From an optimization exercise on the open Yosys and OpenROAD flow, aimed at small area, a short achievable clock period and few clock cycles; shortcuts taken in it are not production practice. At most, simulation tests tie the RTL to the original design; equivalence was not proved. Some runs may be left out. An edit can pass the tests and still lose a function that they never use. Only the layout flow was run in runs 3 to 13; the RTL was not checked for function there.

==> design.v <==
`timescale 1ns/100ps
`default_nettype none
module milestone(
	input logic Clock,
	input logic resetn,
	input logic [15:0] SRAM_read_data,
	input logic m1start,
	output logic [17:0] SRAM_address,
	output logic [15:0] SRAM_write_data,
	output logic SRAM_we_n,
	output logic m1end); 
typedef enum logic [6:0] {
	M1S_IDLE,
	li0, 
	li1,
	li2,
	li3,
	li4,
	li5,
	li6,
	li7,
	li8,
	li9,
	li10,
	li11,
	li12,
	li13,
	li14,
	li15,
	li16,
	li17,
	li18,
	li19,
	li20,
	li21,
	li22,
	li23,
	li24,
	li25,
	li26,
	li27,
	li28,
	li29,
	li30,
	li31,
	li32,
	li33,
	cc1,
	cc2,
	cc3,
	cc4,
	cc5,
	cc6,
	cc7,
	cc8,
	cc9,
	cc10,
	cc11,
	cc12,
	cc13,
	cc14,
	cc15,
	cc16,
	cc17,
	cc18,
	lo0,
	lo1,
	lo2,
	lo3,
	lo4,
	lo5,
	lo6,
	lo7,
	lo8,
	lo9,
	lo10,
	lo11,
	lo12,
	lo13,
	lo14,
	lo15,
	lo16,
	lo17,
	lo18,
	lo19,
	lo20,
	lo21,
	lo22,
	lo23,
	lo24,
	lo25,
	lo26,
	lo27,
	lo28,
	lo29,
	lo30
} milestone1_state_type;
milestone1_state_type m1state;
parameter uaddy= 18'd38400;
parameter yaddy=18'd0;
parameter vaddy=18'd57600;
parameter RGBaddy=18'd146944;
logic[31:0] upeven;
logic[31:0] upodd;
logic[31:0] ubufferodd;
logic[31:0] ubuffereven;
logic[31:0] vpeven;
logic[31:0] vpodd;
logic[31:0] vbufferodd;
logic[31:0] vbuffereven;
logic [7:0] un5;
logic [7:0] un3;
logic [7:0] un1;
logic [7:0] up1;
logic [7:0] up3;
logic [7:0] up5;
logic [7:0] vn5;
logic [7:0] vn3;
logic [7:0] vn1;
logic [7:0] vp1;
logic [7:0] vp3;
logic [7:0] vp5;
logic [31:0]ybuff[1:0];
logic [7:0]ubuff;
logic [7:0]vbuff;
logic [31:0] R; 
logic [31:0] G;
logic [31:0] B;
logic [31:0] Rbuff[0:1];  
logic [31:0] Gbuff[0:1];
logic [31:0] Bbuff[0:1];
logic [7:0] Rc[1:0]; 
logic [7:0] Bc[1:0];
logic [7:0] Gc[1:0];
logic [7:0] Rout[0:1];
logic [7:0] Bout[0:1];
logic [7:0] Gout[0:1];
logic signed [31:0] op1,op2,op3,op4,op5,op6;
logic signed [31:0] mult1,mult2,mult3;
logic signed [63:0] multlong1, multlong2, multlong3;
logic [17:0] ucounter;
logic [17:0] vcounter;
logic [17:0] ycounter;
logic [17:0] rgbcounter;
logic[17:0] colcounter;
logic [17:0] pixCount;
parameter signed jn5= 32'h15; 
parameter signed jn3= 32'hFFFFFFCC; 
parameter signed jn1= 32'h9F; 
parameter signed jp1= 32'h9F; 
parameter signed jp3= 32'hFFFFFFCC; 
parameter signed jp5= 32'h15; 
parameter signed a00=32'h129FC; 
parameter signed a02=32'h19893; 
parameter signed a11=32'hFFFF9BE8; 
parameter signed a12=32'hFFFF2FDF; 
parameter signed a21=32'h2049B; 
assign multlong1=$signed(op1)*$signed(op2);
assign mult1=multlong1[31:0];
assign multlong2=$signed(op3)*$signed(op4);
assign mult2=multlong2[31:0];
assign multlong3=$signed(op5)*$signed(op6);
assign mult3=multlong3[31:0];
always_comb begin
 Rc[0]=(Rbuff[0][31]==1'b1)?8'd0:((Rbuff[0][31:24]>=8'd1)?8'd255:Rbuff[0][23:16]);
 Bc[0]=(Bbuff[0][31]==1'b1)?8'd0:((Bbuff[0][31:24]>=8'd1)?8'd255:Bbuff[0][23:16]);
Gc[0]=(Gbuff[0][31]==1'b1)?8'd0:((Gbuff[0][31:24]>=8'd1)?8'd255:Gbuff[0][23:16]);
 Rc[1]=(Rbuff[1][31]==1'b1)?8'd0:((Rbuff[1][31:24]>=8'd1)?8'd255:Rbuff[1][23:16]);
 Bc[1]=(Bbuff[1][31]==1'b1)?8'd0:((Bbuff[1][31:24]>=8'd1)?8'd255:Bbuff[1][23:16]);
 Gc[1]=(Gbuff[1][31]==1'b1)?8'd0:((Gbuff[1][31:24]>=8'd1)?8'd255:Gbuff[1][23:16]);
end
always @(posedge Clock or negedge resetn) begin
	if(~resetn)begin
		SRAM_address<=18'd0;
		SRAM_write_data<=18'd0;
		SRAM_we_n<=1'b1;
		m1end<=1'b0;
		upeven<=32'd0;
		upodd<=32'd0;
      ubufferodd<=32'd0;
		ubuffereven<=32'd0;
		ucounter<=18'd0;
		vcounter<=18'd0;
		ycounter<=18'd0;
		vpeven<=32'd0;
		vpodd<=32'd0;
		vbufferodd<=32'd0;
		vbuffereven<=32'd0;
		pixCount<=18'd0;
		un5<=8'd0;
		un3<=8'd0;
		un1<=8'd0;
		up1<=8'd0;
		up3<=8'd0;
		up5<=8'd0;
		vn5<=8'd0;
		vn3<=8'd0;
		vn1<=8'd0;
		vp1<=8'd0;
		vp3<=8'd0;
		vp5<=8'd0;
		ybuff[0]<=32'd0;
		ybuff[1]<=32'd0;
		ubuff<=8'd0;
		vbuff<=8'd0;
		R<=32'd0;
		G<=32'd0;
		B<=32'd0;
		Rbuff[0]<=32'd0;
		Gbuff[0]<=32'd0;
		Bbuff[0]<=32'd0;
		Rbuff[1]<=32'd0;
		Gbuff[1]<=32'd0;
		Bbuff[1]<=32'd0;
		Rout[0]<=8'd0;
		Bout[0]<=8'd0;
		Gout[0]<=8'd0;
		Rout[1]<=8'd0;
		Bout[1]<=8'd0;
		Gout[1]<=8'd0;
		op1<=32'd0;
		op2<=32'd0;
		op3<=32'd0;
		op4<=32'd0;
		op5<=32'd0;
		op6<=32'd0;
		rgbcounter<=18'd0;
		colcounter<=18'd0;
		m1state<=M1S_IDLE;
	end else begin
		case(m1state)
			M1S_IDLE:begin
					if (m1start==1'b1) begin
					SRAM_address <= uaddy;
					ucounter<= 18'd0;
					m1state <= li0;
					SRAM_write_data<=18'd0;
					SRAM_we_n<=1'b1;
					m1end<=1'b0;
					upeven<=32'd0;
					upodd<=32'd0;
					ucounter<=18'd0;
					vcounter<=18'd0;
					ycounter<=18'd0;
					ubufferodd<=32'd0;
					ubuffereven<=32'd0;
					pixCount<=18'd0;
					vpeven<=32'd0;
					vpodd<=32'd0;
					vbufferodd<=32'd0;
					vbuffereven<=32'd0;
					un5<=8'd0;
					un3<=8'd0;
					un1<=8'd0;
					up1<=8'd0;
					up3<=8'd0;
					up5<=8'd0;
					vn5<=8'd0;
					vn3<=8'd0;
					vn1<=8'd0;
					vp1<=8'd0;
					vp3<=8'd0;
					vp5<=8'd0;
					ybuff[0]<=32'd0;
					ybuff[1]<=32'd0;
					ubuff<=8'd0;
					vbuff<=8'd0;
					R<=32'd0;
					G<=32'd0;
					B<=32'd0;
		Rbuff[0]<=32'd0;
		Gbuff[0]<=32'd0;
		Bbuff[0]<=32'd0;
		Rbuff[1]<=32'd0;
		Gbuff[1]<=32'd0;
		Bbuff[1]<=32'd0;
		Rout[0]<=8'd0;
		Bout[0]<=8'd0;
		Gout[0]<=8'd0;
		Rout[1]<=8'd0;
		Bout[1]<=8'd0;
		Gout[1]<=8'd0;					
					colcounter<=18'd0;
					op1<=32'd0;
					op2<=32'd0;
					op3<=32'd0;
					op4<=32'd0;
					op5<=32'd0;
					op6<=32'd0;
					rgbcounter<=18'd0;
					m1state <= li0;
					end
			end
			li0:begin
				SRAM_we_n <= 1'b1;
				SRAM_address <= vaddy+vcounter; 
				vcounter <= vcounter + 18'd1;
				ucounter<= ucounter + 18'd1;
				m1state <= li1;
			end
			li1:begin 
				SRAM_address <= uaddy + ucounter;  
				m1state <= li2;
			end 
			li2:begin
				un5<=SRAM_read_data[15:8]; 
				un3<=SRAM_read_data[15:8];
				un1<=SRAM_read_data[15:8];
				up1<=SRAM_read_data[15:8];
				up3<=SRAM_read_data[15:8];
				up5<=SRAM_read_data[7:0]; 
				upeven <= {24'd0,SRAM_read_data[15:8]};
				op1<= {24'd0,SRAM_read_data[15:8]}; 
				op2 <= jn5;
				SRAM_address <= vaddy + vcounter;
				vcounter <= vcounter + 18'd1;
				ucounter<= ucounter + 18'd1;
				m1state <= li3;
			end
			li3:begin
				vn5<=SRAM_read_data[15:8]; 
				vn3<=SRAM_read_data[15:8]; 
				vn1<=SRAM_read_data[15:8]; 
				vp1<=SRAM_read_data[15:8]; 
				vp3<=SRAM_read_data[15:8]; 
				vp5<=SRAM_read_data[7:0];
				vpeven <= {24'd0,SRAM_read_data[15:8]};
				ubuffereven <= upeven-32'd128;
				upodd <= mult1;  
				op1<= {24'd0,un3};
				op2 <= jn3;
				op3<= {24'd0,SRAM_read_data[15:8]}; 
				op4<=jn5;
				SRAM_address <= yaddy+ycounter;
				ycounter<= ycounter + 18'd1;
				m1state <= li4;				
			end
			li4:begin	
				upodd <= upodd+mult1;  
				vpodd<=mult2;  
				up1<=up5; 
				up3<=SRAM_read_data[15:8]; 
				up5<=SRAM_read_data[7:0]; 
				op1<= {24'd0,un1}; 
				op2 <= jn1;
				op3 <= {24'd0,vn3};
				op4 <= jn3;
				vbuffereven<=vpeven-32'd128;
				m1state <= li5;
			end
			li5:begin
				upodd <= upodd + mult1;  
				vpodd <= vpodd + mult2;  
				vp1<=vp5;
				vp3<=SRAM_read_data[15:8];
				vp5<=SRAM_read_data[7:0];
				op1<={24'd0,up1};
				op2<=jp1;
				op3<={24'd0,vn1};
				op4<=jn1;
				m1state <= li6;
			end
			li6:begin
				upodd <= upodd + mult1;  
				vpodd <= vpodd + mult2;  
				ybuff[0]<={24'd0,SRAM_read_data[15:8]} - 32'd16;
				ybuff[1]<={24'd0,SRAM_read_data[7:0]} - 32'd16;
				op1<={24'd0,up3};
				op2<=jp3;
				op3<={24'd0,vp1};
				op4<=jp1;
				m1state <= li7;
			end
			li7:begin
				upodd <= upodd + mult1;  
				vpodd <= vpodd + mult2;  
				op1<={24'd0,up5};
				op2<=jp5;
				op3<={24'd0,vp3};
				op4<=jp3;
				m1state <= li8;
			end
			li8:begin
				upodd <= ((upodd + mult1 + 32'd128)>>>8) - 32'd128;  
				vpodd <= vpodd + mult2;  
				op3<={24'd0,vp5};
				op4<=jp5;
				m1state <= li9;
			end
			li9:begin
				vpodd <= ((vpodd + mult2 + 32'd128)>>>8) - 32'd128;  
				ubufferodd <= upodd; 
				op1<=a00;
				op2<=ybuff[0];			
				op3<=a02; 
				op4<=vbuffereven;		
				op5<=a21; 
				op6<=ubuffereven;
				m1state <= li10;
			end
			li10:begin
			Rbuff[0]<=mult1+mult2;
			Bbuff[0]<=mult1+mult3;
			G<=mult1;
			op1<=a11;
			op2<=ubuffereven;				
			op3<=a12;
			op4<=vbuffereven;
			vbufferodd <= vpodd;
			SRAM_address <= uaddy + ucounter;  
			m1state <= li11;
			end
			li11:begin
				SRAM_address <= vaddy + vcounter;  
				vcounter<= vcounter + 18'd1;
				ucounter<= ucounter + 18'd1;
				Gbuff[0]<=G+mult1+mult2;
				Rout[0]<=Rc[0];
				Bout[0]<=Bc[0];
				un5 <= un3;
				un3 <= un1;
				un1 <= up1;
				up1<=up3;
				up3 <= up5;
				vn5 <= vn3;
				vn3 <= vn1;
				vn1 <= vp1;
				vp1 <= vp3;
				vp3<=vp5;
				op1<=a00;
		op2<=ybuff[1];
		op3<=a02; 
		op4<=vbufferodd;
		op5<=a21; 
		op6<=ubufferodd;
				m1state <= li12;
			end
			li12:begin
			Rbuff[1]<=mult1+mult2;
			Bbuff[1]<=mult1+mult3;
			G<=mult1;
			op1<=a11;
			op2<=ubufferodd;	
			op3<=a12;
			op4<=vbufferodd;
			Gout[0]<=Gc[0];
			SRAM_address <= yaddy + ycounter;
			ycounter <= ycounter + 18'd1;
			m1state <= li13;
			end
			li13:begin
				SRAM_we_n <= 18'b0;
			SRAM_address <= RGBaddy + rgbcounter;
			rgbcounter <= rgbcounter + 18'd1;
			SRAM_write_data <= {Rout[0],Gout[0]};
			op1 <= {24'd0,un5};
			op2 <= jn5;
			op3 <= {24'd0,un3};
			op4 <= jn3;
			op5 <= {24'd0,un1};
			op6 <= jn1;
			Rout[1]<=Rc[1];
			Bout[1]<=Bc[1];
			Gbuff[1]<=G+mult1+mult2;
			up5 <= SRAM_read_data[15:8];
			ubuff <= SRAM_read_data[7:0];
				m1state <= li14;				
			end
			li14:begin
			SRAM_we_n <= 18'b1;
			Gout[1]<=Gc[1];
			upodd<=mult1+mult2+mult3;
			ubuffereven<={24'd0,un1}-32'd128;
			vp5 <= SRAM_read_data[15:8];
			vbuff <= SRAM_read_data[7:0];
			op1 <= {24'd0,up5};
			op2 <= jp5;
			op3 <= {24'd0,up3};
			op4 <= jp3;
			op5 <= {24'd0,up1};
			op6 <= jp1;
				m1state <= li15;
			end
			li15:begin
			pixCount<=pixCount+18'd1;
			SRAM_we_n <= 18'b0;
			SRAM_address <= RGBaddy + rgbcounter; 
			rgbcounter <= rgbcounter + 18'd1;
			SRAM_write_data <= {Bout[0],Rout[1]};
			ubufferodd<=((upodd+mult1+mult2+mult3+ 32'd128)>>>8)-32'd128;
			ubuffereven<={24'd0,un1}-32'd128;
			ybuff[0] <= {24'd0,SRAM_read_data[15:8]}-32'd16;
			ybuff[1] <= {24'd0,SRAM_read_data[7:0]}-32'd16;
			op1 <= {24'd0,vn5};
			op2 <= jn5;
			op3 <= {24'd0,vn3};
			op4 <= jn3;
			op5 <= {24'd0,vn1};
			op6 <= jn1;
			vbuffereven<={24'd0,vn1}-32'd128;
			m1state <= li16;
			end
			li16:begin
			pixCount<=pixCount+18'd1;
			SRAM_address <= RGBaddy + rgbcounter; 
			rgbcounter <= rgbcounter + 18'd1;
			SRAM_write_data <= {Gout[1],Bout[1]};
				vpodd<=mult1+mult2+mult3;
			op1 <= {24'd0,vp5};
			op2 <= jp5;
			op3 <= {24'd0,vp3};
			op4 <= jp3;
			op5 <= {24'd0,vp1};
			op6 <= jp1;	
				m1state <= li17;
			end
			li17:begin
			SRAM_we_n <= 18'b1;
				vbufferodd<=((vpodd+mult1+mult2+mult3+ 32'd128)>>>8)-32'd128;
		op1<=a00;
		op2<=ybuff[0];			
		op3<=a02; 
		op4<=vbuffereven;		
		op5<=a21; 
		op6<=ubuffereven;	
				m1state <= li18;
			end
			li18:begin
				Rbuff[0]<=mult1+mult2;
		Bbuff[0]<=mult1+mult3;
		G<=mult1;
		op1<=a11;
		op2<=ubuffereven;				
		op3<=a12;
		op4<=vbuffereven;
				m1state <= li19;
			end
			li19:begin
				Gbuff[0]<=G+mult1+mult2;
		Rout[0]<=Rc[0];
		Bout[0]<=Bc[0];
		op1<=a00;
		op2<=ybuff[1];
		op3<=a02; 
		op4<=vbufferodd;
		op5<=a21; 
		op6<=ubufferodd;
				m1state <= li20;
			end
			li20:begin
				Rbuff[1]<=mult1+mult2;
			Bbuff[1]<=mult1+mult3;
			G<=mult1;
			op1<=a11;
				op2<=ubufferodd;
				op3<=a12;
				op4<=vbufferodd;
				Gout[0]<=Gc[0];
				m1state <= li21;
			end
			li21:begin
				SRAM_address <= yaddy + ycounter;
			ycounter <= ycounter + 18'd1;
			Rout[1]<=Rc[1];
			Bout[1]<=Bc[1];
			Gbuff[1]<=G+mult1+mult2;
			un5 <= un3;
				un3 <= un1;
				un1 <= up1;
				up1<=up3;
				up3 <= up5;
				up5<=ubuff;
				vn5 <= vn3;
				vn3 <= vn1;
				vn1 <= vp1;
				vp1 <= vp3;
				vp3<=vp5;
				vp5<=vbuff;
			m1state <= li22;		
			end
			li22:begin
					Gout[1]<=Gc[1];
		SRAM_we_n <= 18'b0;
			SRAM_address <= RGBaddy + rgbcounter;
			rgbcounter <= rgbcounter + 18'd1;
			SRAM_write_data <= {Rout[0],Gout[0]};
			op1 <= {24'd0,un5};
			op2 <= jn5;
			op3 <= {24'd0,un3};
			op4 <= jn3;
			op5 <= {24'd0,un1};
			op6 <= jn1;
			m1state <= li23;				
			end
			li23:begin
SRAM_address <= RGBaddy + rgbcounter; 
				rgbcounter <= rgbcounter + 18'd1;
			SRAM_write_data <= {Bout[0],Rout[1]};
			upodd<=mult1+mult2+mult3;
			op1 <= {24'd0,up5};
			op2 <= jp5;
			op3 <= {24'd0,up3};
			op4 <= jp3;
			op5 <= {24'd0,up1};
			op6 <= jp1;
			pixCount<=pixCount+18'd1;	
			m1state <= li24;				
			end
			li24:begin				
				SRAM_address <= RGBaddy + rgbcounter; 
				rgbcounter <= rgbcounter + 18'd1;
			SRAM_write_data <= {Gout[1],Bout[1]};
			ubufferodd<=((upodd+mult1+mult2+mult3+ 32'd128)>>>8)-32'd128;
			ubuffereven<={24'd0,un1}-32'd128;
			ybuff[0] <= {24'd0,SRAM_read_data[15:8]}-32'd16;
			ybuff[1] <= {24'd0,SRAM_read_data[7:0]}-32'd16;
			op1 <= {24'd0,vn5};
			op2 <= jn5;
			op3 <= {24'd0,vn3};
			op4 <= jn3;
			op5 <= {24'd0,vn1};
			op6 <= jn1;	
		vbuffereven<={24'd0,vn1}-32'd128;	
		pixCount<=pixCount+18'd1;
			m1state <= li25;			
			end	
			li25:begin
				SRAM_we_n <= 18'b1;
			vpodd<=mult1+mult2+mult3;
			op1 <= {24'd0,vp5};
			op2 <= jp5;
			op3 <= {24'd0,vp3};
			op4 <= jp3;
			op5 <= {24'd0,vp1};
			op6 <= jp1;			
			m1state <= li26;				
			end
			li26:begin
			op1<=a00;
		op2<=ybuff[0];			
		op3<=a02; 
		op4<=vbuffereven;		
		op5<=a21; 
		op6<=ubuffereven;
		vbufferodd<=((vpodd+mult1+mult2+mult3+ 32'd128)>>>8)-32'd128;
				m1state<=li27;
			end
			li27: begin
						un5 <= un3;
				un3 <= un1;
				un1 <= up1;
				up1<=up3;
				up3 <= up5;
				vn5 <= vn3;
				vn3 <= vn1;
				vn1 <= vp1;
				vp1 <= vp3;
				vp3<=vp5;
				Rbuff[0]<=mult1+mult2;
				Bbuff[0]<=mult1+mult3;
				G<=mult1;
				op1<=a11;
				op2<=ubuffereven;
				op3<=a12;
				op4<=vbuffereven;
				m1state<=li28;
			end
			li28: begin
			SRAM_we_n <= 1'b1;
			Gbuff[0]<=G+mult1+mult2;
			Rout[0]<=Rc[0];
			Bout[0]<=Bc[0];
			op1<=a00;
				op2<=ybuff[1];
				op3<=a02; 
				op4<=vbufferodd;
				op5<=a21; 
				op6<=ubufferodd;
			m1state<=li29;
			end
			li29: begin
								SRAM_address <= uaddy + ucounter;
			Rbuff[1]<=mult1+mult2;
			Bbuff[1]<=mult1+mult3;
			Gout[0]<=Gc[0];
			G<=mult1;
			op1<=a11;
				op2<=ubufferodd;
				op3<=a12;
				op4<=vbufferodd;
			m1state<=li30;
			end
			li30: begin
			SRAM_address <= vaddy + vcounter;
			vcounter <= vcounter + 18'd1;
			ucounter <= ucounter + 18'd1;
			Rout[1]<=Rc[1];
			Bout[1]<=Bc[1];
			Gbuff[1]<=G+mult1+mult2;
			m1state<=li31;
			end
			li31: begin
			SRAM_address <= yaddy + ycounter;
			ycounter <= ycounter + 18'd1;	
			Gout[1]<=Gc[1];
			m1state<=cc1;
			end
		cc1:begin
		SRAM_we_n <= 18'b0;
			SRAM_address <= RGBaddy + rgbcounter;
			rgbcounter <= rgbcounter + 18'd1;
			SRAM_write_data <= {Rout[0],Gout[0]};
			Gout[1]<=Gc[1];
			op1 <= {24'd0,un5};
			op2 <= jn5;
			op3 <= {24'd0,un3};
			op4 <= jn3;
			op5 <= {24'd0,un1};
			op6 <= jn1;
			up5 <= SRAM_read_data[15:8];
			ubuff <= SRAM_read_data[7:0];
			m1state<=cc2;
			end
		cc2:begin
				SRAM_address <= RGBaddy + rgbcounter; 
				rgbcounter <= rgbcounter + 18'd1;
			SRAM_write_data <= {Bout[0],Rout[1]};
			upodd<=mult1+mult2+mult3;
			ubuffereven<={24'd0,un1}-32'd128;
			vp5 <= SRAM_read_data[15:8];
			vbuff <= SRAM_read_data[7:0];
			op1 <= {24'd0,up5};
			pixCount<=pixCount+18'd1;
			op2 <= jp5;
			op3 <= {24'd0,up3};
			op4 <= jp3;
			op5 <= {24'd0,up1};
			op6 <= jp1;
			m1state<=cc3;
			end
		cc3:begin
		pixCount<=pixCount+18'd1;
				SRAM_address <= RGBaddy + rgbcounter; 
				rgbcounter <= rgbcounter + 18'd1;
			SRAM_write_data <= {Gout[1],Bout[1]};
			ubufferodd<=((upodd+mult1+mult2+mult3+ 32'd128)>>>8)-32'd128;
			ubuffereven<={24'd0,un1}-32'd128;
			ybuff[0] <= {24'd0,SRAM_read_data[15:8]}-32'd16;
			ybuff[1] <= {24'd0,SRAM_read_data[7:0]}-32'd16;
			op1 <= {24'd0,vn5};
			op2 <= jn5;
			op3 <= {24'd0,vn3};
			op4 <= jn3;
			op5 <= {24'd0,vn1};
			op6 <= jn1;
			vbuffereven<={24'd0,vn1}-32'd128;
		m1state<=cc4;
			end
		cc4:begin
		vpodd<=mult1+mult2+mult3;
		SRAM_we_n <= 18'b1;
			op1 <= {24'd0,vp5};
			op2 <= jp5;
			op3 <= {24'd0,vp3};
			op4 <= jp3;
			op5 <= {24'd0,vp1};
			op6 <= jp1;
		m1state<=cc5;	
				end
		cc5:begin
		vbufferodd<=((vpodd+mult1+mult2+mult3+ 32'd128)>>>8)-32'd128;
		op1<=a00;
		op2<=ybuff[0];			
		op3<=a02; 
		op4<=vbuffereven;		
		op5<=a21; 
		op6<=ubuffereven;
		m1state<=cc6;
			end
		cc6:begin
		Rbuff[0]<=mult1+mult2;
		Bbuff[0]<=mult1+mult3;
		G<=mult1;
		op1<=a11;
		op2<=ubuffereven;				
		op3<=a12;
		op4<=vbuffereven;
		m1state<=cc7;
				end
		cc7:begin
		Gbuff[0]<=G+mult1+mult2;
		Rout[0]<=Rc[0];
		Bout[0]<=Bc[0];
		op1<=a00;
		op2<=ybuff[1];
		op3<=a02; 
		op4<=vbufferodd;
		op5<=a21; 
		op6<=ubufferodd;
		m1state<=cc8;
			end
		cc8:begin
				SRAM_address <= yaddy + ycounter;
			ycounter <= ycounter + 18'd1;
			Rbuff[1]<=mult1+mult2;
			Bbuff[1]<=mult1+mult3;
			G<=mult1;
			op1<=a11;
				op2<=ubufferodd;
				op3<=a12;
				op4<=vbufferodd;
				Gout[0]<=Gc[0];
		m1state<=cc9;
			end
		cc9:begin
			Rout[1]<=Rc[1];
			Bout[1]<=Bc[1];
			Gbuff[1]<=G+mult1+mult2;
			un5 <= un3;
				un3 <= un1;
				un1 <= up1;
				up1<=up3;
				up3 <= up5;
				up5<=ubuff;
				vn5 <= vn3;
				vn3 <= vn1;
				vn1 <= vp1;
				vp1 <= vp3;
				vp3<=vp5;
				vp5<=vbuff;
		m1state<=cc10;
			end
		cc10:begin
		Gout[1]<=Gc[1];
		SRAM_we_n <= 18'b0;
			SRAM_address <= RGBaddy + rgbcounter;
			rgbcounter <= rgbcounter + 18'd1;
			SRAM_write_data <= {Rout[0],Gout[0]};
			op1 <= {24'd0,un5};
			op2 <= jn5;
			op3 <= {24'd0,un3};
			op4 <= jn3;
			op5 <= {24'd0,un1};
			op6 <= jn1;
		m1state<=cc11;
			end
		cc11:begin
		ybuff[0] <= {24'd0,SRAM_read_data[15:8]}-32'd16;
			ybuff[1] <= {24'd0,SRAM_read_data[7:0]}-32'd16;
		SRAM_address <= RGBaddy + rgbcounter; 
				rgbcounter <= rgbcounter + 18'd1;
			SRAM_write_data <= {Bout[0],Rout[1]};
			upodd<=mult1+mult2+mult3;
			op1 <= {24'd0,up5};
			op2 <= jp5;
			op3 <= {24'd0,up3};
			op4 <= jp3;
			op5 <= {24'd0,up1};
			op6 <= jp1;
			pixCount<=pixCount+18'd1;
		m1state<=cc12;
			end
		cc12:begin
		SRAM_address <= RGBaddy + rgbcounter; 
				rgbcounter <= rgbcounter + 18'd1;
			SRAM_write_data <= {Gout[1],Bout[1]};
			ubufferodd<=((upodd+mult1+mult2+mult3+ 32'd128)>>>8)-32'd128;
			ubuffereven<={24'd0,un1}-32'd128;
			op1 <= {24'd0,vn5};
			op2 <= jn5;
			op3 <= {24'd0,vn3};
			op4 <= jn3;
			op5 <= {24'd0,vn1};
			op6 <= jn1;	
		vbuffereven<={24'd0,vn1}-32'd128;	
		pixCount<=pixCount+18'd1;
		m1state<=cc13;
			end
		cc13:begin
			SRAM_we_n <= 18'b1;
			vpodd<=mult1+mult2+mult3;
			op1 <= {24'd0,vp5};
			op2 <= jp5;
			op3 <= {24'd0,vp3};
			op4 <= jp3;
			op5 <= {24'd0,vp1};
			op6 <= jp1;	
		m1state<=cc14;
			end
		cc14:begin
		op1<=a00;
		op2<=ybuff[0];			
		op3<=a02; 
		op4<=vbuffereven;		
		op5<=a21; 
		op6<=ubuffereven;
		vbufferodd<=((vpodd+mult1+mult2+mult3+ 32'd128)>>>8)-32'd128;
		m1state<=cc15;
			end
		cc15:begin
		Rbuff[0]<=mult1+mult2;
		Bbuff[0]<=mult1+mult3;
		G<=mult1;
		op1<=a11;
		op2<=ubuffereven;				
		op3<=a12;
		op4<=vbuffereven;
		m1state<=cc16;
			end
		cc16:begin
		if (pixCount!=312) begin
		SRAM_address <= uaddy + ucounter;
		end
		Gbuff[0]<=G+mult1+mult2;
		Rout[0]<=Rc[0];
		Bout[0]<=Bc[0];
		op1<=a00;
		op2<=ybuff[1];
		op3<=a02; 
		op4<=vbufferodd;
		op5<=a21; 
		op6<=ubufferodd;
		m1state<=cc17;
			end
		cc17:begin
		if (pixCount!=312) begin
		SRAM_address <= vaddy + vcounter;
		vcounter <= vcounter + 18'd1;	
		ucounter <= ucounter + 18'd1;	
		end
		Rbuff[1]<=mult1+mult2;
		Bbuff[1]<=mult1+mult3;
		Gout[0]<=Gc[0];
		G<=mult1;
		op1<=a11;
		op2<=ubufferodd;				
				op3<=a12;
				op4<=vbufferodd;
				un5 <= un3;
				un3 <= un1;
				un1 <= up1;
				up1<=up3;
				up3 <= up5;
				vn5 <= vn3;
				vn3 <= vn1;
				vn1 <= vp1;
				vp1 <= vp3;
				vp3<=vp5;
		m1state<=cc18;
			end
		cc18:begin
		SRAM_address <= yaddy + ycounter;
			ycounter <= ycounter + 18'd1;
			Rout[1]<=Rc[1];
			Bout[1]<=Bc[1];
			Gbuff[1]<=G+mult1+mult2;
		if (pixCount<312) begin
			m1state<=cc1;
		end else begin
		m1state<=lo0;
		end
			end		
		lo0:begin
			SRAM_we_n <= 18'b0;
			SRAM_address <= RGBaddy + rgbcounter;
			rgbcounter <= rgbcounter + 18'd1;
			SRAM_write_data <= {Rout[0],Gout[0]};
			Gout[1]<=Gc[1];
			op1 <= {24'd0,un5};
			op2 <= jn5;
			op3 <= {24'd0,un3};
			op4 <= jn3;
			op5 <= {24'd0,un1};
			op6 <= jn1;
			m1state<=lo1;
			end
		lo1:begin
			SRAM_address <= RGBaddy + rgbcounter; 
			rgbcounter <= rgbcounter + 18'd1;
			SRAM_write_data <= {Bout[0],Rout[1]};
			pixCount <= pixCount + 32'd1;
			upodd<=mult1+mult2+mult3;
			ubuffereven<={24'd0,un1}-32'd128;
			op1 <= {24'd0,up5};
			op2 <= jp5;
			op3 <= {24'd0,up3};
			op4 <= jp3;
			op5 <= {24'd0,up1};
			op6 <= jp1;
			m1state<=lo2;
			end
		lo2:begin
				SRAM_address <= RGBaddy + rgbcounter; 
				rgbcounter <= rgbcounter + 18'd1;
			SRAM_write_data <= {Gout[1],Bout[1]};
			pixCount <= pixCount + 32'd1;
			ubufferodd<=((upodd+mult1+mult2+mult3+ 32'd128)>>>8)-32'd128;
			ubuffereven<={24'd0,un1}-32'd128;
			ybuff[0] <= {24'd0,SRAM_read_data[15:8]}-32'd16;
			ybuff[1] <= {24'd0,SRAM_read_data[7:0]}-32'd16;
			op1 <= {24'd0,vn5};
			op2 <= jn5;
			op3 <= {24'd0,vn3};
			op4 <= jn3;
			op5 <= {24'd0,vn1};
			op6 <= jn1;
			vbuffereven<={24'd0,vn1}-32'd128;
		m1state<=lo3;
			end
		lo3:begin
		vpodd<=mult1+mult2+mult3;
		SRAM_we_n <= 18'b1;
			op1 <= {24'd0,vp5};
			op2 <= jp5;
			op3 <= {24'd0,vp3};
			op4 <= jp3;
			op5 <= {24'd0,vp1};
			op6 <= jp1;	
		m1state<=lo4;
				end
		lo4:begin
		vbufferodd<=((vpodd+mult1+mult2+mult3+ 32'd128)>>>8)-32'd128;
		op1<=a00;
		op2<=ybuff[0];			
		op3<=a02; 
		op4<=vbuffereven;		
		op5<=a21; 
		op6<=ubuffereven;
		m1state<=lo5;
			end
		lo5:begin
		Rbuff[0]<=mult1+mult2;
		Bbuff[0]<=mult1+mult3;
		G<=mult1;
		op1<=a11;
		op2<=ubuffereven;				
		op3<=a12;
		op4<=vbuffereven;
		m1state<=lo6;
				end
		lo6:begin
		Gbuff[0]<=G+mult1+mult2;
		Rout[0]<=Rc[0];
		Bout[0]<=Bc[0];
		op1<=a00;
		op2<=ybuff[1];
		op3<=a02; 
		op4<=vbufferodd;
		op5<=a21; 
		op6<=ubufferodd;
		m1state<=lo7;
			end
		lo7:begin
			Rbuff[1]<=mult1+mult2;
			Bbuff[1]<=mult1+mult3;
			Gout[0]<=Gc[0];
			G<=mult1;
			op1<=a11;
			op2<=ubufferodd;
			op3<=a12;
			op4<=vbufferodd;
			un5 <= un3;
			un3 <= un1;
			un1 <= up1;
			up1<=up3;
			up3 <= up5;
		m1state<=lo8;
			end
		lo8:begin
		SRAM_address <= yaddy + ycounter;
		ycounter <= ycounter + 18'd1;
			Rout[1]<=Rc[1];
			Bout[1]<=Bc[1];
			Gbuff[1]<=G+mult1+mult2; 
		m1state<=lo9;
			end
		lo9:begin
		Gout[1]<=Gc[1];
		SRAM_we_n <= 18'b0;
			SRAM_address <= RGBaddy + rgbcounter;
			rgbcounter <= rgbcounter + 18'd1;
			SRAM_write_data <= {Rout[0],Gout[0]};
			op1 <= {24'd0,un5};
			op2 <= jn5;
			op3 <= {24'd0,un3};
			op4 <= jn3;
			op5 <= {24'd0,un1};
			op6 <= jn1;
			vn5 <= vn3;
			vn3 <= vn1;
			vn1 <= vp1;
			vp1 <= vp3;
			vp3<=vp5;
		m1state<=lo10;
			end
		lo10:begin
		SRAM_address <= RGBaddy + rgbcounter; 
				rgbcounter <= rgbcounter + 18'd1;
			SRAM_write_data <= {Bout[0],Rout[1]};
			pixCount <= pixCount + 32'd1;
			upodd<=mult1+mult2+mult3;
			op1 <= {24'd0,up5};
			op2 <= jp5;
			op3 <= {24'd0,up3};
			op4 <= jp3;
			op5 <= {24'd0,up1};
			op6 <= jp1;
		m1state<=lo11;
			end
		lo11:begin
		SRAM_address <= RGBaddy + rgbcounter; 
				rgbcounter <= rgbcounter + 18'd1;
			SRAM_write_data <= {Gout[1],Bout[1]};
			pixCount <= pixCount + 32'd1;
			ubufferodd<=((upodd+mult1+mult2+mult3+ 32'd128)>>>8)-32'd128;
			ubuffereven<={24'd0,un1}-32'd128;
			ybuff[0] <= {24'd0,SRAM_read_data[15:8]}-32'd16;
			ybuff[1] <= {24'd0,SRAM_read_data[7:0]}-32'd16;
			op1 <= {24'd0,vn5};
			op2 <= jn5;
			op3 <= {24'd0,vn3};
			op4 <= jn3;
			op5 <= {24'd0,vn1};
			op6 <= jn1;	
		vbuffereven<={24'd0,vn1}-32'd128;	
		m1state<=lo12;
			end
		lo12:begin
				SRAM_we_n <= 18'b1;
			op1 <= {24'd0,vp5};
			op2 <= jp5;
			op3 <= {24'd0,vp3};
			op4 <= jp3;
			op5 <= {24'd0,vp1};
			op6 <= jp1;
			vpodd<=mult1+mult2+mult3;
		m1state<=lo13;
			end
		lo13:begin
				op1<=a00;
		op2<=ybuff[0];			
		op3<=a02; 
		op4<=vbuffereven;		
		op5<=a21; 
		op6<=ubuffereven;
		vbufferodd<=((vpodd+mult1+mult2+mult3+ 32'd128)>>>8)-32'd128;
		m1state<=lo14;
			end
		lo14:begin
		Rbuff[0]<=mult1+mult2;
		Bbuff[0]<=mult1+mult3;
		G<=mult1;
		op1<=a11;
		op2<=ubuffereven;				
		op3<=a12;
		op4<=vbuffereven;
		m1state<=lo15;
			end
		lo15:begin
		Gbuff[0]<=G+mult1+mult2;
		Rout[0]<=Rc[0];
		Bout[0]<=Bc[0];
		op1<=a00;
		op2<=ybuff[1];
		op3<=a02; 
		op4<=vbufferodd;
		op5<=a21; 
		op6<=ubufferodd;
		m1state<=lo16;
			end
		lo16:begin		
			Rbuff[1]<=mult1+mult2;
			Bbuff[1]<=mult1+mult3;
			Gout[0]<=Gc[0];
			G<=mult1;
			op1<=a11;
				op2<=ubufferodd;
				op3<=a12;
				op4<=vbufferodd;
		m1state<=lo17;
			end
		lo17:begin
		SRAM_address <= yaddy + ycounter;
			ycounter <= ycounter + 18'd1;
			Rout[1]<=Rc[1];
			Bout[1]<=Bc[1];
			Gbuff[1]<=G+mult1+mult2;
			un5 <= un3;
			un3 <= un1;
			un1 <= up1;
			up1 <= up3;
			up3 <= up5;
					vn5 <= vn3;
			vn3 <= vn1;
			vn1 <= vp1;
			vp1 <= vp3;
			vp3 <= vp5;
			m1state <= lo18;
			end
		lo18:begin
			SRAM_we_n <= 18'b0;
			SRAM_address <= RGBaddy + rgbcounter;
			rgbcounter <= rgbcounter + 18'd1;
			SRAM_write_data <= {Rout[0],Gout[0]};
			Gout[1]<=Gc[1];
			op1 <= {24'd0,un5};
			op2 <= jn5;
			op3 <= {24'd0,un3};
			op4 <= jn3;
			op5 <= {24'd0,un1};
			op6 <= jn1;
			m1state<=lo19;
			end
		lo19:begin
			SRAM_address <= RGBaddy + rgbcounter; 
			rgbcounter <= rgbcounter + 18'd1;
			SRAM_write_data <= {Bout[0],Rout[1]};
			pixCount <= pixCount + 32'd1;
			upodd<=mult1+mult2+mult3;
			ubuffereven<={24'd0,un1}-32'd128;
			op1 <= {24'd0,up5};
			op2 <= jp5;
			op3 <= {24'd0,up3};
			op4 <= jp3;
			op5 <= {24'd0,up1};
			op6 <= jp1;
			m1state<=lo20;
			end
		lo20:begin
				SRAM_address <= RGBaddy + rgbcounter; 
				rgbcounter <= rgbcounter + 18'd1;
			SRAM_write_data <= {Gout[1],Bout[1]};
			pixCount <= pixCount + 32'd1;
			ubufferodd<=((upodd+mult1+mult2+mult3+ 32'd128)>>>8)-32'd128;
			ubuffereven<={24'd0,un1}-32'd128;
			ybuff[0] <= {24'd0,SRAM_read_data[15:8]}-32'd16;
			ybuff[1] <= {24'd0,SRAM_read_data[7:0]}-32'd16;
			op1 <= {24'd0,vn5};
			op2 <= jn5;
			op3 <= {24'd0,vn3};
			op4 <= jn3;
			op5 <= {24'd0,vn1};
			op6 <= jn1;
			vbuffereven<={24'd0,vn1}-32'd128;
		m1state<=lo21;
			end
		lo21:begin
		vpodd<=mult1+mult2+mult3;
		SRAM_we_n <= 18'b1;
			op1 <= {24'd0,vp5};
			op2 <= jp5;
			op3 <= {24'd0,vp3};
			op4 <= jp3;
			op5 <= {24'd0,vp1};
			op6 <= jp1;
		m1state<=lo22;
				end
		lo22:begin
		vbufferodd<=((vpodd+mult1+mult2+mult3+ 32'd128)>>>8)-32'd128;
		op1<=a00;
		op2<=ybuff[0];			
		op3<=a02; 
		op4<=vbuffereven;		
		op5<=a21; 
		op6<=ubuffereven;
		m1state<=lo23;
			end
		lo23:begin
		Rbuff[0]<=mult1+mult2;
		Bbuff[0]<=mult1+mult3;
		G<=mult1;
		op1<=a11;
		op2<=ubuffereven;				
		op3<=a12;
		op4<=vbuffereven;
		m1state<=lo24;
				end
		lo24:begin
		Gbuff[0]<=G+mult1+mult2;
		Rout[0]<=Rc[0];
		Bout[0]<=Bc[0];
		op1<=a00;
		op2<=ybuff[1];
		op3<=a02; 
		op4<=vbufferodd;
		op5<=a21; 
		op6<=ubufferodd;
		m1state<=lo25;
			end
		lo25:begin
			Rbuff[1]<=mult1+mult2;
			Bbuff[1]<=mult1+mult3;
			Gout[0]<=Gc[0];
			G<=mult1;
			op1<=a11;
				op2<=ubufferodd;
				op3<=a12;
				op4<=vbufferodd;
		m1state<=lo26;
			end
		lo26:begin
			Rout[1]<=Rc[1];
			Bout[1]<=Bc[1];
			Gbuff[1]<=G+mult1+mult2;
			m1state<=lo27;	
			end
		lo27: begin
		Gout[1]<=Gc[1];
			SRAM_we_n <= 18'b0;
			SRAM_address <= RGBaddy + rgbcounter;
			rgbcounter <= rgbcounter + 18'd1;
			SRAM_write_data <= {Rout[0],Gout[0]};
			m1state<=lo28;
		end
		lo28:begin
		SRAM_address <= RGBaddy + rgbcounter;
			rgbcounter <= rgbcounter + 18'd1;
			SRAM_write_data <= {Bout[0],Rout[1]};
			pixCount <= pixCount + 32'd1;
			m1state<=lo29;
		end
				lo29:begin
		SRAM_address <= RGBaddy + rgbcounter;
			rgbcounter <= rgbcounter + 18'd1;
			SRAM_write_data <= {Gout[1],Bout[1]};
			pixCount <= pixCount + 32'd1;
			colcounter <= colcounter + 18'd1;
			m1state<=lo30;
		end
		lo30:begin
		SRAM_we_n <= 18'b1;
		if (colcounter<240) begin
			pixCount<=18'd0;
			SRAM_address <= uaddy+ucounter;
			vpodd<=32'd0;
			upodd<=32'd0;
				vpeven<=32'd0;
			upeven<=32'd0;
			ubuffereven<=32'd0;
			ubufferodd<=32'd0;
				vbuffereven<=32'd0;
			vbufferodd<=32'd0;
			G<=32'd0;
			m1state<=li0;
		end else begin
		m1state<=M1S_IDLE;
		m1end<=1'b1;
		end
		end
		endcase
end
end
endmodule
==> run.sh <==
#!/bin/bash
# synth_recipe.tcl (not shown) runs the flow's synth.tcl, then flattens the netlist and writes it again
# the make line also repeats each setting of config.mk as NAME=value (left out here)
make -C /OpenROAD-flow-scripts/flow DESIGN_CONFIG=/design/flow/config.mk WORK_HOME=/design/flow/orfs CLKGATE_MAP_FILE= SYNTH_SCRIPT=/design/flow/synth_recipe.tcl finish
==> config.mk <==
export PLATFORM = sky130hd
export DESIGN_NAME = milestone
export DESIGN_NICKNAME = milestone
export VERILOG_FILES = /design/flow/design.v
export SDC_FILE = /design/flow/constraint.sdc
export NUM_CORES = 4
export LEC_CHECK = 0
export CAP_MARGIN = 20
export CORE_MARGIN = 2
export CORE_UTILIZATION = 40
export SLEW_MARGIN = 20
==> constraint.sdc <==
create_clock -name core_clock -period 13.0 [get_ports {Clock}]
set_input_delay 2.6000 -clock core_clock [delete_from_list [all_inputs] [get_ports {Clock}]]
set_output_delay 2.6000 -clock core_clock [all_outputs]
set_load 0.01 [all_outputs]
==> out/results.tsv, run 1 <==
metric	value	unit
status	no timing/DRC/antenna violations	
synth_edf_count	0	
final_hold_viol_count	0	
via_per_inst	5.71	
path_common_cell	fa_1	
num_vias	72600	
cts_hold_buffers	0	
synth_top_area_share	22.6	%
multiInputGateArea	62200	um2
end_kind	register	
synthFlopType	dfrtp_1	
core.rowCount	172	
maxCapViolCount	0	
cts_tree	done	
hold_depth	2	
clk_latency	0.80	ns
synth_cell_types	105	
crit_cells	36	
wl_met2	139000	um
regArea	18600	um2
cts_buffers	91	
rsz0062_at_grt	false	
post_cts_resized	0	
gr-usage-met2	43.6	%
cp.required	13.66	ns
antennaDiodeCount	2	
whs_endpoint	vp5[4]$_DFFE_PN0P_	
root_buffer	clkbuf_16	
synth_common_cells	inv_1, nand2_1, fa_1	
cts_max_level	3	
min-delay-start	vbuff[4]$_DFFE_PN0P_	
dieArea	224000	um2
timing.final.crit_share	94.6	%
top_usage_layer	met2	
place_area	92600	um2
synthXorXnorAreaFrac	5.76	%
buf_share	2.57	%
nFlopsAndLatches	744	
drc	0	
r2r_slack	0.70	ns
detailroute.wirelength.met3	24300	um
cp_slowest_cell	a2111oi_0	
drt-initial-drc-count	7054	
synth_most_common_cell	inv_1	
cp-endpoint	ubufferodd[24]$_DFFE_PN0P_	
grt_overflow	0	
multi_input_area_share	64.9	%
synthAdderAreaFrac	34.3	%
cp_top_family	adder cells	
track_usage	27.3	%
sh_seq_area	19.4	%
syn_avg_cell_area	8.94	um2
syn_area	88100	um2
synth_area_leader_cell	fa_1	
critPathKind	register to register	
fmax	81.3	MHz
tightest_slew	1.25	ns
start_kind	register	
slew_headroom	16.1	%
yosysWarnings	11	
ant_nets	0	
use_met1	36.7	%
fin_skew	0.0947	ns
nNetsFinal	11600	
hold_class	register to register	
dp_slack	0.475	ns
rr_worst_depth	36	
taps	2871	
path_clk_slew	0.08	ns
n_clock_buffer	122	
dp_hpwl	243000	um
nNonClkInverters	1542	
synth_top_family_by_area	adder cells	
clock_path_buffers	3	
grt_pass1_wl	468000	um
totalWireLength	305000	um
slowest_delay	0.81	ns
dp.cells	12600	
finalMaxSlewViolations	0	
post_cts_buffers	0	
final_cell_mix	inv_1, nand2_1, fa_1	
clkCellAreaFrac	3.37	%
rr_endpoint	ubufferodd[24]$_DFFE_PN0P_	
final_common_cell	inv_1	
cts.sinks	744	
synth_compound_area_share	14.4	%
synth-seq-cells	744	
cp-startpoint	op2[2]$_DFFE_PN0P_	
worst_hold_slack	0.461	ns
grt_antenna_before_repair	9	
use_met3	5.10	%
drt-met1-wl	128000	um
syn_inst	9860	
fillCellCount	21300	
avgRoutedWirePerCell	24.0	um
path_buf_inv	6	
Testbench counts for the RTL of run 1, summed over its fixed seeds: cycles 1,043,283.
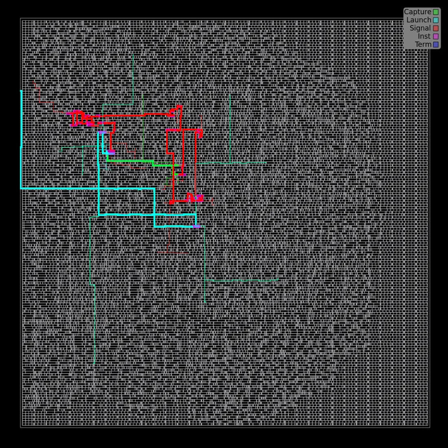
*The worst timing path, run 1*
Final min period: 12.30 ns
Layout Utilization: 43.7%
Final Worst Setup Slack: 0.701 ns
final non-filler cell total: 12700
setup tns final: 0 ns

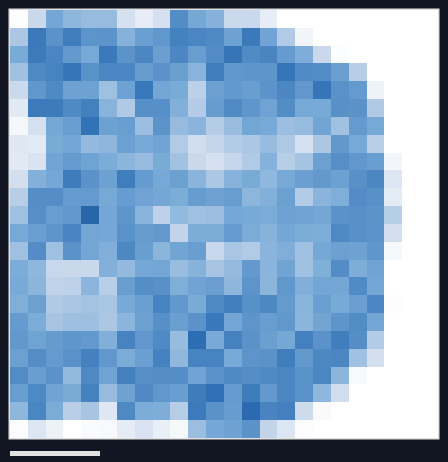
*Cell density map, run 1*
The bar under the picture is 100 um long. The die is cut into 24 by 24 equal tiles; white is low, dark blue is high, 0 to 100% covered.
The densest ninth of the die: south. The mean over all tiles is 41%. The emptiest ninth of the die: north-east. 0.50% of the tiles are over 75% full. 16% of the tiles are nearly empty.
core area: 219000 um2
Initial Util: 40.2%

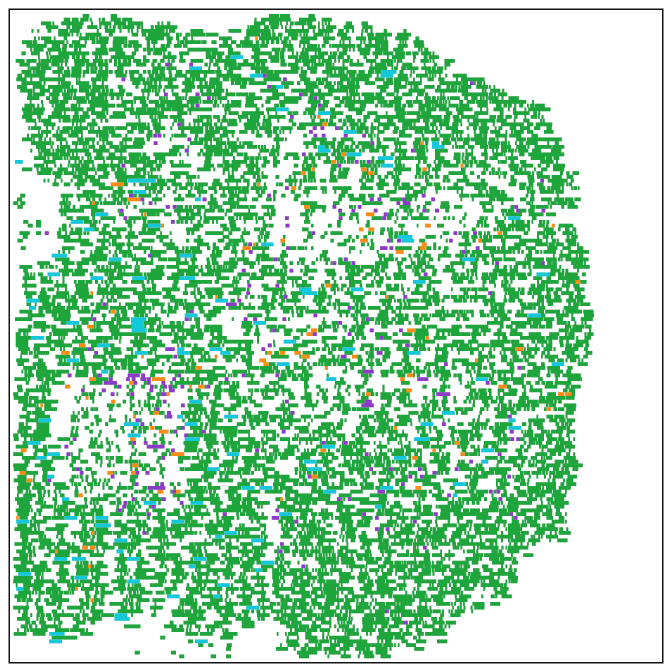
*Cells by drive strength, run 1*
Cyan shows x6 and larger, cells 135, share 1.4%, most used clkbuf_16. Purple shows x3 and x4, cells 262, share 2.7%, most used buf_4. Green shows x1 and smaller, cells 9346, share 95%, most used inv_1. Orange shows x2, cells 111, share 1.1%, most used or2_2.
area grow syn2layout: 8.84%
post-route cell area: 95900 um2
Non-clock buffers: 297

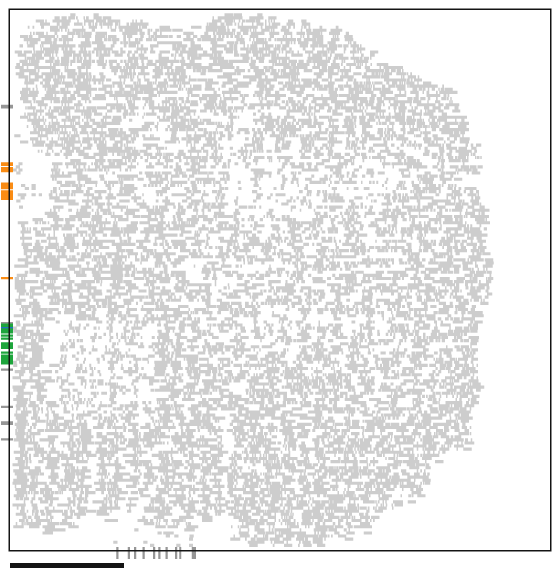
*Pin placement, run 1*
The bar under the picture is 100 um long. Pins as bars across the die edge, other pins in gray.
Green shows SRAM_address, pins 18, direction output, edge west. Blue shows m1end, pins 1, direction output, edge west. Orange shows SRAM_read_data, pins 16, direction input, edge west.
All pins by edge: 43 west, 12 south.
buffers added on ports: 54
Chip Height: 473 um
DIE WIDTH: 473 um

## Run 2: files that changed since run 1, shown whole
==> design.v <==
`timescale 1ns/100ps
`default_nettype none
module milestone(
	input logic Clock,
	input logic resetn,
	input logic [15:0] SRAM_read_data,
	input logic m1start,
	output logic [17:0] SRAM_address,
	output logic [15:0] SRAM_write_data,
	output logic SRAM_we_n,
	output logic m1end);
localparam logic [17:0] RGB_BASE = 18'd146944;
logic        run;
logic [2:0]  ph;
logic signed [16:0] ycnt;    
logic [7:0]  col;            
logic [17:0] rgb_next;
logic [7:0]  wu [0:6];       
logic [7:0]  wv [0:6];       
logic [15:0] yw;             
logic signed [9:0] uo, vo;   
logic        uq, vq;         
logic signed [11:0] rs, gs, bs;  
logic        sqv, squ;        
logic [7:0]  b0h;            
logic [7:0] t0, t1, t2, t3, t4, t5;
logic [7:0] f [0:5];
always_comb begin
	for (int i = 0; i < 6; i++) f[i] = (ph == 3'd0) ? wu[i] : wv[i];
	t0 = f[0]; t1 = f[1]; t2 = f[2]; t3 = f[3]; t4 = f[4]; t5 = f[5];
	if (col == 8'd0) begin t0 = f[2]; t1 = f[2]; end
	if (col == 8'd1) t0 = f[1];
	if (col == 8'd157) t5 = f[4];
	if (col == 8'd158) begin t4 = f[3]; t5 = f[3]; end
	if (col == 8'd159) begin t3 = f[2]; t4 = f[2]; t5 = f[2]; end
end
logic [8:0] fa, fb, fc;
logic signed [17:0] fs;
assign fa = t0 + t5;
assign fb = t1 + t4;
assign fc = t2 + t3;
assign fs = $signed({9'd0, fa}) * 18'sd21 - $signed({9'd0, fb}) * 18'sd52
          + $signed({9'd0, fc}) * 18'sd159 + 18'sd128;
logic [7:0] cy;
logic signed [9:0] cu, cv;
logic cqu, cqv;
always_comb begin
	if (ph == 3'd1) begin
		cy = yw[15:8]; cu = {2'b00, wu[2]}; cv = {2'b00, wv[1]}; cqu = 1'b0; cqv = 1'b0;
	end else begin
		cy = yw[7:0]; cu = uo; cv = vo; cqu = uq; cqv = vq;
	end
end
logic signed [27:0] rsum, gsum, bsum;
logic signed [27:0] py;
assign py   = $signed({20'd0, cy}) * 28'sd76284;
assign rsum = py + cv * 28'sd104595 - 28'sd14608704;
assign gsum = py - cu * 28'sd25624 - cv * 28'sd53281 + 28'sd8879296;
assign bsum = py + cu * 28'sd132251 - 28'sd18148672;
function automatic logic [7:0] clip(input logic signed [11:0] s, input logic [7:0] k);
	logic [7:0] top;
	top = {{4{s[11]}}, s[11:8]} + k;
	if (top[7]) clip = 8'd0;
	else if (top[6:0] != 7'd0) clip = 8'd255;
	else clip = s[7:0];
endfunction
logic [7:0] cr, cg, cb;
assign cr = clip(rs, sqv ? 8'h93 : 8'h00);
assign cg = clip(gs, (squ ? 8'hE8 : 8'h00) + (sqv ? 8'hDF : 8'h00));
assign cb = clip(bs, squ ? 8'h9B : 8'h00);
always_ff @(posedge Clock or negedge resetn) begin
	if (~resetn) begin
		run <= 1'b0;
		SRAM_we_n <= 1'b1;
		m1end <= 1'b0;
	end else if (!run) begin
		if (m1start) begin
			run <= 1'b1;
			m1end <= 1'b0;
		end
	end else begin
		if (ph == 3'd2) SRAM_we_n <= (ycnt <= 17'sd0);
		if (ph == 3'd0) begin
			SRAM_we_n <= 1'b1;
			if (!SRAM_we_n && (&SRAM_address)) begin
				run <= 1'b0;
				m1end <= 1'b1;
			end
		end
	end
end
always_ff @(posedge Clock) begin
	if (!run) begin
		if (m1start) begin
			ph <= 3'd2;
			ycnt <= -17'sd4;
			col <= 8'd156;
			rgb_next <= RGB_BASE;
			SRAM_address <= 18'd57600;
		end
	end else begin
		ph <= (ph == 3'd4) ? 3'd0 : ph + 3'd1;
		case (ph)
			3'd0: begin
				SRAM_address <= {ycnt[16], ycnt};
				if (!SRAM_we_n) rgb_next <= SRAM_address + 18'd1;
				col <= (col == 8'd159) ? 8'd0 : col + 8'd1;
			end
			3'd1: SRAM_address <= {{2{ycnt[16]}}, ycnt[16:1]} + (ycnt[0] ? 18'd38402 : 18'd57602);
			3'd2: begin
				SRAM_address <= rgb_next;
				ycnt <= ycnt + 17'sd1;
			end
			default: SRAM_address <= SRAM_address + 18'd1;
		endcase
	end
end
always_ff @(posedge Clock) begin
	if (ph == 3'd0) begin
		uo <= fs[17:8];
		uq <= fs[17];
	end
	if (ph == 3'd2) begin
		vo <= fs[17:8];
		vq <= fs[17];
	end
	if (ph == 3'd3) yw <= SRAM_read_data;
	if (ph == 3'd4) begin
		if (!ycnt[0]) begin
			for (int i = 0; i < 5; i++) wu[i] <= wu[i+1];
			wu[5] <= SRAM_read_data[15:8];
			wu[6] <= SRAM_read_data[7:0];
			for (int i = 0; i < 6; i++) wv[i] <= wv[i+1];
		end else begin
			for (int i = 0; i < 6; i++) wu[i] <= wu[i+1];
			for (int i = 0; i < 5; i++) wv[i] <= wv[i+1];
			wv[5] <= SRAM_read_data[15:8];
			wv[6] <= SRAM_read_data[7:0];
		end
	end
	if (ph == 3'd1 || ph == 3'd2) begin
		rs <= rsum[27:16]; gs <= gsum[27:16]; bs <= bsum[27:16];
		sqv <= cqv; squ <= cqu;
	end
	case (ph)
		3'd2: begin SRAM_write_data <= {cr, cg}; b0h <= cb; end
		3'd3: SRAM_write_data <= {b0h, cr};
		3'd4: SRAM_write_data <= {cg, cb};
		default: ;
	endcase
end
endmodule
==> run 2 against run 1 <==
Still clean on timing, DRC and antenna. Worst setup slack gained 1.9 ns. Die area decreased by 64%. Area after synthesis is 65% lower. Register-to-register slack improved by 1.9 ns. Cell area shrank 65%. Non-clock buffer count fell by 218.
==> out/results.tsv, run 2 <==
metric	value	unit	change
slew_headroom	32.6	%	was 16.1%
whs_endpoint	wv[1][6]$_DFFE_PP_		was vp5[4]$_DFFE_PN0P_
fin_skew	0.0211	ns	was 0.0947 ns
synthFlopType	edfxtp_1		was dfrtp_1
final_hold_viol_count	0		unchanged
buf_share	2.15	%	was 2.57%
synth_compound_area_share	9.26	%	was 14.4%
path_common_cell	inv_1		was fa_1
root_buffer	clkbuf_16		unchanged
min-delay-start	wv[2][6]$_DFFE_PP_		was vbuff[4]$_DFFE_PN0P_
clk_latency	0.60	ns	was 0.80 ns
fp.dieW	283	um	was 473 um
cp_top_family	adder cells		unchanged
nNonClkInverters	600		was 1542
r2r_slack	2.59	ns	was 0.70 ns
tns	0	ns	unchanged
fillCellCount	7438		was 21300
drt-met1-wl	34300	um	was 128000 um
cts_hold_buffers	0		unchanged
cp-endpoint	rs[11]$_DFFE_PP_		was ubufferodd[24]$_DFFE_PN0P_
drt-initial-drc-count	1366		was 7054
final_common_cell	ha_1		was inv_1
synth_top_family_by_area	adder cells		unchanged
place_area	33000	um2	was 92600 um2
maxCapViolCount	0		unchanged
crit_cells	36		unchanged
critPathKind	register to register		unchanged
cp.required	13.32	ns	was 13.66 ns
sh_seq_area	24.5	%	was 19.4%
yosys.area_share.simple	7.59	%	was 15.5%
clock_path_buffers	3		unchanged
synth_cell_types	80		was 105
synth_most_common_cell	ha_1		was inv_1
timing.final.crit_share	80.1	%	was 94.6%
start_util	40.3	%	was 40.2%
fin_crit	10.41	ns	was 12.30 ns
gr-usage-met2	31.2	%	was 43.6%
hold_depth	0		was 2
synthXorXnorAreaFrac	5.12	%	was 5.76%
wl_met2	34600	um	was 139000 um
synth_top_area_share	26.4	%	was 22.6%
post_cts_resized	0		unchanged
n_clock_buffer	35		was 122
final_cell_mix	ha_1, inv_1, edfxtp_1		was inv_1, nand2_1, fa_1
tightest_slew	1.01	ns	was 1.25 ns
syn_area	31200	um2	was 88100 um2
detailroute.wirelength.met3	3070	um	was 24300 um
path_buf_inv	9		was 6
final_cells	4118		was 12700
fmax	96.1	MHz	was 81.3 MHz
syn_inst	2992		was 9860
arrival	10.73	ns	was 12.96 ns
grt_overflow	0		unchanged
die_h	283	um	was 473 um
antennaDiodeCount	1		was 2
status	no timing/DRC/antenna violations		unchanged
slowest_delay	0.67	ns	was 0.81 ns
syn_avg_cell_area	10.4	um2	was 8.94 um2
multi_input_area_share	60.3	%	was 64.9%
rr_worst_depth	36		unchanged
path_clk_slew	0.07	ns	was 0.08 ns
clkCellAreaFrac	2.59	%	was 3.37%
multiInputGateArea	20400	um2	was 62200 um2
rsz0062_at_grt	false		unchanged
grt_pass1_vias	21200		was 74000
post_cts_buffers	0		unchanged
ant_nets	0		unchanged
synth_common_cells	ha_1, inv_1, edfxtp_1		was inv_1, nand2_1, fa_1
final_util	43.8	%	was 43.7%
nFlopsAndLatches	277		was 744
cts_max_level	1		was 3
cp_max_fo	21		was 12
hold_class	register to register		unchanged
synth_area_leader_cell	edfxtp_1		was fa_1
core.rowCount	102		was 172
cts_buffers	29		was 91
synthTopCellsByArea	edfxtp_1, ha_1, fa_1, inv_1, xnor2_1		was fa_1, dfrtp_1, ha_1, inv_1, nand2_1
yosysWarnings	4		was 11
dp_hpwl	61700	um	was 243000 um
regArea	8300	um2	was 18600 um2
worst_hold_slack	0.442	ns	was 0.461 ns
cp-startpoint	ph[1]$_SDFFCE_PN1P_		was op2[2]$_DFFE_PN0P_
cp_slowest_cell	fa_1		was a2111oi_0
dp.cells	4064		was 12600
use_met3	2.38	%	was 5.10%
rr_endpoint	rs[11]$_DFFE_PP_		was ubufferodd[24]$_DFFE_PN0P_
synth-seq-cells	277		was 744
start_kind	register		unchanged
end_kind	register		unchanged
nNetsFinal	3930		was 11600
io_buffer_count	54		unchanged
core_area	77300	um2	was 219000 um2
cts.sinks	277		was 744
io_pins	55		unchanged
dp_slack	2.60	ns	was 0.475 ns
grt_antenna_before_repair	4		was 9
cts_tree	done		unchanged
top_usage_layer	met2		unchanged
taps	1040		was 2871
grt_pass1_wl	118000	um	was 468000 um
dieArea	80100	um2	was 224000 um2
via_per_inst	5.06		was 5.71
synthAdderAreaFrac	40.5	%	was 34.3%
finalMaxSlewViolations	0		unchanged
use_met1	25.4	%	was 36.7%
drc	0		unchanged
multi_input_gates	2068		was 7106
synth_edf_count	274		was 0
Testbench counts for the RTL of run 2, summed over its fixed seeds: cycles 576,075.
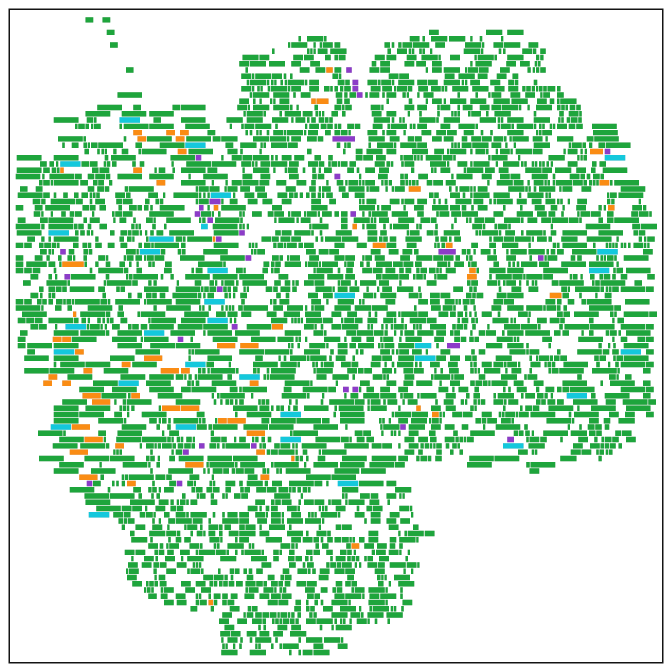
*Cells by drive strength, run 2*
Green shows x1 and smaller, cells 2949, share 96%, most used ha_1. Orange shows x2, cells 63, share 2.0%, most used mux2_2. Purple shows x3 and x4, cells 33, share 1.1%, most used buf_4. Cyan shows x6 and larger, cells 32, share 1.0%, most used clkbuf_16.
Non-clock buffers: 79
area grow syn2layout: 8.80%
Final Worst Setup Slack: 2.59 ns
post-route cell area: 33900 um2

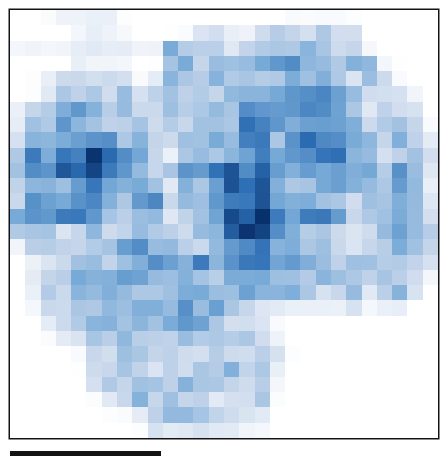
*Wire density map, run 2*
The bar under the picture is 100 um long. The die is cut into 28 by 28 equal tiles; white is low, dark blue is high, scaled to the fullest tile. Values are wire area over tile area, all layers added.
16% of the tiles are over half the peak. The emptiest ninth of the die: south-east. The mean over all tiles is 0.15.
WL/cell: 18.1 um
GR Util All Layers: 18.7%
Vias: 20800
Post-Route WL: 74400 um

==> run 3: a larger rewrite; changed files in full <==
==> design.v <==
`timescale 1ns/100ps
`default_nettype none
module milestone(
	input logic Clock,
	input logic resetn,
	input logic [15:0] SRAM_read_data,
	input logic m1start,
	output logic [17:0] SRAM_address,
	output logic [15:0] SRAM_write_data,
	output logic SRAM_we_n,
	output logic m1end);
localparam logic [17:0] RGB_BASE = 18'd146944;
logic        run;
logic [4:0]  ph;             
logic signed [16:0] ycnt;    
logic [7:0]  col;            
logic [17:0] wa;             
logic        wr_ok;          
assign wr_ok = !ycnt[16] && (ycnt[15:1] != 15'd0);
logic [7:0]  wu [0:6];       
logic [7:0]  wv [0:6];       
logic [15:0] yw;             
logic [7:0] f [0:5];
logic [7:0] t0, t1, t2, t3, t4, t5;
logic e0, e1, e157, e158, e159;
assign e0 = (col == 8'd0);
assign e1 = (col == 8'd1);
assign e157 = (col == 8'd157);
assign e158 = (col == 8'd158);
assign e159 = (col == 8'd159);
always_comb begin
	for (int i = 0; i < 6; i++) f[i] = ph[0] ? wu[i] : wv[i];
	t0 = e0 ? f[2] : (e1 ? f[1] : f[0]);
	t1 = e0 ? f[2] : f[1];
	t2 = f[2];
	t3 = e159 ? f[2] : f[3];
	t4 = e159 ? f[2] : (e158 ? f[3] : f[4]);
	t5 = e159 ? f[2] : (e158 ? f[3] : (e157 ? f[4] : f[5]));
end
logic [8:0] fa, fb, fc;      
always_ff @(posedge Clock) begin
	fa <= t0 + t5;
	fb <= t1 + t4;
	fc <= t2 + t3;
end
logic [17:0] fsum;
wire f_1 = fa[7] ^ fa[5];
wire f_2 = fa[7] & fa[5];
wire f_3 = fa[8] ^ fa[6];
wire f_4 = fa[8] & fa[6];
wire f_5 = fa[5] ^ fa[3];
wire f_6 = fa[5] & fa[3];
wire f_7 = fa[6] ^ fa[4] ^ fa[2];
wire f_8 = (fa[6] & fa[4]) | (fa[6] & fa[2]) | (fa[4] & fa[2]);
wire f_9 = ~fb[4] ^ fb[2] ^ ~fb[0];
wire f_10 = (~fb[4] & fb[2]) | (~fb[4] & ~fb[0]) | (fb[2] & ~fb[0]);
wire f_11 = fa[3] ^ ~fb[5] ^ fb[3];
wire f_12 = (fa[3] & ~fb[5]) | (fa[3] & fb[3]) | (~fb[5] & fb[3]);
wire f_13 = ~fb[1] ^ ~fc[7] ^ fc[2];
wire f_14 = (~fb[1] & ~fc[7]) | (~fb[1] & fc[2]) | (~fc[7] & fc[2]);
wire f_15 = fc[0] ^ 1'b1;
wire f_16 = fc[0] & 1'b1;
wire f_17 = fa[4] ^ ~fb[6] ^ fb[4];
wire f_18 = (fa[4] & ~fb[6]) | (fa[4] & fb[4]) | (~fb[6] & fb[4]);
wire f_19 = ~fb[2] ^ ~fc[8] ^ fc[3];
wire f_20 = (~fb[2] & ~fc[8]) | (~fb[2] & fc[3]) | (~fc[8] & fc[3]);
wire f_21 = fc[1] ^ f_2 ^ f_3;
wire f_22 = (fc[1] & f_2) | (fc[1] & f_3) | (f_2 & f_3);
wire f_23 = fa[7] ^ fa[5] ^ ~fb[7];
wire f_24 = (fa[7] & fa[5]) | (fa[7] & ~fb[7]) | (fa[5] & ~fb[7]);
wire f_25 = fb[5] ^ ~fb[3] ^ fc[4];
wire f_26 = (fb[5] & ~fb[3]) | (fb[5] & fc[4]) | (~fb[3] & fc[4]);
wire f_27 = fc[2] ^ 1'b1 ^ f_4;
wire f_28 = (fc[2] & 1'b1) | (fc[2] & f_4) | (1'b1 & f_4);
wire f_29 = fa[8] ^ fa[6] ^ ~fb[8];
wire f_30 = (fa[8] & fa[6]) | (fa[8] & ~fb[8]) | (fa[6] & ~fb[8]);
wire f_31 = fb[6] ^ ~fb[4] ^ fc[5];
wire f_32 = (fb[6] & ~fb[4]) | (fb[6] & fc[5]) | (~fb[4] & fc[5]);
wire f_33 = fc[3] ^ 1'b1;
wire f_34 = fc[3] & 1'b1;
wire f_35 = fa[7] ^ fb[7] ^ ~fb[5];
wire f_36 = (fa[7] & fb[7]) | (fa[7] & ~fb[5]) | (fb[7] & ~fb[5]);
wire f_37 = fa[8] ^ fb[8];
wire f_38 = fa[8] & fb[8];
wire f_39 = fa[2] ^ fa[0];
wire f_40 = fa[2] & fa[0];
wire f_41 = fa[3] ^ fa[1];
wire f_42 = fa[3] & fa[1];
wire f_43 = fa[4] ^ fa[2] ^ fa[0];
wire f_44 = (fa[4] & fa[2]) | (fa[4] & fa[0]) | (fa[2] & fa[0]);
wire f_45 = ~fb[2] ^ fb[0];
wire f_46 = ~fb[2] & fb[0];
wire f_47 = fa[1] ^ ~fb[3] ^ fb[1];
wire f_48 = (fa[1] & ~fb[3]) | (fa[1] & fb[1]) | (~fb[3] & fb[1]);
wire f_49 = ~fc[5] ^ fc[0] ^ f_5;
wire f_50 = (~fc[5] & fc[0]) | (~fc[5] & f_5) | (fc[0] & f_5);
wire f_51 = ~fc[6] ^ fc[1] ^ 1'b1;
wire f_52 = (~fc[6] & fc[1]) | (~fc[6] & 1'b1) | (fc[1] & 1'b1);
wire f_53 = f_6 ^ f_7 ^ f_9;
wire f_54 = (f_6 & f_7) | (f_6 & f_9) | (f_7 & f_9);
wire f_55 = f_1 ^ f_8 ^ f_10;
wire f_56 = (f_1 & f_8) | (f_1 & f_10) | (f_8 & f_10);
wire f_57 = f_11 ^ f_13 ^ f_15;
wire f_58 = (f_11 & f_13) | (f_11 & f_15) | (f_13 & f_15);
wire f_59 = f_12 ^ f_14 ^ f_16;
wire f_60 = (f_12 & f_14) | (f_12 & f_16) | (f_14 & f_16);
wire f_61 = f_17 ^ f_19 ^ f_21;
wire f_62 = (f_17 & f_19) | (f_17 & f_21) | (f_19 & f_21);
wire f_63 = f_18 ^ f_20 ^ f_22;
wire f_64 = (f_18 & f_20) | (f_18 & f_22) | (f_20 & f_22);
wire f_65 = f_23 ^ f_25 ^ f_27;
wire f_66 = (f_23 & f_25) | (f_23 & f_27) | (f_25 & f_27);
wire f_67 = f_24 ^ f_26 ^ f_28;
wire f_68 = (f_24 & f_26) | (f_24 & f_28) | (f_26 & f_28);
wire f_69 = f_29 ^ f_31 ^ f_33;
wire f_70 = (f_29 & f_31) | (f_29 & f_33) | (f_31 & f_33);
wire f_71 = fc[6] ^ fc[4] ^ f_30;
wire f_72 = (fc[6] & fc[4]) | (fc[6] & f_30) | (fc[4] & f_30);
wire f_73 = f_32 ^ f_34 ^ f_35;
wire f_74 = (f_32 & f_34) | (f_32 & f_35) | (f_34 & f_35);
wire f_75 = ~fb[6] ^ fc[7] ^ fc[5];
wire f_76 = (~fb[6] & fc[7]) | (~fb[6] & fc[5]) | (fc[7] & fc[5]);
wire f_77 = 1'b1 ^ f_36 ^ f_37;
wire f_78 = (1'b1 & f_36) | (1'b1 & f_37) | (f_36 & f_37);
wire f_79 = ~fb[7] ^ fc[8] ^ fc[6];
wire f_80 = (~fb[7] & fc[8]) | (~fb[7] & fc[6]) | (fc[8] & fc[6]);
wire f_81 = 1'b1 ^ f_38;
wire f_82 = 1'b1 & f_38;
wire f_83 = ~fb[8] ^ fc[7];
wire f_84 = ~fb[8] & fc[7];
wire f_85 = ~fb[0] ^ ~fc[2];
wire f_86 = ~fb[0] & ~fc[2];
wire f_87 = ~fb[1] ^ ~fc[3] ^ f_40;
wire f_88 = (~fb[1] & ~fc[3]) | (~fb[1] & f_40) | (~fc[3] & f_40);
wire f_89 = ~fc[4] ^ f_42 ^ f_43;
wire f_90 = (~fc[4] & f_42) | (~fc[4] & f_43) | (f_42 & f_43);
wire f_91 = f_44 ^ f_46 ^ f_47;
wire f_92 = (f_44 & f_46) | (f_44 & f_47) | (f_46 & f_47);
wire f_93 = f_48 ^ f_50 ^ f_51;
wire f_94 = (f_48 & f_50) | (f_48 & f_51) | (f_50 & f_51);
wire f_95 = f_52 ^ f_54 ^ f_55;
wire f_96 = (f_52 & f_54) | (f_52 & f_55) | (f_54 & f_55);
wire f_97 = f_56 ^ f_58 ^ f_59;
wire f_98 = (f_56 & f_58) | (f_56 & f_59) | (f_58 & f_59);
wire f_99 = f_60 ^ f_62 ^ f_63;
wire f_100 = (f_60 & f_62) | (f_60 & f_63) | (f_62 & f_63);
wire f_101 = f_64 ^ f_66 ^ f_67;
wire f_102 = (f_64 & f_66) | (f_64 & f_67) | (f_66 & f_67);
wire f_103 = f_68 ^ f_70 ^ f_71;
wire f_104 = (f_68 & f_70) | (f_68 & f_71) | (f_70 & f_71);
wire f_105 = f_72 ^ f_74 ^ f_75;
wire f_106 = (f_72 & f_74) | (f_72 & f_75) | (f_74 & f_75);
wire f_107 = f_76 ^ f_78 ^ f_79;
wire f_108 = (f_76 & f_78) | (f_76 & f_79) | (f_78 & f_79);
wire f_109 = 1'b1 ^ f_80 ^ f_82;
wire f_110 = (1'b1 & f_80) | (1'b1 & f_82) | (f_80 & f_82);
wire f_111 = fa[0] ^ ~fc[0];
wire f_112 = fa[0] & ~fc[0];
wire f_113 = fa[1] ^ ~fc[1];
wire f_114 = fa[1] & ~fc[1];
wire f_115 = 1'b1 ^ f_39 ^ f_85;
wire f_116 = (1'b1 & f_39) | (1'b1 & f_85) | (f_39 & f_85);
wire f_117 = f_41 ^ f_86 ^ f_87;
wire f_118 = (f_41 & f_86) | (f_41 & f_87) | (f_86 & f_87);
wire f_119 = f_45 ^ f_88 ^ f_89;
wire f_120 = (f_45 & f_88) | (f_45 & f_89) | (f_88 & f_89);
wire f_121 = f_49 ^ f_90 ^ f_91;
wire f_122 = (f_49 & f_90) | (f_49 & f_91) | (f_90 & f_91);
wire f_123 = f_53 ^ f_92 ^ f_93;
wire f_124 = (f_53 & f_92) | (f_53 & f_93) | (f_92 & f_93);
wire f_125 = f_57 ^ f_94 ^ f_95;
wire f_126 = (f_57 & f_94) | (f_57 & f_95) | (f_94 & f_95);
wire f_127 = f_61 ^ f_96 ^ f_97;
wire f_128 = (f_61 & f_96) | (f_61 & f_97) | (f_96 & f_97);
wire f_129 = f_65 ^ f_98 ^ f_99;
wire f_130 = (f_65 & f_98) | (f_65 & f_99) | (f_98 & f_99);
wire f_131 = f_69 ^ f_100 ^ f_101;
wire f_132 = (f_69 & f_100) | (f_69 & f_101) | (f_100 & f_101);
wire f_133 = f_73 ^ f_102 ^ f_103;
wire f_134 = (f_73 & f_102) | (f_73 & f_103) | (f_102 & f_103);
wire f_135 = f_77 ^ f_104 ^ f_105;
wire f_136 = (f_77 & f_104) | (f_77 & f_105) | (f_104 & f_105);
wire f_137 = f_81 ^ f_106 ^ f_107;
wire f_138 = (f_81 & f_106) | (f_81 & f_107) | (f_106 & f_107);
wire f_139 = f_83 ^ f_108 ^ f_109;
wire f_140 = (f_83 & f_108) | (f_83 & f_109) | (f_108 & f_109);
wire f_141 = fc[8] ^ f_84 ^ f_110;
wire f_142 = (fc[8] & f_84) | (fc[8] & f_110) | (f_84 & f_110);
assign fsum = {1'b0, f_142, f_140, f_138, f_136, f_134, f_132, f_130, f_128, f_126, f_124, f_122, f_120, f_118, f_116, f_114, f_112, 1'b1} + {1'b0, 1'b0, f_141, f_139, f_137, f_135, f_133, f_131, f_129, f_127, f_125, f_123, f_121, f_119, f_117, f_115, f_113, f_111};
logic [9:0] fx;
logic       fq;
assign fx = fsum[17:8];
assign fq = ~(fsum[17] | fsum[16]);
logic [9:0] vo;
logic       vq;
logic [7:0] cy;              
logic [9:0] cu, cv;          
logic       cqu, cqv;        
logic [16+3:0] r_lo, g_lo, b_lo;
wire rl_1 = ~cy[7] ^ cy[0];
wire rl_2 = ~cy[7] & cy[0];
wire rl_3 = cy[4] ^ cy[2];
wire rl_4 = cy[4] & cy[2];
wire rl_5 = cy[5] ^ cy[3];
wire rl_6 = cy[5] & cy[3];
wire rl_7 = cy[6] ^ cy[4] ^ cy[2];
wire rl_8 = (cy[6] & cy[4]) | (cy[6] & cy[2]) | (cy[4] & cy[2]);
wire rl_9 = ~cy[4] ^ ~cv[6];
wire rl_10 = ~cy[4] & ~cv[6];
wire rl_11 = ~cy[5] ^ ~cv[7] ^ cv[5];
wire rl_12 = (~cy[5] & ~cv[7]) | (~cy[5] & cv[5]) | (~cv[7] & cv[5]);
wire rl_13 = cv[3] ^ cv[0];
wire rl_14 = cv[3] & cv[0];
wire rl_15 = ~cy[6] ^ ~cv[8] ^ cv[6];
wire rl_16 = (~cy[6] & ~cv[8]) | (~cy[6] & cv[6]) | (~cv[8] & cv[6]);
wire rl_17 = cv[4] ^ cv[1] ^ 1'b1;
wire rl_18 = (cv[4] & cv[1]) | (cv[4] & 1'b1) | (cv[1] & 1'b1);
wire rl_19 = ~cv[9] ^ cv[7] ^ cv[5];
wire rl_20 = (~cv[9] & cv[7]) | (~cv[9] & cv[5]) | (cv[7] & cv[5]);
wire rl_21 = cv[2] ^ 1'b1 ^ rl_1;
wire rl_22 = (cv[2] & 1'b1) | (cv[2] & rl_1) | (1'b1 & rl_1);
wire rl_23 = cy[1] ^ cv[8] ^ cv[6];
wire rl_24 = (cy[1] & cv[8]) | (cy[1] & cv[6]) | (cv[8] & cv[6]);
wire rl_25 = cv[3] ^ rl_2;
wire rl_26 = cv[3] & rl_2;
wire rl_27 = cy[2] ^ cy[0] ^ cv[9];
wire rl_28 = (cy[2] & cy[0]) | (cy[2] & cv[9]) | (cy[0] & cv[9]);
wire rl_29 = cv[7] ^ cv[4] ^ ~cv[0];
wire rl_30 = (cv[7] & cv[4]) | (cv[7] & ~cv[0]) | (cv[4] & ~cv[0]);
wire rl_31 = cy[3] ^ cy[1] ^ cv[8];
wire rl_32 = (cy[3] & cy[1]) | (cy[3] & cv[8]) | (cy[1] & cv[8]);
wire rl_33 = cv[5] ^ ~cv[1];
wire rl_34 = cv[5] & ~cv[1];
wire rl_35 = cy[0] ^ cv[9] ^ cv[6];
wire rl_36 = (cy[0] & cv[9]) | (cy[0] & cv[6]) | (cv[9] & cv[6]);
wire rl_37 = ~cv[2] ^ cv[0] ^ rl_3;
wire rl_38 = (~cv[2] & cv[0]) | (~cv[2] & rl_3) | (cv[0] & rl_3);
wire rl_39 = cy[1] ^ cv[7] ^ ~cv[3];
wire rl_40 = (cy[1] & cv[7]) | (cy[1] & ~cv[3]) | (cv[7] & ~cv[3]);
wire rl_41 = cv[1] ^ rl_4 ^ rl_5;
wire rl_42 = (cv[1] & rl_4) | (cv[1] & rl_5) | (rl_4 & rl_5);
wire rl_43 = cv[8] ^ ~cv[4] ^ cv[2];
wire rl_44 = (cv[8] & ~cv[4]) | (cv[8] & cv[2]) | (~cv[4] & cv[2]);
wire rl_45 = ~cv[0] ^ rl_6 ^ rl_7;
wire rl_46 = (~cv[0] & rl_6) | (~cv[0] & rl_7) | (rl_6 & rl_7);
wire rl_47 = ~cy[0] ^ ~cv[2];
wire rl_48 = ~cy[0] & ~cv[2];
wire rl_49 = ~cy[1] ^ ~cv[3];
wire rl_50 = ~cy[1] & ~cv[3];
wire rl_51 = ~cy[2] ^ ~cv[4] ^ cv[2];
wire rl_52 = (~cy[2] & ~cv[4]) | (~cy[2] & cv[2]) | (~cv[4] & cv[2]);
wire rl_53 = ~cy[3] ^ ~cv[5] ^ cv[3];
wire rl_54 = (~cy[3] & ~cv[5]) | (~cy[3] & cv[3]) | (~cv[5] & cv[3]);
wire rl_55 = cv[4] ^ cv[2] ^ 1'b1;
wire rl_56 = (cv[4] & cv[2]) | (cv[4] & 1'b1) | (cv[2] & 1'b1);
wire rl_57 = 1'b1 ^ rl_10 ^ rl_11;
wire rl_58 = (1'b1 & rl_10) | (1'b1 & rl_11) | (rl_10 & rl_11);
wire rl_59 = rl_12 ^ rl_14 ^ rl_15;
wire rl_60 = (rl_12 & rl_14) | (rl_12 & rl_15) | (rl_14 & rl_15);
wire rl_61 = rl_16 ^ rl_18 ^ rl_19;
wire rl_62 = (rl_16 & rl_18) | (rl_16 & rl_19) | (rl_18 & rl_19);
wire rl_63 = rl_20 ^ rl_22 ^ rl_23;
wire rl_64 = (rl_20 & rl_22) | (rl_20 & rl_23) | (rl_22 & rl_23);
wire rl_65 = rl_24 ^ rl_26 ^ rl_27;
wire rl_66 = (rl_24 & rl_26) | (rl_24 & rl_27) | (rl_26 & rl_27);
wire rl_67 = rl_28 ^ rl_30 ^ rl_31;
wire rl_68 = (rl_28 & rl_30) | (rl_28 & rl_31) | (rl_30 & rl_31);
wire rl_69 = rl_32 ^ rl_34 ^ rl_35;
wire rl_70 = (rl_32 & rl_34) | (rl_32 & rl_35) | (rl_34 & rl_35);
wire rl_71 = rl_36 ^ rl_38 ^ rl_39;
wire rl_72 = (rl_36 & rl_38) | (rl_36 & rl_39) | (rl_38 & rl_39);
wire rl_73 = rl_40 ^ rl_42 ^ rl_43;
wire rl_74 = (rl_40 & rl_42) | (rl_40 & rl_43) | (rl_42 & rl_43);
wire rl_75 = rl_8 ^ rl_44;
wire rl_76 = rl_8 & rl_44;
wire rl_77 = cv[0] ^ 1'b1;
wire rl_78 = cv[0] & 1'b1;
wire rl_79 = cv[1] ^ rl_48 ^ rl_49;
wire rl_80 = (cv[1] & rl_48) | (cv[1] & rl_49) | (rl_48 & rl_49);
wire rl_81 = cv[0] ^ rl_50 ^ rl_51;
wire rl_82 = (cv[0] & rl_50) | (cv[0] & rl_51) | (rl_50 & rl_51);
wire rl_83 = cv[1] ^ rl_52 ^ rl_53;
wire rl_84 = (cv[1] & rl_52) | (cv[1] & rl_53) | (rl_52 & rl_53);
wire rl_85 = rl_9 ^ rl_54 ^ rl_55;
wire rl_86 = (rl_9 & rl_54) | (rl_9 & rl_55) | (rl_54 & rl_55);
wire rl_87 = rl_13 ^ rl_56 ^ rl_57;
wire rl_88 = (rl_13 & rl_56) | (rl_13 & rl_57) | (rl_56 & rl_57);
wire rl_89 = rl_17 ^ rl_58 ^ rl_59;
wire rl_90 = (rl_17 & rl_58) | (rl_17 & rl_59) | (rl_58 & rl_59);
wire rl_91 = rl_21 ^ rl_60 ^ rl_61;
wire rl_92 = (rl_21 & rl_60) | (rl_21 & rl_61) | (rl_60 & rl_61);
wire rl_93 = rl_25 ^ rl_62 ^ rl_63;
wire rl_94 = (rl_25 & rl_62) | (rl_25 & rl_63) | (rl_62 & rl_63);
wire rl_95 = rl_29 ^ rl_64 ^ rl_65;
wire rl_96 = (rl_29 & rl_64) | (rl_29 & rl_65) | (rl_64 & rl_65);
wire rl_97 = rl_33 ^ rl_66 ^ rl_67;
wire rl_98 = (rl_33 & rl_66) | (rl_33 & rl_67) | (rl_66 & rl_67);
wire rl_99 = rl_37 ^ rl_68 ^ rl_69;
wire rl_100 = (rl_37 & rl_68) | (rl_37 & rl_69) | (rl_68 & rl_69);
wire rl_101 = rl_41 ^ rl_70 ^ rl_71;
wire rl_102 = (rl_41 & rl_70) | (rl_41 & rl_71) | (rl_70 & rl_71);
wire rl_103 = rl_45 ^ rl_72 ^ rl_73;
wire rl_104 = (rl_45 & rl_72) | (rl_45 & rl_73) | (rl_72 & rl_73);
wire rl_105 = rl_46 ^ rl_74 ^ rl_75;
wire rl_106 = (rl_46 & rl_74) | (rl_46 & rl_75) | (rl_74 & rl_75);
assign r_lo = {1'b0, 1'b0, rl_76, rl_104, rl_102, rl_100, rl_98, rl_96, rl_94, rl_92, rl_90, rl_88, rl_86, rl_84, rl_82, rl_80, rl_78, rl_47, ~cv[1], ~cv[0]} + {1'b0, 1'b0, rl_106, rl_105, rl_103, rl_101, rl_99, rl_97, rl_95, rl_93, rl_91, rl_89, rl_87, rl_85, rl_83, rl_81, rl_79, rl_77, 1'b0, 1'b1};
wire gl_1 = cy[5] ^ cy[3];
wire gl_2 = cy[5] & cy[3];
wire gl_3 = ~cy[7] ^ cy[0];
wire gl_4 = ~cy[7] & cy[0];
wire gl_5 = cy[3] ^ cy[1];
wire gl_6 = cy[3] & cy[1];
wire gl_7 = cy[4] ^ cy[2] ^ cy[0];
wire gl_8 = (cy[4] & cy[2]) | (cy[4] & cy[0]) | (cy[2] & cy[0]);
wire gl_9 = ~cu[8] ^ ~cu[3];
wire gl_10 = ~cu[8] & ~cu[3];
wire gl_11 = cy[1] ^ ~cu[9] ^ ~cu[4];
wire gl_12 = (cy[1] & ~cu[9]) | (cy[1] & ~cu[4]) | (~cu[9] & ~cu[4]);
wire gl_13 = cu[1] ^ ~cv[9] ^ ~cv[2];
wire gl_14 = (cu[1] & ~cv[9]) | (cu[1] & ~cv[2]) | (~cv[9] & ~cv[2]);
wire gl_15 = cv[0] ^ 1'b1;
wire gl_16 = cv[0] & 1'b1;
wire gl_17 = cy[6] ^ cy[4] ^ cy[2];
wire gl_18 = (cy[6] & cy[4]) | (cy[6] & cy[2]) | (cy[4] & cy[2]);
wire gl_19 = ~cu[5] ^ cu[2] ^ ~cu[0];
wire gl_20 = (~cu[5] & cu[2]) | (~cu[5] & ~cu[0]) | (cu[2] & ~cu[0]);
wire gl_21 = ~cv[3] ^ cv[1] ^ gl_2;
wire gl_22 = (~cv[3] & cv[1]) | (~cv[3] & gl_2) | (cv[1] & gl_2);
wire gl_23 = ~cy[3] ^ cu[2];
wire gl_24 = ~cy[3] & cu[2];
wire gl_25 = ~cy[4] ^ cu[3] ^ ~cu[1];
wire gl_26 = (~cy[4] & cu[3]) | (~cy[4] & ~cu[1]) | (cu[3] & ~cu[1]);
wire gl_27 = ~cy[5] ^ cu[4] ^ ~cu[2];
wire gl_28 = (~cy[5] & cu[4]) | (~cy[5] & ~cu[2]) | (cu[4] & ~cu[2]);
wire gl_29 = ~cy[6] ^ cu[5] ^ ~cu[3];
wire gl_30 = (~cy[6] & cu[5]) | (~cy[6] & ~cu[3]) | (cu[5] & ~cu[3]);
wire gl_31 = cu[6] ^ ~cu[4] ^ ~cv[9];
wire gl_32 = (cu[6] & ~cu[4]) | (cu[6] & ~cv[9]) | (~cu[4] & ~cv[9]);
wire gl_33 = ~cv[4] ^ 1'b1;
wire gl_34 = ~cv[4] & 1'b1;
wire gl_35 = cy[1] ^ cu[7] ^ ~cu[5];
wire gl_36 = (cy[1] & cu[7]) | (cy[1] & ~cu[5]) | (cu[7] & ~cu[5]);
wire gl_37 = ~cu[0] ^ ~cv[5] ^ gl_4;
wire gl_38 = (~cu[0] & ~cv[5]) | (~cu[0] & gl_4) | (~cv[5] & gl_4);
wire gl_39 = cy[2] ^ cy[0] ^ cu[8];
wire gl_40 = (cy[2] & cy[0]) | (cy[2] & cu[8]) | (cy[0] & cu[8]);
wire gl_41 = ~cu[6] ^ ~cu[1] ^ ~cv[6];
wire gl_42 = (~cu[6] & ~cu[1]) | (~cu[6] & ~cv[6]) | (~cu[1] & ~cv[6]);
wire gl_43 = cu[9] ^ ~cu[7] ^ ~cu[2];
wire gl_44 = (cu[9] & ~cu[7]) | (cu[9] & ~cu[2]) | (~cu[7] & ~cu[2]);
wire gl_45 = ~cv[7] ^ ~cv[0] ^ gl_5;
wire gl_46 = (~cv[7] & ~cv[0]) | (~cv[7] & gl_5) | (~cv[0] & gl_5);
wire gl_47 = cu[0] ^ ~cv[8] ^ ~cv[1];
wire gl_48 = (cu[0] & ~cv[8]) | (cu[0] & ~cv[1]) | (~cv[8] & ~cv[1]);
wire gl_49 = gl_6 ^ gl_7 ^ gl_9;
wire gl_50 = (gl_6 & gl_7) | (gl_6 & gl_9) | (gl_7 & gl_9);
wire gl_51 = gl_1 ^ gl_8 ^ gl_10;
wire gl_52 = (gl_1 & gl_8) | (gl_1 & gl_10) | (gl_8 & gl_10);
wire gl_53 = gl_11 ^ gl_13 ^ gl_15;
wire gl_54 = (gl_11 & gl_13) | (gl_11 & gl_15) | (gl_13 & gl_15);
wire gl_55 = gl_12 ^ gl_14 ^ gl_16;
wire gl_56 = (gl_12 & gl_14) | (gl_12 & gl_16) | (gl_14 & gl_16);
wire gl_57 = gl_17 ^ gl_19 ^ gl_21;
wire gl_58 = (gl_17 & gl_19) | (gl_17 & gl_21) | (gl_19 & gl_21);
wire gl_59 = gl_18 ^ gl_20;
wire gl_60 = gl_18 & gl_20;
wire gl_61 = ~cu[0] ^ ~cv[5];
wire gl_62 = ~cu[0] & ~cv[5];
wire gl_63 = ~cv[6] ^ ~cv[1] ^ gl_24;
wire gl_64 = (~cv[6] & ~cv[1]) | (~cv[6] & gl_24) | (~cv[1] & gl_24);
wire gl_65 = ~cv[7] ^ ~cv[2] ^ gl_26;
wire gl_66 = (~cv[7] & ~cv[2]) | (~cv[7] & gl_26) | (~cv[2] & gl_26);
wire gl_67 = ~cv[8] ^ ~cv[3] ^ gl_28;
wire gl_68 = (~cv[8] & ~cv[3]) | (~cv[8] & gl_28) | (~cv[3] & gl_28);
wire gl_69 = gl_3 ^ gl_30 ^ gl_31;
wire gl_70 = (gl_3 & gl_30) | (gl_3 & gl_31) | (gl_30 & gl_31);
wire gl_71 = gl_32 ^ gl_34 ^ gl_35;
wire gl_72 = (gl_32 & gl_34) | (gl_32 & gl_35) | (gl_34 & gl_35);
wire gl_73 = gl_36 ^ gl_38 ^ gl_39;
wire gl_74 = (gl_36 & gl_38) | (gl_36 & gl_39) | (gl_38 & gl_39);
wire gl_75 = gl_40 ^ gl_42 ^ gl_43;
wire gl_76 = (gl_40 & gl_42) | (gl_40 & gl_43) | (gl_42 & gl_43);
wire gl_77 = gl_44 ^ gl_46 ^ gl_47;
wire gl_78 = (gl_44 & gl_46) | (gl_44 & gl_47) | (gl_46 & gl_47);
wire gl_79 = gl_48 ^ gl_50 ^ gl_51;
wire gl_80 = (gl_48 & gl_50) | (gl_48 & gl_51) | (gl_50 & gl_51);
wire gl_81 = gl_52 ^ gl_54 ^ gl_55;
wire gl_82 = (gl_52 & gl_54) | (gl_52 & gl_55) | (gl_54 & gl_55);
wire gl_83 = gl_22 ^ gl_56 ^ gl_58;
wire gl_84 = (gl_22 & gl_56) | (gl_22 & gl_58) | (gl_56 & gl_58);
wire gl_85 = ~cy[0] ^ ~cv[2];
wire gl_86 = ~cy[0] & ~cv[2];
wire gl_87 = ~cy[1] ^ cu[0] ^ ~cv[3];
wire gl_88 = (~cy[1] & cu[0]) | (~cy[1] & ~cv[3]) | (cu[0] & ~cv[3]);
wire gl_89 = ~cy[2] ^ cu[1] ^ ~cv[4];
wire gl_90 = (~cy[2] & cu[1]) | (~cy[2] & ~cv[4]) | (cu[1] & ~cv[4]);
wire gl_91 = ~cv[0] ^ gl_23 ^ gl_61;
wire gl_92 = (~cv[0] & gl_23) | (~cv[0] & gl_61) | (gl_23 & gl_61);
wire gl_93 = gl_25 ^ gl_62 ^ gl_63;
wire gl_94 = (gl_25 & gl_62) | (gl_25 & gl_63) | (gl_62 & gl_63);
wire gl_95 = gl_27 ^ gl_64 ^ gl_65;
wire gl_96 = (gl_27 & gl_64) | (gl_27 & gl_65) | (gl_64 & gl_65);
wire gl_97 = gl_29 ^ gl_66 ^ gl_67;
wire gl_98 = (gl_29 & gl_66) | (gl_29 & gl_67) | (gl_66 & gl_67);
wire gl_99 = gl_33 ^ gl_68 ^ gl_69;
wire gl_100 = (gl_33 & gl_68) | (gl_33 & gl_69) | (gl_68 & gl_69);
wire gl_101 = gl_37 ^ gl_70 ^ gl_71;
wire gl_102 = (gl_37 & gl_70) | (gl_37 & gl_71) | (gl_70 & gl_71);
wire gl_103 = gl_41 ^ gl_72 ^ gl_73;
wire gl_104 = (gl_41 & gl_72) | (gl_41 & gl_73) | (gl_72 & gl_73);
wire gl_105 = gl_45 ^ gl_74 ^ gl_75;
wire gl_106 = (gl_45 & gl_74) | (gl_45 & gl_75) | (gl_74 & gl_75);
wire gl_107 = gl_49 ^ gl_76 ^ gl_77;
wire gl_108 = (gl_49 & gl_76) | (gl_49 & gl_77) | (gl_76 & gl_77);
wire gl_109 = gl_53 ^ gl_78 ^ gl_79;
wire gl_110 = (gl_53 & gl_78) | (gl_53 & gl_79) | (gl_78 & gl_79);
wire gl_111 = gl_57 ^ gl_80 ^ gl_81;
wire gl_112 = (gl_57 & gl_80) | (gl_57 & gl_81) | (gl_80 & gl_81);
wire gl_113 = gl_59 ^ gl_82 ^ gl_83;
wire gl_114 = (gl_59 & gl_82) | (gl_59 & gl_83) | (gl_82 & gl_83);
wire gl_115 = gl_60 ^ gl_84;
wire gl_116 = gl_60 & gl_84;
assign g_lo = {1'b0, gl_116, gl_114, gl_112, gl_110, gl_108, gl_106, gl_104, gl_102, gl_100, gl_98, gl_96, gl_94, gl_92, gl_90, gl_88, gl_86, 1'b1, ~cv[1], ~cv[0]} + {1'b0, 1'b0, gl_115, gl_113, gl_111, gl_109, gl_107, gl_105, gl_103, gl_101, gl_99, gl_97, gl_95, gl_93, gl_91, gl_89, gl_87, gl_85, 1'b0, 1'b1};
wire bl_1 = ~cy[7] ^ cy[0];
wire bl_2 = ~cy[7] & cy[0];
wire bl_3 = cy[1] ^ ~cu[8];
wire bl_4 = cy[1] & ~cu[8];
wire bl_5 = cy[2] ^ cy[0] ^ ~cu[9];
wire bl_6 = (cy[2] & cy[0]) | (cy[2] & ~cu[9]) | (cy[0] & ~cu[9]);
wire bl_7 = cy[3] ^ cy[1];
wire bl_8 = cy[3] & cy[1];
wire bl_9 = cy[4] ^ cy[2];
wire bl_10 = cy[4] & cy[2];
wire bl_11 = cy[5] ^ cy[3] ^ cy[1];
wire bl_12 = (cy[5] & cy[3]) | (cy[5] & cy[1]) | (cy[3] & cy[1]);
wire bl_13 = ~cy[4] ^ ~cu[6];
wire bl_14 = ~cy[4] & ~cu[6];
wire bl_15 = ~cy[5] ^ ~cu[7] ^ ~cu[5];
wire bl_16 = (~cy[5] & ~cu[7]) | (~cy[5] & ~cu[5]) | (~cu[7] & ~cu[5]);
wire bl_17 = cu[2] ^ cu[0];
wire bl_18 = cu[2] & cu[0];
wire bl_19 = ~cy[6] ^ ~cu[8] ^ ~cu[6];
wire bl_20 = (~cy[6] & ~cu[8]) | (~cy[6] & ~cu[6]) | (~cu[8] & ~cu[6]);
wire bl_21 = cu[3] ^ cu[1] ^ 1'b1;
wire bl_22 = (cu[3] & cu[1]) | (cu[3] & 1'b1) | (cu[1] & 1'b1);
wire bl_23 = ~cu[9] ^ ~cu[7] ^ cu[4];
wire bl_24 = (~cu[9] & ~cu[7]) | (~cu[9] & cu[4]) | (~cu[7] & cu[4]);
wire bl_25 = cu[2] ^ 1'b1 ^ bl_1;
wire bl_26 = (cu[2] & 1'b1) | (cu[2] & bl_1) | (1'b1 & bl_1);
wire bl_27 = cu[5] ^ cu[3] ^ cu[0];
wire bl_28 = (cu[5] & cu[3]) | (cu[5] & cu[0]) | (cu[3] & cu[0]);
wire bl_29 = 1'b1 ^ bl_2 ^ bl_3;
wire bl_30 = (1'b1 & bl_2) | (1'b1 & bl_3) | (bl_2 & bl_3);
wire bl_31 = cu[6] ^ cu[4] ^ cu[1];
wire bl_32 = (cu[6] & cu[4]) | (cu[6] & cu[1]) | (cu[4] & cu[1]);
wire bl_33 = 1'b1 ^ bl_4 ^ bl_5;
wire bl_34 = (1'b1 & bl_4) | (1'b1 & bl_5) | (bl_4 & bl_5);
wire bl_35 = cu[7] ^ cu[5] ^ cu[2];
wire bl_36 = (cu[7] & cu[5]) | (cu[7] & cu[2]) | (cu[5] & cu[2]);
wire bl_37 = 1'b1 ^ bl_6 ^ bl_7;
wire bl_38 = (1'b1 & bl_6) | (1'b1 & bl_7) | (bl_6 & bl_7);
wire bl_39 = cy[0] ^ cu[8] ^ cu[6];
wire bl_40 = (cy[0] & cu[8]) | (cy[0] & cu[6]) | (cu[8] & cu[6]);
wire bl_41 = cu[3] ^ bl_8 ^ bl_9;
wire bl_42 = (cu[3] & bl_8) | (cu[3] & bl_9) | (bl_8 & bl_9);
wire bl_43 = cu[9] ^ cu[7] ^ cu[4];
wire bl_44 = (cu[9] & cu[7]) | (cu[9] & cu[4]) | (cu[7] & cu[4]);
wire bl_45 = 1'b1 ^ bl_10 ^ bl_11;
wire bl_46 = (1'b1 & bl_10) | (1'b1 & bl_11) | (bl_10 & bl_11);
wire bl_47 = cy[6] ^ cy[4] ^ cy[2];
wire bl_48 = (cy[6] & cy[4]) | (cy[6] & cy[2]) | (cy[4] & cy[2]);
wire bl_49 = cu[8] ^ cu[5] ^ bl_12;
wire bl_50 = (cu[8] & cu[5]) | (cu[8] & bl_12) | (cu[5] & bl_12);
wire bl_51 = ~cy[1] ^ ~cu[3];
wire bl_52 = ~cy[1] & ~cu[3];
wire bl_53 = ~cy[2] ^ ~cu[4];
wire bl_54 = ~cy[2] & ~cu[4];
wire bl_55 = ~cy[3] ^ ~cu[5] ^ ~cu[3];
wire bl_56 = (~cy[3] & ~cu[5]) | (~cy[3] & ~cu[3]) | (~cu[5] & ~cu[3]);
wire bl_57 = ~cu[4] ^ cu[1] ^ 1'b1;
wire bl_58 = (~cu[4] & cu[1]) | (~cu[4] & 1'b1) | (cu[1] & 1'b1);
wire bl_59 = 1'b1 ^ bl_14 ^ bl_15;
wire bl_60 = (1'b1 & bl_14) | (1'b1 & bl_15) | (bl_14 & bl_15);
wire bl_61 = bl_16 ^ bl_18 ^ bl_19;
wire bl_62 = (bl_16 & bl_18) | (bl_16 & bl_19) | (bl_18 & bl_19);
wire bl_63 = bl_20 ^ bl_22 ^ bl_23;
wire bl_64 = (bl_20 & bl_22) | (bl_20 & bl_23) | (bl_22 & bl_23);
wire bl_65 = bl_24 ^ bl_26 ^ bl_27;
wire bl_66 = (bl_24 & bl_26) | (bl_24 & bl_27) | (bl_26 & bl_27);
wire bl_67 = bl_28 ^ bl_30 ^ bl_31;
wire bl_68 = (bl_28 & bl_30) | (bl_28 & bl_31) | (bl_30 & bl_31);
wire bl_69 = bl_32 ^ bl_34 ^ bl_35;
wire bl_70 = (bl_32 & bl_34) | (bl_32 & bl_35) | (bl_34 & bl_35);
wire bl_71 = bl_36 ^ bl_38 ^ bl_39;
wire bl_72 = (bl_36 & bl_38) | (bl_36 & bl_39) | (bl_38 & bl_39);
wire bl_73 = bl_40 ^ bl_42 ^ bl_43;
wire bl_74 = (bl_40 & bl_42) | (bl_40 & bl_43) | (bl_42 & bl_43);
wire bl_75 = bl_44 ^ bl_46 ^ bl_47;
wire bl_76 = (bl_44 & bl_46) | (bl_44 & bl_47) | (bl_46 & bl_47);
wire bl_77 = ~cy[0] ^ ~cu[2];
wire bl_78 = ~cy[0] & ~cu[2];
wire bl_79 = ~cu[1] ^ 1'b1 ^ bl_51;
wire bl_80 = (~cu[1] & 1'b1) | (~cu[1] & bl_51) | (1'b1 & bl_51);
wire bl_81 = ~cu[2] ^ bl_52 ^ bl_53;
wire bl_82 = (~cu[2] & bl_52) | (~cu[2] & bl_53) | (bl_52 & bl_53);
wire bl_83 = cu[0] ^ bl_54 ^ bl_55;
wire bl_84 = (cu[0] & bl_54) | (cu[0] & bl_55) | (bl_54 & bl_55);
wire bl_85 = bl_13 ^ bl_56 ^ bl_57;
wire bl_86 = (bl_13 & bl_56) | (bl_13 & bl_57) | (bl_56 & bl_57);
wire bl_87 = bl_17 ^ bl_58 ^ bl_59;
wire bl_88 = (bl_17 & bl_58) | (bl_17 & bl_59) | (bl_58 & bl_59);
wire bl_89 = bl_21 ^ bl_60 ^ bl_61;
wire bl_90 = (bl_21 & bl_60) | (bl_21 & bl_61) | (bl_60 & bl_61);
wire bl_91 = bl_25 ^ bl_62 ^ bl_63;
wire bl_92 = (bl_25 & bl_62) | (bl_25 & bl_63) | (bl_62 & bl_63);
wire bl_93 = bl_29 ^ bl_64 ^ bl_65;
wire bl_94 = (bl_29 & bl_64) | (bl_29 & bl_65) | (bl_64 & bl_65);
wire bl_95 = bl_33 ^ bl_66 ^ bl_67;
wire bl_96 = (bl_33 & bl_66) | (bl_33 & bl_67) | (bl_66 & bl_67);
wire bl_97 = bl_37 ^ bl_68 ^ bl_69;
wire bl_98 = (bl_37 & bl_68) | (bl_37 & bl_69) | (bl_68 & bl_69);
wire bl_99 = bl_41 ^ bl_70 ^ bl_71;
wire bl_100 = (bl_41 & bl_70) | (bl_41 & bl_71) | (bl_70 & bl_71);
wire bl_101 = bl_45 ^ bl_72 ^ bl_73;
wire bl_102 = (bl_45 & bl_72) | (bl_45 & bl_73) | (bl_72 & bl_73);
wire bl_103 = bl_49 ^ bl_74 ^ bl_75;
wire bl_104 = (bl_49 & bl_74) | (bl_49 & bl_75) | (bl_74 & bl_75);
wire bl_105 = bl_48 ^ bl_50 ^ bl_76;
wire bl_106 = (bl_48 & bl_50) | (bl_48 & bl_76) | (bl_50 & bl_76);
assign b_lo = {1'b0, 1'b0, bl_106, bl_104, bl_102, bl_100, bl_98, bl_96, bl_94, bl_92, bl_90, bl_88, bl_86, bl_84, bl_82, bl_80, bl_78, ~cu[0], ~cu[1], ~cu[0]} + {1'b0, 1'b0, 1'b0, bl_105, bl_103, bl_101, bl_99, bl_97, bl_95, bl_93, bl_91, bl_89, bl_87, bl_85, bl_83, bl_81, bl_79, bl_77, 1'b0, 1'b1};
logic [3:0] r_cy, g_cy, b_cy;
always_ff @(posedge Clock) begin
	r_cy <= r_lo[16+3:16];
	g_cy <= g_lo[16+3:16];
	b_cy <= b_lo[16+3:16];
end
logic [12-1:0] r_hi, g_hi, b_hi;
wire rh_1 = cy[7] ^ cy[5];
wire rh_2 = cy[7] & cy[5];
wire rh_3 = cy[3] ^ cy[0] ^ cv[9];
wire rh_4 = (cy[3] & cy[0]) | (cy[3] & cv[9]) | (cy[0] & cv[9]);
wire rh_5 = ~cv[5] ^ cv[3];
wire rh_6 = ~cv[5] & cv[3];
wire rh_7 = cy[6] ^ cy[4] ^ cy[1];
wire rh_8 = (cy[6] & cy[4]) | (cy[6] & cy[1]) | (cy[4] & cy[1]);
wire rh_9 = ~cv[6] ^ cv[4] ^ ~cv[2];
wire rh_10 = (~cv[6] & cv[4]) | (~cv[6] & ~cv[2]) | (cv[4] & ~cv[2]);
wire rh_11 = cv[0] ^ r_cy[1];
wire rh_12 = cv[0] & r_cy[1];
wire rh_13 = cy[7] ^ cy[5] ^ cy[2];
wire rh_14 = (cy[7] & cy[5]) | (cy[7] & cy[2]) | (cy[5] & cy[2]);
wire rh_15 = ~cv[7] ^ cv[5] ^ ~cv[3];
wire rh_16 = (~cv[7] & cv[5]) | (~cv[7] & ~cv[3]) | (cv[5] & ~cv[3]);
wire rh_17 = cv[1] ^ r_cy[2];
wire rh_18 = cv[1] & r_cy[2];
wire rh_19 = cy[6] ^ cy[3] ^ ~cv[8];
wire rh_20 = (cy[6] & cy[3]) | (cy[6] & ~cv[8]) | (cy[3] & ~cv[8]);
wire rh_21 = cv[6] ^ ~cv[4] ^ cv[2];
wire rh_22 = (cv[6] & ~cv[4]) | (cv[6] & cv[2]) | (~cv[4] & cv[2]);
wire rh_23 = 1'b1 ^ r_cy[3];
wire rh_24 = 1'b1 & r_cy[3];
wire rh_25 = cy[7] ^ cy[4] ^ ~cv[9];
wire rh_26 = (cy[7] & cy[4]) | (cy[7] & ~cv[9]) | (cy[4] & ~cv[9]);
wire rh_27 = cv[7] ^ ~cv[5];
wire rh_28 = cv[7] & ~cv[5];
wire rh_29 = cy[5] ^ cv[8];
wire rh_30 = cy[5] & cv[8];
wire rh_31 = ~cv[1] ^ 1'b1 ^ r_cy[0];
wire rh_32 = (~cv[1] & 1'b1) | (~cv[1] & r_cy[0]) | (1'b1 & r_cy[0]);
wire rh_33 = rh_2 ^ rh_4 ^ rh_6;
wire rh_34 = (rh_2 & rh_4) | (rh_2 & rh_6) | (rh_4 & rh_6);
wire rh_35 = rh_7 ^ rh_9;
wire rh_36 = rh_7 & rh_9;
wire rh_37 = rh_8 ^ rh_10 ^ rh_12;
wire rh_38 = (rh_8 & rh_10) | (rh_8 & rh_12) | (rh_10 & rh_12);
wire rh_39 = rh_13 ^ rh_15 ^ rh_17;
wire rh_40 = (rh_13 & rh_15) | (rh_13 & rh_17) | (rh_15 & rh_17);
wire rh_41 = rh_14 ^ rh_16 ^ rh_18;
wire rh_42 = (rh_14 & rh_16) | (rh_14 & rh_18) | (rh_16 & rh_18);
wire rh_43 = rh_19 ^ rh_21 ^ rh_23;
wire rh_44 = (rh_19 & rh_21) | (rh_19 & rh_23) | (rh_21 & rh_23);
wire rh_45 = cv[3] ^ rh_20 ^ rh_22;
wire rh_46 = (cv[3] & rh_20) | (cv[3] & rh_22) | (rh_20 & rh_22);
wire rh_47 = rh_24 ^ rh_25 ^ rh_27;
wire rh_48 = (rh_24 & rh_25) | (rh_24 & rh_27) | (rh_25 & rh_27);
wire rh_49 = ~cv[6] ^ cv[4] ^ 1'b1;
wire rh_50 = (~cv[6] & cv[4]) | (~cv[6] & 1'b1) | (cv[4] & 1'b1);
wire rh_51 = rh_26 ^ rh_28 ^ rh_29;
wire rh_52 = (rh_26 & rh_28) | (rh_26 & rh_29) | (rh_28 & rh_29);
wire rh_53 = cy[6] ^ cv[9] ^ ~cv[7];
wire rh_54 = (cy[6] & cv[9]) | (cy[6] & ~cv[7]) | (cv[9] & ~cv[7]);
wire rh_55 = cv[5] ^ 1'b1 ^ rh_30;
wire rh_56 = (cv[5] & 1'b1) | (cv[5] & rh_30) | (1'b1 & rh_30);
wire rh_57 = cy[7] ^ ~cv[8];
wire rh_58 = cy[7] & ~cv[8];
wire rh_59 = rh_1 ^ rh_3;
wire rh_60 = rh_1 & rh_3;
wire rh_61 = rh_11 ^ rh_32 ^ rh_33;
wire rh_62 = (rh_11 & rh_32) | (rh_11 & rh_33) | (rh_32 & rh_33);
wire rh_63 = rh_34 ^ rh_36 ^ rh_37;
wire rh_64 = (rh_34 & rh_36) | (rh_34 & rh_37) | (rh_36 & rh_37);
wire rh_65 = rh_38 ^ rh_40 ^ rh_41;
wire rh_66 = (rh_38 & rh_40) | (rh_38 & rh_41) | (rh_40 & rh_41);
wire rh_67 = rh_42 ^ rh_44 ^ rh_45;
wire rh_68 = (rh_42 & rh_44) | (rh_42 & rh_45) | (rh_44 & rh_45);
wire rh_69 = rh_46 ^ rh_48 ^ rh_49;
wire rh_70 = (rh_46 & rh_48) | (rh_46 & rh_49) | (rh_48 & rh_49);
wire rh_71 = rh_50 ^ rh_52 ^ rh_53;
wire rh_72 = (rh_50 & rh_52) | (rh_50 & rh_53) | (rh_52 & rh_53);
wire rh_73 = cv[6] ^ rh_54 ^ rh_56;
wire rh_74 = (cv[6] & rh_54) | (cv[6] & rh_56) | (rh_54 & rh_56);
wire rh_75 = ~cv[9] ^ cv[7] ^ 1'b1;
wire rh_76 = (~cv[9] & cv[7]) | (~cv[9] & 1'b1) | (cv[7] & 1'b1);
wire rh_77 = rh_5 ^ rh_31;
wire rh_78 = rh_5 & rh_31;
wire rh_79 = rh_35 ^ rh_60 ^ rh_61;
wire rh_80 = (rh_35 & rh_60) | (rh_35 & rh_61) | (rh_60 & rh_61);
wire rh_81 = rh_39 ^ rh_62 ^ rh_63;
wire rh_82 = (rh_39 & rh_62) | (rh_39 & rh_63) | (rh_62 & rh_63);
wire rh_83 = rh_43 ^ rh_64 ^ rh_65;
wire rh_84 = (rh_43 & rh_64) | (rh_43 & rh_65) | (rh_64 & rh_65);
wire rh_85 = rh_47 ^ rh_66 ^ rh_67;
wire rh_86 = (rh_47 & rh_66) | (rh_47 & rh_67) | (rh_66 & rh_67);
wire rh_87 = rh_51 ^ rh_68 ^ rh_69;
wire rh_88 = (rh_51 & rh_68) | (rh_51 & rh_69) | (rh_68 & rh_69);
wire rh_89 = rh_55 ^ rh_70 ^ rh_71;
wire rh_90 = (rh_55 & rh_70) | (rh_55 & rh_71) | (rh_70 & rh_71);
wire rh_91 = rh_57 ^ rh_72 ^ rh_73;
wire rh_92 = (rh_57 & rh_72) | (rh_57 & rh_73) | (rh_72 & rh_73);
wire rh_93 = rh_58 ^ rh_74 ^ rh_75;
wire rh_94 = (rh_58 & rh_74) | (rh_58 & rh_75) | (rh_74 & rh_75);
wire rh_95 = cv[8] ^ 1'b1 ^ rh_76;
wire rh_96 = (cv[8] & 1'b1) | (cv[8] & rh_76) | (1'b1 & rh_76);
assign r_hi = {1'b1, cv[9], rh_94, rh_92, rh_90, rh_88, rh_86, rh_84, rh_82, rh_80, rh_78, rh_59} + {1'b0, rh_96, rh_95, rh_93, rh_91, rh_89, rh_87, rh_85, rh_83, rh_81, rh_79, rh_77};
wire gh_1 = cy[7] ^ cy[5] ^ cy[3];
wire gh_2 = (cy[7] & cy[5]) | (cy[7] & cy[3]) | (cy[5] & cy[3]);
wire gh_3 = cy[6] ^ cy[4] ^ cy[1];
wire gh_4 = (cy[6] & cy[4]) | (cy[6] & cy[1]) | (cy[4] & cy[1]);
wire gh_5 = cy[7] ^ cy[5] ^ cy[2];
wire gh_6 = (cy[7] & cy[5]) | (cy[7] & cy[2]) | (cy[5] & cy[2]);
wire gh_7 = ~cu[8] ^ cu[5];
wire gh_8 = ~cu[8] & cu[5];
wire gh_9 = cy[6] ^ cy[3] ^ ~cu[9];
wire gh_10 = (cy[6] & cy[3]) | (cy[6] & ~cu[9]) | (cy[3] & ~cu[9]);
wire gh_11 = cu[6] ^ ~cu[4];
wire gh_12 = cu[6] & ~cu[4];
wire gh_13 = cy[0] ^ ~cu[6] ^ cu[3];
wire gh_14 = (cy[0] & ~cu[6]) | (cy[0] & cu[3]) | (~cu[6] & cu[3]);
wire gh_15 = ~cu[1] ^ ~cv[4];
wire gh_16 = ~cu[1] & ~cv[4];
wire gh_17 = ~cu[7] ^ cu[4] ^ ~cu[2];
wire gh_18 = (~cu[7] & cu[4]) | (~cu[7] & ~cu[2]) | (cu[4] & ~cu[2]);
wire gh_19 = ~cv[5] ^ cv[3] ^ ~cv[1];
wire gh_20 = (~cv[5] & cv[3]) | (~cv[5] & ~cv[1]) | (cv[3] & ~cv[1]);
wire gh_21 = g_cy[1] ^ gh_2;
wire gh_22 = g_cy[1] & gh_2;
wire gh_23 = ~cu[3] ^ ~cv[6] ^ cv[4];
wire gh_24 = (~cu[3] & ~cv[6]) | (~cu[3] & cv[4]) | (~cv[6] & cv[4]);
wire gh_25 = ~cv[2] ^ 1'b1 ^ g_cy[2];
wire gh_26 = (~cv[2] & 1'b1) | (~cv[2] & g_cy[2]) | (1'b1 & g_cy[2]);
wire gh_27 = gh_4 ^ gh_5 ^ gh_7;
wire gh_28 = (gh_4 & gh_5) | (gh_4 & gh_7) | (gh_5 & gh_7);
wire gh_29 = ~cv[7] ^ cv[5] ^ ~cv[3];
wire gh_30 = (~cv[7] & cv[5]) | (~cv[7] & ~cv[3]) | (cv[5] & ~cv[3]);
wire gh_31 = 1'b1 ^ g_cy[3] ^ gh_6;
wire gh_32 = (1'b1 & g_cy[3]) | (1'b1 & gh_6) | (g_cy[3] & gh_6);
wire gh_33 = gh_8 ^ gh_9 ^ gh_11;
wire gh_34 = (gh_8 & gh_9) | (gh_8 & gh_11) | (gh_9 & gh_11);
wire gh_35 = cy[7] ^ cy[4] ^ cu[7];
wire gh_36 = (cy[7] & cy[4]) | (cy[7] & cu[7]) | (cy[4] & cu[7]);
wire gh_37 = ~cu[5] ^ ~cv[8] ^ cv[6];
wire gh_38 = (~cu[5] & ~cv[8]) | (~cu[5] & cv[6]) | (~cv[8] & cv[6]);
wire gh_39 = ~cv[4] ^ gh_10 ^ gh_12;
wire gh_40 = (~cv[4] & gh_10) | (~cv[4] & gh_12) | (gh_10 & gh_12);
wire gh_41 = cy[5] ^ cu[8] ^ ~cu[6];
wire gh_42 = (cy[5] & cu[8]) | (cy[5] & ~cu[6]) | (cu[8] & ~cu[6]);
wire gh_43 = ~cv[9] ^ cv[7] ^ ~cv[5];
wire gh_44 = (~cv[9] & cv[7]) | (~cv[9] & ~cv[5]) | (cv[7] & ~cv[5]);
wire gh_45 = cy[6] ^ cu[9] ^ ~cu[7];
wire gh_46 = (cy[6] & cu[9]) | (cy[6] & ~cu[7]) | (cu[9] & ~cu[7]);
wire gh_47 = cv[2] ^ ~cv[0] ^ g_cy[0];
wire gh_48 = (cv[2] & ~cv[0]) | (cv[2] & g_cy[0]) | (~cv[0] & g_cy[0]);
wire gh_49 = gh_3 ^ gh_14 ^ gh_16;
wire gh_50 = (gh_3 & gh_14) | (gh_3 & gh_16) | (gh_14 & gh_16);
wire gh_51 = gh_17 ^ gh_19;
wire gh_52 = gh_17 & gh_19;
wire gh_53 = gh_18 ^ gh_20 ^ gh_22;
wire gh_54 = (gh_18 & gh_20) | (gh_18 & gh_22) | (gh_20 & gh_22);
wire gh_55 = gh_23 ^ gh_25 ^ gh_27;
wire gh_56 = (gh_23 & gh_25) | (gh_23 & gh_27) | (gh_25 & gh_27);
wire gh_57 = gh_24 ^ gh_26 ^ gh_28;
wire gh_58 = (gh_24 & gh_26) | (gh_24 & gh_28) | (gh_26 & gh_28);
wire gh_59 = gh_29 ^ gh_31 ^ gh_33;
wire gh_60 = (gh_29 & gh_31) | (gh_29 & gh_33) | (gh_31 & gh_33);
wire gh_61 = gh_30 ^ gh_32 ^ gh_34;
wire gh_62 = (gh_30 & gh_32) | (gh_30 & gh_34) | (gh_32 & gh_34);
wire gh_63 = gh_35 ^ gh_37 ^ gh_39;
wire gh_64 = (gh_35 & gh_37) | (gh_35 & gh_39) | (gh_37 & gh_39);
wire gh_65 = 1'b1 ^ gh_36 ^ gh_38;
wire gh_66 = (1'b1 & gh_36) | (1'b1 & gh_38) | (gh_36 & gh_38);
wire gh_67 = gh_40 ^ gh_41 ^ gh_43;
wire gh_68 = (gh_40 & gh_41) | (gh_40 & gh_43) | (gh_41 & gh_43);
wire gh_69 = cv[8] ^ ~cv[6] ^ 1'b1;
wire gh_70 = (cv[8] & ~cv[6]) | (cv[8] & 1'b1) | (~cv[6] & 1'b1);
wire gh_71 = gh_42 ^ gh_44 ^ gh_45;
wire gh_72 = (gh_42 & gh_44) | (gh_42 & gh_45) | (gh_44 & gh_45);
wire gh_73 = cy[7] ^ ~cu[8] ^ cv[9];
wire gh_74 = (cy[7] & ~cu[8]) | (cy[7] & cv[9]) | (~cu[8] & cv[9]);
wire gh_75 = ~cv[7] ^ gh_46;
wire gh_76 = ~cv[7] & gh_46;
wire gh_77 = ~cu[9] ^ ~cv[8];
wire gh_78 = ~cu[9] & ~cv[8];
wire gh_79 = gh_1 ^ gh_13;
wire gh_80 = gh_1 & gh_13;
wire gh_81 = gh_21 ^ gh_48 ^ gh_49;
wire gh_82 = (gh_21 & gh_48) | (gh_21 & gh_49) | (gh_48 & gh_49);
wire gh_83 = gh_50 ^ gh_52 ^ gh_53;
wire gh_84 = (gh_50 & gh_52) | (gh_50 & gh_53) | (gh_52 & gh_53);
wire gh_85 = gh_54 ^ gh_56 ^ gh_57;
wire gh_86 = (gh_54 & gh_56) | (gh_54 & gh_57) | (gh_56 & gh_57);
wire gh_87 = gh_58 ^ gh_60 ^ gh_61;
wire gh_88 = (gh_58 & gh_60) | (gh_58 & gh_61) | (gh_60 & gh_61);
wire gh_89 = gh_62 ^ gh_64 ^ gh_65;
wire gh_90 = (gh_62 & gh_64) | (gh_62 & gh_65) | (gh_64 & gh_65);
wire gh_91 = gh_66 ^ gh_68 ^ gh_69;
wire gh_92 = (gh_66 & gh_68) | (gh_66 & gh_69) | (gh_68 & gh_69);
wire gh_93 = gh_70 ^ gh_72 ^ gh_73;
wire gh_94 = (gh_70 & gh_72) | (gh_70 & gh_73) | (gh_72 & gh_73);
wire gh_95 = 1'b1 ^ gh_74 ^ gh_76;
wire gh_96 = (1'b1 & gh_74) | (1'b1 & gh_76) | (gh_74 & gh_76);
wire gh_97 = ~cv[9] ^ 1'b1;
wire gh_98 = ~cv[9] & 1'b1;
wire gh_99 = gh_15 ^ gh_47;
wire gh_100 = gh_15 & gh_47;
wire gh_101 = gh_51 ^ gh_80 ^ gh_81;
wire gh_102 = (gh_51 & gh_80) | (gh_51 & gh_81) | (gh_80 & gh_81);
wire gh_103 = gh_55 ^ gh_82 ^ gh_83;
wire gh_104 = (gh_55 & gh_82) | (gh_55 & gh_83) | (gh_82 & gh_83);
wire gh_105 = gh_59 ^ gh_84 ^ gh_85;
wire gh_106 = (gh_59 & gh_84) | (gh_59 & gh_85) | (gh_84 & gh_85);
wire gh_107 = gh_63 ^ gh_86 ^ gh_87;
wire gh_108 = (gh_63 & gh_86) | (gh_63 & gh_87) | (gh_86 & gh_87);
wire gh_109 = gh_67 ^ gh_88 ^ gh_89;
wire gh_110 = (gh_67 & gh_88) | (gh_67 & gh_89) | (gh_88 & gh_89);
wire gh_111 = gh_71 ^ gh_90 ^ gh_91;
wire gh_112 = (gh_71 & gh_90) | (gh_71 & gh_91) | (gh_90 & gh_91);
wire gh_113 = gh_75 ^ gh_92 ^ gh_93;
wire gh_114 = (gh_75 & gh_92) | (gh_75 & gh_93) | (gh_92 & gh_93);
wire gh_115 = gh_77 ^ gh_94 ^ gh_95;
wire gh_116 = (gh_77 & gh_94) | (gh_77 & gh_95) | (gh_94 & gh_95);
wire gh_117 = gh_78 ^ gh_96 ^ gh_97;
wire gh_118 = (gh_78 & gh_96) | (gh_78 & gh_97) | (gh_96 & gh_97);
assign g_hi = {1'b1, gh_98, gh_116, gh_114, gh_112, gh_110, gh_108, gh_106, gh_104, gh_102, gh_100, gh_79} + {1'b0, gh_118, gh_117, gh_115, gh_113, gh_111, gh_109, gh_107, gh_105, gh_103, gh_101, gh_99};
wire bh_1 = cy[7] ^ cy[5];
wire bh_2 = cy[7] & cy[5];
wire bh_3 = cy[6] ^ cy[4] ^ cy[1];
wire bh_4 = (cy[6] & cy[4]) | (cy[6] & cy[1]) | (cy[4] & cy[1]);
wire bh_5 = cy[7] ^ cy[5] ^ cy[2];
wire bh_6 = (cy[7] & cy[5]) | (cy[7] & cy[2]) | (cy[5] & cy[2]);
wire bh_7 = cy[3] ^ cy[0] ^ cu[9];
wire bh_8 = (cy[3] & cy[0]) | (cy[3] & cu[9]) | (cy[0] & cu[9]);
wire bh_9 = cu[7] ^ cu[0] ^ 1'b1;
wire bh_10 = (cu[7] & cu[0]) | (cu[7] & 1'b1) | (cu[0] & 1'b1);
wire bh_11 = b_cy[1] ^ bh_2;
wire bh_12 = b_cy[1] & bh_2;
wire bh_13 = cu[8] ^ cu[1] ^ 1'b1;
wire bh_14 = (cu[8] & cu[1]) | (cu[8] & 1'b1) | (cu[1] & 1'b1);
wire bh_15 = b_cy[2] ^ bh_4 ^ bh_5;
wire bh_16 = (b_cy[2] & bh_4) | (b_cy[2] & bh_5) | (bh_4 & bh_5);
wire bh_17 = cy[6] ^ cy[3] ^ cu[9];
wire bh_18 = (cy[6] & cy[3]) | (cy[6] & cu[9]) | (cy[3] & cu[9]);
wire bh_19 = cu[2] ^ b_cy[3] ^ bh_6;
wire bh_20 = (cu[2] & b_cy[3]) | (cu[2] & bh_6) | (b_cy[3] & bh_6);
wire bh_21 = cy[7] ^ cy[4];
wire bh_22 = cy[7] & cy[4];
wire bh_23 = cu[6] ^ b_cy[0];
wire bh_24 = cu[6] & b_cy[0];
wire bh_25 = bh_3 ^ bh_8 ^ bh_9;
wire bh_26 = (bh_3 & bh_8) | (bh_3 & bh_9) | (bh_8 & bh_9);
wire bh_27 = bh_10 ^ bh_12 ^ bh_13;
wire bh_28 = (bh_10 & bh_12) | (bh_10 & bh_13) | (bh_12 & bh_13);
wire bh_29 = bh_14 ^ bh_16 ^ bh_17;
wire bh_30 = (bh_14 & bh_16) | (bh_14 & bh_17) | (bh_16 & bh_17);
wire bh_31 = cu[3] ^ bh_18 ^ bh_20;
wire bh_32 = (cu[3] & bh_18) | (cu[3] & bh_20) | (bh_18 & bh_20);
wire bh_33 = cy[5] ^ cu[4] ^ 1'b1;
wire bh_34 = (cy[5] & cu[4]) | (cy[5] & 1'b1) | (cu[4] & 1'b1);
wire bh_35 = cy[6] ^ cu[5];
wire bh_36 = cy[6] & cu[5];
wire bh_37 = cy[7] ^ cu[6];
wire bh_38 = cy[7] & cu[6];
wire bh_39 = bh_1 ^ bh_7;
wire bh_40 = bh_1 & bh_7;
wire bh_41 = bh_11 ^ bh_24 ^ bh_25;
wire bh_42 = (bh_11 & bh_24) | (bh_11 & bh_25) | (bh_24 & bh_25);
wire bh_43 = bh_15 ^ bh_26 ^ bh_27;
wire bh_44 = (bh_15 & bh_26) | (bh_15 & bh_27) | (bh_26 & bh_27);
wire bh_45 = bh_19 ^ bh_28 ^ bh_29;
wire bh_46 = (bh_19 & bh_28) | (bh_19 & bh_29) | (bh_28 & bh_29);
wire bh_47 = bh_21 ^ bh_30 ^ bh_31;
wire bh_48 = (bh_21 & bh_30) | (bh_21 & bh_31) | (bh_30 & bh_31);
wire bh_49 = bh_22 ^ bh_32 ^ bh_33;
wire bh_50 = (bh_22 & bh_32) | (bh_22 & bh_33) | (bh_32 & bh_33);
wire bh_51 = 1'b1 ^ bh_34 ^ bh_35;
wire bh_52 = (1'b1 & bh_34) | (1'b1 & bh_35) | (bh_34 & bh_35);
wire bh_53 = 1'b1 ^ bh_36 ^ bh_37;
wire bh_54 = (1'b1 & bh_36) | (1'b1 & bh_37) | (bh_36 & bh_37);
wire bh_55 = cu[7] ^ bh_38;
wire bh_56 = cu[7] & bh_38;
assign b_hi = {1'b1, cu[9], cu[8], bh_54, bh_52, bh_50, bh_48, bh_46, bh_44, bh_42, bh_40, bh_23} + {1'b0, 1'b1, bh_56, bh_55, bh_53, bh_51, bh_49, bh_47, bh_45, bh_43, bh_41, bh_39};
logic [11:0] rs, gs, bs;     
logic        squ, sqv;
always_ff @(posedge Clock) begin
	rs <= r_hi[27-16:16-16];
	gs <= g_hi[27-16:16-16];
	bs <= b_hi[27-16:16-16];
	squ <= cqu;
	sqv <= cqv;
end
function automatic logic [7:0] clip(input logic [11:0] s, input logic [7:0] k);
	logic [7:0] top;
	top = {{4{s[11]}}, s[11:8]} + k;
	if (top[7]) clip = 8'd0;
	else if (top[6:0] != 7'd0) clip = 8'd255;
	else clip = s[7:0];
endfunction
logic [7:0] cr, cg, cb;
assign cr = clip(rs, sqv ? 8'h93 : 8'h00);
assign cg = clip(gs, (squ ? 8'hE8 : 8'h00) + (sqv ? 8'hDF : 8'h00));
assign cb = clip(bs, squ ? 8'h9B : 8'h00);
logic [7:0] b0h;             
always_ff @(posedge Clock or negedge resetn) begin
	if (~resetn) begin
		run <= 1'b0;
		SRAM_we_n <= 1'b1;
		m1end <= 1'b0;
	end else if (!run) begin
		if (m1start) begin
			run <= 1'b1;
			m1end <= 1'b0;
		end
	end else begin
		if (ph[2] || ph[4]) SRAM_we_n <= !wr_ok;
		if (ph[1] || ph[3]) SRAM_we_n <= 1'b1;
		if (ph[1] && !SRAM_we_n && (&SRAM_address)) begin
			run <= 1'b0;
			m1end <= 1'b1;
		end
	end
end
always_ff @(posedge Clock) begin
	if (!run) begin
		if (m1start) begin
			ph <= 5'b00100;
			ycnt <= -17'sd3;
			col <= 8'd156;
			wa <= RGB_BASE;
			SRAM_address <= 18'd57600;
		end
	end else begin
		ph <= {ph[3:0], ph[4]};
		if (ph[0]) col <= (col == 8'd159) ? 8'd0 : col + 8'd1;
		if (ph[4]) ycnt <= ycnt + 17'sd1;
		if (((ph[2] || ph[4]) && wr_ok) || (ph[0] && !SRAM_we_n)) wa <= wa + 18'd1;
		if (ph[0] || ph[2] || ph[4]) SRAM_address <= wa;
		if (ph[1]) SRAM_address <= {{2{ycnt[16]}}, ycnt[16:1]} + (ycnt[0] ? 18'd57602 : 18'd38401);
		if (ph[3]) SRAM_address <= {ycnt[16], ycnt};
	end
end
always_ff @(posedge Clock) begin
	if (ph[1]) yw <= SRAM_read_data;
	if (ph[4]) begin
		if (!ycnt[0]) begin
			for (int i = 0; i < 5; i++) wu[i] <= wu[i+1];
			wu[5] <= SRAM_read_data[15:8];
			wu[6] <= SRAM_read_data[7:0];
			for (int i = 0; i < 6; i++) wv[i] <= wv[i+1];
		end else begin
			for (int i = 0; i < 6; i++) wu[i] <= wu[i+1];
			for (int i = 0; i < 5; i++) wv[i] <= wv[i+1];
			wv[5] <= SRAM_read_data[15:8];
			wv[6] <= SRAM_read_data[7:0];
		end
	end
	if (ph[3]) begin
		vo <= fx;
		vq <= fq;
	end
	if (ph[4]) begin
		cy <= yw[15:8];
		cu <= {2'b01, wu[3]};
		cv <= {2'b01, wv[2]};
		cqu <= 1'b0;
		cqv <= 1'b0;
	end
	if (ph[1]) begin
		cy <= yw[7:0];
		cu <= fx;
		cv <= vo;
		cqu <= fq;
		cqv <= vq;
	end
	if (ph[2]) b0h <= cb;
	if (ph[2]) SRAM_write_data <= {cr, cg};
	else if (ph[4]) SRAM_write_data <= {b0h, cr};
	else SRAM_write_data <= {cg, cb};
end
endmodule
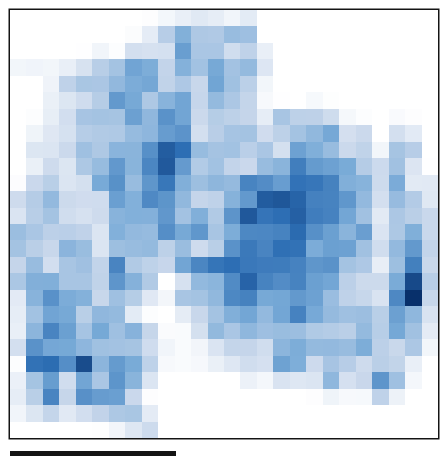
*Wire density map, run 3*
The bar under the picture is 100 um long. The die is cut into 26 by 26 equal tiles; white is low, dark blue is high, scaled to the fullest tile. Values are wire area over tile area, all layers added.
The densest ninth of the die: center. 25% of the tiles are nearly empty. The emptiest ninth of the die: north-east.
Post-Route WL: 60500 um
Vias: 16400
GR Util All Layers: 18.8%

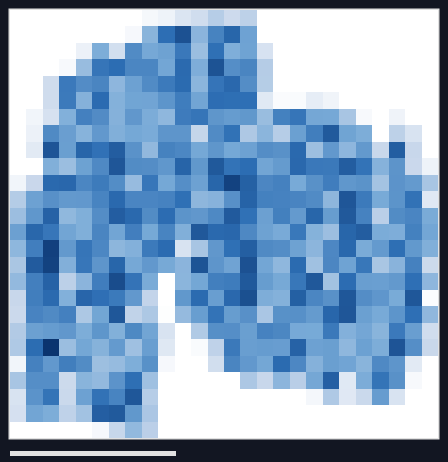
*Cell density map, run 3*
The bar under the picture is 100 um long. The die is cut into 26 by 26 equal tiles; white is low, dark blue is high, 0 to 100% covered.
24% of the tiles are nearly empty. 12% of the tiles are over 75% full. The fullest tile reaches 99%. The emptiest ninth of the die: north-east. The mean over all tiles is 42%.
Initial Util: 40.6%
core area: 63300 um2
Layout Utilization: 45.1%

==> run 3 against run 2 <==
Register-to-register slack improved by 5.2 ns. Worst setup slack improved by 5.2 ns. Hold slack lost 0.090 ns. Maximum frequency up 98%. Clock skew up 0.011 ns. Count of clock-buffer cells in the layout up 12. Sequential share of layout area rose by 7.7 points. Final cell count decreased by 21%. Area after synthesis down 17%. Critical path type unchanged. Flip-flop and latch count grew 60. Still clean on timing, DRC and antenna.
==> out/results.tsv, run 3 <==
metric	value	unit	change
status	no timing/DRC/antenna violations		unchanged
clock_path_buffers	3		unchanged
hold_class	register to register		unchanged
syn_avg_cell_area	11.1	um2	was 10.4 um2
fin_skew	0.0321	ns	was 0.0211 ns
drt-met1-wl	26200	um	was 34300 um
cp-startpoint	cy[1]$_DFFE_PP_		was ph[1]$_SDFFCE_PN1P_
end_kind	register		unchanged
maxCapViolCount	0		unchanged
rsz0062_at_grt	false		unchanged
final_cell_mix	inv_1, fa_1, ha_1		was ha_1, inv_1, edfxtp_1
synthXorXnorAreaFrac	3.44	%	was 5.12%
core.rowCount	92		was 102
root_buffer	clkbuf_16		unchanged
io_buffer_count	54		unchanged
cts_hold_buffers	0		unchanged
sh_seq_area	32.2	%	was 24.5%
fillCellCount	5899		was 7438
cp-endpoint	gs[10]$_DFF_P_		was rs[11]$_DFFE_PP_
path_common_cell	fa_1		was inv_1
cp_slowest_cell	edfxtp_1		was fa_1
final_hold_viol_count	0		unchanged
cts.sinks	337		was 277
drc	0		unchanged
wl_met2	29500	um	was 34600 um
dp_slack	7.74	ns	was 2.60 ns
finalMaxSlewViolations	0		unchanged
final_area	28600	um2	was 33900 um2
synth_common_cells	inv_1, fa_1, ha_1		was ha_1, inv_1, edfxtp_1
synth_edf_count	243		was 274
synth_top_family_by_area	adder cells		unchanged
multiInputGateArea	14400	um2	was 20400 um2
whs_endpoint	sqv$_DFF_P_		was wv[1][6]$_DFFE_PP_
area_delta_synth_final	11.1	%	was 8.80%
rr_endpoint	gs[10]$_DFF_P_		was rs[11]$_DFFE_PP_
clk_latency	0.59	ns	was 0.60 ns
grt_pass1_wl	97600	um	was 118000 um
regArea	9200	um2	was 8300 um2
use_met3	2.30	%	was 2.38%
arrival	5.75	ns	was 10.73 ns
yosys.area_share.simple	7.05	%	was 7.59%
multi_input_gates	1407		was 2068
yosysWarnings	4		unchanged
cp.required	13.49	ns	was 13.32 ns
slowest_delay	0.72	ns	was 0.67 ns
die_h	257	um	was 283 um
crit_cells	14		was 36
synth-seq-cells	337		was 277
slew_headroom	32.5	%	was 32.6%
r2r_slack	7.74	ns	was 2.59 ns
avgRoutedWirePerCell	18.6	um	was 18.1 um
multi_input_area_share	50.3	%	was 60.3%
synth_cell_types	75		was 80
gr-usage-met2	32.4	%	was 31.2%
critPathKind	register to register		unchanged
timing.final.crit_share	40.5	%	was 80.1%
path_buf_inv	2		was 9
ant_nets	0		unchanged
grt_antenna_before_repair	1		was 4
syn_area	25700	um2	was 31200 um2
fin_crit	5.26	ns	was 10.41 ns
io_pins	55		unchanged
fp.dieW	257	um	was 283 um
hold_depth	0		unchanged
tightest_slew	1.01	ns	about the same
cts_buffers	40		was 29
n_all_buffers	64		was 79
synthFlopType	edfxtp_1		unchanged
rr_worst_depth	14		was 36
dieArea	66300	um2	was 80100 um2
nNetsFinal	2905		was 3930
cts_tree	done		unchanged
antennaDiodeCount	0		was 1
place_area	27200	um2	was 33000 um2
synth_area_leader_cell	edfxtp_1		unchanged
final_cells	3250		was 4118
nNonClkInverters	522		was 600
top_usage_layer	met2		unchanged
final_common_cell	inv_1		was ha_1
detailroute.wirelength.met3	2310	um	was 3070 um
dp.cells	3176		was 4064
worst_slack	7.74	ns	was 2.59 ns
nFlopsAndLatches	337		was 277
fmax	190	MHz	was 96.1 MHz
grt_overflow	0		unchanged
cp_max_fo	9		was 21
taps	846		was 1040
start_kind	register		unchanged
buf_share	2.16	%	was 2.15%
use_met1	23.9	%	was 25.4%
tns	0	ns	unchanged
synth_most_common_cell	inv_1		was ha_1
synth_compound_area_share	8.14	%	was 9.26%
post_cts_buffers	0		unchanged
path_clk_slew	0.06	ns	was 0.07 ns
synthTopCellsByArea	edfxtp_1, fa_1, ha_1, inv_1, dfxtp_1		was edfxtp_1, ha_1, fa_1, inv_1, xnor2_1
syn_inst	2313		was 2992
n_clock_buffer	47		was 35
## Run 4: files that changed since run 3, shown whole
==> design.v <==
`timescale 1ns/100ps
`default_nettype none
module milestone(
	input logic Clock,
	input logic resetn,
	input logic [15:0] SRAM_read_data,
	input logic m1start,
	output logic [17:0] SRAM_address,
	output logic [15:0] SRAM_write_data,
	output logic SRAM_we_n,
	output logic m1end);
localparam logic [17:0] RGB_BASE = 18'd146944;
logic        run;
logic [4:0]  ph;             
logic signed [16:0] ycnt;    
logic [7:0]  col;            
logic [17:0] wa;             
logic        wr_ok;          
logic        wpend;          
assign wr_ok = !ycnt[16] && (ycnt[15:1] != 15'd0);
logic [7:0]  wu [0:6];       
logic [7:0]  wv [0:7];       
logic [15:0] yw;             
logic [7:0] f [0:5];
logic [7:0] t0, t1, t2, t3, t4, t5;
logic e0, e1, e157, e158, e159;
assign e0 = (col == 8'd0);
assign e1 = (col == 8'd1);
assign e157 = (col == 8'd157);
assign e158 = (col == 8'd158);
assign e159 = (col == 8'd159);
always_comb begin
	for (int i = 0; i < 6; i++) f[i] = ph[0] ? wu[i] : wv[i];
	t0 = e0 ? f[2] : (e1 ? f[1] : f[0]);
	t1 = e0 ? f[2] : f[1];
	t2 = f[2];
	t3 = e159 ? f[2] : f[3];
	t4 = e159 ? f[2] : (e158 ? f[3] : f[4]);
	t5 = e159 ? f[2] : (e158 ? f[3] : (e157 ? f[4] : f[5]));
end
logic [9:0] fd1, fd2;        
logic [8:0] fc;
always_ff @(posedge Clock) begin
	fd1 <= {2'b00, t0} + {2'b00, t5} - {2'b00, t1} - {2'b00, t4};
	fd2 <= {2'b00, t2} + {2'b00, t3} - {2'b00, t1} - {2'b00, t4};
	fc  <= {1'b0, t2} + {1'b0, t3};
end
logic [17:0] fsum;
wire f_1 = fd1[8] ^ fd1[6];
wire f_2 = fd1[8] & fd1[6];
wire f_3 = fd1[7] ^ fd1[5];
wire f_4 = fd1[7] & fd1[5];
wire f_5 = fd1[5] ^ fd1[3];
wire f_6 = fd1[5] & fd1[3];
wire f_7 = fd1[6] ^ fd1[4] ^ fd1[2];
wire f_8 = (fd1[6] & fd1[4]) | (fd1[6] & fd1[2]) | (fd1[4] & fd1[2]);
wire f_9 = fd1[5] ^ fd1[3] ^ fd2[2];
wire f_10 = (fd1[5] & fd1[3]) | (fd1[5] & fd2[2]) | (fd1[3] & fd2[2]);
wire f_11 = fd1[7] ^ fd2[7];
wire f_12 = fd1[7] | fd2[7];
wire f_13 = fd1[7] ^ f_1 ^ fd1[4];
wire f_14 = (fd1[7] & f_1) | (fd1[7] & fd1[4]) | (f_1 & fd1[4]);
wire f_15 = ~fd2[8];
wire f_16 = fd2[3] ^ fc[1] ^ f_15;
wire f_17 = (fd2[3] & fc[1]) | (fd2[3] & f_15) | (fc[1] & f_15);
wire f_18 = f_2 ^ f_3 ^ fd2[9];
wire f_19 = (f_2 & f_3) | (f_2 & fd2[9]) | (f_3 & fd2[9]);
wire f_20 = ~fd1[9];
wire f_21 = fd2[4] ^ fc[2] ^ f_20;
wire f_22 = (fd2[4] & fc[2]) | (fd2[4] & f_20) | (fc[2] & f_20);
wire f_23 = f_4 ^ fd1[8];
wire f_24 = f_4 | fd1[8];
wire f_25 = fd1[6] ^ fd2[5] ^ fc[3];
wire f_26 = (fd1[6] & fd2[5]) | (fd1[6] & fc[3]) | (fd2[5] & fc[3]);
wire f_27 = fd1[7] ^ fd2[6] ^ fc[4];
wire f_28 = (fd1[7] & fd2[6]) | (fd1[7] & fc[4]) | (fd2[6] & fc[4]);
wire f_29 = fd1[4] ^ fd1[2];
wire f_30 = fd1[4] & fd1[2];
wire f_31 = f_5 ^ fd1[1] ^ fd2[0];
wire f_32 = (f_5 & fd1[1]) | (f_5 & fd2[0]) | (fd1[1] & fd2[0]);
wire f_33 = f_6 ^ f_7 ^ fd2[1];
wire f_34 = (f_6 & f_7) | (f_6 & fd2[1]) | (f_7 & fd2[1]);
wire f_35 = f_8 ^ f_9 ^ f_11;
wire f_36 = (f_8 & f_9) | (f_8 & f_11) | (f_9 & f_11);
wire f_37 = f_10 ^ f_13 ^ f_16;
wire f_38 = (f_10 & f_13) | (f_10 & f_16) | (f_13 & f_16);
wire f_39 = f_14 ^ f_17 ^ f_18;
wire f_40 = (f_14 & f_17) | (f_14 & f_18) | (f_17 & f_18);
wire f_41 = f_19 ^ f_22 ^ f_25;
wire f_42 = (f_19 & f_22) | (f_19 & f_25) | (f_22 & f_25);
wire f_43 = f_24 ^ f_26 ^ f_27;
wire f_44 = (f_24 & f_26) | (f_24 & f_27) | (f_26 & f_27);
wire f_45 = f_28 ^ fd2[7] ^ fc[5];
wire f_46 = (f_28 & fd2[7]) | (f_28 & fc[5]) | (fd2[7] & fc[5]);
wire f_47 = fd1[8] ^ fd2[8] ^ fc[6];
wire f_48 = (fd1[8] & fd2[8]) | (fd1[8] & fc[6]) | (fd2[8] & fc[6]);
wire f_49 = fd1[1] ^ fd2[1];
wire f_50 = fd1[1] & ~fd2[1];
wire f_51 = ~fd2[2];
wire f_52 = fd1[2] ^ fd1[0] ^ f_51;
wire f_53 = (fd1[2] & fd1[0]) | (fd1[2] & f_51) | (fd1[0] & f_51);
wire f_54 = ~fd2[3];
wire f_55 = fd1[3] ^ fd1[1] ^ f_54;
wire f_56 = (fd1[3] & fd1[1]) | (fd1[3] & f_54) | (fd1[1] & f_54);
wire f_57 = ~fd2[4];
wire f_58 = f_29 ^ fd1[0] ^ f_57;
wire f_59 = (f_29 & fd1[0]) | (f_29 & f_57) | (fd1[0] & f_57);
wire f_60 = ~fd2[5];
wire f_61 = f_30 ^ f_31 ^ f_60;
wire f_62 = (f_30 & f_31) | (f_30 & f_60) | (f_31 & f_60);
wire f_63 = ~fd2[6];
wire f_64 = f_32 ^ f_33 ^ f_63;
wire f_65 = (f_32 & f_33) | (f_32 & f_63) | (f_33 & f_63);
wire f_66 = f_34 ^ f_35 ^ fc[0];
wire f_67 = (f_34 & f_35) | (f_34 & fc[0]) | (f_35 & fc[0]);
wire f_68 = ~f_12;
wire f_69 = f_36 ^ f_37 ^ f_68;
wire f_70 = (f_36 & f_37) | (f_36 & f_68) | (f_37 & f_68);
wire f_71 = f_38 ^ f_39 ^ f_21;
wire f_72 = (f_38 & f_39) | (f_38 & f_21) | (f_39 & f_21);
wire f_73 = ~f_23;
wire f_74 = f_40 ^ f_41 ^ f_73;
wire f_75 = (f_40 & f_41) | (f_40 & f_73) | (f_41 & f_73);
wire f_76 = ~fd1[9];
wire f_77 = f_42 ^ f_43 ^ f_76;
wire f_78 = (f_42 & f_43) | (f_42 & f_76) | (f_43 & f_76);
wire f_79 = ~fd1[8];
wire f_80 = f_44 ^ f_45 ^ f_79;
wire f_81 = (f_44 & f_45) | (f_44 & f_79) | (f_45 & f_79);
wire f_82 = ~fd1[9];
wire f_83 = f_46 ^ f_47 ^ f_82;
wire f_84 = (f_46 & f_47) | (f_46 & f_82) | (f_47 & f_82);
wire f_85 = ~fd2[9];
wire f_86 = f_48 ^ fc[7] ^ f_85;
wire f_87 = (f_48 & fc[7]) | (f_48 & f_85) | (fc[7] & f_85);
assign fsum = {1'b0, fc[8], f_87, f_84, f_81, f_78, f_75, f_72, f_70, f_67, f_65, f_62, f_59, f_56, f_53, f_50, fd1[0], ~fd1[0]} + {1'b0, 1'b0, ~fc[8], f_86, f_83, f_80, f_77, f_74, f_71, f_69, f_66, f_64, f_61, f_58, f_55, f_52, ~f_49, ~fd2[0]};
logic [9:0] uo, vo;
logic       uq, vq;
always_ff @(posedge Clock) begin
	if (ph[1]) begin
		uo <= fsum[17:8];
		uq <= ~(fsum[17] | fsum[16]);
	end
	if (ph[3]) begin
		vo <= fsum[17:8];
		vq <= ~(fsum[17] | fsum[16]);
	end
end
logic [7:0]  ysel;
logic [22:0] ymul;           
assign ysel = ph[0] ? yw[15:8] : yw[7:0];
wire y_1 = ysel[5] ^ ysel[3];
wire y_2 = ysel[5] | ysel[3];
wire y_3 = ysel[6] ^ ysel[4];
wire y_4 = ysel[6] | ysel[4];
wire y_5 = ysel[5] ^ ysel[3] ^ ysel[0];
wire y_6 = (ysel[5] & ysel[3]) | (ysel[5] & ysel[0]) | (ysel[3] & ysel[0]);
wire y_7 = ysel[7] ^ ysel[4] ^ ysel[1];
wire y_8 = (ysel[7] & ysel[4]) | (ysel[7] & ysel[1]) | (ysel[4] & ysel[1]);
wire y_9 = ysel[6] ^ ysel[5] ^ ysel[2];
wire y_10 = (ysel[6] & ysel[5]) | (ysel[6] & ysel[2]) | (ysel[5] & ysel[2]);
wire y_11 = ysel[7] ^ ysel[6];
wire y_12 = ysel[7] | ysel[6];
wire y_13 = ysel[3] ^ ysel[1];
wire y_14 = ysel[3] | ysel[1];
wire y_15 = ~ysel[4];
wire y_16 = ysel[2] ^ ysel[0] ^ y_15;
wire y_17 = (ysel[2] & ysel[0]) | (ysel[2] & y_15) | (ysel[0] & y_15);
wire y_18 = ~y_1;
wire y_19 = ysel[4] ^ ysel[1] ^ y_18;
wire y_20 = (ysel[4] & ysel[1]) | (ysel[4] & y_18) | (ysel[1] & y_18);
wire y_21 = ~y_3;
wire y_22 = y_2 ^ ysel[2] ^ y_21;
wire y_23 = (y_2 & ysel[2]) | (y_2 & y_21) | (ysel[2] & y_21);
wire y_24 = ~ysel[7];
wire y_25 = y_4 ^ y_5 ^ y_24;
wire y_26 = (y_4 & y_5) | (y_4 & y_24) | (y_5 & y_24);
wire y_27 = ~ysel[6];
wire y_28 = y_6 ^ y_7 ^ y_27;
wire y_29 = (y_6 & y_7) | (y_6 & y_27) | (y_7 & y_27);
wire y_30 = ~ysel[7];
wire y_31 = y_8 ^ y_9 ^ y_30;
wire y_32 = (y_8 & y_9) | (y_8 & y_30) | (y_9 & y_30);
wire y_33 = ~y_11;
wire y_34 = y_10 ^ ysel[3] ^ y_33;
wire y_35 = (y_10 & ysel[3]) | (y_10 & y_33) | (ysel[3] & y_33);
wire y_36 = ~ysel[7];
wire y_37 = y_12 ^ ysel[4] ^ y_36;
wire y_38 = (y_12 & ysel[4]) | (y_12 & y_36) | (ysel[4] & y_36);
wire y_39 = ysel[7] ^ ysel[5];
wire y_40 = ysel[7] | ysel[5];
assign ymul = {ysel[7], ysel[6], y_40, y_38, y_35, y_32, y_29, y_26, y_23, y_20, y_17, y_14, ysel[2], ~ysel[2], ysel[1], ~ysel[7], ~ysel[6], ~ysel[5], ~ysel[4], ~ysel[3], ~ysel[2], ~ysel[1], ~ysel[0]} + {1'b1, ~ysel[7], ~ysel[6], ~y_39, y_37, y_34, y_31, y_28, y_25, y_22, y_19, y_16, ~y_13, ysel[0], 1'b1, ysel[0], 1'b0, 1'b0, 1'b0, 1'b0, 1'b0, 1'b0, 1'b1};
logic [22:0] cy;
logic [9:0]  cu, cv;         
logic        cqu, cqv;       
logic [12+3:0] r_lo, g_lo, b_lo;
wire rl_1 = cy[5] ^ cv[5];
wire rl_2 = cy[5] | cv[5];
wire rl_3 = cv[3] ^ cv[0];
wire rl_4 = cv[3] & cv[0];
wire rl_5 = cy[6] ^ cv[6];
wire rl_6 = cy[6] | cv[6];
wire rl_7 = ~cv[8];
wire rl_8 = cv[4] ^ cv[1] ^ rl_7;
wire rl_9 = (cv[4] & cv[1]) | (cv[4] & rl_7) | (cv[1] & rl_7);
wire rl_10 = cy[7] ^ cv[7];
wire rl_11 = cy[7] | cv[7];
wire rl_12 = ~cv[9];
wire rl_13 = cv[5] ^ cv[2] ^ rl_12;
wire rl_14 = (cv[5] & cv[2]) | (cv[5] & rl_12) | (cv[2] & rl_12);
wire rl_15 = cy[8] ^ cv[8];
wire rl_16 = cy[8] | cv[8];
wire rl_17 = cv[6] ^ cv[3];
wire rl_18 = cv[6] & cv[3];
wire rl_19 = cy[9] ^ cv[9] ^ cv[7];
wire rl_20 = (cy[9] & cv[9]) | (cy[9] & cv[7]) | (cv[9] & cv[7]);
wire rl_21 = cv[4] ^ cv[0];
wire rl_22 = cv[4] & ~cv[0];
wire rl_23 = cy[2] ^ cv[2];
wire rl_24 = cy[2] & cv[2];
wire rl_25 = cy[3] ^ cv[3] ^ cv[1];
wire rl_26 = (cy[3] & cv[3]) | (cy[3] & cv[1]) | (cv[3] & cv[1]);
wire rl_27 = ~cy[4];
wire rl_28 = cv[4] ^ cv[2] ^ rl_27;
wire rl_29 = (cv[4] & cv[2]) | (cv[4] & rl_27) | (cv[2] & rl_27);
wire rl_30 = ~rl_1;
wire rl_31 = cy[4] ^ rl_3 ^ rl_30;
wire rl_32 = (cy[4] & rl_3) | (cy[4] & rl_30) | (rl_3 & rl_30);
wire rl_33 = rl_2 ^ rl_4 ^ rl_8;
wire rl_34 = (rl_2 & rl_4) | (rl_2 & rl_8) | (rl_4 & rl_8);
wire rl_35 = rl_6 ^ rl_9 ^ rl_13;
wire rl_36 = (rl_6 & rl_9) | (rl_6 & rl_13) | (rl_9 & rl_13);
wire rl_37 = rl_11 ^ rl_14 ^ rl_17;
wire rl_38 = (rl_11 & rl_14) | (rl_11 & rl_17) | (rl_14 & rl_17);
wire rl_39 = rl_16 ^ rl_18 ^ rl_19;
wire rl_40 = (rl_16 & rl_18) | (rl_16 & rl_19) | (rl_18 & rl_19);
wire rl_41 = cy[0] ^ cv[0];
wire rl_42 = cy[0] & cv[0];
wire rl_43 = ~cv[3];
wire rl_44 = cy[1] ^ cv[1] ^ rl_43;
wire rl_45 = (cy[1] & cv[1]) | (cy[1] & rl_43) | (cv[1] & rl_43);
wire rl_46 = ~cv[4];
wire rl_47 = rl_23 ^ cv[0] ^ rl_46;
wire rl_48 = (rl_23 & cv[0]) | (rl_23 & rl_46) | (cv[0] & rl_46);
wire rl_49 = ~cv[5];
wire rl_50 = rl_24 ^ rl_25 ^ rl_49;
wire rl_51 = (rl_24 & rl_25) | (rl_24 & rl_49) | (rl_25 & rl_49);
wire rl_52 = ~cv[6];
wire rl_53 = rl_26 ^ rl_28 ^ rl_52;
wire rl_54 = (rl_26 & rl_28) | (rl_26 & rl_52) | (rl_28 & rl_52);
wire rl_55 = ~cv[7];
wire rl_56 = rl_29 ^ rl_31 ^ rl_55;
wire rl_57 = (rl_29 & rl_31) | (rl_29 & rl_55) | (rl_31 & rl_55);
wire rl_58 = ~rl_5;
wire rl_59 = rl_32 ^ rl_33 ^ rl_58;
wire rl_60 = (rl_32 & rl_33) | (rl_32 & rl_58) | (rl_33 & rl_58);
wire rl_61 = ~rl_10;
wire rl_62 = rl_34 ^ rl_35 ^ rl_61;
wire rl_63 = (rl_34 & rl_35) | (rl_34 & rl_61) | (rl_35 & rl_61);
wire rl_64 = ~rl_15;
wire rl_65 = rl_36 ^ rl_37 ^ rl_64;
wire rl_66 = (rl_36 & rl_37) | (rl_36 & rl_64) | (rl_37 & rl_64);
wire rl_67 = ~rl_21;
wire rl_68 = rl_38 ^ rl_39 ^ rl_67;
wire rl_69 = (rl_38 & rl_39) | (rl_38 & rl_67) | (rl_39 & rl_67);
wire rl_70 = rl_40 ^ rl_20 ^ rl_22;
wire rl_71 = (rl_40 & rl_20) | (rl_40 & rl_22) | (rl_20 & rl_22);
assign r_lo = {1'b0, 1'b0, rl_71, rl_69, rl_66, rl_63, rl_60, rl_57, rl_54, rl_51, rl_48, rl_45, rl_42, rl_41, ~cv[1], ~cv[0]} + {1'b0, 1'b0, 1'b0, rl_70, rl_68, rl_65, rl_62, rl_59, rl_56, rl_53, rl_50, rl_47, rl_44, ~cv[2], 1'b0, 1'b1};
wire gl_1 = cy[3] ^ cu[2];
wire gl_2 = cy[3] & cu[2];
wire gl_3 = cu[1] ^ cv[6] ^ cv[1];
wire gl_4 = (cu[1] & cv[6]) | (cu[1] & cv[1]) | (cv[6] & cv[1]);
wire gl_5 = cu[2] ^ cv[7] ^ cv[2];
wire gl_6 = (cu[2] & cv[7]) | (cu[2] & cv[2]) | (cv[7] & cv[2]);
wire gl_7 = cu[3] ^ cv[8] ^ cv[3];
wire gl_8 = (cu[3] & cv[8]) | (cu[3] & cv[3]) | (cv[8] & cv[3]);
wire gl_9 = cu[4] ^ cv[9];
wire gl_10 = cu[4] & cv[9];
wire gl_11 = cy[7] ^ cu[6];
wire gl_12 = cy[7] & cu[6];
wire gl_13 = cu[5] ^ cu[0];
wire gl_14 = cu[5] & cu[0];
wire gl_15 = ~cv[5];
wire gl_16 = cy[8] ^ cu[7] ^ gl_15;
wire gl_17 = (cy[8] & cu[7]) | (cy[8] & gl_15) | (cu[7] & gl_15);
wire gl_18 = cu[6] ^ cu[1] ^ cv[6];
wire gl_19 = (cu[6] & cu[1]) | (cu[6] & cv[6]) | (cu[1] & cv[6]);
wire gl_20 = cy[9] ^ cu[8];
wire gl_21 = cy[9] & cu[8];
wire gl_22 = cu[0] ^ cv[5];
wire gl_23 = cu[0] | cv[5];
wire gl_24 = gl_2 ^ cy[4] ^ cu[3];
wire gl_25 = (gl_2 & cy[4]) | (gl_2 & cu[3]) | (cy[4] & cu[3]);
wire gl_26 = ~gl_4;
wire gl_27 = cy[5] ^ cu[4] ^ gl_26;
wire gl_28 = (cy[5] & cu[4]) | (cy[5] & gl_26) | (cu[4] & gl_26);
wire gl_29 = ~gl_6;
wire gl_30 = cy[6] ^ cu[5] ^ gl_29;
wire gl_31 = (cy[6] & cu[5]) | (cy[6] & gl_29) | (cu[5] & gl_29);
wire gl_32 = gl_8 ^ gl_9 ^ cv[4];
wire gl_33 = (gl_8 & gl_9) | (gl_8 & cv[4]) | (gl_9 & cv[4]);
wire gl_34 = ~gl_10;
wire gl_35 = gl_12 ^ gl_16 ^ gl_34;
wire gl_36 = (gl_12 & gl_16) | (gl_12 & gl_34) | (gl_16 & gl_34);
wire gl_37 = ~gl_14;
wire gl_38 = gl_17 ^ gl_20 ^ gl_37;
wire gl_39 = (gl_17 & gl_20) | (gl_17 & gl_37) | (gl_20 & gl_37);
wire gl_40 = cy[1] ^ cu[0];
wire gl_41 = cy[1] & cu[0];
wire gl_42 = ~cv[4];
wire gl_43 = cy[2] ^ cu[1] ^ gl_42;
wire gl_44 = (cy[2] & cu[1]) | (cy[2] & gl_42) | (cu[1] & gl_42);
wire gl_45 = ~cv[0];
wire gl_46 = gl_22 ^ gl_1 ^ gl_45;
wire gl_47 = (gl_22 & gl_1) | (gl_22 & gl_45) | (gl_1 & gl_45);
wire gl_48 = ~gl_24;
wire gl_49 = gl_23 ^ gl_3 ^ gl_48;
wire gl_50 = (gl_23 & gl_3) | (gl_23 & gl_48) | (gl_3 & gl_48);
wire gl_51 = ~gl_5;
wire gl_52 = gl_25 ^ gl_27 ^ gl_51;
wire gl_53 = (gl_25 & gl_27) | (gl_25 & gl_51) | (gl_27 & gl_51);
wire gl_54 = ~gl_7;
wire gl_55 = gl_28 ^ gl_30 ^ gl_54;
wire gl_56 = (gl_28 & gl_30) | (gl_28 & gl_54) | (gl_30 & gl_54);
wire gl_57 = ~gl_32;
wire gl_58 = gl_31 ^ gl_11 ^ gl_57;
wire gl_59 = (gl_31 & gl_11) | (gl_31 & gl_57) | (gl_11 & gl_57);
wire gl_60 = ~gl_35;
wire gl_61 = gl_33 ^ gl_13 ^ gl_60;
wire gl_62 = (gl_33 & gl_13) | (gl_33 & gl_60) | (gl_13 & gl_60);
wire gl_63 = ~gl_18;
wire gl_64 = gl_36 ^ gl_38 ^ gl_63;
wire gl_65 = (gl_36 & gl_38) | (gl_36 & gl_63) | (gl_38 & gl_63);
wire gl_66 = ~gl_19;
wire gl_67 = gl_39 ^ gl_21 ^ gl_66;
wire gl_68 = (gl_39 & gl_21) | (gl_39 & gl_66) | (gl_21 & gl_66);
assign g_lo = {1'b0, 1'b0, gl_68, gl_65, ~gl_62, gl_59, gl_56, gl_53, ~gl_50, gl_47, gl_44, gl_41, gl_40, cy[0], ~cv[1], ~cv[0]} + {1'b0, 1'b0, 1'b0, gl_67, gl_64, ~gl_61, gl_58, gl_55, gl_52, ~gl_49, gl_46, gl_43, ~cv[3], ~cv[2], 1'b0, 1'b1};
wire bl_1 = cu[7] ^ cu[5];
wire bl_2 = cu[7] & cu[5];
wire bl_3 = cy[5] ^ cu[2];
wire bl_4 = cy[5] & cu[2];
wire bl_5 = cu[8] ^ cu[6];
wire bl_6 = cu[8] & cu[6];
wire bl_7 = cy[6] ^ cu[3] ^ cu[1];
wire bl_8 = (cy[6] & cu[3]) | (cy[6] & cu[1]) | (cu[3] & cu[1]);
wire bl_9 = cu[9] ^ cu[7];
wire bl_10 = cu[9] & cu[7];
wire bl_11 = cy[7] ^ cu[4] ^ cu[2];
wire bl_12 = (cy[7] & cu[4]) | (cy[7] & cu[2]) | (cu[4] & cu[2]);
wire bl_13 = cy[8] ^ cu[5] ^ cu[3];
wire bl_14 = (cy[8] & cu[5]) | (cy[8] & cu[3]) | (cu[5] & cu[3]);
wire bl_15 = cu[0] ^ cu[8];
wire bl_16 = cu[0] & ~cu[8];
wire bl_17 = cy[9] ^ cu[6] ^ cu[4];
wire bl_18 = (cy[9] & cu[6]) | (cy[9] & cu[4]) | (cu[6] & cu[4]);
wire bl_19 = cu[1] ^ cu[9];
wire bl_20 = cu[1] & ~cu[9];
wire bl_21 = cu[3] ^ cu[1];
wire bl_22 = cu[3] | cu[1];
wire bl_23 = cu[4] ^ cu[2];
wire bl_24 = cu[4] | cu[2];
wire bl_25 = ~cu[5];
wire bl_26 = cy[3] ^ cu[0] ^ bl_25;
wire bl_27 = (cy[3] & cu[0]) | (cy[3] & bl_25) | (cu[0] & bl_25);
wire bl_28 = cy[4] ^ cu[6] ^ cu[4];
wire bl_29 = (cy[4] & cu[6]) | (cy[4] & cu[4]) | (cu[6] & cu[4]);
wire bl_30 = cy[4] ^ bl_3 ^ cu[0];
wire bl_31 = (cy[4] & bl_3) | (cy[4] & cu[0]) | (bl_3 & cu[0]);
wire bl_32 = ~bl_2;
wire bl_33 = bl_4 ^ bl_7 ^ bl_32;
wire bl_34 = (bl_4 & bl_7) | (bl_4 & bl_32) | (bl_7 & bl_32);
wire bl_35 = ~bl_6;
wire bl_36 = bl_8 ^ bl_11 ^ bl_35;
wire bl_37 = (bl_8 & bl_11) | (bl_8 & bl_35) | (bl_11 & bl_35);
wire bl_38 = ~bl_10;
wire bl_39 = bl_12 ^ bl_13 ^ bl_38;
wire bl_40 = (bl_12 & bl_13) | (bl_12 & bl_38) | (bl_13 & bl_38);
wire bl_41 = bl_14 ^ bl_16 ^ bl_17;
wire bl_42 = (bl_14 & bl_16) | (bl_14 & bl_17) | (bl_16 & bl_17);
wire bl_43 = cy[0] ^ cu[2];
wire bl_44 = cy[0] | cu[2];
wire bl_45 = cy[0] ^ bl_21 ^ cy[1];
wire bl_46 = (cy[0] & bl_21) | (cy[0] & cy[1]) | (bl_21 & cy[1]);
wire bl_47 = ~bl_22;
wire bl_48 = bl_23 ^ cy[2] ^ bl_47;
wire bl_49 = (bl_23 & cy[2]) | (bl_23 & bl_47) | (cy[2] & bl_47);
wire bl_50 = ~bl_26;
wire bl_51 = bl_24 ^ cu[3] ^ bl_50;
wire bl_52 = (bl_24 & cu[3]) | (bl_24 & bl_50) | (cu[3] & bl_50);
wire bl_53 = ~bl_28;
wire bl_54 = bl_27 ^ cu[1] ^ bl_53;
wire bl_55 = (bl_27 & cu[1]) | (bl_27 & bl_53) | (cu[1] & bl_53);
wire bl_56 = ~bl_30;
wire bl_57 = bl_29 ^ bl_1 ^ bl_56;
wire bl_58 = (bl_29 & bl_1) | (bl_29 & bl_56) | (bl_1 & bl_56);
wire bl_59 = ~bl_5;
wire bl_60 = bl_31 ^ bl_33 ^ bl_59;
wire bl_61 = (bl_31 & bl_33) | (bl_31 & bl_59) | (bl_33 & bl_59);
wire bl_62 = ~bl_9;
wire bl_63 = bl_34 ^ bl_36 ^ bl_62;
wire bl_64 = (bl_34 & bl_36) | (bl_34 & bl_62) | (bl_36 & bl_62);
wire bl_65 = ~bl_15;
wire bl_66 = bl_37 ^ bl_39 ^ bl_65;
wire bl_67 = (bl_37 & bl_39) | (bl_37 & bl_65) | (bl_39 & bl_65);
wire bl_68 = ~bl_19;
wire bl_69 = bl_40 ^ bl_41 ^ bl_68;
wire bl_70 = (bl_40 & bl_41) | (bl_40 & bl_68) | (bl_41 & bl_68);
wire bl_71 = bl_42 ^ bl_18 ^ bl_20;
wire bl_72 = (bl_42 & bl_18) | (bl_42 & bl_20) | (bl_18 & bl_20);
assign b_lo = {1'b0, 1'b0, bl_72, bl_70, bl_67, bl_64, bl_61, ~bl_58, bl_55, ~bl_52, bl_49, bl_46, ~bl_44, bl_43, ~cu[1], ~cu[0]} + {1'b0, 1'b0, 1'b0, bl_71, bl_69, bl_66, bl_63, bl_60, ~bl_57, bl_54, ~bl_51, bl_48, bl_45, ~cu[0], 1'b0, 1'b1};
logic [3:0] r_cy, g_cy, b_cy;
always_ff @(posedge Clock) begin
	r_cy <= r_lo[12+3:12];
	g_cy <= g_lo[12+3:12];
	b_cy <= b_lo[12+3:12];
end
logic r_hc, g_hc, b_hc;
logic [11:0] r_ha, r_hb, g_ha, g_hb, b_ha, b_hb;
wire rh_1 = cy[10] ^ cv[8];
wire rh_2 = cy[10] & cv[8];
wire rh_3 = cy[11] ^ cv[9] ^ cv[6];
wire rh_4 = (cy[11] & cv[9]) | (cy[11] & cv[6]) | (cv[9] & cv[6]);
wire rh_5 = cv[0] ^ r_cy[1];
wire rh_6 = cv[0] & r_cy[1];
wire rh_7 = cy[12] ^ cv[7] ^ cv[1];
wire rh_8 = (cy[12] & cv[7]) | (cy[12] & cv[1]) | (cv[7] & cv[1]);
wire rh_9 = r_cy[2] ^ cv[3];
wire rh_10 = r_cy[2] & ~cv[3];
wire rh_11 = cy[13] ^ cv[8] ^ cv[2];
wire rh_12 = (cy[13] & cv[8]) | (cy[13] & cv[2]) | (cv[8] & cv[2]);
wire rh_13 = ~r_cy[3];
wire rh_14 = cv[4] ^ cv[0] ^ rh_13;
wire rh_15 = (cv[4] & cv[0]) | (cv[4] & rh_13) | (cv[0] & rh_13);
wire rh_16 = cv[5] ^ cv[1];
wire rh_17 = cv[5] & cv[1];
wire rh_18 = cy[14] ^ cv[9] ^ cv[3];
wire rh_19 = (cy[14] & cv[9]) | (cy[14] & cv[3]) | (cv[9] & cv[3]);
wire rh_20 = cy[15] ^ cv[4] ^ cv[0];
wire rh_21 = (cy[15] & cv[4]) | (cy[15] & cv[0]) | (cv[4] & cv[0]);
wire rh_22 = cv[6] ^ cv[2];
wire rh_23 = cv[6] | cv[2];
wire rh_24 = cy[16] ^ cv[5] ^ cv[1];
wire rh_25 = (cy[16] & cv[5]) | (cy[16] & cv[1]) | (cv[5] & cv[1]);
wire rh_26 = cv[7] ^ cv[3];
wire rh_27 = cv[7] | cv[3];
wire rh_28 = cv[8] ^ cv[4];
wire rh_29 = cv[8] & cv[4];
wire rh_30 = cy[17] ^ cv[6] ^ cv[2];
wire rh_31 = (cy[17] & cv[6]) | (cy[17] & cv[2]) | (cv[6] & cv[2]);
wire rh_32 = cy[18] ^ cv[7] ^ cv[3];
wire rh_33 = (cy[18] & cv[7]) | (cy[18] & cv[3]) | (cv[7] & cv[3]);
wire rh_34 = cv[9] ^ cv[5];
wire rh_35 = cv[9] | cv[5];
wire rh_36 = cy[19] ^ cv[8];
wire rh_37 = cy[19] | cv[8];
wire rh_38 = cv[4] ^ cv[6];
wire rh_39 = cv[4] & ~cv[6];
wire rh_40 = cy[20] ^ cv[9];
wire rh_41 = cy[20] | cv[9];
wire rh_42 = cv[5] ^ cv[7];
wire rh_43 = cv[5] & ~cv[7];
wire rh_44 = cy[21] ^ cv[6];
wire rh_45 = cy[21] & cv[6];
wire rh_46 = rh_1 ^ cv[5];
wire rh_47 = rh_1 & cv[5];
wire rh_48 = rh_2 ^ rh_3 ^ rh_5;
wire rh_49 = (rh_2 & rh_3) | (rh_2 & rh_5) | (rh_3 & rh_5);
wire rh_50 = rh_4 ^ rh_6 ^ rh_7;
wire rh_51 = (rh_4 & rh_6) | (rh_4 & rh_7) | (rh_6 & rh_7);
wire rh_52 = rh_8 ^ rh_10 ^ rh_11;
wire rh_53 = (rh_8 & rh_10) | (rh_8 & rh_11) | (rh_10 & rh_11);
wire rh_54 = ~rh_15;
wire rh_55 = rh_12 ^ rh_18 ^ rh_54;
wire rh_56 = (rh_12 & rh_18) | (rh_12 & rh_54) | (rh_18 & rh_54);
wire rh_57 = rh_19 ^ rh_20 ^ rh_22;
wire rh_58 = (rh_19 & rh_20) | (rh_19 & rh_22) | (rh_20 & rh_22);
wire rh_59 = rh_21 ^ rh_24 ^ rh_26;
wire rh_60 = (rh_21 & rh_24) | (rh_21 & rh_26) | (rh_24 & rh_26);
wire rh_61 = ~rh_27;
wire rh_62 = rh_25 ^ rh_30 ^ rh_61;
wire rh_63 = (rh_25 & rh_30) | (rh_25 & rh_61) | (rh_30 & rh_61);
wire rh_64 = rh_31 ^ rh_32 ^ rh_34;
wire rh_65 = (rh_31 & rh_32) | (rh_31 & rh_34) | (rh_32 & rh_34);
wire rh_66 = rh_35 ^ rh_36 ^ rh_38;
wire rh_67 = (rh_35 & rh_36) | (rh_35 & rh_38) | (rh_36 & rh_38);
wire rh_68 = ~rh_40;
wire rh_69 = rh_37 ^ rh_39 ^ rh_68;
wire rh_70 = (rh_37 & rh_39) | (rh_37 & rh_68) | (rh_39 & rh_68);
wire rh_71 = rh_41 ^ rh_43 ^ rh_44;
wire rh_72 = (rh_41 & rh_43) | (rh_41 & rh_44) | (rh_43 & rh_44);
wire rh_73 = ~cy[22];
wire rh_74 = rh_45 ^ cv[7] ^ rh_73;
wire rh_75 = (rh_45 & cv[7]) | (rh_45 & rh_73) | (cv[7] & rh_73);
wire rh_76 = rh_46 ^ r_cy[0];
wire rh_77 = rh_46 & r_cy[0];
wire rh_78 = ~cv[2];
wire rh_79 = rh_47 ^ rh_48 ^ rh_78;
wire rh_80 = (rh_47 & rh_48) | (rh_47 & rh_78) | (rh_48 & rh_78);
wire rh_81 = ~rh_9;
wire rh_82 = rh_49 ^ rh_50 ^ rh_81;
wire rh_83 = (rh_49 & rh_50) | (rh_49 & rh_81) | (rh_50 & rh_81);
wire rh_84 = ~rh_14;
wire rh_85 = rh_51 ^ rh_52 ^ rh_84;
wire rh_86 = (rh_51 & rh_52) | (rh_51 & rh_84) | (rh_52 & rh_84);
wire rh_87 = ~rh_16;
wire rh_88 = rh_53 ^ rh_55 ^ rh_87;
wire rh_89 = (rh_53 & rh_55) | (rh_53 & rh_87) | (rh_55 & rh_87);
wire rh_90 = ~rh_17;
wire rh_91 = rh_56 ^ rh_57 ^ rh_90;
wire rh_92 = (rh_56 & rh_57) | (rh_56 & rh_90) | (rh_57 & rh_90);
wire rh_93 = ~rh_23;
wire rh_94 = rh_58 ^ rh_59 ^ rh_93;
wire rh_95 = (rh_58 & rh_59) | (rh_58 & rh_93) | (rh_59 & rh_93);
wire rh_96 = ~rh_28;
wire rh_97 = rh_60 ^ rh_62 ^ rh_96;
wire rh_98 = (rh_60 & rh_62) | (rh_60 & rh_96) | (rh_62 & rh_96);
wire rh_99 = ~rh_29;
wire rh_100 = rh_63 ^ rh_64 ^ rh_99;
wire rh_101 = (rh_63 & rh_64) | (rh_63 & rh_99) | (rh_64 & rh_99);
wire rh_102 = ~rh_66;
wire rh_103 = rh_65 ^ rh_33 ^ rh_102;
wire rh_104 = (rh_65 & rh_33) | (rh_65 & rh_102) | (rh_33 & rh_102);
wire rh_105 = ~rh_69;
wire rh_106 = rh_67 ^ rh_42 ^ rh_105;
wire rh_107 = (rh_67 & rh_42) | (rh_67 & rh_105) | (rh_42 & rh_105);
wire rh_108 = ~cv[8];
wire rh_109 = rh_70 ^ rh_71 ^ rh_108;
wire rh_110 = (rh_70 & rh_71) | (rh_70 & rh_108) | (rh_71 & rh_108);
wire rh_111 = ~cv[9];
wire rh_112 = rh_72 ^ rh_74 ^ rh_111;
wire rh_113 = (rh_72 & rh_74) | (rh_72 & rh_111) | (rh_74 & rh_111);
wire rh_114 = ~cy[22];
wire rh_115 = rh_75 ^ cv[8] ^ rh_114;
wire rh_116 = (rh_75 & cv[8]) | (rh_75 & rh_114) | (cv[8] & rh_114);
wire rh_117 = cy[22] ^ cv[9];
wire rh_118 = cy[22] & cv[9];
wire [4:0] r_hl = {1'b0, rh_83, rh_80, rh_77, rh_76} + {1'b0, rh_85, rh_82, rh_79, ~cv[1]};
assign r_hc = r_hl[4];
assign r_ha = {rh_118, rh_116, rh_113, rh_110, ~rh_107, rh_104, rh_101, rh_98, rh_95, rh_92, rh_89, rh_86};
assign r_hb = {1'b1, rh_117, rh_115, rh_112, rh_109, ~rh_106, rh_103, rh_100, rh_97, rh_94, rh_91, rh_88};
wire gh_1 = cy[10] ^ cu[9];
wire gh_2 = cy[10] & cu[9];
wire gh_3 = cu[8] ^ cu[3] ^ cv[8];
wire gh_4 = (cu[8] & cu[3]) | (cu[8] & cv[8]) | (cu[3] & cv[8]);
wire gh_5 = cu[9] ^ cu[4];
wire gh_6 = cu[9] & cu[4];
wire gh_7 = cy[12] ^ cu[1] ^ cv[0];
wire gh_8 = (cy[12] & cu[1]) | (cy[12] & cv[0]) | (cu[1] & cv[0]);
wire gh_9 = cy[13] ^ cu[2] ^ cv[1];
wire gh_10 = (cy[13] & cu[2]) | (cy[13] & cv[1]) | (cu[2] & cv[1]);
wire gh_11 = cu[5] ^ cu[0];
wire gh_12 = cu[5] | cu[0];
wire gh_13 = cu[6] ^ cu[1] ^ cv[4];
wire gh_14 = (cu[6] & cu[1]) | (cu[6] & cv[4]) | (cu[1] & cv[4]);
wire gh_15 = cy[14] ^ cu[3];
wire gh_16 = cy[14] & cu[3];
wire gh_17 = cu[7] ^ cu[2] ^ cv[5];
wire gh_18 = (cu[7] & cu[2]) | (cu[7] & cv[5]) | (cu[2] & cv[5]);
wire gh_19 = cy[15] ^ cu[4];
wire gh_20 = cy[15] & cu[4];
wire gh_21 = cu[8] ^ cu[3];
wire gh_22 = cu[8] & cu[3];
wire gh_23 = cy[16] ^ cu[5] ^ cv[4];
wire gh_24 = (cy[16] & cu[5]) | (cy[16] & cv[4]) | (cu[5] & cv[4]);
wire gh_25 = cu[9] ^ cu[4];
wire gh_26 = cu[9] & cu[4];
wire gh_27 = cy[17] ^ cu[6] ^ cv[5];
wire gh_28 = (cy[17] & cu[6]) | (cy[17] & cv[5]) | (cu[6] & cv[5]);
wire gh_29 = cu[5] ^ cv[8] ^ cv[4];
wire gh_30 = (cu[5] & cv[8]) | (cu[5] & cv[4]) | (cv[8] & cv[4]);
wire gh_31 = cu[6] ^ cv[9];
wire gh_32 = cu[6] & cv[9];
wire gh_33 = cu[7] ^ cu[2] ^ cv[7];
wire gh_34 = (cu[7] & cu[2]) | (cu[7] & cv[7]) | (cu[2] & cv[7]);
wire gh_35 = gh_2 ^ cy[11] ^ cu[0];
wire gh_36 = (gh_2 & cy[11]) | (gh_2 & cu[0]) | (cy[11] & cu[0]);
wire gh_37 = gh_3 ^ cv[1];
wire gh_38 = gh_3 | cv[1];
wire gh_39 = gh_4 ^ gh_5 ^ cv[9];
wire gh_40 = (gh_4 & gh_5) | (gh_4 & cv[9]) | (gh_5 & cv[9]);
wire gh_41 = ~cv[2];
wire gh_42 = gh_7 ^ g_cy[2] ^ gh_41;
wire gh_43 = (gh_7 & g_cy[2]) | (gh_7 & gh_41) | (g_cy[2] & gh_41);
wire gh_44 = gh_8 ^ gh_9 ^ gh_11;
wire gh_45 = (gh_8 & gh_9) | (gh_8 & gh_11) | (gh_9 & gh_11);
wire gh_46 = ~g_cy[3];
wire gh_47 = gh_6 ^ cv[3] ^ gh_46;
wire gh_48 = (gh_6 & cv[3]) | (gh_6 & gh_46) | (cv[3] & gh_46);
wire gh_49 = gh_12 ^ gh_13 ^ cv[0];
wire gh_50 = (gh_12 & gh_13) | (gh_12 & cv[0]) | (gh_13 & cv[0]);
wire gh_51 = gh_10 ^ gh_15 ^ cv[2];
wire gh_52 = (gh_10 & gh_15) | (gh_10 & cv[2]) | (gh_15 & cv[2]);
wire gh_53 = gh_14 ^ gh_17 ^ cv[1];
wire gh_54 = (gh_14 & gh_17) | (gh_14 & cv[1]) | (gh_17 & cv[1]);
wire gh_55 = gh_16 ^ gh_19 ^ cv[3];
wire gh_56 = (gh_16 & gh_19) | (gh_16 & cv[3]) | (gh_19 & cv[3]);
wire gh_57 = gh_18 ^ gh_21 ^ cv[6];
wire gh_58 = (gh_18 & gh_21) | (gh_18 & cv[6]) | (gh_21 & cv[6]);
wire gh_59 = ~cv[2];
wire gh_60 = gh_20 ^ gh_23 ^ gh_59;
wire gh_61 = (gh_20 & gh_23) | (gh_20 & gh_59) | (gh_23 & gh_59);
wire gh_62 = gh_22 ^ gh_25 ^ cv[7];
wire gh_63 = (gh_22 & gh_25) | (gh_22 & cv[7]) | (gh_25 & cv[7]);
wire gh_64 = ~cv[3];
wire gh_65 = gh_24 ^ gh_27 ^ gh_64;
wire gh_66 = (gh_24 & gh_27) | (gh_24 & gh_64) | (gh_27 & gh_64);
wire gh_67 = gh_28 ^ cy[18] ^ cu[7];
wire gh_68 = (gh_28 & cy[18]) | (gh_28 & cu[7]) | (cy[18] & cu[7]);
wire gh_69 = ~cv[6];
wire gh_70 = gh_26 ^ gh_29 ^ gh_69;
wire gh_71 = (gh_26 & gh_29) | (gh_26 & gh_69) | (gh_29 & gh_69);
wire gh_72 = gh_30 ^ gh_31 ^ cv[5];
wire gh_73 = (gh_30 & gh_31) | (gh_30 & cv[5]) | (gh_31 & cv[5]);
wire gh_74 = cy[19] ^ cu[8] ^ cv[7];
wire gh_75 = (cy[19] & cu[8]) | (cy[19] & cv[7]) | (cu[8] & cv[7]);
wire gh_76 = gh_32 ^ cy[20] ^ cu[7];
wire gh_77 = (gh_32 & cy[20]) | (gh_32 & cu[7]) | (cy[20] & cu[7]);
wire gh_78 = ~cv[6];
wire gh_79 = cu[9] ^ cv[8] ^ gh_78;
wire gh_80 = (cu[9] & cv[8]) | (cu[9] & gh_78) | (cv[8] & gh_78);
wire gh_81 = cy[20] ^ cy[21] ^ cv[9];
wire gh_82 = (cy[20] & cy[21]) | (cy[20] & cv[9]) | (cy[21] & cv[9]);
wire gh_83 = cu[8] ^ cv[7];
wire gh_84 = cu[8] | cv[7];
wire gh_85 = cu[9] ^ cv[8];
wire gh_86 = cu[9] & cv[8];
wire gh_87 = gh_1 ^ g_cy[0];
wire gh_88 = gh_1 & g_cy[0];
wire gh_89 = gh_35 ^ gh_37 ^ g_cy[1];
wire gh_90 = (gh_35 & gh_37) | (gh_35 & g_cy[1]) | (gh_37 & g_cy[1]);
wire gh_91 = ~gh_38;
wire gh_92 = gh_36 ^ gh_42 ^ gh_91;
wire gh_93 = (gh_36 & gh_42) | (gh_36 & gh_91) | (gh_42 & gh_91);
wire gh_94 = ~gh_40;
wire gh_95 = gh_43 ^ gh_44 ^ gh_94;
wire gh_96 = (gh_43 & gh_44) | (gh_43 & gh_94) | (gh_44 & gh_94);
wire gh_97 = ~gh_48;
wire gh_98 = gh_45 ^ gh_51 ^ gh_97;
wire gh_99 = (gh_45 & gh_51) | (gh_45 & gh_97) | (gh_51 & gh_97);
wire gh_100 = ~gh_50;
wire gh_101 = gh_52 ^ gh_55 ^ gh_100;
wire gh_102 = (gh_52 & gh_55) | (gh_52 & gh_100) | (gh_55 & gh_100);
wire gh_103 = ~gh_54;
wire gh_104 = gh_56 ^ gh_60 ^ gh_103;
wire gh_105 = (gh_56 & gh_60) | (gh_56 & gh_103) | (gh_60 & gh_103);
wire gh_106 = ~gh_58;
wire gh_107 = gh_61 ^ gh_65 ^ gh_106;
wire gh_108 = (gh_61 & gh_65) | (gh_61 & gh_106) | (gh_65 & gh_106);
wire gh_109 = ~gh_63;
wire gh_110 = gh_66 ^ gh_67 ^ gh_109;
wire gh_111 = (gh_66 & gh_67) | (gh_66 & gh_109) | (gh_67 & gh_109);
wire gh_112 = ~gh_71;
wire gh_113 = gh_68 ^ gh_74 ^ gh_112;
wire gh_114 = (gh_68 & gh_74) | (gh_68 & gh_112) | (gh_74 & gh_112);
wire gh_115 = ~gh_73;
wire gh_116 = gh_75 ^ gh_79 ^ gh_115;
wire gh_117 = (gh_75 & gh_79) | (gh_75 & gh_115) | (gh_79 & gh_115);
wire gh_118 = gh_80 ^ gh_81 ^ gh_83;
wire gh_119 = (gh_80 & gh_81) | (gh_80 & gh_83) | (gh_81 & gh_83);
wire gh_120 = ~gh_84;
wire gh_121 = gh_82 ^ cy[22] ^ gh_120;
wire gh_122 = (gh_82 & cy[22]) | (gh_82 & gh_120) | (cy[22] & gh_120);
wire gh_123 = gh_33 ^ cv[0];
wire gh_124 = gh_33 | cv[0];
wire gh_125 = ~gh_34;
wire gh_126 = gh_88 ^ gh_89 ^ gh_125;
wire gh_127 = (gh_88 & gh_89) | (gh_88 & gh_125) | (gh_89 & gh_125);
wire gh_128 = ~gh_39;
wire gh_129 = gh_90 ^ gh_92 ^ gh_128;
wire gh_130 = (gh_90 & gh_92) | (gh_90 & gh_128) | (gh_92 & gh_128);
wire gh_131 = ~gh_47;
wire gh_132 = gh_93 ^ gh_95 ^ gh_131;
wire gh_133 = (gh_93 & gh_95) | (gh_93 & gh_131) | (gh_95 & gh_131);
wire gh_134 = ~gh_49;
wire gh_135 = gh_96 ^ gh_98 ^ gh_134;
wire gh_136 = (gh_96 & gh_98) | (gh_96 & gh_134) | (gh_98 & gh_134);
wire gh_137 = ~gh_53;
wire gh_138 = gh_99 ^ gh_101 ^ gh_137;
wire gh_139 = (gh_99 & gh_101) | (gh_99 & gh_137) | (gh_101 & gh_137);
wire gh_140 = ~gh_57;
wire gh_141 = gh_102 ^ gh_104 ^ gh_140;
wire gh_142 = (gh_102 & gh_104) | (gh_102 & gh_140) | (gh_104 & gh_140);
wire gh_143 = ~gh_62;
wire gh_144 = gh_105 ^ gh_107 ^ gh_143;
wire gh_145 = (gh_105 & gh_107) | (gh_105 & gh_143) | (gh_107 & gh_143);
wire gh_146 = ~gh_70;
wire gh_147 = gh_108 ^ gh_110 ^ gh_146;
wire gh_148 = (gh_108 & gh_110) | (gh_108 & gh_146) | (gh_110 & gh_146);
wire gh_149 = ~gh_72;
wire gh_150 = gh_111 ^ gh_113 ^ gh_149;
wire gh_151 = (gh_111 & gh_113) | (gh_111 & gh_149) | (gh_113 & gh_149);
wire gh_152 = ~gh_76;
wire gh_153 = gh_114 ^ gh_116 ^ gh_152;
wire gh_154 = (gh_114 & gh_116) | (gh_114 & gh_152) | (gh_116 & gh_152);
wire gh_155 = ~gh_77;
wire gh_156 = gh_117 ^ gh_118 ^ gh_155;
wire gh_157 = (gh_117 & gh_118) | (gh_117 & gh_155) | (gh_118 & gh_155);
wire gh_158 = ~gh_85;
wire gh_159 = gh_119 ^ gh_121 ^ gh_158;
wire gh_160 = (gh_119 & gh_121) | (gh_119 & gh_158) | (gh_121 & gh_158);
wire gh_161 = ~cv[9];
wire gh_162 = gh_122 ^ gh_86 ^ gh_161;
wire gh_163 = (gh_122 & gh_86) | (gh_122 & gh_161) | (gh_86 & gh_161);
wire [4:0] g_hl = {1'b0, gh_130, gh_127, ~gh_124, gh_123} + {1'b0, gh_132, gh_129, gh_126, gh_87};
assign g_hc = g_hl[4];
assign g_ha = {1'b1, gh_163, gh_160, gh_157, gh_154, gh_151, gh_148, gh_145, gh_142, gh_139, gh_136, gh_133};
assign g_hb = {1'b0, ~gh_86, gh_162, gh_159, gh_156, gh_153, gh_150, gh_147, gh_144, gh_141, gh_138, gh_135};
wire bh_1 = cy[10] ^ cu[7];
wire bh_2 = cy[10] & cu[7];
wire bh_3 = cy[11] ^ cu[8];
wire bh_4 = cy[11] | cu[8];
wire bh_5 = cu[6] ^ cu[3];
wire bh_6 = cu[6] & cu[3];
wire bh_7 = cy[12] ^ cu[9];
wire bh_8 = cy[12] | cu[9];
wire bh_9 = cu[7] ^ cu[4] ^ b_cy[2];
wire bh_10 = (cu[7] & cu[4]) | (cu[7] & b_cy[2]) | (cu[4] & b_cy[2]);
wire bh_11 = cy[13] ^ cu[8] ^ cu[5];
wire bh_12 = (cy[13] & cu[8]) | (cy[13] & cu[5]) | (cu[8] & cu[5]);
wire bh_13 = bh_1 ^ cu[5];
wire bh_14 = bh_1 & cu[5];
wire bh_15 = bh_2 ^ bh_5 ^ b_cy[1];
wire bh_16 = (bh_2 & bh_5) | (bh_2 & b_cy[1]) | (bh_5 & b_cy[1]);
wire bh_17 = bh_4 ^ bh_6 ^ bh_9;
wire bh_18 = (bh_4 & bh_6) | (bh_4 & bh_9) | (bh_6 & bh_9);
wire bh_19 = bh_8 ^ bh_10 ^ bh_11;
wire bh_20 = (bh_8 & bh_10) | (bh_8 & bh_11) | (bh_10 & bh_11);
wire bh_21 = bh_12 ^ cy[14] ^ cu[9];
wire bh_22 = (bh_12 & cy[14]) | (bh_12 & cu[9]) | (cy[14] & cu[9]);
wire bh_23 = cy[15] ^ cu[7];
wire bh_24 = cy[15] | cu[7];
wire bh_25 = cy[16] ^ cu[8];
wire bh_26 = cy[16] | cu[8];
wire bh_27 = cy[17] ^ cu[9];
wire bh_28 = cy[17] & cu[9];
wire bh_29 = bh_13 ^ cu[2];
wire bh_30 = bh_13 & cu[2];
wire bh_31 = ~bh_3;
wire bh_32 = bh_14 ^ bh_15 ^ bh_31;
wire bh_33 = (bh_14 & bh_15) | (bh_14 & bh_31) | (bh_15 & bh_31);
wire bh_34 = ~bh_7;
wire bh_35 = bh_16 ^ bh_17 ^ bh_34;
wire bh_36 = (bh_16 & bh_17) | (bh_16 & bh_34) | (bh_17 & bh_34);
wire bh_37 = bh_18 ^ bh_19 ^ b_cy[3];
wire bh_38 = (bh_18 & bh_19) | (bh_18 & b_cy[3]) | (bh_19 & b_cy[3]);
wire bh_39 = bh_20 ^ bh_21 ^ cu[6];
wire bh_40 = (bh_20 & bh_21) | (bh_20 & cu[6]) | (bh_21 & cu[6]);
wire bh_41 = ~bh_23;
wire bh_42 = bh_22 ^ cu[0] ^ bh_41;
wire bh_43 = (bh_22 & cu[0]) | (bh_22 & bh_41) | (cu[0] & bh_41);
wire bh_44 = ~bh_25;
wire bh_45 = bh_24 ^ cu[1] ^ bh_44;
wire bh_46 = (bh_24 & cu[1]) | (bh_24 & bh_44) | (cu[1] & bh_44);
wire bh_47 = bh_26 ^ bh_27 ^ cu[2];
wire bh_48 = (bh_26 & bh_27) | (bh_26 & cu[2]) | (bh_27 & cu[2]);
wire bh_49 = bh_28 ^ cy[18] ^ cu[3];
wire bh_50 = (bh_28 & cy[18]) | (bh_28 & cu[3]) | (cy[18] & cu[3]);
wire bh_51 = cy[19] ^ cu[4];
wire bh_52 = cy[19] | cu[4];
wire bh_53 = cy[20] ^ cu[5];
wire bh_54 = cy[20] | cu[5];
wire bh_55 = cy[21] ^ cu[6];
wire bh_56 = cy[21] | cu[6];
wire bh_57 = cy[22] ^ cu[7];
wire bh_58 = cy[22] & cu[7];
wire [4:0] b_hl = {1'b0, bh_36, bh_33, bh_30, bh_29} + {1'b0, bh_37, bh_35, bh_32, b_cy[0]};
assign b_hc = b_hl[4];
assign b_ha = {1'b1, cu[9], bh_58, bh_56, bh_54, bh_52, bh_50, bh_48, bh_46, bh_43, bh_40, bh_38};
assign b_hb = {1'b0, 1'b1, cu[8], bh_57, ~bh_55, ~bh_53, ~bh_51, bh_49, bh_47, bh_45, bh_42, bh_39};
logic [11:0] ra, rb, ga, gb, ba, bb;   
logic        rc, gc, bc;
logic        squ, sqv;
always_ff @(posedge Clock) begin
	ra <= r_ha; rb <= r_hb; rc <= r_hc;
	ga <= g_ha; gb <= g_hb; gc <= g_hc;
	ba <= b_ha; bb <= b_hb; bc <= b_hc;
	squ <= cqu;
	sqv <= cqv;
end
function automatic logic [7:0] clip(input logic [11:0] s, input logic [7:0] k);
	logic [7:0] top;
	top = {{4{s[11]}}, s[11:8]} + k;
	if (top[7]) clip = 8'd0;
	else if (top[6:0] != 7'd0) clip = 8'd255;
	else clip = s[7:0];
endfunction
logic [11:0] rs, gs, bs;
assign rs = ra + rb + {11'd0, rc};
assign gs = ga + gb + {11'd0, gc};
assign bs = ba + bb + {11'd0, bc};
logic [7:0] cr, cg, cb;
assign cr = clip(rs, sqv ? 8'h93 : 8'h00);
assign cg = clip(gs, (squ ? 8'hE8 : 8'h00) + (sqv ? 8'hDF : 8'h00));
assign cb = clip(bs, squ ? 8'h9B : 8'h00);
logic [7:0] b0h;             
always_ff @(posedge Clock or negedge resetn) begin
	if (~resetn) begin
		run <= 1'b0;
		SRAM_we_n <= 1'b1;
		m1end <= 1'b0;
	end else if (!run) begin
		if (m1start) begin
			run <= 1'b1;
			m1end <= 1'b0;
		end
	end else begin
		if (ph[3]) SRAM_we_n <= !wr_ok;
		if (ph[0] || ph[1]) SRAM_we_n <= !wpend;
		if (ph[2] || ph[4]) SRAM_we_n <= 1'b1;
		if (ph[2] && !SRAM_we_n && (&SRAM_address)) begin
			run <= 1'b0;
			m1end <= 1'b1;
		end
	end
end
always_ff @(posedge Clock) begin
	if (!run) begin
		if (m1start) begin
			ph <= 5'b01000;
			ycnt <= -17'sd4;
			col <= 8'd155;
			wa <= RGB_BASE;
			wpend <= 1'b0;
			SRAM_address <= 18'd57600;
		end
	end else begin
		ph <= {ph[3:0], ph[4]};
		if (ph[0]) col <= (col == 8'd159) ? 8'd0 : col + 8'd1;
		if (ph[4]) ycnt <= ycnt + 17'sd1;
		if (ph[3]) wpend <= wr_ok;
		if ((ph[3] && wr_ok) || ((ph[0] || ph[1]) && wpend)) wa <= wa + 18'd1;
		if (ph[0] || ph[1] || ph[3]) SRAM_address <= wa;
		if (ph[2]) SRAM_address <= {{2{ycnt[16]}}, ycnt[16:1]} + (ycnt[0] ? 18'd38402 : 18'd57602);
		if (ph[4]) SRAM_address <= {ycnt[16], ycnt};
	end
end
always_ff @(posedge Clock) begin
	if (ph[2]) yw <= SRAM_read_data;
	if (ph[0]) begin
		if (!ycnt[0]) begin
			for (int i = 0; i < 5; i++) wu[i] <= wu[i+1];
			wu[5] <= SRAM_read_data[15:8];
			wu[6] <= SRAM_read_data[7:0];
			for (int i = 0; i < 7; i++) wv[i] <= wv[i+1];
		end else begin
			for (int i = 0; i < 6; i++) wu[i] <= wu[i+1];
			for (int i = 0; i < 6; i++) wv[i] <= wv[i+1];
			wv[6] <= SRAM_read_data[15:8];
			wv[7] <= SRAM_read_data[7:0];
		end
	end
	if (ph[0]) begin
		cy <= ymul;
		cu <= {2'b01, wu[2]};
		cv <= {2'b01, wv[2]};
		cqu <= 1'b0;
		cqv <= 1'b0;
	end
	if (ph[2]) begin
		cy <= ymul;
		cu <= uo;
		cv <= vo;
		cqu <= uq;
		cqv <= vq;
	end
	if (ph[3]) b0h <= cb;
	if (ph[3]) SRAM_write_data <= {cr, cg};
	else if (ph[0]) SRAM_write_data <= {b0h, cr};
	else SRAM_write_data <= {cg, cb};
end
endmodule
==> run 4 against run 3 <==
Synthesized cell count rose by 3.9%. Critical endpoint is now SRAM_write_data[9]$_DFF_P_. Routed wire length rose by 1.7%. Sequential share of layout area rose by 3.3 points. Maximum frequency fell by 2.4%. First-iteration DRC count fell by 11%. Flip-flop and latch count rose by 69. Non-clock buffer count rose by 2. Via count rose by 6.2%. Still clean on timing, DRC and antenna. Cell area rose by 7.7%. Highest routed layer unchanged.
==> out/results.tsv, run 4 <==
metric	value	unit	change
status	no timing/DRC/antenna violations		unchanged
yosys.area_share.simple	8.22	%	was 7.05%
synthMuxAreaShare	4.39	%	was 4.53%
first_pass_iters	5		was 8
synth_area_leader_cell	edfxtp_1		unchanged
path_clk_slew	0.06	ns	about the same
post_cts_buffers	0		unchanged
largest_reg_flops	64		
nFlopsAndLatches	406		was 337
synth-seq-cells	406		was 337
timing.final.crit_share	41.4	%	was 40.5%
core.rowCount	96		was 92
cp_max_fo	12		was 9
cp_top_family	compound AO/OA/AOI/OAI gates		was adder cells
num_vias	17400		was 16400
dp_slack	7.65	ns	was 7.74 ns
critPathKind	register to register		unchanged
grt_antenna_before_repair	0		was 1
synth_top_family_by_area	adder cells		unchanged
cp_slowest_cell	a2111o_1		was edfxtp_1
dp_hpwl	47600	um	was 48200 um
cp-endpoint	SRAM_write_data[9]$_DFF_P_		was gs[10]$_DFF_P_
path_buf_inv	1		was 2
synth_compound_area_share	9.17	%	was 8.14%
whs_endpoint	sqv$_DFF_P_		unchanged
detailroute.wirelength.met3	2590	um	was 2310 um
syn_inst	2403		was 2313
fp.dieW	267	um	was 257 um
syn_area	27600	um2	was 25700 um2
n_clock_buffer	63		was 47
arrival	5.83	ns	was 5.75 ns
synth_top_area_share	30.3	%	was 28.4%
n_all_buffers	66		was 64
post_cts_resized	0		unchanged
rr_endpoint	SRAM_write_data[9]$_DFF_P_		was gs[10]$_DFF_P_
totalWireLength	61600	um	was 60500 um
regMostFlops	wv		
syn_avg_cell_area	11.5	um2	was 11.1 um2
hold_class	register to register		unchanged
cts.sinks	406		was 337
use_met3	2.80	%	was 2.30%
end_kind	register		unchanged
regArea	10900	um2	was 9200 um2
cts_max_level	2		unchanged
multi_input_area_share	48.6	%	was 50.3%
crit_cells	21		was 14
wl_met2	30000	um	was 29500 um
top_usage_layer	met2		unchanged
start_kind	register		unchanged
hold_depth	0		unchanged
antennaDiodeCount	0		unchanged
nNonClkInverters	411		was 522
fmax	186	MHz	was 190 MHz
cp.required	13.45	ns	was 13.49 ns
grt_overflow	0		unchanged
final_area	30800	um2	was 28600 um2
synthAdderAreaFrac	28.9	%	was 32.7%
final_hold_viol_count	0		unchanged
drt-initial-drc-count	1026		was 1153
dp.cells	3301		was 3176
fin_skew	0.0320	ns	was 0.0321 ns
fillCellCount	6316		was 5899
yosysSeqAreaShare	39.6	%	was 35.8%
layout-drive-gt1-share	6.39	%	was 7.07%
use_met1	22.8	%	was 23.9%
synth_cell_types	74		was 75
synthTopCellsByArea	edfxtp_1, fa_1, ha_1, dfxtp_1, inv_1		was edfxtp_1, fa_1, ha_1, inv_1, dfxtp_1
ant_nets	0		unchanged
worstPathCellList	fa_1, fa_1, a211oi_1, nor2_1, o311ai_0, a21oi_1, o21ai_0, nand2b_1, a21oi_1, xnor2_1, ha_1, inv_1, fa_1, nor2b_1, o21a_1, mux2_2, a21oi_1, a2111o_1, or2_2, a22oi_1, o22ai_1		was inv_1, fa_1, fa_1, inv_1, fa_1, fa_1, fa_1, a21o_1, a21oi_1, o21ai_0, a2111o_1, a31o_2, a21oi_1, xnor2_1
via_per_inst	5.14		was 5.04
rsz0062_at_grt	false		unchanged
cp-startpoint	ga[0]$_DFF_P_		was cy[1]$_DFFE_PP_
worst_hold_slack	0.354	ns	was 0.351 ns
buf_share	2.09	%	was 2.16%
clock_path_buffers	3		unchanged
largestRegisters	wv (64), wu (56), cy (23)		was wu (56), wv (56)
drc	0		unchanged
grt_pass1_wl	99300	um	was 97600 um
nNetsFinal	2976		was 2905
drt-met1-wl	27300	um	was 26200 um
multiInputGateArea	14900	um2	was 14400 um2
taps	882		was 846
area_delta_synth_final	11.5	%	was 11.1%
track_usage	17.8	%	was 18.8%
clk_latency	0.59	ns	about the same
tightest_slew	0.991	ns	was 1.01 ns
synthXorXnorAreaFrac	3.43	%	was 3.44%
synth_most_common_cell	inv_1		unchanged
clkCellAreaFrac	5.21	%	was 4.81%
die_h	267	um	was 257 um
synthFlopType	edfxtp_1		unchanged
dieArea	71000	um2	was 66300 um2
r2r_slack	7.61	ns	was 7.74 ns
cts_tree	done		unchanged
final_common_cell	inv_1		unchanged
gr-usage-met2	30.9	%	was 32.4%
cts_hold_buffers	0		unchanged
final_cell_mix	inv_1, edfxtp_1, ha_1		was inv_1, fa_1, ha_1
slew_headroom	33.9	%	was 32.5%
min-delay-start	cqv$_SDFFCE_PN0P_		unchanged
multi_input_gates	1536		was 1407
finalMaxSlewViolations	0		unchanged
cts_buffers	46		was 40
root_buffer	clkbuf_16		unchanged
slowest_delay	0.56	ns	was 0.72 ns
sh_seq_area	35.5	%	was 32.2%
rr_worst_depth	21		was 14
maxCapViolCount	0		unchanged
synth_edf_count	278		was 243
tns	0	ns	unchanged
io_buffer_count	54		unchanged
yosysWarnings	4		unchanged
grt_pass1_vias	18400		was 17900
io_pins	55		unchanged
place_area	29100	um2	was 27200 um2
avgRoutedWirePerCell	18.2	um	was 18.6 um
synth_common_cells	inv_1, edfxtp_1, ha_1		was inv_1, fa_1, ha_1
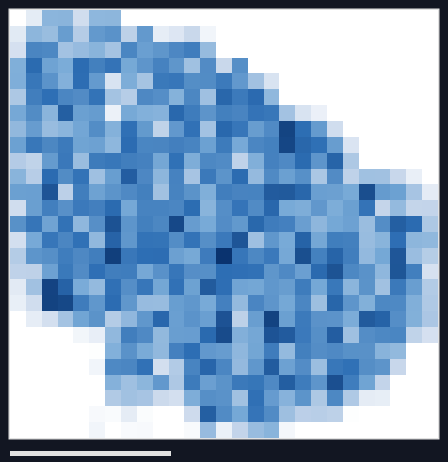
*Cell density map, run 4*
The bar under the picture is 100 um long. The die is cut into 27 by 27 equal tiles; white is low, dark blue is high, 0 to 100% covered.
24% of the tiles are nearly empty. The emptiest ninth of the die: north-east. The fullest tile reaches 99%. 9.3% of the tiles are over 75% full.
Layout Utilization: 44.9%
Initial Util: 40.3%
core area: 68500 um2

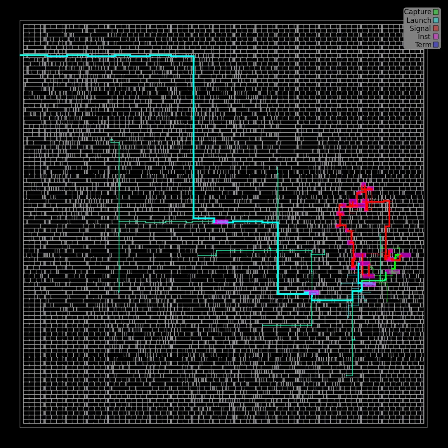
*The worst timing path, run 4*
Final min period: 5.39 ns
final non-filler cell total: 3386
Final Worst Setup Slack: 7.61 ns

--- run 5: outline of the changes from run 4 ---
design.v: 871 -> 998 lines; modules unchanged: 0
  milestone: edited, 869 -> 996 lines
==> flow/run.sh (new file) <==
#!/bin/bash
# The standard layout (standard.sh), with ORFS's repair_timing asked
# to leave more setup slack (SETUP_SLACK_MARGIN) than the clock period needs.
# The design is still laid out and signed off at the design's clock period.
set -euo pipefail
MARGIN=${MARGIN:-9}
sed "s/\"\\\${@:-finish}\"/SETUP_SLACK_MARGIN=$MARGIN \"\${@:-finish}\"/" standard.sh > standard_margin.sh
grep -q "SETUP_SLACK_MARGIN=$MARGIN" standard_margin.sh
bash standard_margin.sh > flow_make.log 2>&1
==> standard.sh (new file) <==
#!/bin/bash
# synth_recipe.tcl (not shown) runs the flow's synth.tcl, then flattens the netlist and writes it again
# the make line also repeats each setting of config.mk as NAME=value (left out here)
make -C /OpenROAD-flow-scripts/flow DESIGN_CONFIG=/design/flow/config.mk WORK_HOME=/design/flow/orfs CLKGATE_MAP_FILE= SYNTH_SCRIPT=/design/flow/synth_recipe.tcl "${@:-finish}"
removed: run.sh
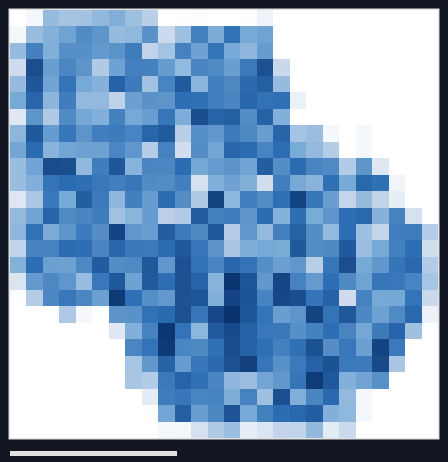
*Cell density map, run 5*
The bar under the picture is 100 um long. The die is cut into 26 by 26 equal tiles; white is low, dark blue is high, 0 to 100% covered.
The mean over all tiles is 44%. The fullest tile reaches 99%. 25% of the tiles are nearly empty.
core area: 63000 um2
Layout Utilization: 47.8%
Initial Util: 40.5%

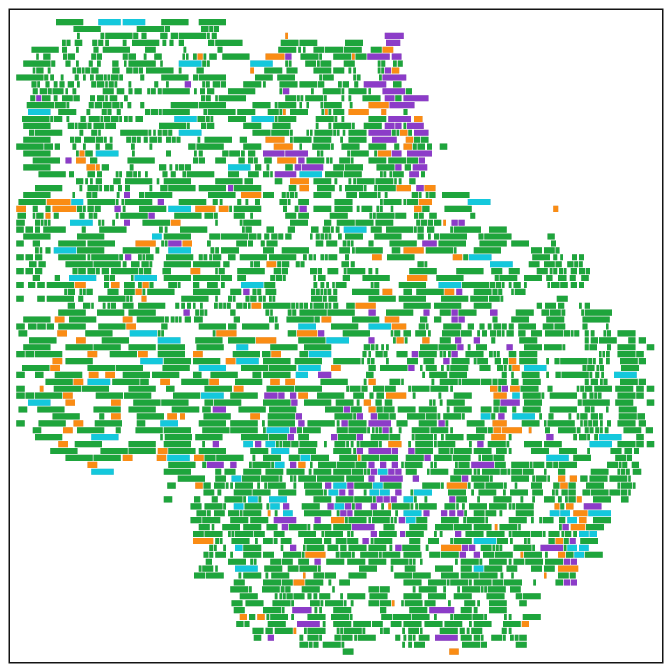
*Cells by drive strength, run 5*
Purple shows x3 and x4, cells 161, share 6.7%, most used buf_4. Cyan shows x6 and larger, cells 88, share 3.7%, most used clkbuf_16. Orange shows x2, cells 151, share 6.3%, most used mux2_2. Green shows x1 and smaller, cells 2010, share 83%, most used inv_1.
Non-clock buffers: 184
post-route cell area: 30100 um2
area grow syn2layout: 18.2%
Final Worst Setup Slack: 8.53 ns

==> run 5 against run 4 <==
Final cell count decreased by 3.8%. Largest cell class unchanged. Critical path depth decreased by 5. Sequential share of layout area decreased by 4.9 points. Hold slack got worse by 0.012 ns. Routed wire length increased by 4.5%. Non-clock buffer count increased by 118. Core utilization increased by 2.9 points. Count of clock-buffer cells in the layout decreased by 15. First-iteration DRC count increased by 22%. Register-to-register slack improved by 0.92 ns. Critical path type unchanged.
==> out/results.tsv, run 5 <==
metric	value	unit	change
status	no timing/DRC/antenna violations		unchanged
slowest_delay	0.51	ns	was 0.56 ns
rsz0062_at_grt	true		was false
grt_antenna_before_repair	1		was 0
multi_input_gates	1464		was 1536
synth_top_area_share	28.6	%	was 30.3%
syn_avg_cell_area	11.5	um2	about the same
dp_hpwl	47700	um	was 47600 um
multiInputGateArea	15400	um2	was 14900 um2
grt_pass1_wl	101000	um	was 99300 um
sh_seq_area	30.6	%	was 35.5%
ant_nets	0		unchanged
nNetsFinal	2909		was 2976
min-delay-start	cqv$_SDFFCE_PN0P_		unchanged
tns	0	ns	unchanged
yosysSeqAreaShare	36.1	%	was 39.6%
synth_common_cells	inv_1, fa_1, edfxtp_1		was inv_1, edfxtp_1, ha_1
cts_tree	done		unchanged
worstPathCellList	clkinvlp_4, buf_6, fa_1, inv_2, fa_1, inv_1, fa_1, inv_1, fa_1, ha_1, a21o_1, a21oi_2, nor2b_1, o31a_1, o31a_1, xor2_1		was fa_1, fa_1, a211oi_1, nor2_1, o311ai_0, a21oi_1, o21ai_0, nand2b_1, a21oi_1, xnor2_1, ha_1, inv_1, fa_1, nor2b_1, o21a_1, mux2_2, a21oi_1, a2111o_1, or2_2, a22oi_1, o22ai_1
maxCapViolCount	0		unchanged
syn_area	25500	um2	was 27600 um2
fin_crit	4.47	ns	was 5.39 ns
antennaDiodeCount	0		unchanged
path_clk_slew	0.06	ns	about the same
drt-met1-wl	28600	um	was 27300 um
cts_max_level	2		unchanged
fmax	224	MHz	was 186 MHz
avgRoutedWirePerCell	19.7	um	was 18.2 um
grt_pass1_vias	17800		was 18400
wl_met2	30100	um	was 30000 um
drt-initial-drc-count	1250		was 1026
final_common_cell	inv_1		unchanged
taps	846		was 882
via_per_inst	5.16		was 5.14
synth_most_common_cell	inv_1		unchanged
grt_overflow	0		unchanged
cp-endpoint	rs[9]$_DFF_P_		was SRAM_write_data[9]$_DFF_P_
cts_buffers	39		was 46
first_pass_iters	7		was 5
end_kind	register		unchanged
synth-seq-cells	337		was 406
post_cts_resized	149		was 0
multi_input_area_share	51.2	%	was 48.6%
cp_top_family	adder cells		was compound AO/OA/AOI/OAI gates
layout-drive-gt1-share	16.6	%	was 6.39%
final_cells	3256		was 3386
path_buf_inv	5		was 1
totalWireLength	64300	um	was 61600 um
top_usage_layer	met2		unchanged
yosysWarnings	4		unchanged
nNonClkInverters	354		was 411
clock_path_buffers	3		unchanged
dp.cells	3068		was 3301
finalMaxSlewViolations	0		unchanged
timing.final.crit_share	34.4	%	was 41.4%
tightest_slew	0.990	ns	was 0.991 ns
clk_latency	0.57	ns	was 0.59 ns
cp-startpoint	cy[7]$_DFFE_PP_		was ga[0]$_DFF_P_
core.rowCount	92		was 96
post_cts_buffers	93		was 0
cp.required	13.43	ns	was 13.45 ns
use_met3	3.49	%	was 2.80%
synth_top_family_by_area	adder cells		unchanged
synthMuxAreaShare	4.24	%	was 4.39%
drc	0		unchanged
io_pins	55		unchanged
final_hold_viol_count	0		unchanged
rr_worst_depth	16		was 21
synthFlopType	edfxtp_1		unchanged
synth_edf_count	243		was 278
fin_skew	0.0299	ns	was 0.0320 ns
io_buffer_count	54		unchanged
path_common_cell	fa_1		
critPathKind	register to register		unchanged
dp_slack	7.91	ns	was 7.65 ns
synthAdderAreaFrac	33.4	%	was 28.9%
fp.dieW	256	um	was 267 um
clkCellAreaFrac	4.68	%	was 5.21%
crit_cells	16		was 21
n_clock_buffer	48		was 63
arrival	4.90	ns	was 5.83 ns
nFlopsAndLatches	337		was 406
detailroute.wirelength.met3	3660	um	was 2590 um
buf_share	5.44	%	was 2.09%
synthTopCellsByArea	edfxtp_1, fa_1, ha_1, dfxtp_1, inv_1		unchanged
hold_class	register to register		unchanged
hold_depth	0		unchanged
place_area	27100	um2	was 29100 um2
syn_inst	2207		was 2403
rr_endpoint	rs[9]$_DFF_P_		was SRAM_write_data[9]$_DFF_P_
fillCellCount	5574		was 6316
cts.sinks	337		was 406
whs_endpoint	sqv$_DFF_P_		unchanged
grt_max_degree	72		was 182
r2r_slack	8.53	ns	was 7.61 ns
cts_hold_buffers	0		unchanged
synth_area_leader_cell	edfxtp_1		unchanged
dieArea	65700	um2	was 71000 um2
final_cell_mix	inv_1, fa_1, edfxtp_1		was inv_1, edfxtp_1, ha_1
yosys.area_share.simple	8.27	%	was 8.22%
largestRegisters	wu (56), wv (56)		was wv (64), wu (56), cy (23)
gr-usage-met2	32.5	%	was 30.9%
synthXorXnorAreaFrac	3.13	%	was 3.43%
root_buffer	clkbuf_16		unchanged
num_vias	16800		was 17400
track_usage	19.7	%	was 17.8%
use_met1	26.6	%	was 22.8%
synth_compound_area_share	8.77	%	was 9.17%
==> run 6: too many edits to list; what changed since run 5 <==
design.v: 998 -> 879 lines; modules unchanged: 0
  milestone: edited, 996 -> 869 lines
  fa3: new, 4 lines
  ha2: new, 4 lines
==> module ha2 as of run 6 <==
module ha2(input logic a, input logic b, output logic s, output logic co);
assign s = a ^ b;
assign co = a & b;
endmodule
==> module fa3 as of run 6 <==
module fa3(input logic a, input logic b, input logic c, output logic s, output logic co);
assign s = a ^ b ^ c;
assign co = (a & b) | (a & c) | (b & c);
endmodule
==> run.sh (new file) <==
#!/bin/bash
# synth_recipe.tcl (not shown) runs the flow's synth.tcl, then flattens the netlist and writes it again
# the make line also repeats each setting of config.mk as NAME=value (left out here)
make -C /OpenROAD-flow-scripts/flow DESIGN_CONFIG=/design/flow/config.mk WORK_HOME=/design/flow/orfs CLKGATE_MAP_FILE= SYNTH_SCRIPT=/design/flow/synth_recipe.tcl finish
--- a/config.mk
+++ b/config.mk
@@ -10,2 +10,3 @@
 export CORE_UTILIZATION = 40
 export SLEW_MARGIN = 20
+export SYNTH_HIERARCHICAL = 1
removed: flow/run.sh
removed: standard.sh
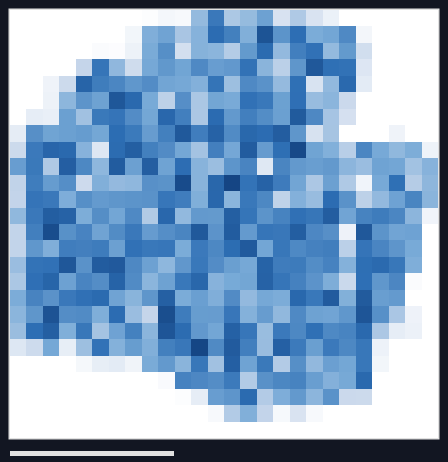
*Cell density map, run 6*
The bar under the picture is 100 um long. The die is cut into 26 by 26 equal tiles; white is low, dark blue is high, 0 to 100% covered.
The mean over all tiles is 42%. The fullest tile reaches 92%. 24% of the tiles are nearly empty. 11% of the tiles are over 75% full.
Initial Util: 40.3%
Layout Utilization: 45.0%

==> run 6 against run 5 <==
Hold slack got worse by 0.017 ns. Non-clock buffer count shrank 114. Critical path depth up 5. Routed wire length is 10% lower. Synthesized cell count fell by 1.6%. Global-route usage shrank 2.4 points. Worst setup slack got worse by 0.72 ns. Still clean on timing, DRC and antenna. Cell area shrank 1.9%. Largest cell class unchanged. First-iteration DRC count is 24% lower.
==> out/results.tsv, run 6 <==
metric	value	unit	change
syn_inst	2171		was 2207
final_common_cell	edfxtp_1		was inv_1
crit_cells	21		was 16
first_pass_iters	5		was 7
core.rowCount	94		was 92
layout-drive-gt1-share	7.43	%	was 16.6%
arrival	5.66	ns	was 4.90 ns
cts.sinks	409		was 337
drc	0		unchanged
avgRoutedWirePerCell	18.4	um	was 19.7 um
rr_worst_depth	21		was 16
cp.required	13.46	ns	was 13.43 ns
synthXorXnorAreaFrac	3.61	%	was 3.13%
synthTopCellsByArea	edfxtp_1, fa_1, ha_1, dfxtp_1, inv_1		unchanged
taps	864		was 846
io_buffer_count	54		unchanged
via_per_inst	5.13		was 5.16
fin_crit	5.19	ns	was 4.47 ns
sh_seq_area	37.2	%	was 30.6%
wl_met2	27900	um	was 30100 um
rr_endpoint	fd1[8]$_DFF_P_		was rs[9]$_DFF_P_
drt-initial-drc-count	945		was 1250
yosys.area_share.simple	7.63	%	was 8.27%
top_usage_layer	met2		unchanged
grt_max_degree	75		was 72
synth_cell_types	77		was 67
min-delay-start	b_cy[0]$_DFF_P_		was cqv$_SDFFCE_PN0P_
hold_depth	0		unchanged
cts_buffers	46		was 39
synthMuxAreaShare	4.40	%	was 4.24%
nNonClkInverters	269		was 354
multiInputGateArea	14300	um2	was 15400 um2
dieArea	68200	um2	was 65700 um2
cp-startpoint	fsel$_DFF_P_		was cy[7]$_DFFE_PP_
fin_skew	0.0222	ns	was 0.0299 ns
rsz0062_at_grt	false		was true
status	no timing/DRC/antenna violations		unchanged
cts_tree	done		unchanged
nNetsFinal	2723		was 2909
fmax	193	MHz	was 224 MHz
worst_hold_slack	0.325	ns	was 0.342 ns
grt_pass1_wl	92500	um	was 101000 um
fp.dieW	261	um	was 256 um
hold_class	register to register		unchanged
fillCellCount	6008		was 5574
largestRegisters	wv (64), wu (56), cy (23)		was wu (56), wv (56)
antennaDiodeCount	0		unchanged
slew_headroom	31.0	%	was 34.0%
io_pins	55		unchanged
grt_overflow	0		unchanged
use_met1	23.8	%	was 26.6%
timing.final.crit_share	40.0	%	was 34.4%
drt-met1-wl	26300	um	was 28600 um
regArea	11000	um2	was 9210 um2
multi_input_gates	1443		was 1464
synthFlopType	edfxtp_1		unchanged
root_buffer	clkbuf_16		unchanged
finalMaxSlewViolations	0		unchanged
grt_pass1_vias	16700		was 17800
largest_reg_flops	64		
totalWireLength	57700	um	was 64300 um
slowest_delay	0.71	ns	was 0.51 ns
buf_share	2.24	%	was 5.44%
n_clock_buffer	55		was 48
finalSetupViolCount	0		unchanged
clkCellAreaFrac	5.15	%	was 4.68%
syn_area	26400	um2	was 25500 um2
r2r_slack	7.81	ns	was 8.53 ns
synthAdderAreaFrac	28.9	%	was 33.4%
dp_hpwl	44100	um	was 47700 um
post_cts_buffers	0		was 93
cp_max_fo	37		was 4
dp_slack	7.81	ns	was 7.91 ns
yosysWarnings	10		was 4
start_kind	register		unchanged
maxCapViolCount	0		unchanged
whs_endpoint	bb[0]$_DFF_P_		was sqv$_DFF_P_
tightest_slew	1.03	ns	was 0.990 ns
track_usage	17.4	%	was 19.7%
final_cell_mix	edfxtp_1, inv_1, fa_1		was inv_1, fa_1, edfxtp_1
end_kind	register		unchanged
worstPathCellList	buf_4, mux2_2, or2_2, o21ai_0, nor2_1, a21oi_1, fa_1, inv_1, fa_1, inv_1, ha_1, inv_1, fa_1, nor2b_1, o21ai_0, a21boi_0, o21ai_0, nand2b_1, a21o_1, a21oi_1, xnor2_1		was clkinvlp_4, buf_6, fa_1, inv_2, fa_1, inv_1, fa_1, inv_1, fa_1, ha_1, a21o_1, a21oi_2, nor2b_1, o31a_1, o31a_1, xor2_1
cp-endpoint	fd1[8]$_DFF_P_		was rs[9]$_DFF_P_
cp_top_family	adder cells		unchanged
ant_nets	0		unchanged
yosysSeqAreaShare	41.6	%	was 36.1%
multi_input_area_share	48.3	%	was 51.2%
synth_area_leader_cell	edfxtp_1		unchanged
final_hold_viol_count	0		unchanged
grt_antenna_before_repair	0		was 1
place_area	28000	um2	was 27100 um2
synth_compound_area_share	9.24	%	was 8.77%
core_area	65600	um2	was 63000 um2
use_met3	2.19	%	was 3.49%
clk_latency	0.59	ns	was 0.57 ns
cts_max_level	2		unchanged
num_vias	16100		was 16800
cts_hold_buffers	0		unchanged
path_buf_inv	4		was 5
regMostFlops	wv		
synth_most_common_cell	edfxtp_1		was inv_1
cp_slowest_cell	dfxtp_4		was fa_1
post_cts_resized	0		was 149
synth_common_cells	edfxtp_1, inv_1, fa_1		was inv_1, fa_1, edfxtp_1
synth-seq-cells	409		was 337
final_cells	3140		was 3256
detailroute.wirelength.met3	2300	um	was 3660 um
synth_top_family_by_area	adder cells		unchanged
die_h	261	um	was 256 um
path_clk_slew	0.06	ns	about the same
tns	0	ns	unchanged
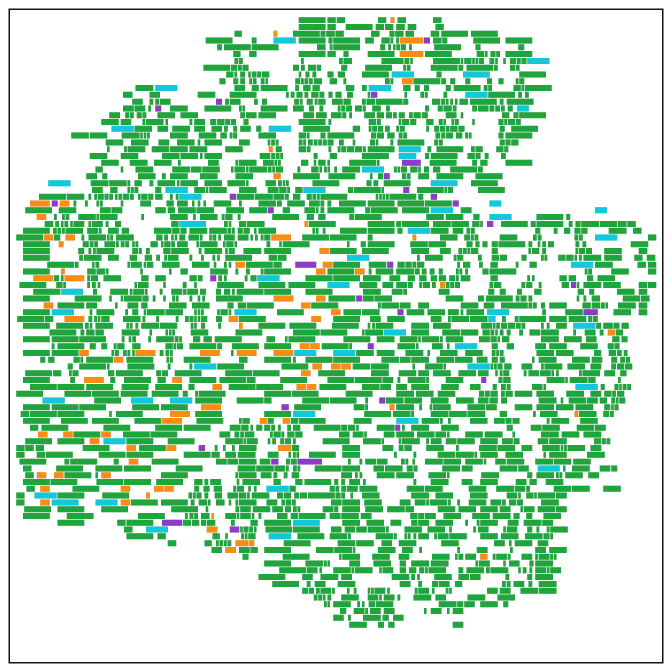
*Cells by drive strength, run 6*
Purple shows x3 and x4, cells 30, share 1.3%, most used buf_4. Orange shows x2, cells 83, share 3.6%, most used mux2_2. Green shows x1 and smaller, cells 2107, share 93%, most used edfxtp_1. Cyan shows x6 and larger, cells 56, share 2.5%, most used clkbuf_16.
Final Worst Setup Slack: 7.81 ns
area grow syn2layout: 11.7%
post-route cell area: 29500 um2
Non-clock buffers: 70

==> run 7: too many edits to list; what changed since run 6 <==
design.v: 879 -> 949 lines; modules unchanged: 2
  milestone: edited, 869 -> 939 lines
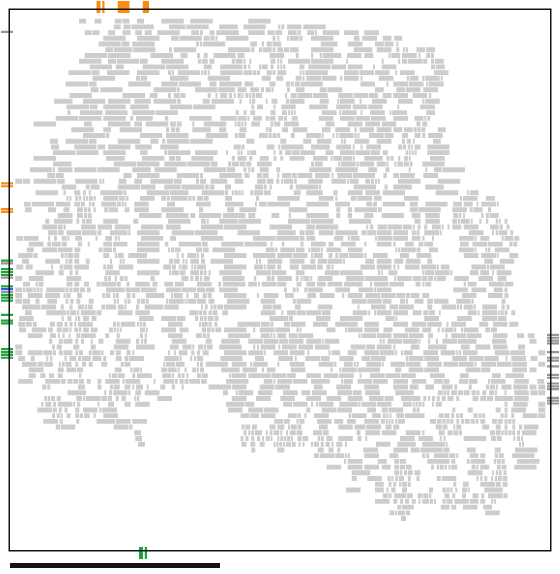
*Pin placement, run 7*
The bar under the picture is 100 um long. Pins as bars across the die edge, other pins in gray.
Green shows SRAM_address, pins 18, direction output, edge 15 west, 3 south. Blue shows m1end, pins 1, direction output, edge west. Orange shows SRAM_read_data, pins 16, direction input, edge 12 north, 4 west.
DIE WIDTH: 257 um
Chip Height: 257 um

==> run 7 against run 6 <==
Clock skew up 0.0094 ns. Synthesized cell count is essentially flat. Core utilization grew 0.21 points. Hold slack gained 0.011 ns. Routed wire length is 2.0% higher. Via count is 1.3% higher. Global-route usage up 0.71 points. Final cell count down 0.80%. Maximum frequency grew 13%. Area after synthesis fell by 3.2%. Largest cell class unchanged. Highest routed layer unchanged.
==> out/results.tsv, run 7 <==
metric	value	unit	change
fin_skew	0.0316	ns	was 0.0222 ns
fin_crit	4.58	ns	was 5.19 ns
crit_cells	12		was 21
track_usage	18.1	%	was 17.4%
cp-endpoint	vo[9]$_DFFE_PP_		was fd1[8]$_DFF_P_
regMostFlops	wv		unchanged
grt_pass1_wl	93600	um	was 92500 um
timing.final.crit_share	35.2	%	was 40.0%
num_vias	16300		was 16100
root_buffer	clkbuf_16		unchanged
dp_slack	8.45	ns	was 7.81 ns
synth_compound_area_share	9.66	%	was 9.24%
synthFlopType	dfxtp_1		was edfxtp_1
finalSetupViolCount	0		unchanged
slowest_delay	0.55	ns	was 0.71 ns
clkCellAreaFrac	5.23	%	was 5.15%
antennaDiodeCount	0		unchanged
drc	0		unchanged
hold_depth	0		unchanged
grt_max_degree	83		was 75
rr_endpoint	vo[9]$_DFFE_PP_		was fd1[8]$_DFF_P_
r2r_slack	8.42	ns	was 7.81 ns
synthTopCellsByArea	edfxtp_1, fa_1, dfxtp_1, ha_1, inv_1		was edfxtp_1, fa_1, ha_1, dfxtp_1, inv_1
multi_input_gates	1468		was 1443
use_met3	3.42	%	was 2.19%
hold_class	register to register		unchanged
top_usage_layer	met2		unchanged
clk_latency	0.59	ns	about the same
synthAdderAreaFrac	29.5	%	was 28.9%
multiInputGateArea	14300	um2	about the same
first_pass_iters	4		was 5
regArea	10200	um2	was 11000 um2
worstPathCellList	ha_1, fa_1, fa_1, fa_1, fa_1, ha_1, and2_0, o21ai_0, a31oi_1, a21oi_1, o21bai_1, and2_1		was buf_4, mux2_2, or2_2, o21ai_0, nor2_1, a21oi_1, fa_1, inv_1, fa_1, inv_1, ha_1, inv_1, fa_1, nor2b_1, o21ai_0, a21boi_0, o21ai_0, nand2b_1, a21o_1, a21oi_1, xnor2_1
rr_worst_depth	12		was 21
gr-usage-met2	28.2	%	was 29.4%
largestRegisters	wv (64), wu (56), cy (23)		unchanged
synth_cell_types	77		unchanged
fillCellCount	5715		was 6008
dieArea	66000	um2	was 68200 um2
drt-met1-wl	27700	um	was 26300 um
detailroute.wirelength.met3	3410	um	was 2300 um
drt-initial-drc-count	1149		was 945
status	no timing/DRC/antenna violations		unchanged
cp_slowest_cell	fa_1		was dfxtp_4
cp_max_fo	4		was 37
use_met1	25.9	%	was 23.8%
core.rowCount	92		was 94
synth_top_family_by_area	adder cells		unchanged
cp.required	13.31	ns	was 13.46 ns
largest_reg_flops	64		unchanged
grt_antenna_before_repair	2		was 0
synthMuxAreaShare	4.93	%	was 4.40%
dp.cells	3031		was 3055
io_pins	55		unchanged
cts_hold_buffers	0		unchanged
fmax	218	MHz	was 193 MHz
worst_hold_slack	0.336	ns	was 0.325 ns
cp_top_family	adder cells		unchanged
end_kind	register		unchanged
syn_avg_cell_area	11.8	um2	was 12.2 um2
path_clk_slew	0.06	ns	about the same
post_cts_resized	0		unchanged
yosys.area_share.simple	8.18	%	was 7.63%
synthXorXnorAreaFrac	3.49	%	was 3.61%
cp-startpoint	fa[8]$_DFF_P_		was fsel$_DFF_P_
multi_input_area_share	50.0	%	was 48.3%
synth-seq-cells	408		was 409
yosysSeqAreaShare	39.8	%	was 41.6%
final_cells	3115		was 3140
via_per_inst	5.23		was 5.13
start_kind	register		unchanged
critPathKind	register to register		unchanged
final_common_cell	inv_1		was edfxtp_1
synth_edf_count	200		was 278
nNetsFinal	2711		was 2723
cts_max_level	2		unchanged
final_cell_mix	inv_1, fa_1, ha_1		was edfxtp_1, inv_1, fa_1
maxCapViolCount	0		unchanged
nFlopsAndLatches	408		was 409
start_util	40.5	%	was 40.3%
slew_headroom	30.4	%	was 31.0%
whs_endpoint	bb[0]$_DFF_P_		unchanged
synth_top_area_share	23.5	%	was 31.6%
arrival	4.89	ns	was 5.66 ns
taps	846		was 864
tns	0	ns	unchanged
yosysWarnings	10		unchanged
finalMaxSlewViolations	0		unchanged
grt_pass1_vias	16700		about the same
ant_nets	0		unchanged
syn_area	25600	um2	was 26400 um2
cts_tree	done		unchanged
rsz0062_at_grt	false		unchanged
tightest_slew	1.04	ns	was 1.03 ns
core_area	63200	um2	was 65600 um2
place_area	27100	um2	was 28000 um2
cts_buffers	45		was 46
syn_inst	2173		was 2171
grt_overflow	0		unchanged
final_util	45.2	%	was 45.0%
post_cts_buffers	0		unchanged
nNonClkInverters	244		was 269
avgRoutedWirePerCell	18.9	um	was 18.4 um
final_hold_viol_count	0		unchanged
buf_share	2.18	%	was 2.24%
n_clock_buffer	58		was 55
wl_met2	26500	um	was 27900 um
sh_seq_area	35.7	%	was 37.2%
synth_most_common_cell	inv_1		was edfxtp_1
synth_common_cells	inv_1, fa_1, ha_1		was edfxtp_1, inv_1, fa_1
io_buffer_count	54		unchanged
path_common_cell	fa_1		
totalWireLength	58800	um	was 57700 um
min-delay-start	b_cy[0]$_DFF_P_		unchanged
path_buf_inv	0		was 4
synth_area_leader_cell	edfxtp_1		unchanged
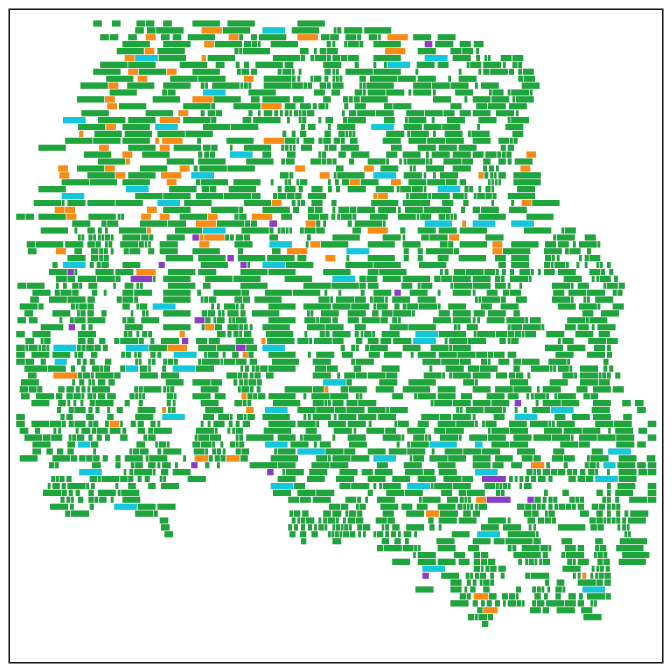
*Cells by drive strength, run 7*
Purple shows x3 and x4, cells 20, share 0.88%, most used buf_4. Green shows x1 and smaller, cells 2101, share 93%, most used inv_1. Cyan shows x6 and larger, cells 56, share 2.5%, most used clkbuf_16. Orange shows x2, cells 92, share 4.1%, most used mux2_2.
post-route cell area: 28600 um2
Non-clock buffers: 65
area grow syn2layout: 11.7%
Final Worst Setup Slack: 8.42 ns

### Wire density map, run 7

The bar under the picture is 100 um long. The die is cut into 26 by 26 equal tiles; white is low, dark blue is high, scaled to the fullest tile. Values are wire area over tile area, all layers added.
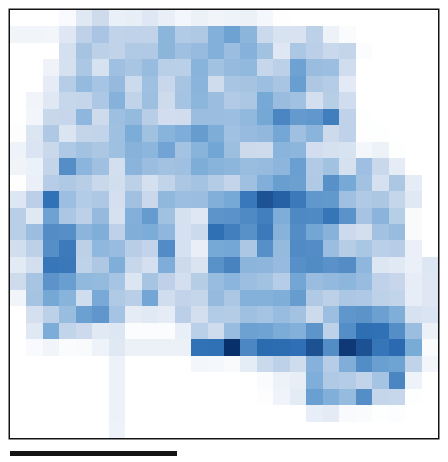

## Run 8: what changed since run 7
==> flow/run.sh (new file) <==
#!/bin/bash
# The standard layout (standard.sh), with ORFS's repair_timing asked
# to leave more setup slack (SETUP_SLACK_MARGIN) than the clock period needs.
# The design is still laid out and signed off at the design's clock period.
set -euo pipefail
MARGIN=${MARGIN:-9}
sed "s/\"\\\${@:-finish}\"/SETUP_SLACK_MARGIN=$MARGIN \"\${@:-finish}\"/" standard.sh > standard_margin.sh
grep -q "SETUP_SLACK_MARGIN=$MARGIN" standard_margin.sh
bash standard_margin.sh > flow_make.log 2>&1
==> standard.sh (new file) <==
#!/bin/bash
# synth_recipe.tcl (not shown) runs the flow's synth.tcl, then flattens the netlist and writes it again
# the make line also repeats each setting of config.mk as NAME=value (left out here)
make -C /OpenROAD-flow-scripts/flow DESIGN_CONFIG=/design/flow/config.mk WORK_HOME=/design/flow/orfs CLKGATE_MAP_FILE= SYNTH_SCRIPT=/design/flow/synth_recipe.tcl "${@:-finish}"
removed: run.sh
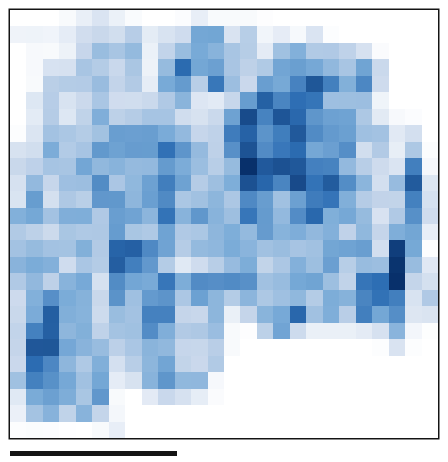
*Wire density map, run 8*
The bar under the picture is 100 um long. The die is cut into 26 by 26 equal tiles; white is low, dark blue is high, scaled to the fullest tile. Values are wire area over tile area, all layers added.
The mean over all tiles is 0.14. The fullest tile reaches 0.45. 24% of the tiles are over half the peak. The emptiest ninth of the die: south-east. The densest ninth of the die: center. 21% of the tiles are nearly empty.
Post-Route WL: 60500 um
WL/cell: 19.1 um
GR Util All Layers: 18.6%
Vias: 16500

==> run 8 against run 7 <==
Core utilization increased by 1.1 points. Die area unchanged. Count of clock-buffer cells in the layout increased by 2. Area after synthesis unchanged. Flip-flop and latch count unchanged. First-iteration DRC count decreased by 11%. Synthesized cell count unchanged. Global-route usage increased by 0.56 points. Critical path type unchanged.
==> out/results.tsv, run 8 <==
metric	value	unit	change
nFlopsAndLatches	408		unchanged
detailroute.wirelength.met3	2110	um	was 3410 um
path_buf_inv	0		unchanged
final_cell_mix	inv_1, fa_1, ha_1		unchanged
wl_met2	30700	um	was 26500 um
synth_edf_count	200		unchanged
hold_depth	0		unchanged
multi_input_gates	1468		unchanged
hold_class	register to register		unchanged
syn_avg_cell_area	11.8	um2	unchanged
use_met1	24.2	%	was 25.9%
synthAdderAreaFrac	29.5	%	unchanged
slowest_delay	0.57	ns	was 0.55 ns
start_util	40.5	%	unchanged
grt_antenna_before_repair	0		was 2
regMostFlops	wv		unchanged
cp-endpoint	vo[6]$_DFFE_PP_		was vo[9]$_DFFE_PP_
worstPathCellList	fa_1, fa_1, fa_1, fa_1, ha_4, nand4_1, a21o_1, a21o_4, a311oi_2, o21a_1, nor2_1, xnor2_1		was ha_1, fa_1, fa_1, fa_1, fa_1, ha_1, and2_0, o21ai_0, a31oi_1, a21oi_1, o21bai_1, and2_1
cts.sinks	408		unchanged
clock_path_buffers	3		unchanged
ant_nets	0		unchanged
synth_common_cells	inv_1, fa_1, ha_1		unchanged
clkCellAreaFrac	5.29	%	was 5.23%
rsz0062_at_grt	true		was false
largestRegisters	wv (64), wu (56), cy (23)		unchanged
cp_max_fo	4		unchanged
gr-usage-met2	32.7	%	was 28.2%
cts_tree	done		unchanged
antennaDiodeCount	0		unchanged
synthFlopType	dfxtp_1		unchanged
synthXorXnorAreaFrac	3.49	%	unchanged
cp_top_family	adder cells		unchanged
core.rowCount	92		unchanged
critPathKind	register to register		unchanged
yosys.area_share.simple	8.18	%	unchanged
finalMaxSlewViolations	0		unchanged
cts_hold_buffers	0		unchanged
final_hold_viol_count	0		unchanged
final_cells	3172		was 3115
synth_compound_area_share	9.66	%	unchanged
fin_skew	0.0155	ns	was 0.0316 ns
cts_buffers	45		unchanged
die_h	257	um	unchanged
end_kind	register		unchanged
cp.required	13.33	ns	was 13.31 ns
first_pass_iters	5		was 4
yosysSeqAreaShare	39.8	%	unchanged
final_area	29200	um2	was 28600 um2
post_cts_resized	57		was 0
dominant_cells	multi-input gates		unchanged
grt_pass1_vias	17100		was 16700
timing.final.crit_share	31.9	%	was 35.2%
nNonClkInverters	244		unchanged
taps	846		unchanged
synth_top_family_by_area	adder cells		unchanged
slew_headroom	32.7	%	was 30.4%
post_cts_buffers	42		was 0
drt-met1-wl	26300	um	was 27700 um
via_per_inst	5.20		was 5.23
path_clk_slew	0.06	ns	about the same
top_usage_layer	met2		unchanged
fp.dieW	257	um	unchanged
dp_hpwl	46100	um	was 45500 um
synth_top_area_share	23.5	%	unchanged
r2r_start	fa[2]$_DFF_P_		was fa[8]$_DFF_P_
whs_endpoint	bb[0]$_DFF_P_		unchanged
nNetsFinal	2769		was 2711
dieArea	66000	um2	unchanged
rr_endpoint	vo[6]$_DFFE_PP_		was vo[9]$_DFFE_PP_
grt_pass1_wl	96200	um	was 93600 um
worst_hold_slack	0.324	ns	was 0.336 ns
drt-initial-drc-count	1024		was 1149
start_kind	register		unchanged
dp_slack	8.62	ns	was 8.45 ns
buf_share	3.52	%	was 2.18%
synth_most_common_cell	inv_1		unchanged
status	no timing/DRC/antenna violations		unchanged
fmax	241	MHz	was 218 MHz
regArea	10200	um2	about the same
yosysWarnings	10		unchanged
cp_slowest_cell	fa_1		unchanged
use_met3	2.78	%	was 3.42%
multi_input_area_share	49.5	%	was 50.0%
tightest_slew	1.01	ns	was 1.04 ns
r2r_slack	8.85	ns	was 8.42 ns
n_clock_buffer	60		was 58
crit_cells	12		unchanged
sh_seq_area	34.9	%	was 35.7%
dp.cells	3031		unchanged
final_common_cell	inv_1		unchanged
cts_max_level	2		unchanged
tns	0	ns	unchanged
highest-signal-layer	met4		unchanged
synthTopCellsByArea	edfxtp_1, fa_1, dfxtp_1, ha_1, inv_1		unchanged
largest_reg_flops	64		unchanged
rr_worst_depth	12		unchanged
area_delta_synth_final	14.3	%	was 11.7%
grt_overflow	0		unchanged
finalSetupViolCount	0		unchanged
fin_crit	4.15	ns	was 4.58 ns
core_area	63200	um2	unchanged
drc	0		unchanged
worst_slack	8.85	ns	was 8.42 ns
synth-seq-cells	408		unchanged
root_buffer	clkbuf_16		unchanged
layout-drive-gt1-share	11.2	%	was 7.40%
io_pins	55		unchanged
multiInputGateArea	14500	um2	was 14300 um2
synth_cell_types	77		unchanged
synthMuxAreaShare	4.93	%	unchanged
path_common_cell	fa_1		unchanged
place.gp.congestion	0.867		was 0.871
cp-startpoint	fa[2]$_DFF_P_		was fa[8]$_DFF_P_
n_all_buffers	123		was 65
arrival	4.48	ns	was 4.89 ns
fillCellCount	5709		was 5715
final_util	46.3	%	was 45.2%
place_area	27100	um2	about the same
syn_inst	2173		unchanged
syn_area	25600	um2	unchanged
io_buffer_count	54		unchanged
synth_area_leader_cell	edfxtp_1		unchanged
ys_async_sr_fraction	0.735	%	unchanged
min-delay-start	b_cy[0]$_DFF_P_		unchanged
maxCapViolCount	0		unchanged
grt_max_degree	79		was 83
clk_latency	0.60	ns	was 0.59 ns
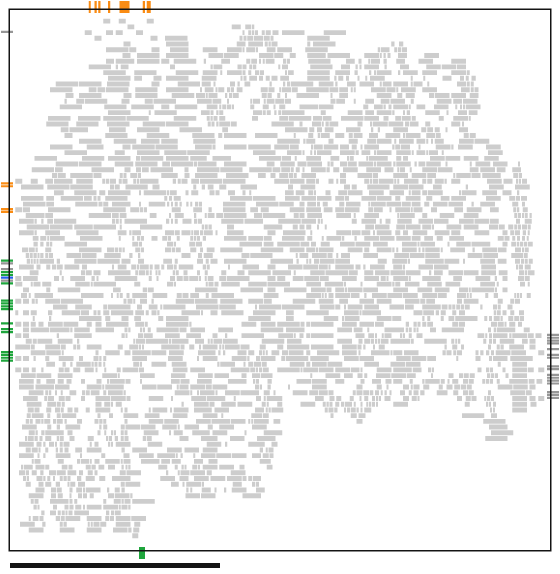
*Pin placement, run 8*
The bar under the picture is 100 um long. Pins as bars across the die edge, other pins in gray.
Blue shows m1end, pins 1, direction output, edge west. Green shows SRAM_address, pins 18, direction output, edge 15 west, 3 south. Orange shows SRAM_read_data, pins 16, direction input, edge 12 north, 4 west.

## Run 9: what changed since run 8
--- a/flow/run.sh
+++ b/flow/run.sh
@@ -3,7 +3,7 @@
 # to leave more setup slack (SETUP_SLACK_MARGIN) than the clock period needs.
 # The design is still laid out and signed off at the design's clock period.
 set -euo pipefail
-MARGIN=${MARGIN:-9}
+MARGIN=${MARGIN:-11}
 sed "s/\"\\\${@:-finish}\"/SETUP_SLACK_MARGIN=$MARGIN \"\${@:-finish}\"/" standard.sh > standard_margin.sh
 grep -q "SETUP_SLACK_MARGIN=$MARGIN" standard_margin.sh
 bash standard_margin.sh > flow_make.log 2>&1
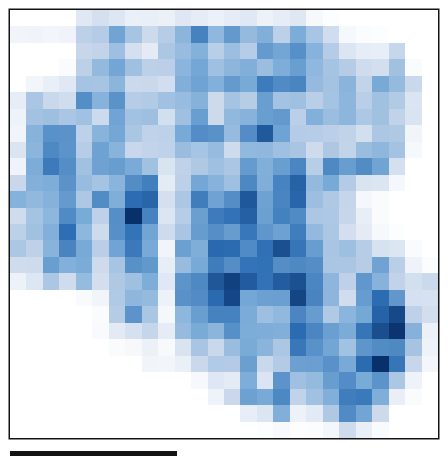
*Wire density map, run 9*
The bar under the picture is 100 um long. The die is cut into 26 by 26 equal tiles; white is low, dark blue is high, scaled to the fullest tile. Values are wire area over tile area, all layers added.
The emptiest ninth of the die: south-west. 20% of the tiles are nearly empty. The fullest tile reaches 0.52. The mean over all tiles is 0.16. 25% of the tiles are over half the peak. The densest ninth of the die: center.
Post-Route WL: 68900 um
GR Util All Layers: 20.5%
Vias: 17700
WL/cell: 20.6 um

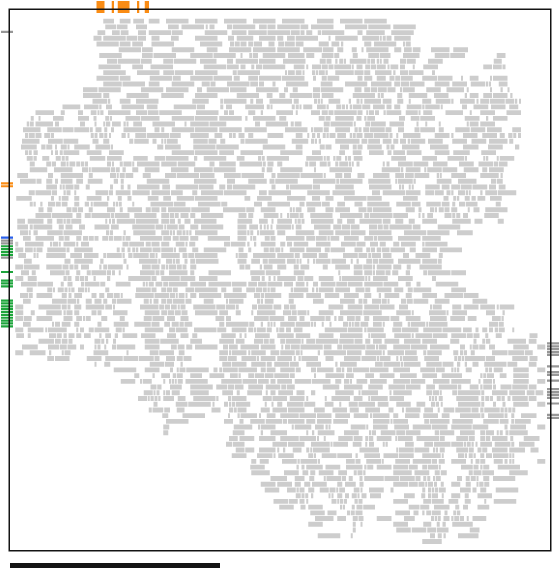
*Pin placement, run 9*
The bar under the picture is 100 um long. Pins as bars across the die edge, other pins in gray.
Orange shows SRAM_read_data, pins 16, direction input, edge 14 north, 2 west. Blue shows m1end, pins 1, direction output, edge west. Green shows SRAM_address, pins 18, direction output, edge west.
All pins by edge: 25 west, 16 east, 14 north.

==> run 9 against run 8 <==
Flip-flop and latch count did not move. Routed wire length rose by 14%. Final cell count increased by 5.6%. Worst setup slack better by 0.024 ns. Register-to-register slack improved by 0.02 ns. Cell area is 15% higher. Sequential share of layout area shrank 4.3 points. Critical endpoint is now vo[2]$_DFFE_PP_. Critical path type unchanged. Count of clock-buffer cells in the layout unchanged. Global-route usage rose by 1.8 points. Critical path depth increased by 1. Non-clock buffer count up 168.
==> out/results.tsv, run 9 <==
metric	value	unit	change
status	no timing/DRC/antenna violations		unchanged
final_cell_mix	inv_1, edfxtp_1, fa_1		was inv_1, fa_1, ha_1
ys_async_sr_fraction	0.735	%	unchanged
multi_input_gates	1472		was 1468
area_delta_synth_final	31.5	%	was 14.3%
cp-endpoint	vo[2]$_DFFE_PP_		was vo[6]$_DFFE_PP_
largestRegisters	wv (64), wu (56), cy (23)		unchanged
post_cts_buffers	165		was 42
syn_inst	2173		unchanged
cp_slowest_cell	fa_2		was fa_1
clk_latency	0.61	ns	was 0.60 ns
layout-drive-gt1-share	35.0	%	was 11.2%
n_all_buffers	291		was 123
synth_edf_count	200		unchanged
cp_top_family	adder cells		unchanged
cp.required	13.38	ns	was 13.33 ns
top_usage_layer	met2		unchanged
slew_headroom	32.3	%	was 32.7%
grt_pass1_vias	18400		was 17100
clkCellAreaFrac	5.27	%	was 5.29%
use_met1	27.4	%	was 24.2%
hold_class	register to register		unchanged
highest-signal-layer	met4		unchanged
drt-met1-wl	29700	um	was 26300 um
drt-initial-drc-count	998		was 1024
final_hold_viol_count	0		unchanged
fillCellCount	5171		was 5709
use_met3	2.78	%	unchanged
synth_area_leader_cell	edfxtp_1		unchanged
synth-seq-cells	408		unchanged
maxCapViolCount	0		unchanged
cts_tree	done		unchanged
slowest_delay	0.54	ns	was 0.57 ns
min-delay-start	cqv$_SDFFCE_PN0P_		was b_cy[0]$_DFF_P_
post_cts_resized	580		was 57
worst_hold_slack	0.330	ns	was 0.324 ns
crit_cells	13		was 12
path_common_cell	fa_1		unchanged
yosys.area_share.simple	8.18	%	unchanged
nNetsFinal	2944		was 2769
final_util	53.2	%	was 46.3%
detailroute.wirelength.met3	3270	um	was 2110 um
synthFlopType	dfxtp_1		unchanged
cts.sinks	408		unchanged
tns	0	ns	unchanged
place_area	27800	um2	was 27100 um2
synth_cell_types	77		unchanged
finalSetupViolCount	0		unchanged
grt_max_degree	67		was 79
dp_hpwl	46900	um	was 46100 um
synth_compound_area_share	9.66	%	unchanged
io_pins	55		unchanged
wl_met2	34000	um	was 30700 um
synthAdderAreaFrac	29.5	%	unchanged
tightest_slew	1.02	ns	was 1.01 ns
multiInputGateArea	16600	um2	was 14500 um2
worst_slack	8.87	ns	was 8.85 ns
sh_seq_area	30.6	%	was 34.9%
via_per_inst	5.28		was 5.20
synthTopCellsByArea	edfxtp_1, fa_1, dfxtp_1, ha_1, inv_1		unchanged
r2r_start	fa[8]$_DFF_P_		was fa[2]$_DFF_P_
taps	846		unchanged
drc	0		unchanged
rsz0062_at_grt	true		unchanged
root_buffer	clkbuf_16		unchanged
end_kind	register		unchanged
synth_top_family_by_area	adder cells		unchanged
place.gp.congestion	0.873		was 0.867
dp.cells	3029		was 3031
path_clk_slew	0.06	ns	about the same
dominant_cells	multi-input gates		unchanged
clock_path_buffers	3		unchanged
synthMuxAreaShare	4.93	%	unchanged
cts_buffers	48		was 45
grt_pass1_wl	105000	um	was 96200 um
fp.dieW	257	um	unchanged
fmax	242	MHz	was 241 MHz
rr_worst_depth	13		was 12
whs_endpoint	sqv$_DFF_P_		was bb[0]$_DFF_P_
multi_input_area_share	49.4	%	was 49.5%
worstPathCellList	ha_4, fa_2, fa_1, fa_1, fa_1, ha_4, nand3_2, a21o_1, buf_4, buf_6, nand2_1, nor2_2, xnor2_2		was fa_1, fa_1, fa_1, fa_1, ha_4, nand4_1, a21o_1, a21o_4, a311oi_2, o21a_1, nor2_1, xnor2_1
r2r_slack	8.87	ns	was 8.85 ns
synth_top_area_share	23.5	%	unchanged
synthXorXnorAreaFrac	3.49	%	unchanged
fin_crit	4.13	ns	was 4.15 ns
nNonClkInverters	244		unchanged
regMostFlops	wv		unchanged
arrival	4.51	ns	was 4.48 ns
ant_nets	0		unchanged
finalMaxSlewViolations	0		unchanged
yosysWarnings	10		unchanged
hold_depth	0		unchanged
critPathKind	register to register		unchanged
nFlopsAndLatches	408		unchanged
gr-usage-met2	34.8	%	was 32.7%
cp_max_fo	4		unchanged
synth_common_cells	inv_1, fa_1, ha_1		unchanged
die_h	257	um	unchanged
dp_slack	8.72	ns	was 8.62 ns
largest_reg_flops	64		unchanged
rr_endpoint	vo[2]$_DFFE_PP_		was vo[6]$_DFFE_PP_
cts_hold_buffers	0		unchanged
buf_share	8.65	%	was 3.52%
final_common_cell	inv_1		unchanged
cp-startpoint	fa[8]$_DFF_P_		was fa[2]$_DFF_P_
synth_most_common_cell	inv_1		unchanged
core_area	63200	um2	unchanged
n_clock_buffer	60		unchanged
syn_avg_cell_area	11.8	um2	unchanged
regArea	10300	um2	was 10200 um2
syn_area	25600	um2	unchanged
grt_antenna_before_repair	0		unchanged
final_area	33600	um2	was 29200 um2
path_buf_inv	2		was 0
first_pass_iters	5		unchanged
core.rowCount	92		unchanged
fin_skew	0.0388	ns	was 0.0155 ns
grt_overflow	0		unchanged
## Run 10: what changed since run 9
==> flow/run.sh (replaced) <==
#!/bin/bash
# The standard layout (standard.sh), with ORFS's repair_timing asked
# to leave more setup slack (SETUP_SLACK_MARGIN) than the clock period needs.
# The design is still laid out and signed off at the design's clock period.
set -euo pipefail
MARGIN=${MARGIN:-9}
sed "s/\"\\\${@:-finish}\"/SETUP_SLACK_MARGIN=$MARGIN \"\${@:-finish}\"/" standard.sh > standard_margin.sh
grep -q "SETUP_SLACK_MARGIN=$MARGIN" standard_margin.sh
bash standard_margin.sh > flow_make.log 2>&1
--- a/config.mk
+++ b/config.mk
@@ -7,6 +7,6 @@
 export LEC_CHECK = 0
 export CAP_MARGIN = 20
 export CORE_MARGIN = 2
-export CORE_UTILIZATION = 40
+export CORE_UTILIZATION = 55
 export SLEW_MARGIN = 20
 export SYNTH_HIERARCHICAL = 1
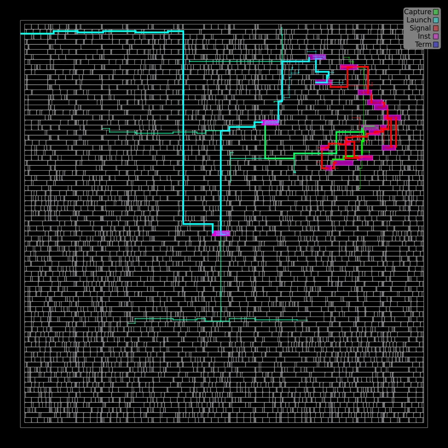
*The worst timing path, run 10*
Layout Utilization: 62.5%
Final min period: 4.08 ns
Final Worst Setup Slack: 8.92 ns
final non-filler cell total: 2929

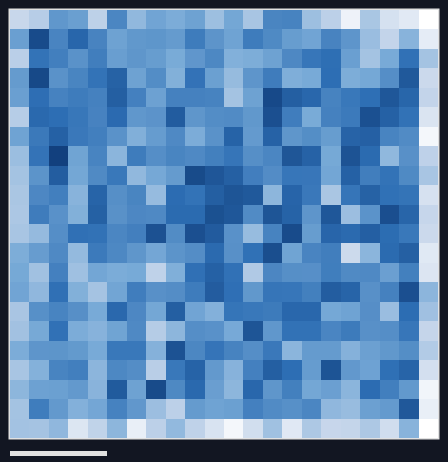
*Cell density map, run 10*
The bar under the picture is 50 um long. The die is cut into 22 by 22 equal tiles; white is low, dark blue is high, 0 to 100% covered.
18% of the tiles are over 75% full. The densest ninth of the die: center. The mean over all tiles is 58%. The fullest tile reaches 94%. 0.40% of the tiles are nearly empty.
core area: 46300 um2
Initial Util: 55.3%

==> run 10 against run 9 <==
Via count fell by 6.2%. Maximum frequency rose by 1.1%. Core utilization rose by 9.3 points. Routed wire length fell by 11%. Synthesized cell count did not move. Critical endpoint is now vo[8]$_DFFE_PP_. Flip-flop and latch count did not move.
==> out/results.tsv, run 10 <==
metric	value	unit	change
cts.sinks	408		unchanged
synth_top_family_by_area	adder cells		unchanged
arrival	4.41	ns	was 4.51 ns
post_cts_resized	51		was 580
avgRoutedWirePerCell	20.8	um	was 20.6 um
dp.cells	2790		was 3029
nNonClkInverters	244		unchanged
sh_seq_area	35.3	%	was 30.6%
nFlopsAndLatches	408		unchanged
num_vias	16600		was 17700
rsz0062_at_grt	true		unchanged
min-delay-start	b_cy[0]$_DFF_P_		was cqv$_SDFFCE_PN0P_
antennaDiodeCount	0		unchanged
largestRegisters	wv (64), wu (56), cy (23)		unchanged
rr_worst_depth	12		was 13
grt_antenna_before_repair	2		was 0
ys_async_sr_fraction	0.735	%	unchanged
area_delta_synth_final	13.0	%	was 31.5%
drt-initial-drc-count	1325		was 998
critPathKind	register to register		unchanged
status	no timing/DRC/antenna violations		unchanged
end_kind	register		unchanged
synthAdderAreaFrac	29.5	%	unchanged
drc	0		unchanged
final_cell_mix	inv_1, fa_1, ha_1		was inv_1, edfxtp_1, fa_1
n_clock_buffer	59		was 60
fin_skew	0.0156	ns	was 0.0388 ns
syn_area	25600	um2	unchanged
syn_inst	2173		unchanged
nNetsFinal	2765		was 2944
dp_hpwl	46300	um	was 46900 um
worst_hold_slack	0.327	ns	was 0.330 ns
yosys.area_share.simple	8.18	%	unchanged
die_h	220	um	was 257 um
clkCellAreaFrac	5.24	%	was 5.27%
r2r_slack	8.92	ns	was 8.87 ns
yosysSeqAreaShare	39.8	%	unchanged
fillCellCount	3672		was 5171
dieArea	48300	um2	was 66000 um2
multi_input_gates	1468		was 1472
finalSetupViolCount	0		unchanged
grt_pass1_vias	16600		was 18400
io_pins	55		unchanged
clock_path_buffers	3		unchanged
synthXorXnorAreaFrac	3.49	%	unchanged
rr_endpoint	vo[8]$_DFFE_PP_		was vo[2]$_DFFE_PP_
ant_nets	0		unchanged
drt-met1-wl	29200	um	was 29700 um
place.gp.congestion	0.863		was 0.873
layout-drive-gt1-share	11.2	%	was 35.0%
post_cts_buffers	31		was 165
cts_buffers	45		was 48
cp-endpoint	vo[8]$_DFFE_PP_		was vo[2]$_DFFE_PP_
start_kind	register		unchanged
cp_slowest_cell	fa_1		was fa_2
detailroute.wirelength.met3	3150	um	was 3270 um
slowest_delay	0.56	ns	was 0.54 ns
dominant_cells	multi-input gates		unchanged
synth_cell_types	77		unchanged
crit_cells	12		was 13
syn_avg_cell_area	11.8	um2	unchanged
n_all_buffers	119		was 291
synth_common_cells	inv_1, fa_1, ha_1		unchanged
final_hold_viol_count	0		unchanged
track_usage	25.9	%	was 20.5%
tightest_slew	1.00	ns	was 1.02 ns
### Wire density map, run 10

The bar under the picture is 50 um long. The die is cut into 22 by 22 equal tiles; white is low, dark blue is high, scaled to the fullest tile. Values are wire area over tile area, all layers added.
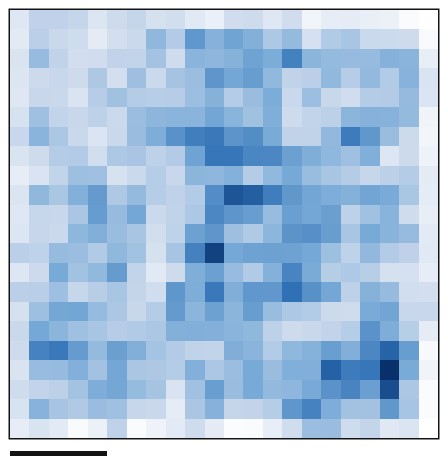

## Run 11: large edit since run 10, in outline
design.v: 949 -> 942 lines; modules unchanged: 2
  milestone: edited, 939 -> 932 lines
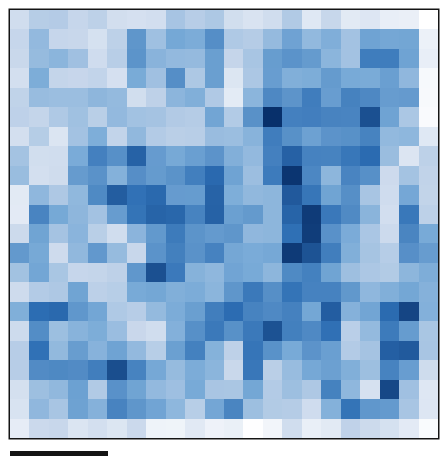
*Wire density map, run 11*
The bar under the picture is 50 um long. The die is cut into 22 by 22 equal tiles; white is low, dark blue is high, scaled to the fullest tile. Values are wire area over tile area, all layers added.
0.40% of the tiles are nearly empty. The fullest tile reaches 0.41. The densest ninth of the die: center. 43% of the tiles are over half the peak.
Post-Route WL: 58500 um
Vias: 16000
GR Util All Layers: 25.4%
WL/cell: 20.2 um

==> run 11 against run 10 <==
Still clean on timing, DRC and antenna. Sequential share of layout area rose by 0.19 points. Routed wire length fell by 4.2%. Count of clock-buffer cells in the layout rose by 7. Die area fell by 0.55%. Synthesized cell count fell by 1.7%. Area after synthesis fell by 0.56%. Cell area fell by 0.49%. Core utilization rose by 0.76 points.
==> out/results.tsv, run 11 <==
metric	value	unit	change
status	no timing/DRC/antenna violations		unchanged
cts_hold_buffers	0		unchanged
drt-initial-drc-count	844		was 1325
synth_top_area_share	23.6	%	was 23.5%
regArea	10200	um2	about the same
yosys.area_share.simple	7.91	%	was 8.18%
drc	0		unchanged
finalMaxSlewViolations	0		unchanged
grt_antenna_before_repair	0		was 2
final_area	28800	um2	was 28900 um2
syn_avg_cell_area	11.9	um2	was 11.8 um2
syn_area	25400	um2	was 25600 um2
tightest_slew	1.00	ns	about the same
core.rowCount	78		was 79
synth_top_family_by_area	adder cells		unchanged
final_common_cell	inv_1		unchanged
use_met3	3.20	%	was 3.44%
path_clk_slew	0.06	ns	about the same
yosysWarnings	10		unchanged
cts_max_level	2		unchanged
slew_headroom	32.5	%	was 32.4%
cp_top_family	adder cells		unchanged
crit_cells	14		was 12
r2r_slack	8.58	ns	was 8.92 ns
finalSetupViolCount	0		unchanged
fmax	226	MHz	was 245 MHz
rsz0062_at_grt	true		unchanged
start_kind	register		unchanged
regMostFlops	wv		unchanged
final_cell_mix	inv_1, fa_1, ha_1		unchanged
post_cts_resized	59		was 51
grt_pass1_vias	16700		was 16600
cts_buffers	45		unchanged
largestRegisters	wv (64), wu (56), cy (23)		unchanged
min-delay-start	cqu$_SDFFCE_PN0P_		was b_cy[0]$_DFF_P_
synth_compound_area_share	10.0	%	was 9.66%
clock_path_buffers	3		unchanged
tns	0	ns	unchanged
r2r_start	fb[5]$_DFF_P_		was fa[6]$_DFF_P_
critPathKind	register to register		unchanged
fin_crit	4.42	ns	was 4.08 ns
drt-met1-wl	25300	um	was 29200 um
start_util	55.9	%	was 55.3%
synth_area_leader_cell	edfxtp_1		unchanged
cp.required	13.32	ns	was 13.33 ns
dominant_cells	multi-input gates		unchanged
synth_edf_count	200		unchanged
hold_class	register to register		unchanged
multi_input_gates	1441		was 1468
maxCapViolCount	0		unchanged
grt_overflow	0		unchanged
cp_max_fo	3		was 4
place.gp.congestion	0.892		was 0.863
use_met1	32.3	%	was 39.3%
yosysSeqAreaShare	40.0	%	was 39.8%
dp.cells	2759		was 2790
fillCellCount	3658		was 3672
io_buffer_count	54		unchanged
rr_worst_depth	14		was 12
clk_latency	0.58	ns	was 0.59 ns
ant_nets	0		unchanged
synth_cell_types	75		was 77
largest_reg_flops	64		unchanged
synth-seq-cells	408		unchanged
synthMuxAreaShare	4.49	%	was 4.93%
cp-endpoint	vo[8]$_DFFE_PP_		unchanged
fin_skew	0.0177	ns	was 0.0156 ns
antennaDiodeCount	0		unchanged
timing.final.crit_share	34.0	%	was 31.4%
ys_async_sr_fraction	0.735	%	unchanged
nFlopsAndLatches	408		unchanged
highest-signal-layer	met4		unchanged
wl_met2	29800	um	was 27600 um
cp_slowest_cell	fa_1		unchanged
synthAdderAreaFrac	29.5	%	about the same
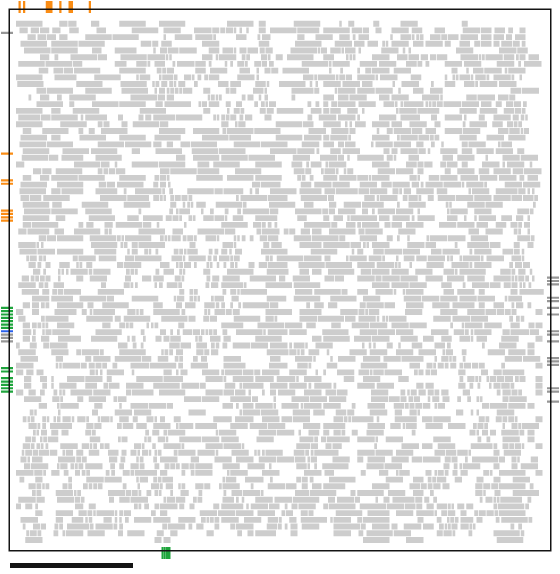
*Pin placement, run 11*
The bar under the picture is 50 um long. Pins as bars across the die edge, other pins in gray.
Orange shows SRAM_read_data, pins 16, direction input, edge 9 north, 7 west. Blue shows m1end, pins 1, direction output, edge west. Green shows SRAM_address, pins 18, direction output, edge 14 west, 4 south.
All pins by edge: 26 west, 16 east, 9 north, 4 south.
Chip Height: 219 um
DIE WIDTH: 219 um

## Run 12: what changed since run 11
--- a/config.mk
+++ b/config.mk
@@ -7,6 +7,6 @@
 export LEC_CHECK = 0
 export CAP_MARGIN = 20
 export CORE_MARGIN = 2
-export CORE_UTILIZATION = 55
+export CORE_UTILIZATION = 70
 export SLEW_MARGIN = 20
 export SYNTH_HIERARCHICAL = 1
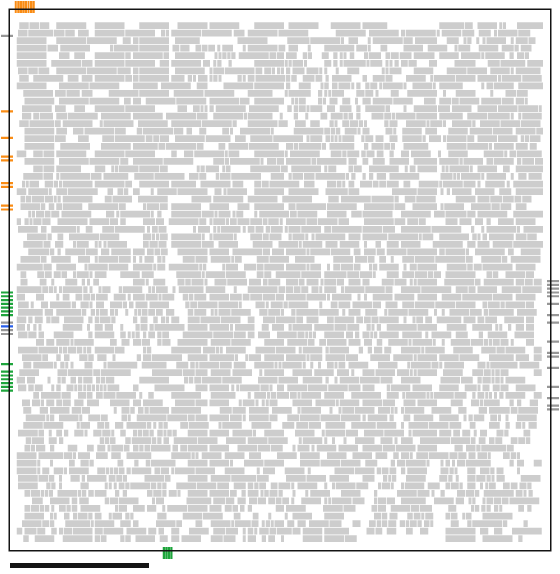
*Pin placement, run 12*
The bar under the picture is 50 um long. Pins as bars across the die edge, other pins in gray.
Blue shows m1end, pins 1, direction output, edge west. Green shows SRAM_address, pins 18, direction output, edge 14 west, 4 south. Orange shows SRAM_read_data, pins 16, direction input, edge 8 west, 8 north.
All pins by edge: 27 west, 16 east, 8 north, 4 south.
Chip Height: 195 um
DIE WIDTH: 195 um

==> run 12 against run 11 <==
Flip-flop and latch count unchanged. Die area shrank 21%. Cell area down 0.70%. Maximum frequency shrank 0.75%. Register-to-register slack worse by 0.03 ns. First-iteration DRC count grew 51%. Area after synthesis is the same. Synthesized cell count unchanged. Via count increased by 4.2%. Hold slack improved by 0.012 ns. Critical endpoint is now vo[9]$_DFFE_PP_.
==> out/results.tsv, run 12 <==
metric	value	unit	change
status	no timing/DRC/antenna violations		unchanged
drt-met1-wl	25100	um	was 25300 um
yosysWarnings	10		unchanged
rsz0062_at_grt	true		unchanged
detailroute.wirelength.met3	4040	um	was 1770 um
area_delta_synth_final	12.3	%	was 13.1%
dp_slack	8.41	ns	was 8.35 ns
critPathKind	register to register		unchanged
final_cell_mix	inv_1, fa_1, ha_1		unchanged
cts_tree	done		unchanged
yosys.area_share.simple	7.91	%	unchanged
min-delay-start	b_cy[0]$_DFF_P_		was cqu$_SDFFCE_PN0P_
synth_most_common_cell	inv_1		unchanged
synth_compound_area_share	10.0	%	unchanged
clk_latency	0.59	ns	was 0.58 ns
cts_hold_buffers	0		unchanged
path_common_cell	fa_1		unchanged
tns	0	ns	unchanged
multi_input_gates	1441		unchanged
arrival	4.79	ns	was 4.74 ns
dp.cells	2616		was 2759
syn_inst	2137		unchanged
cp-endpoint	vo[9]$_DFFE_PP_		was vo[8]$_DFFE_PP_
rr_endpoint	vo[9]$_DFFE_PP_		was vo[8]$_DFFE_PP_
regArea	10200	um2	about the same
post_cts_resized	62		was 59
cp_max_fo	3		unchanged
slowest_delay	0.54	ns	about the same
synth_top_family_by_area	adder cells		unchanged
finalSetupViolCount	0		unchanged
core_area	35700	um2	was 45500 um2
hold_class	register to register		unchanged
core.rowCount	69		was 78
path_clk_slew	0.07	ns	was 0.06 ns
fmax	224	MHz	was 226 MHz
finalMaxSlewViolations	0		unchanged
buf_share	3.46	%	was 3.69%
crit_cells	14		unchanged
nFlopsAndLatches	408		unchanged
cp_top_family	adder cells		unchanged
cts_buffers	44		was 45
syn_area	25400	um2	unchanged
num_vias	16600		was 16000
synthFlopType	dfxtp_1		unchanged
dieArea	37900	um2	was 48000 um2
largest_reg_flops	64		unchanged
synth_top_area_share	23.6	%	unchanged
antennaDiodeCount	1		was 0
yosysSeqAreaShare	40.0	%	unchanged
post_cts_buffers	44		was 37
clock_path_buffers	3		unchanged
n_clock_buffer	64		was 66
highest-signal-layer	met4		unchanged
track_usage	31.9	%	was 25.4%
synth_cell_types	75		unchanged
final_hold_viol_count	0		unchanged
maxCapViolCount	0		unchanged
drc	0		unchanged
grt_overflow	0		unchanged
tightest_slew	1.02	ns	was 1.00 ns
wl_met2	27700	um	was 29800 um
top_usage_layer	met2		unchanged
sh_seq_area	35.8	%	was 35.5%
avgRoutedWirePerCell	21.3	um	was 20.2 um
path_buf_inv	1		unchanged
io_pins	55		unchanged
synthTopCellsByArea	edfxtp_1, fa_1, dfxtp_1, ha_1, inv_1		unchanged
ant_nets	0		unchanged
nNetsFinal	2729		was 2737
io_buffer_count	54		unchanged
root_buffer	clkbuf_16		unchanged
cp-startpoint	fb[5]$_DFF_P_		unchanged
dominant_cells	multi-input gates		unchanged
synth-seq-cells	408		unchanged
multi_input_area_share	50.2	%	was 49.7%
gr-usage-met2	51.8	%	was 45.3%
hold_depth	0		unchanged
place_area	26500	um2	was 26700 um2
totalWireLength	58500	um	about the same
drt-initial-drc-count	1272		was 844
first_pass_iters	5		unchanged
whs_endpoint	bb[0]$_DFF_P_		was squ$_DFF_P_
via_per_inst	6.05		was 5.51
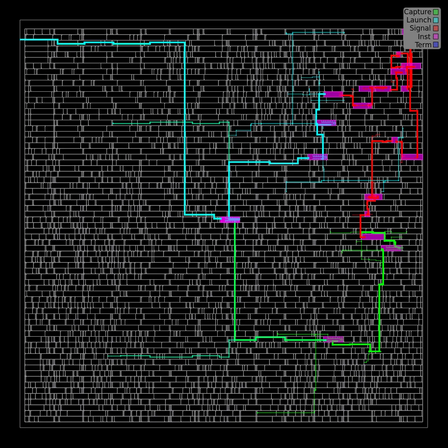
*The worst timing path, run 12*
Final Worst Setup Slack: 8.54 ns
Layout Utilization: 80.1%
final non-filler cell total: 2750
Final min period: 4.46 ns

--- run 13: outline of the changes from run 12 ---
design.v: 942 -> 960 lines; modules unchanged: 2
  milestone: edited, 932 -> 950 lines
--- a/config.mk
+++ b/config.mk
@@ -8,5 +8,5 @@
 export CAP_MARGIN = 20
 export CORE_MARGIN = 2
-export CORE_UTILIZATION = 70
+export CORE_UTILIZATION = 55
 export SLEW_MARGIN = 20
 export SYNTH_HIERARCHICAL = 1
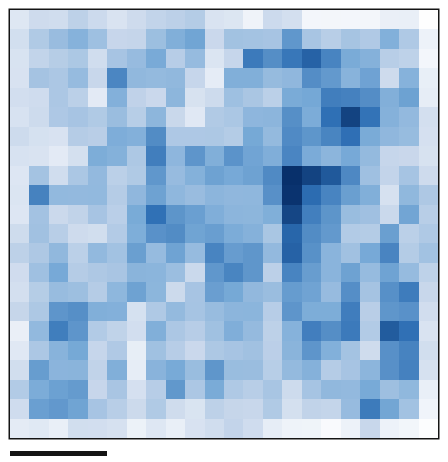
*Wire density map, run 13*
The bar under the picture is 50 um long. The die is cut into 22 by 22 equal tiles; white is low, dark blue is high, scaled to the fullest tile. Values are wire area over tile area, all layers added.
24% of the tiles are over half the peak. 0.40% of the tiles are nearly empty. The densest ninth of the die: center.
Vias: 15900
WL/cell: 21.1 um

==> run 13 against run 12 <==
Still clean. Die area increased by 28%. Count of clock-buffer cells in the layout rose by 2. Hold slack worse by 0.0055 ns. Routed wire length rose by 3.2%. Area after synthesis increased by 1.2%. Critical path type is now register to output pin. Critical endpoint is now SRAM_we_n. Highest routed layer is now met5.
==> out/results.tsv, run 13 <==
metric	value	unit	change
status	no timing/DRC/antenna violations		unchanged
arrival	1.33	ns	was 4.79 ns
cts_tree	done		unchanged
yosysWarnings	10		unchanged
largest_reg_flops	64		unchanged
synthFlopType	dfxtp_1		unchanged
dp_hpwl	47400	um	was 42300 um
use_met1	31.7	%	was 43.3%
dieArea	48600	um2	was 37900 um2
final_hold_viol_count	0		unchanged
synthMuxAreaShare	4.74	%	was 4.49%
path_buf_inv	2		was 1
nNonClkInverters	250		was 241
first_pass_iters	5		unchanged
cp_top_family	flip-flops		was adder cells
rr_endpoint	r_cy[1]$_DFF_P_		was vo[9]$_DFFE_PP_
cp-endpoint	SRAM_we_n		was vo[9]$_DFFE_PP_
dominant_cells	multi-input gates		unchanged
synth_top_area_share	23.3	%	was 23.6%
sh_seq_area	37.1	%	was 35.8%
synth_edf_count	200		unchanged
drt-met1-wl	24800	um	was 25100 um
syn_avg_cell_area	12.0	um2	was 11.9 um2
end_kind	output pin		was register
dp.cells	2763		was 2616
final_cell_mix	inv_1, fa_1, dfxtp_1		was inv_1, fa_1, ha_1
n_all_buffers	75		was 116
clk_latency	0.60	ns	was 0.59 ns
cp.required	10.40	ns	was 13.33 ns
cts_hold_buffers	0		unchanged
regMostFlops	wv		unchanged
drc	0		unchanged
r2r_start	cv[9]$_SDFFCE_PN0P_		was fb[5]$_DFF_P_
tns	0	ns	unchanged
multi_input_area_share	48.8	%	was 50.2%
root_buffer	clkbuf_16		unchanged
totalWireLength	60400	um	was 58500 um
post_cts_buffers	0		was 44
synthAdderAreaFrac	28.9	%	was 29.5%
layout-drive-gt1-share	8.34	%	was 11.7%
gr-usage-met2	45.7	%	was 51.8%
synth_cell_types	75		unchanged
grt_pass1_vias	16700		was 17300
cts_buffers	47		was 44
final_area	28600	um2	about the same
hold_class	register to register		unchanged
post_cts_resized	36		was 62
track_usage	26.0	%	was 31.9%
start_util	55.5	%	was 71.4%
worstPathCellList	inv_1, clkdlybuf4s15_1		was fa_1, inv_1, fa_1, fa_1, fa_1, ha_4, a21oi_1, o21ai_2, a221oi_4, a2111oi_4, o21a_1, o21ai_2, a211oi_2, and2_1
synth_common_cells	inv_1, fa_1, dfxtp_1		was inv_1, fa_1, ha_1
multi_input_gates	1410		was 1441
use_met3	4.03	%	was 6.80%
cp_max_fo	2		was 3
synth_most_common_cell	inv_1		unchanged
final_common_cell	inv_1		unchanged
nFlopsAndLatches	430		was 408
grt_overflow	0		unchanged
min-delay-start	cqu$_SDFFCE_PN0P_		was b_cy[0]$_DFF_P_
maxCapViolCount	0		unchanged
nNetsFinal	2687		was 2729
synthXorXnorAreaFrac	3.71	%	was 3.61%
dp_slack	9.20	ns	was 8.41 ns
core_area	46400	um2	was 35700 um2
detailroute.wirelength.met3	2190	um	was 4040 um
cp_slowest_cell	dfrtp_1		was fa_1
rr_worst_depth	11		was 14
clock_path_buffers	3		unchanged
ys_async_sr_fraction	0.698	%	was 0.735%
start_kind	register		unchanged
fin_skew	0.0294	ns	was 0.0183 ns
ant_nets	0		unchanged
tightest_slew	0.817	ns	was 1.02 ns
io_buffer_count	54		unchanged
critPathKind	register to output pin		was register to register
finalSetupViolCount	0		unchanged
crit_cells	2		was 14
via_per_inst	5.56		was 6.05
synth-seq-cells	430		was 408
largestRegisters	wv (64), wu (56), cy (23)		unchanged
syn_inst	2140		was 2137
die_h	220	um	was 195 um
core.rowCount	79		was 69
cts_max_level	2		unchanged
area_delta_synth_final	11.2	%	was 12.3%
fillCellCount	3779		was 2132
rsz0062_at_grt	false		was true
fin_crit	3.93	ns	was 4.46 ns
synth_top_family_by_area	adder cells		unchanged
highest-signal-layer	met5		was met4
taps	607		was 461
cp-startpoint	we$_DFFE_PN0P_		was fb[5]$_DFF_P_
multiInputGateArea	14000	um2	was 14300 um2
slowest_delay	0.40	ns	was 0.54 ns
synthTopCellsByArea	edfxtp_1, fa_1, dfxtp_1, ha_1, inv_1		unchanged
place_area	26900	um2	was 26500 um2
clkCellAreaFrac	5.81	%	was 5.38%
path_clk_slew	0.06	ns	was 0.07 ns
io_pins	55		unchanged
worst_hold_slack	0.346	ns	was 0.351 ns
syn_area	25700	um2	was 25400 um2
slew_headroom	45.0	%	was 32.0%
finalMaxSlewViolations	0		unchanged
yosys.area_share.simple	7.42	%	was 7.91%
cts.sinks	430		was 408
place.gp.congestion	0.916		was 0.900
fmax	254	MHz	was 224 MHz
fp.dieW	220	um	was 195 um
top_usage_layer	met2		unchanged
regArea	10600	um2	was 10200 um2
grt_antenna_before_repair	1		was 0
drt-initial-drc-count	742		was 1272
r2r_slack	9.25	ns	was 8.54 ns
whs_endpoint	squ$_DFF_P_		was bb[0]$_DFF_P_
buf_share	2.29	%	was 3.46%
wl_met2	30600	um	was 27700 um
synth_compound_area_share	9.47	%	was 10.0%
n_clock_buffer	66		was 64
grt_pass1_wl	94500	um	was 92700 um
grt_max_degree	61		was 83
timing.final.crit_share	30.2	%	was 34.3%
hold_depth	0		unchanged
synth_area_leader_cell	edfxtp_1		unchanged
yosysSeqAreaShare	41.3	%	was 40.0%
antennaDiodeCount	0		was 1
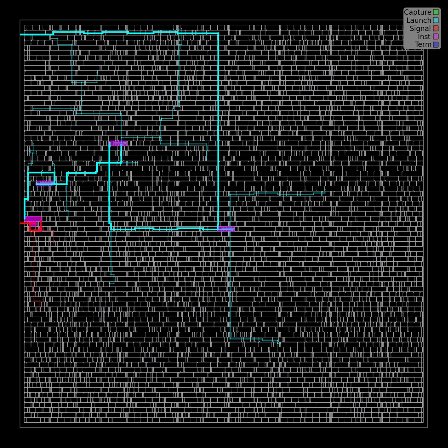
*The worst timing path, run 13*
Final Worst Setup Slack: 9.07 ns
Layout Utilization: 61.8%
final non-filler cell total: 2860

separate check: timing with driven ports:
The flow's constraints put no driver on any port. The routed layouts listed below were extracted and timed again, unchanged, in two steps. Step 1 assumes that a clkbuf_16 drives the clock port and a buf_2 every other input. Step 2 times the ports against the registers' clock, not the clock port: input delays grow and output delays shrink by t, the midpoint of the rising clock arrivals with the driver on. Slacks: no drivers / after step 1 / after step 2; pairs: no drivers / after step 1.
run	t (ns)	setup slack, ns	worst register clock-pin slew, ns	worst data-port slew with drivers (ns)	pins driven straight from the clock port
run 1	0.832	0.701 / 0.701 / 0.701	0.08 / 0.08	0.06	1
run 2	0.643	2.590 / 2.590 / 2.590	0.07 / 0.07	0.05	1
run 3	0.635	7.741 / 7.741 / 7.741	0.06 / 0.06	0.04	1
run 4	0.641	7.612 / 7.612 / 7.612	0.07 / 0.07	0.04	1
run 5	0.616	8.530 / 8.530 / 8.530	0.07 / 0.07	0.08	1
run 6	0.637	7.806 / 7.806 / 7.806	0.06 / 0.06	0.05	1
run 7	0.628	8.422 / 8.422 / 8.422	0.06 / 0.06	0.04	1
run 8	0.651	8.850 / 8.850 / 8.850	0.07 / 0.07	0.03	1
run 9	0.657	8.874 / 8.874 / 8.874	0.07 / 0.07	0.06	1
run 10	0.639	8.918 / 8.918 / 8.918	0.07 / 0.07	0.05	1
run 11	0.629	8.578 / 8.578 / 8.578	0.06 / 0.06	0.04	1
run 12	0.641	8.544 / 8.544 / 8.544	0.07 / 0.07	0.04	1
run 13	0.645	9.069 / 9.011 / 9.247	0.07 / 0.07	0.05	1
After both steps setup and hold are still met in every run listed.
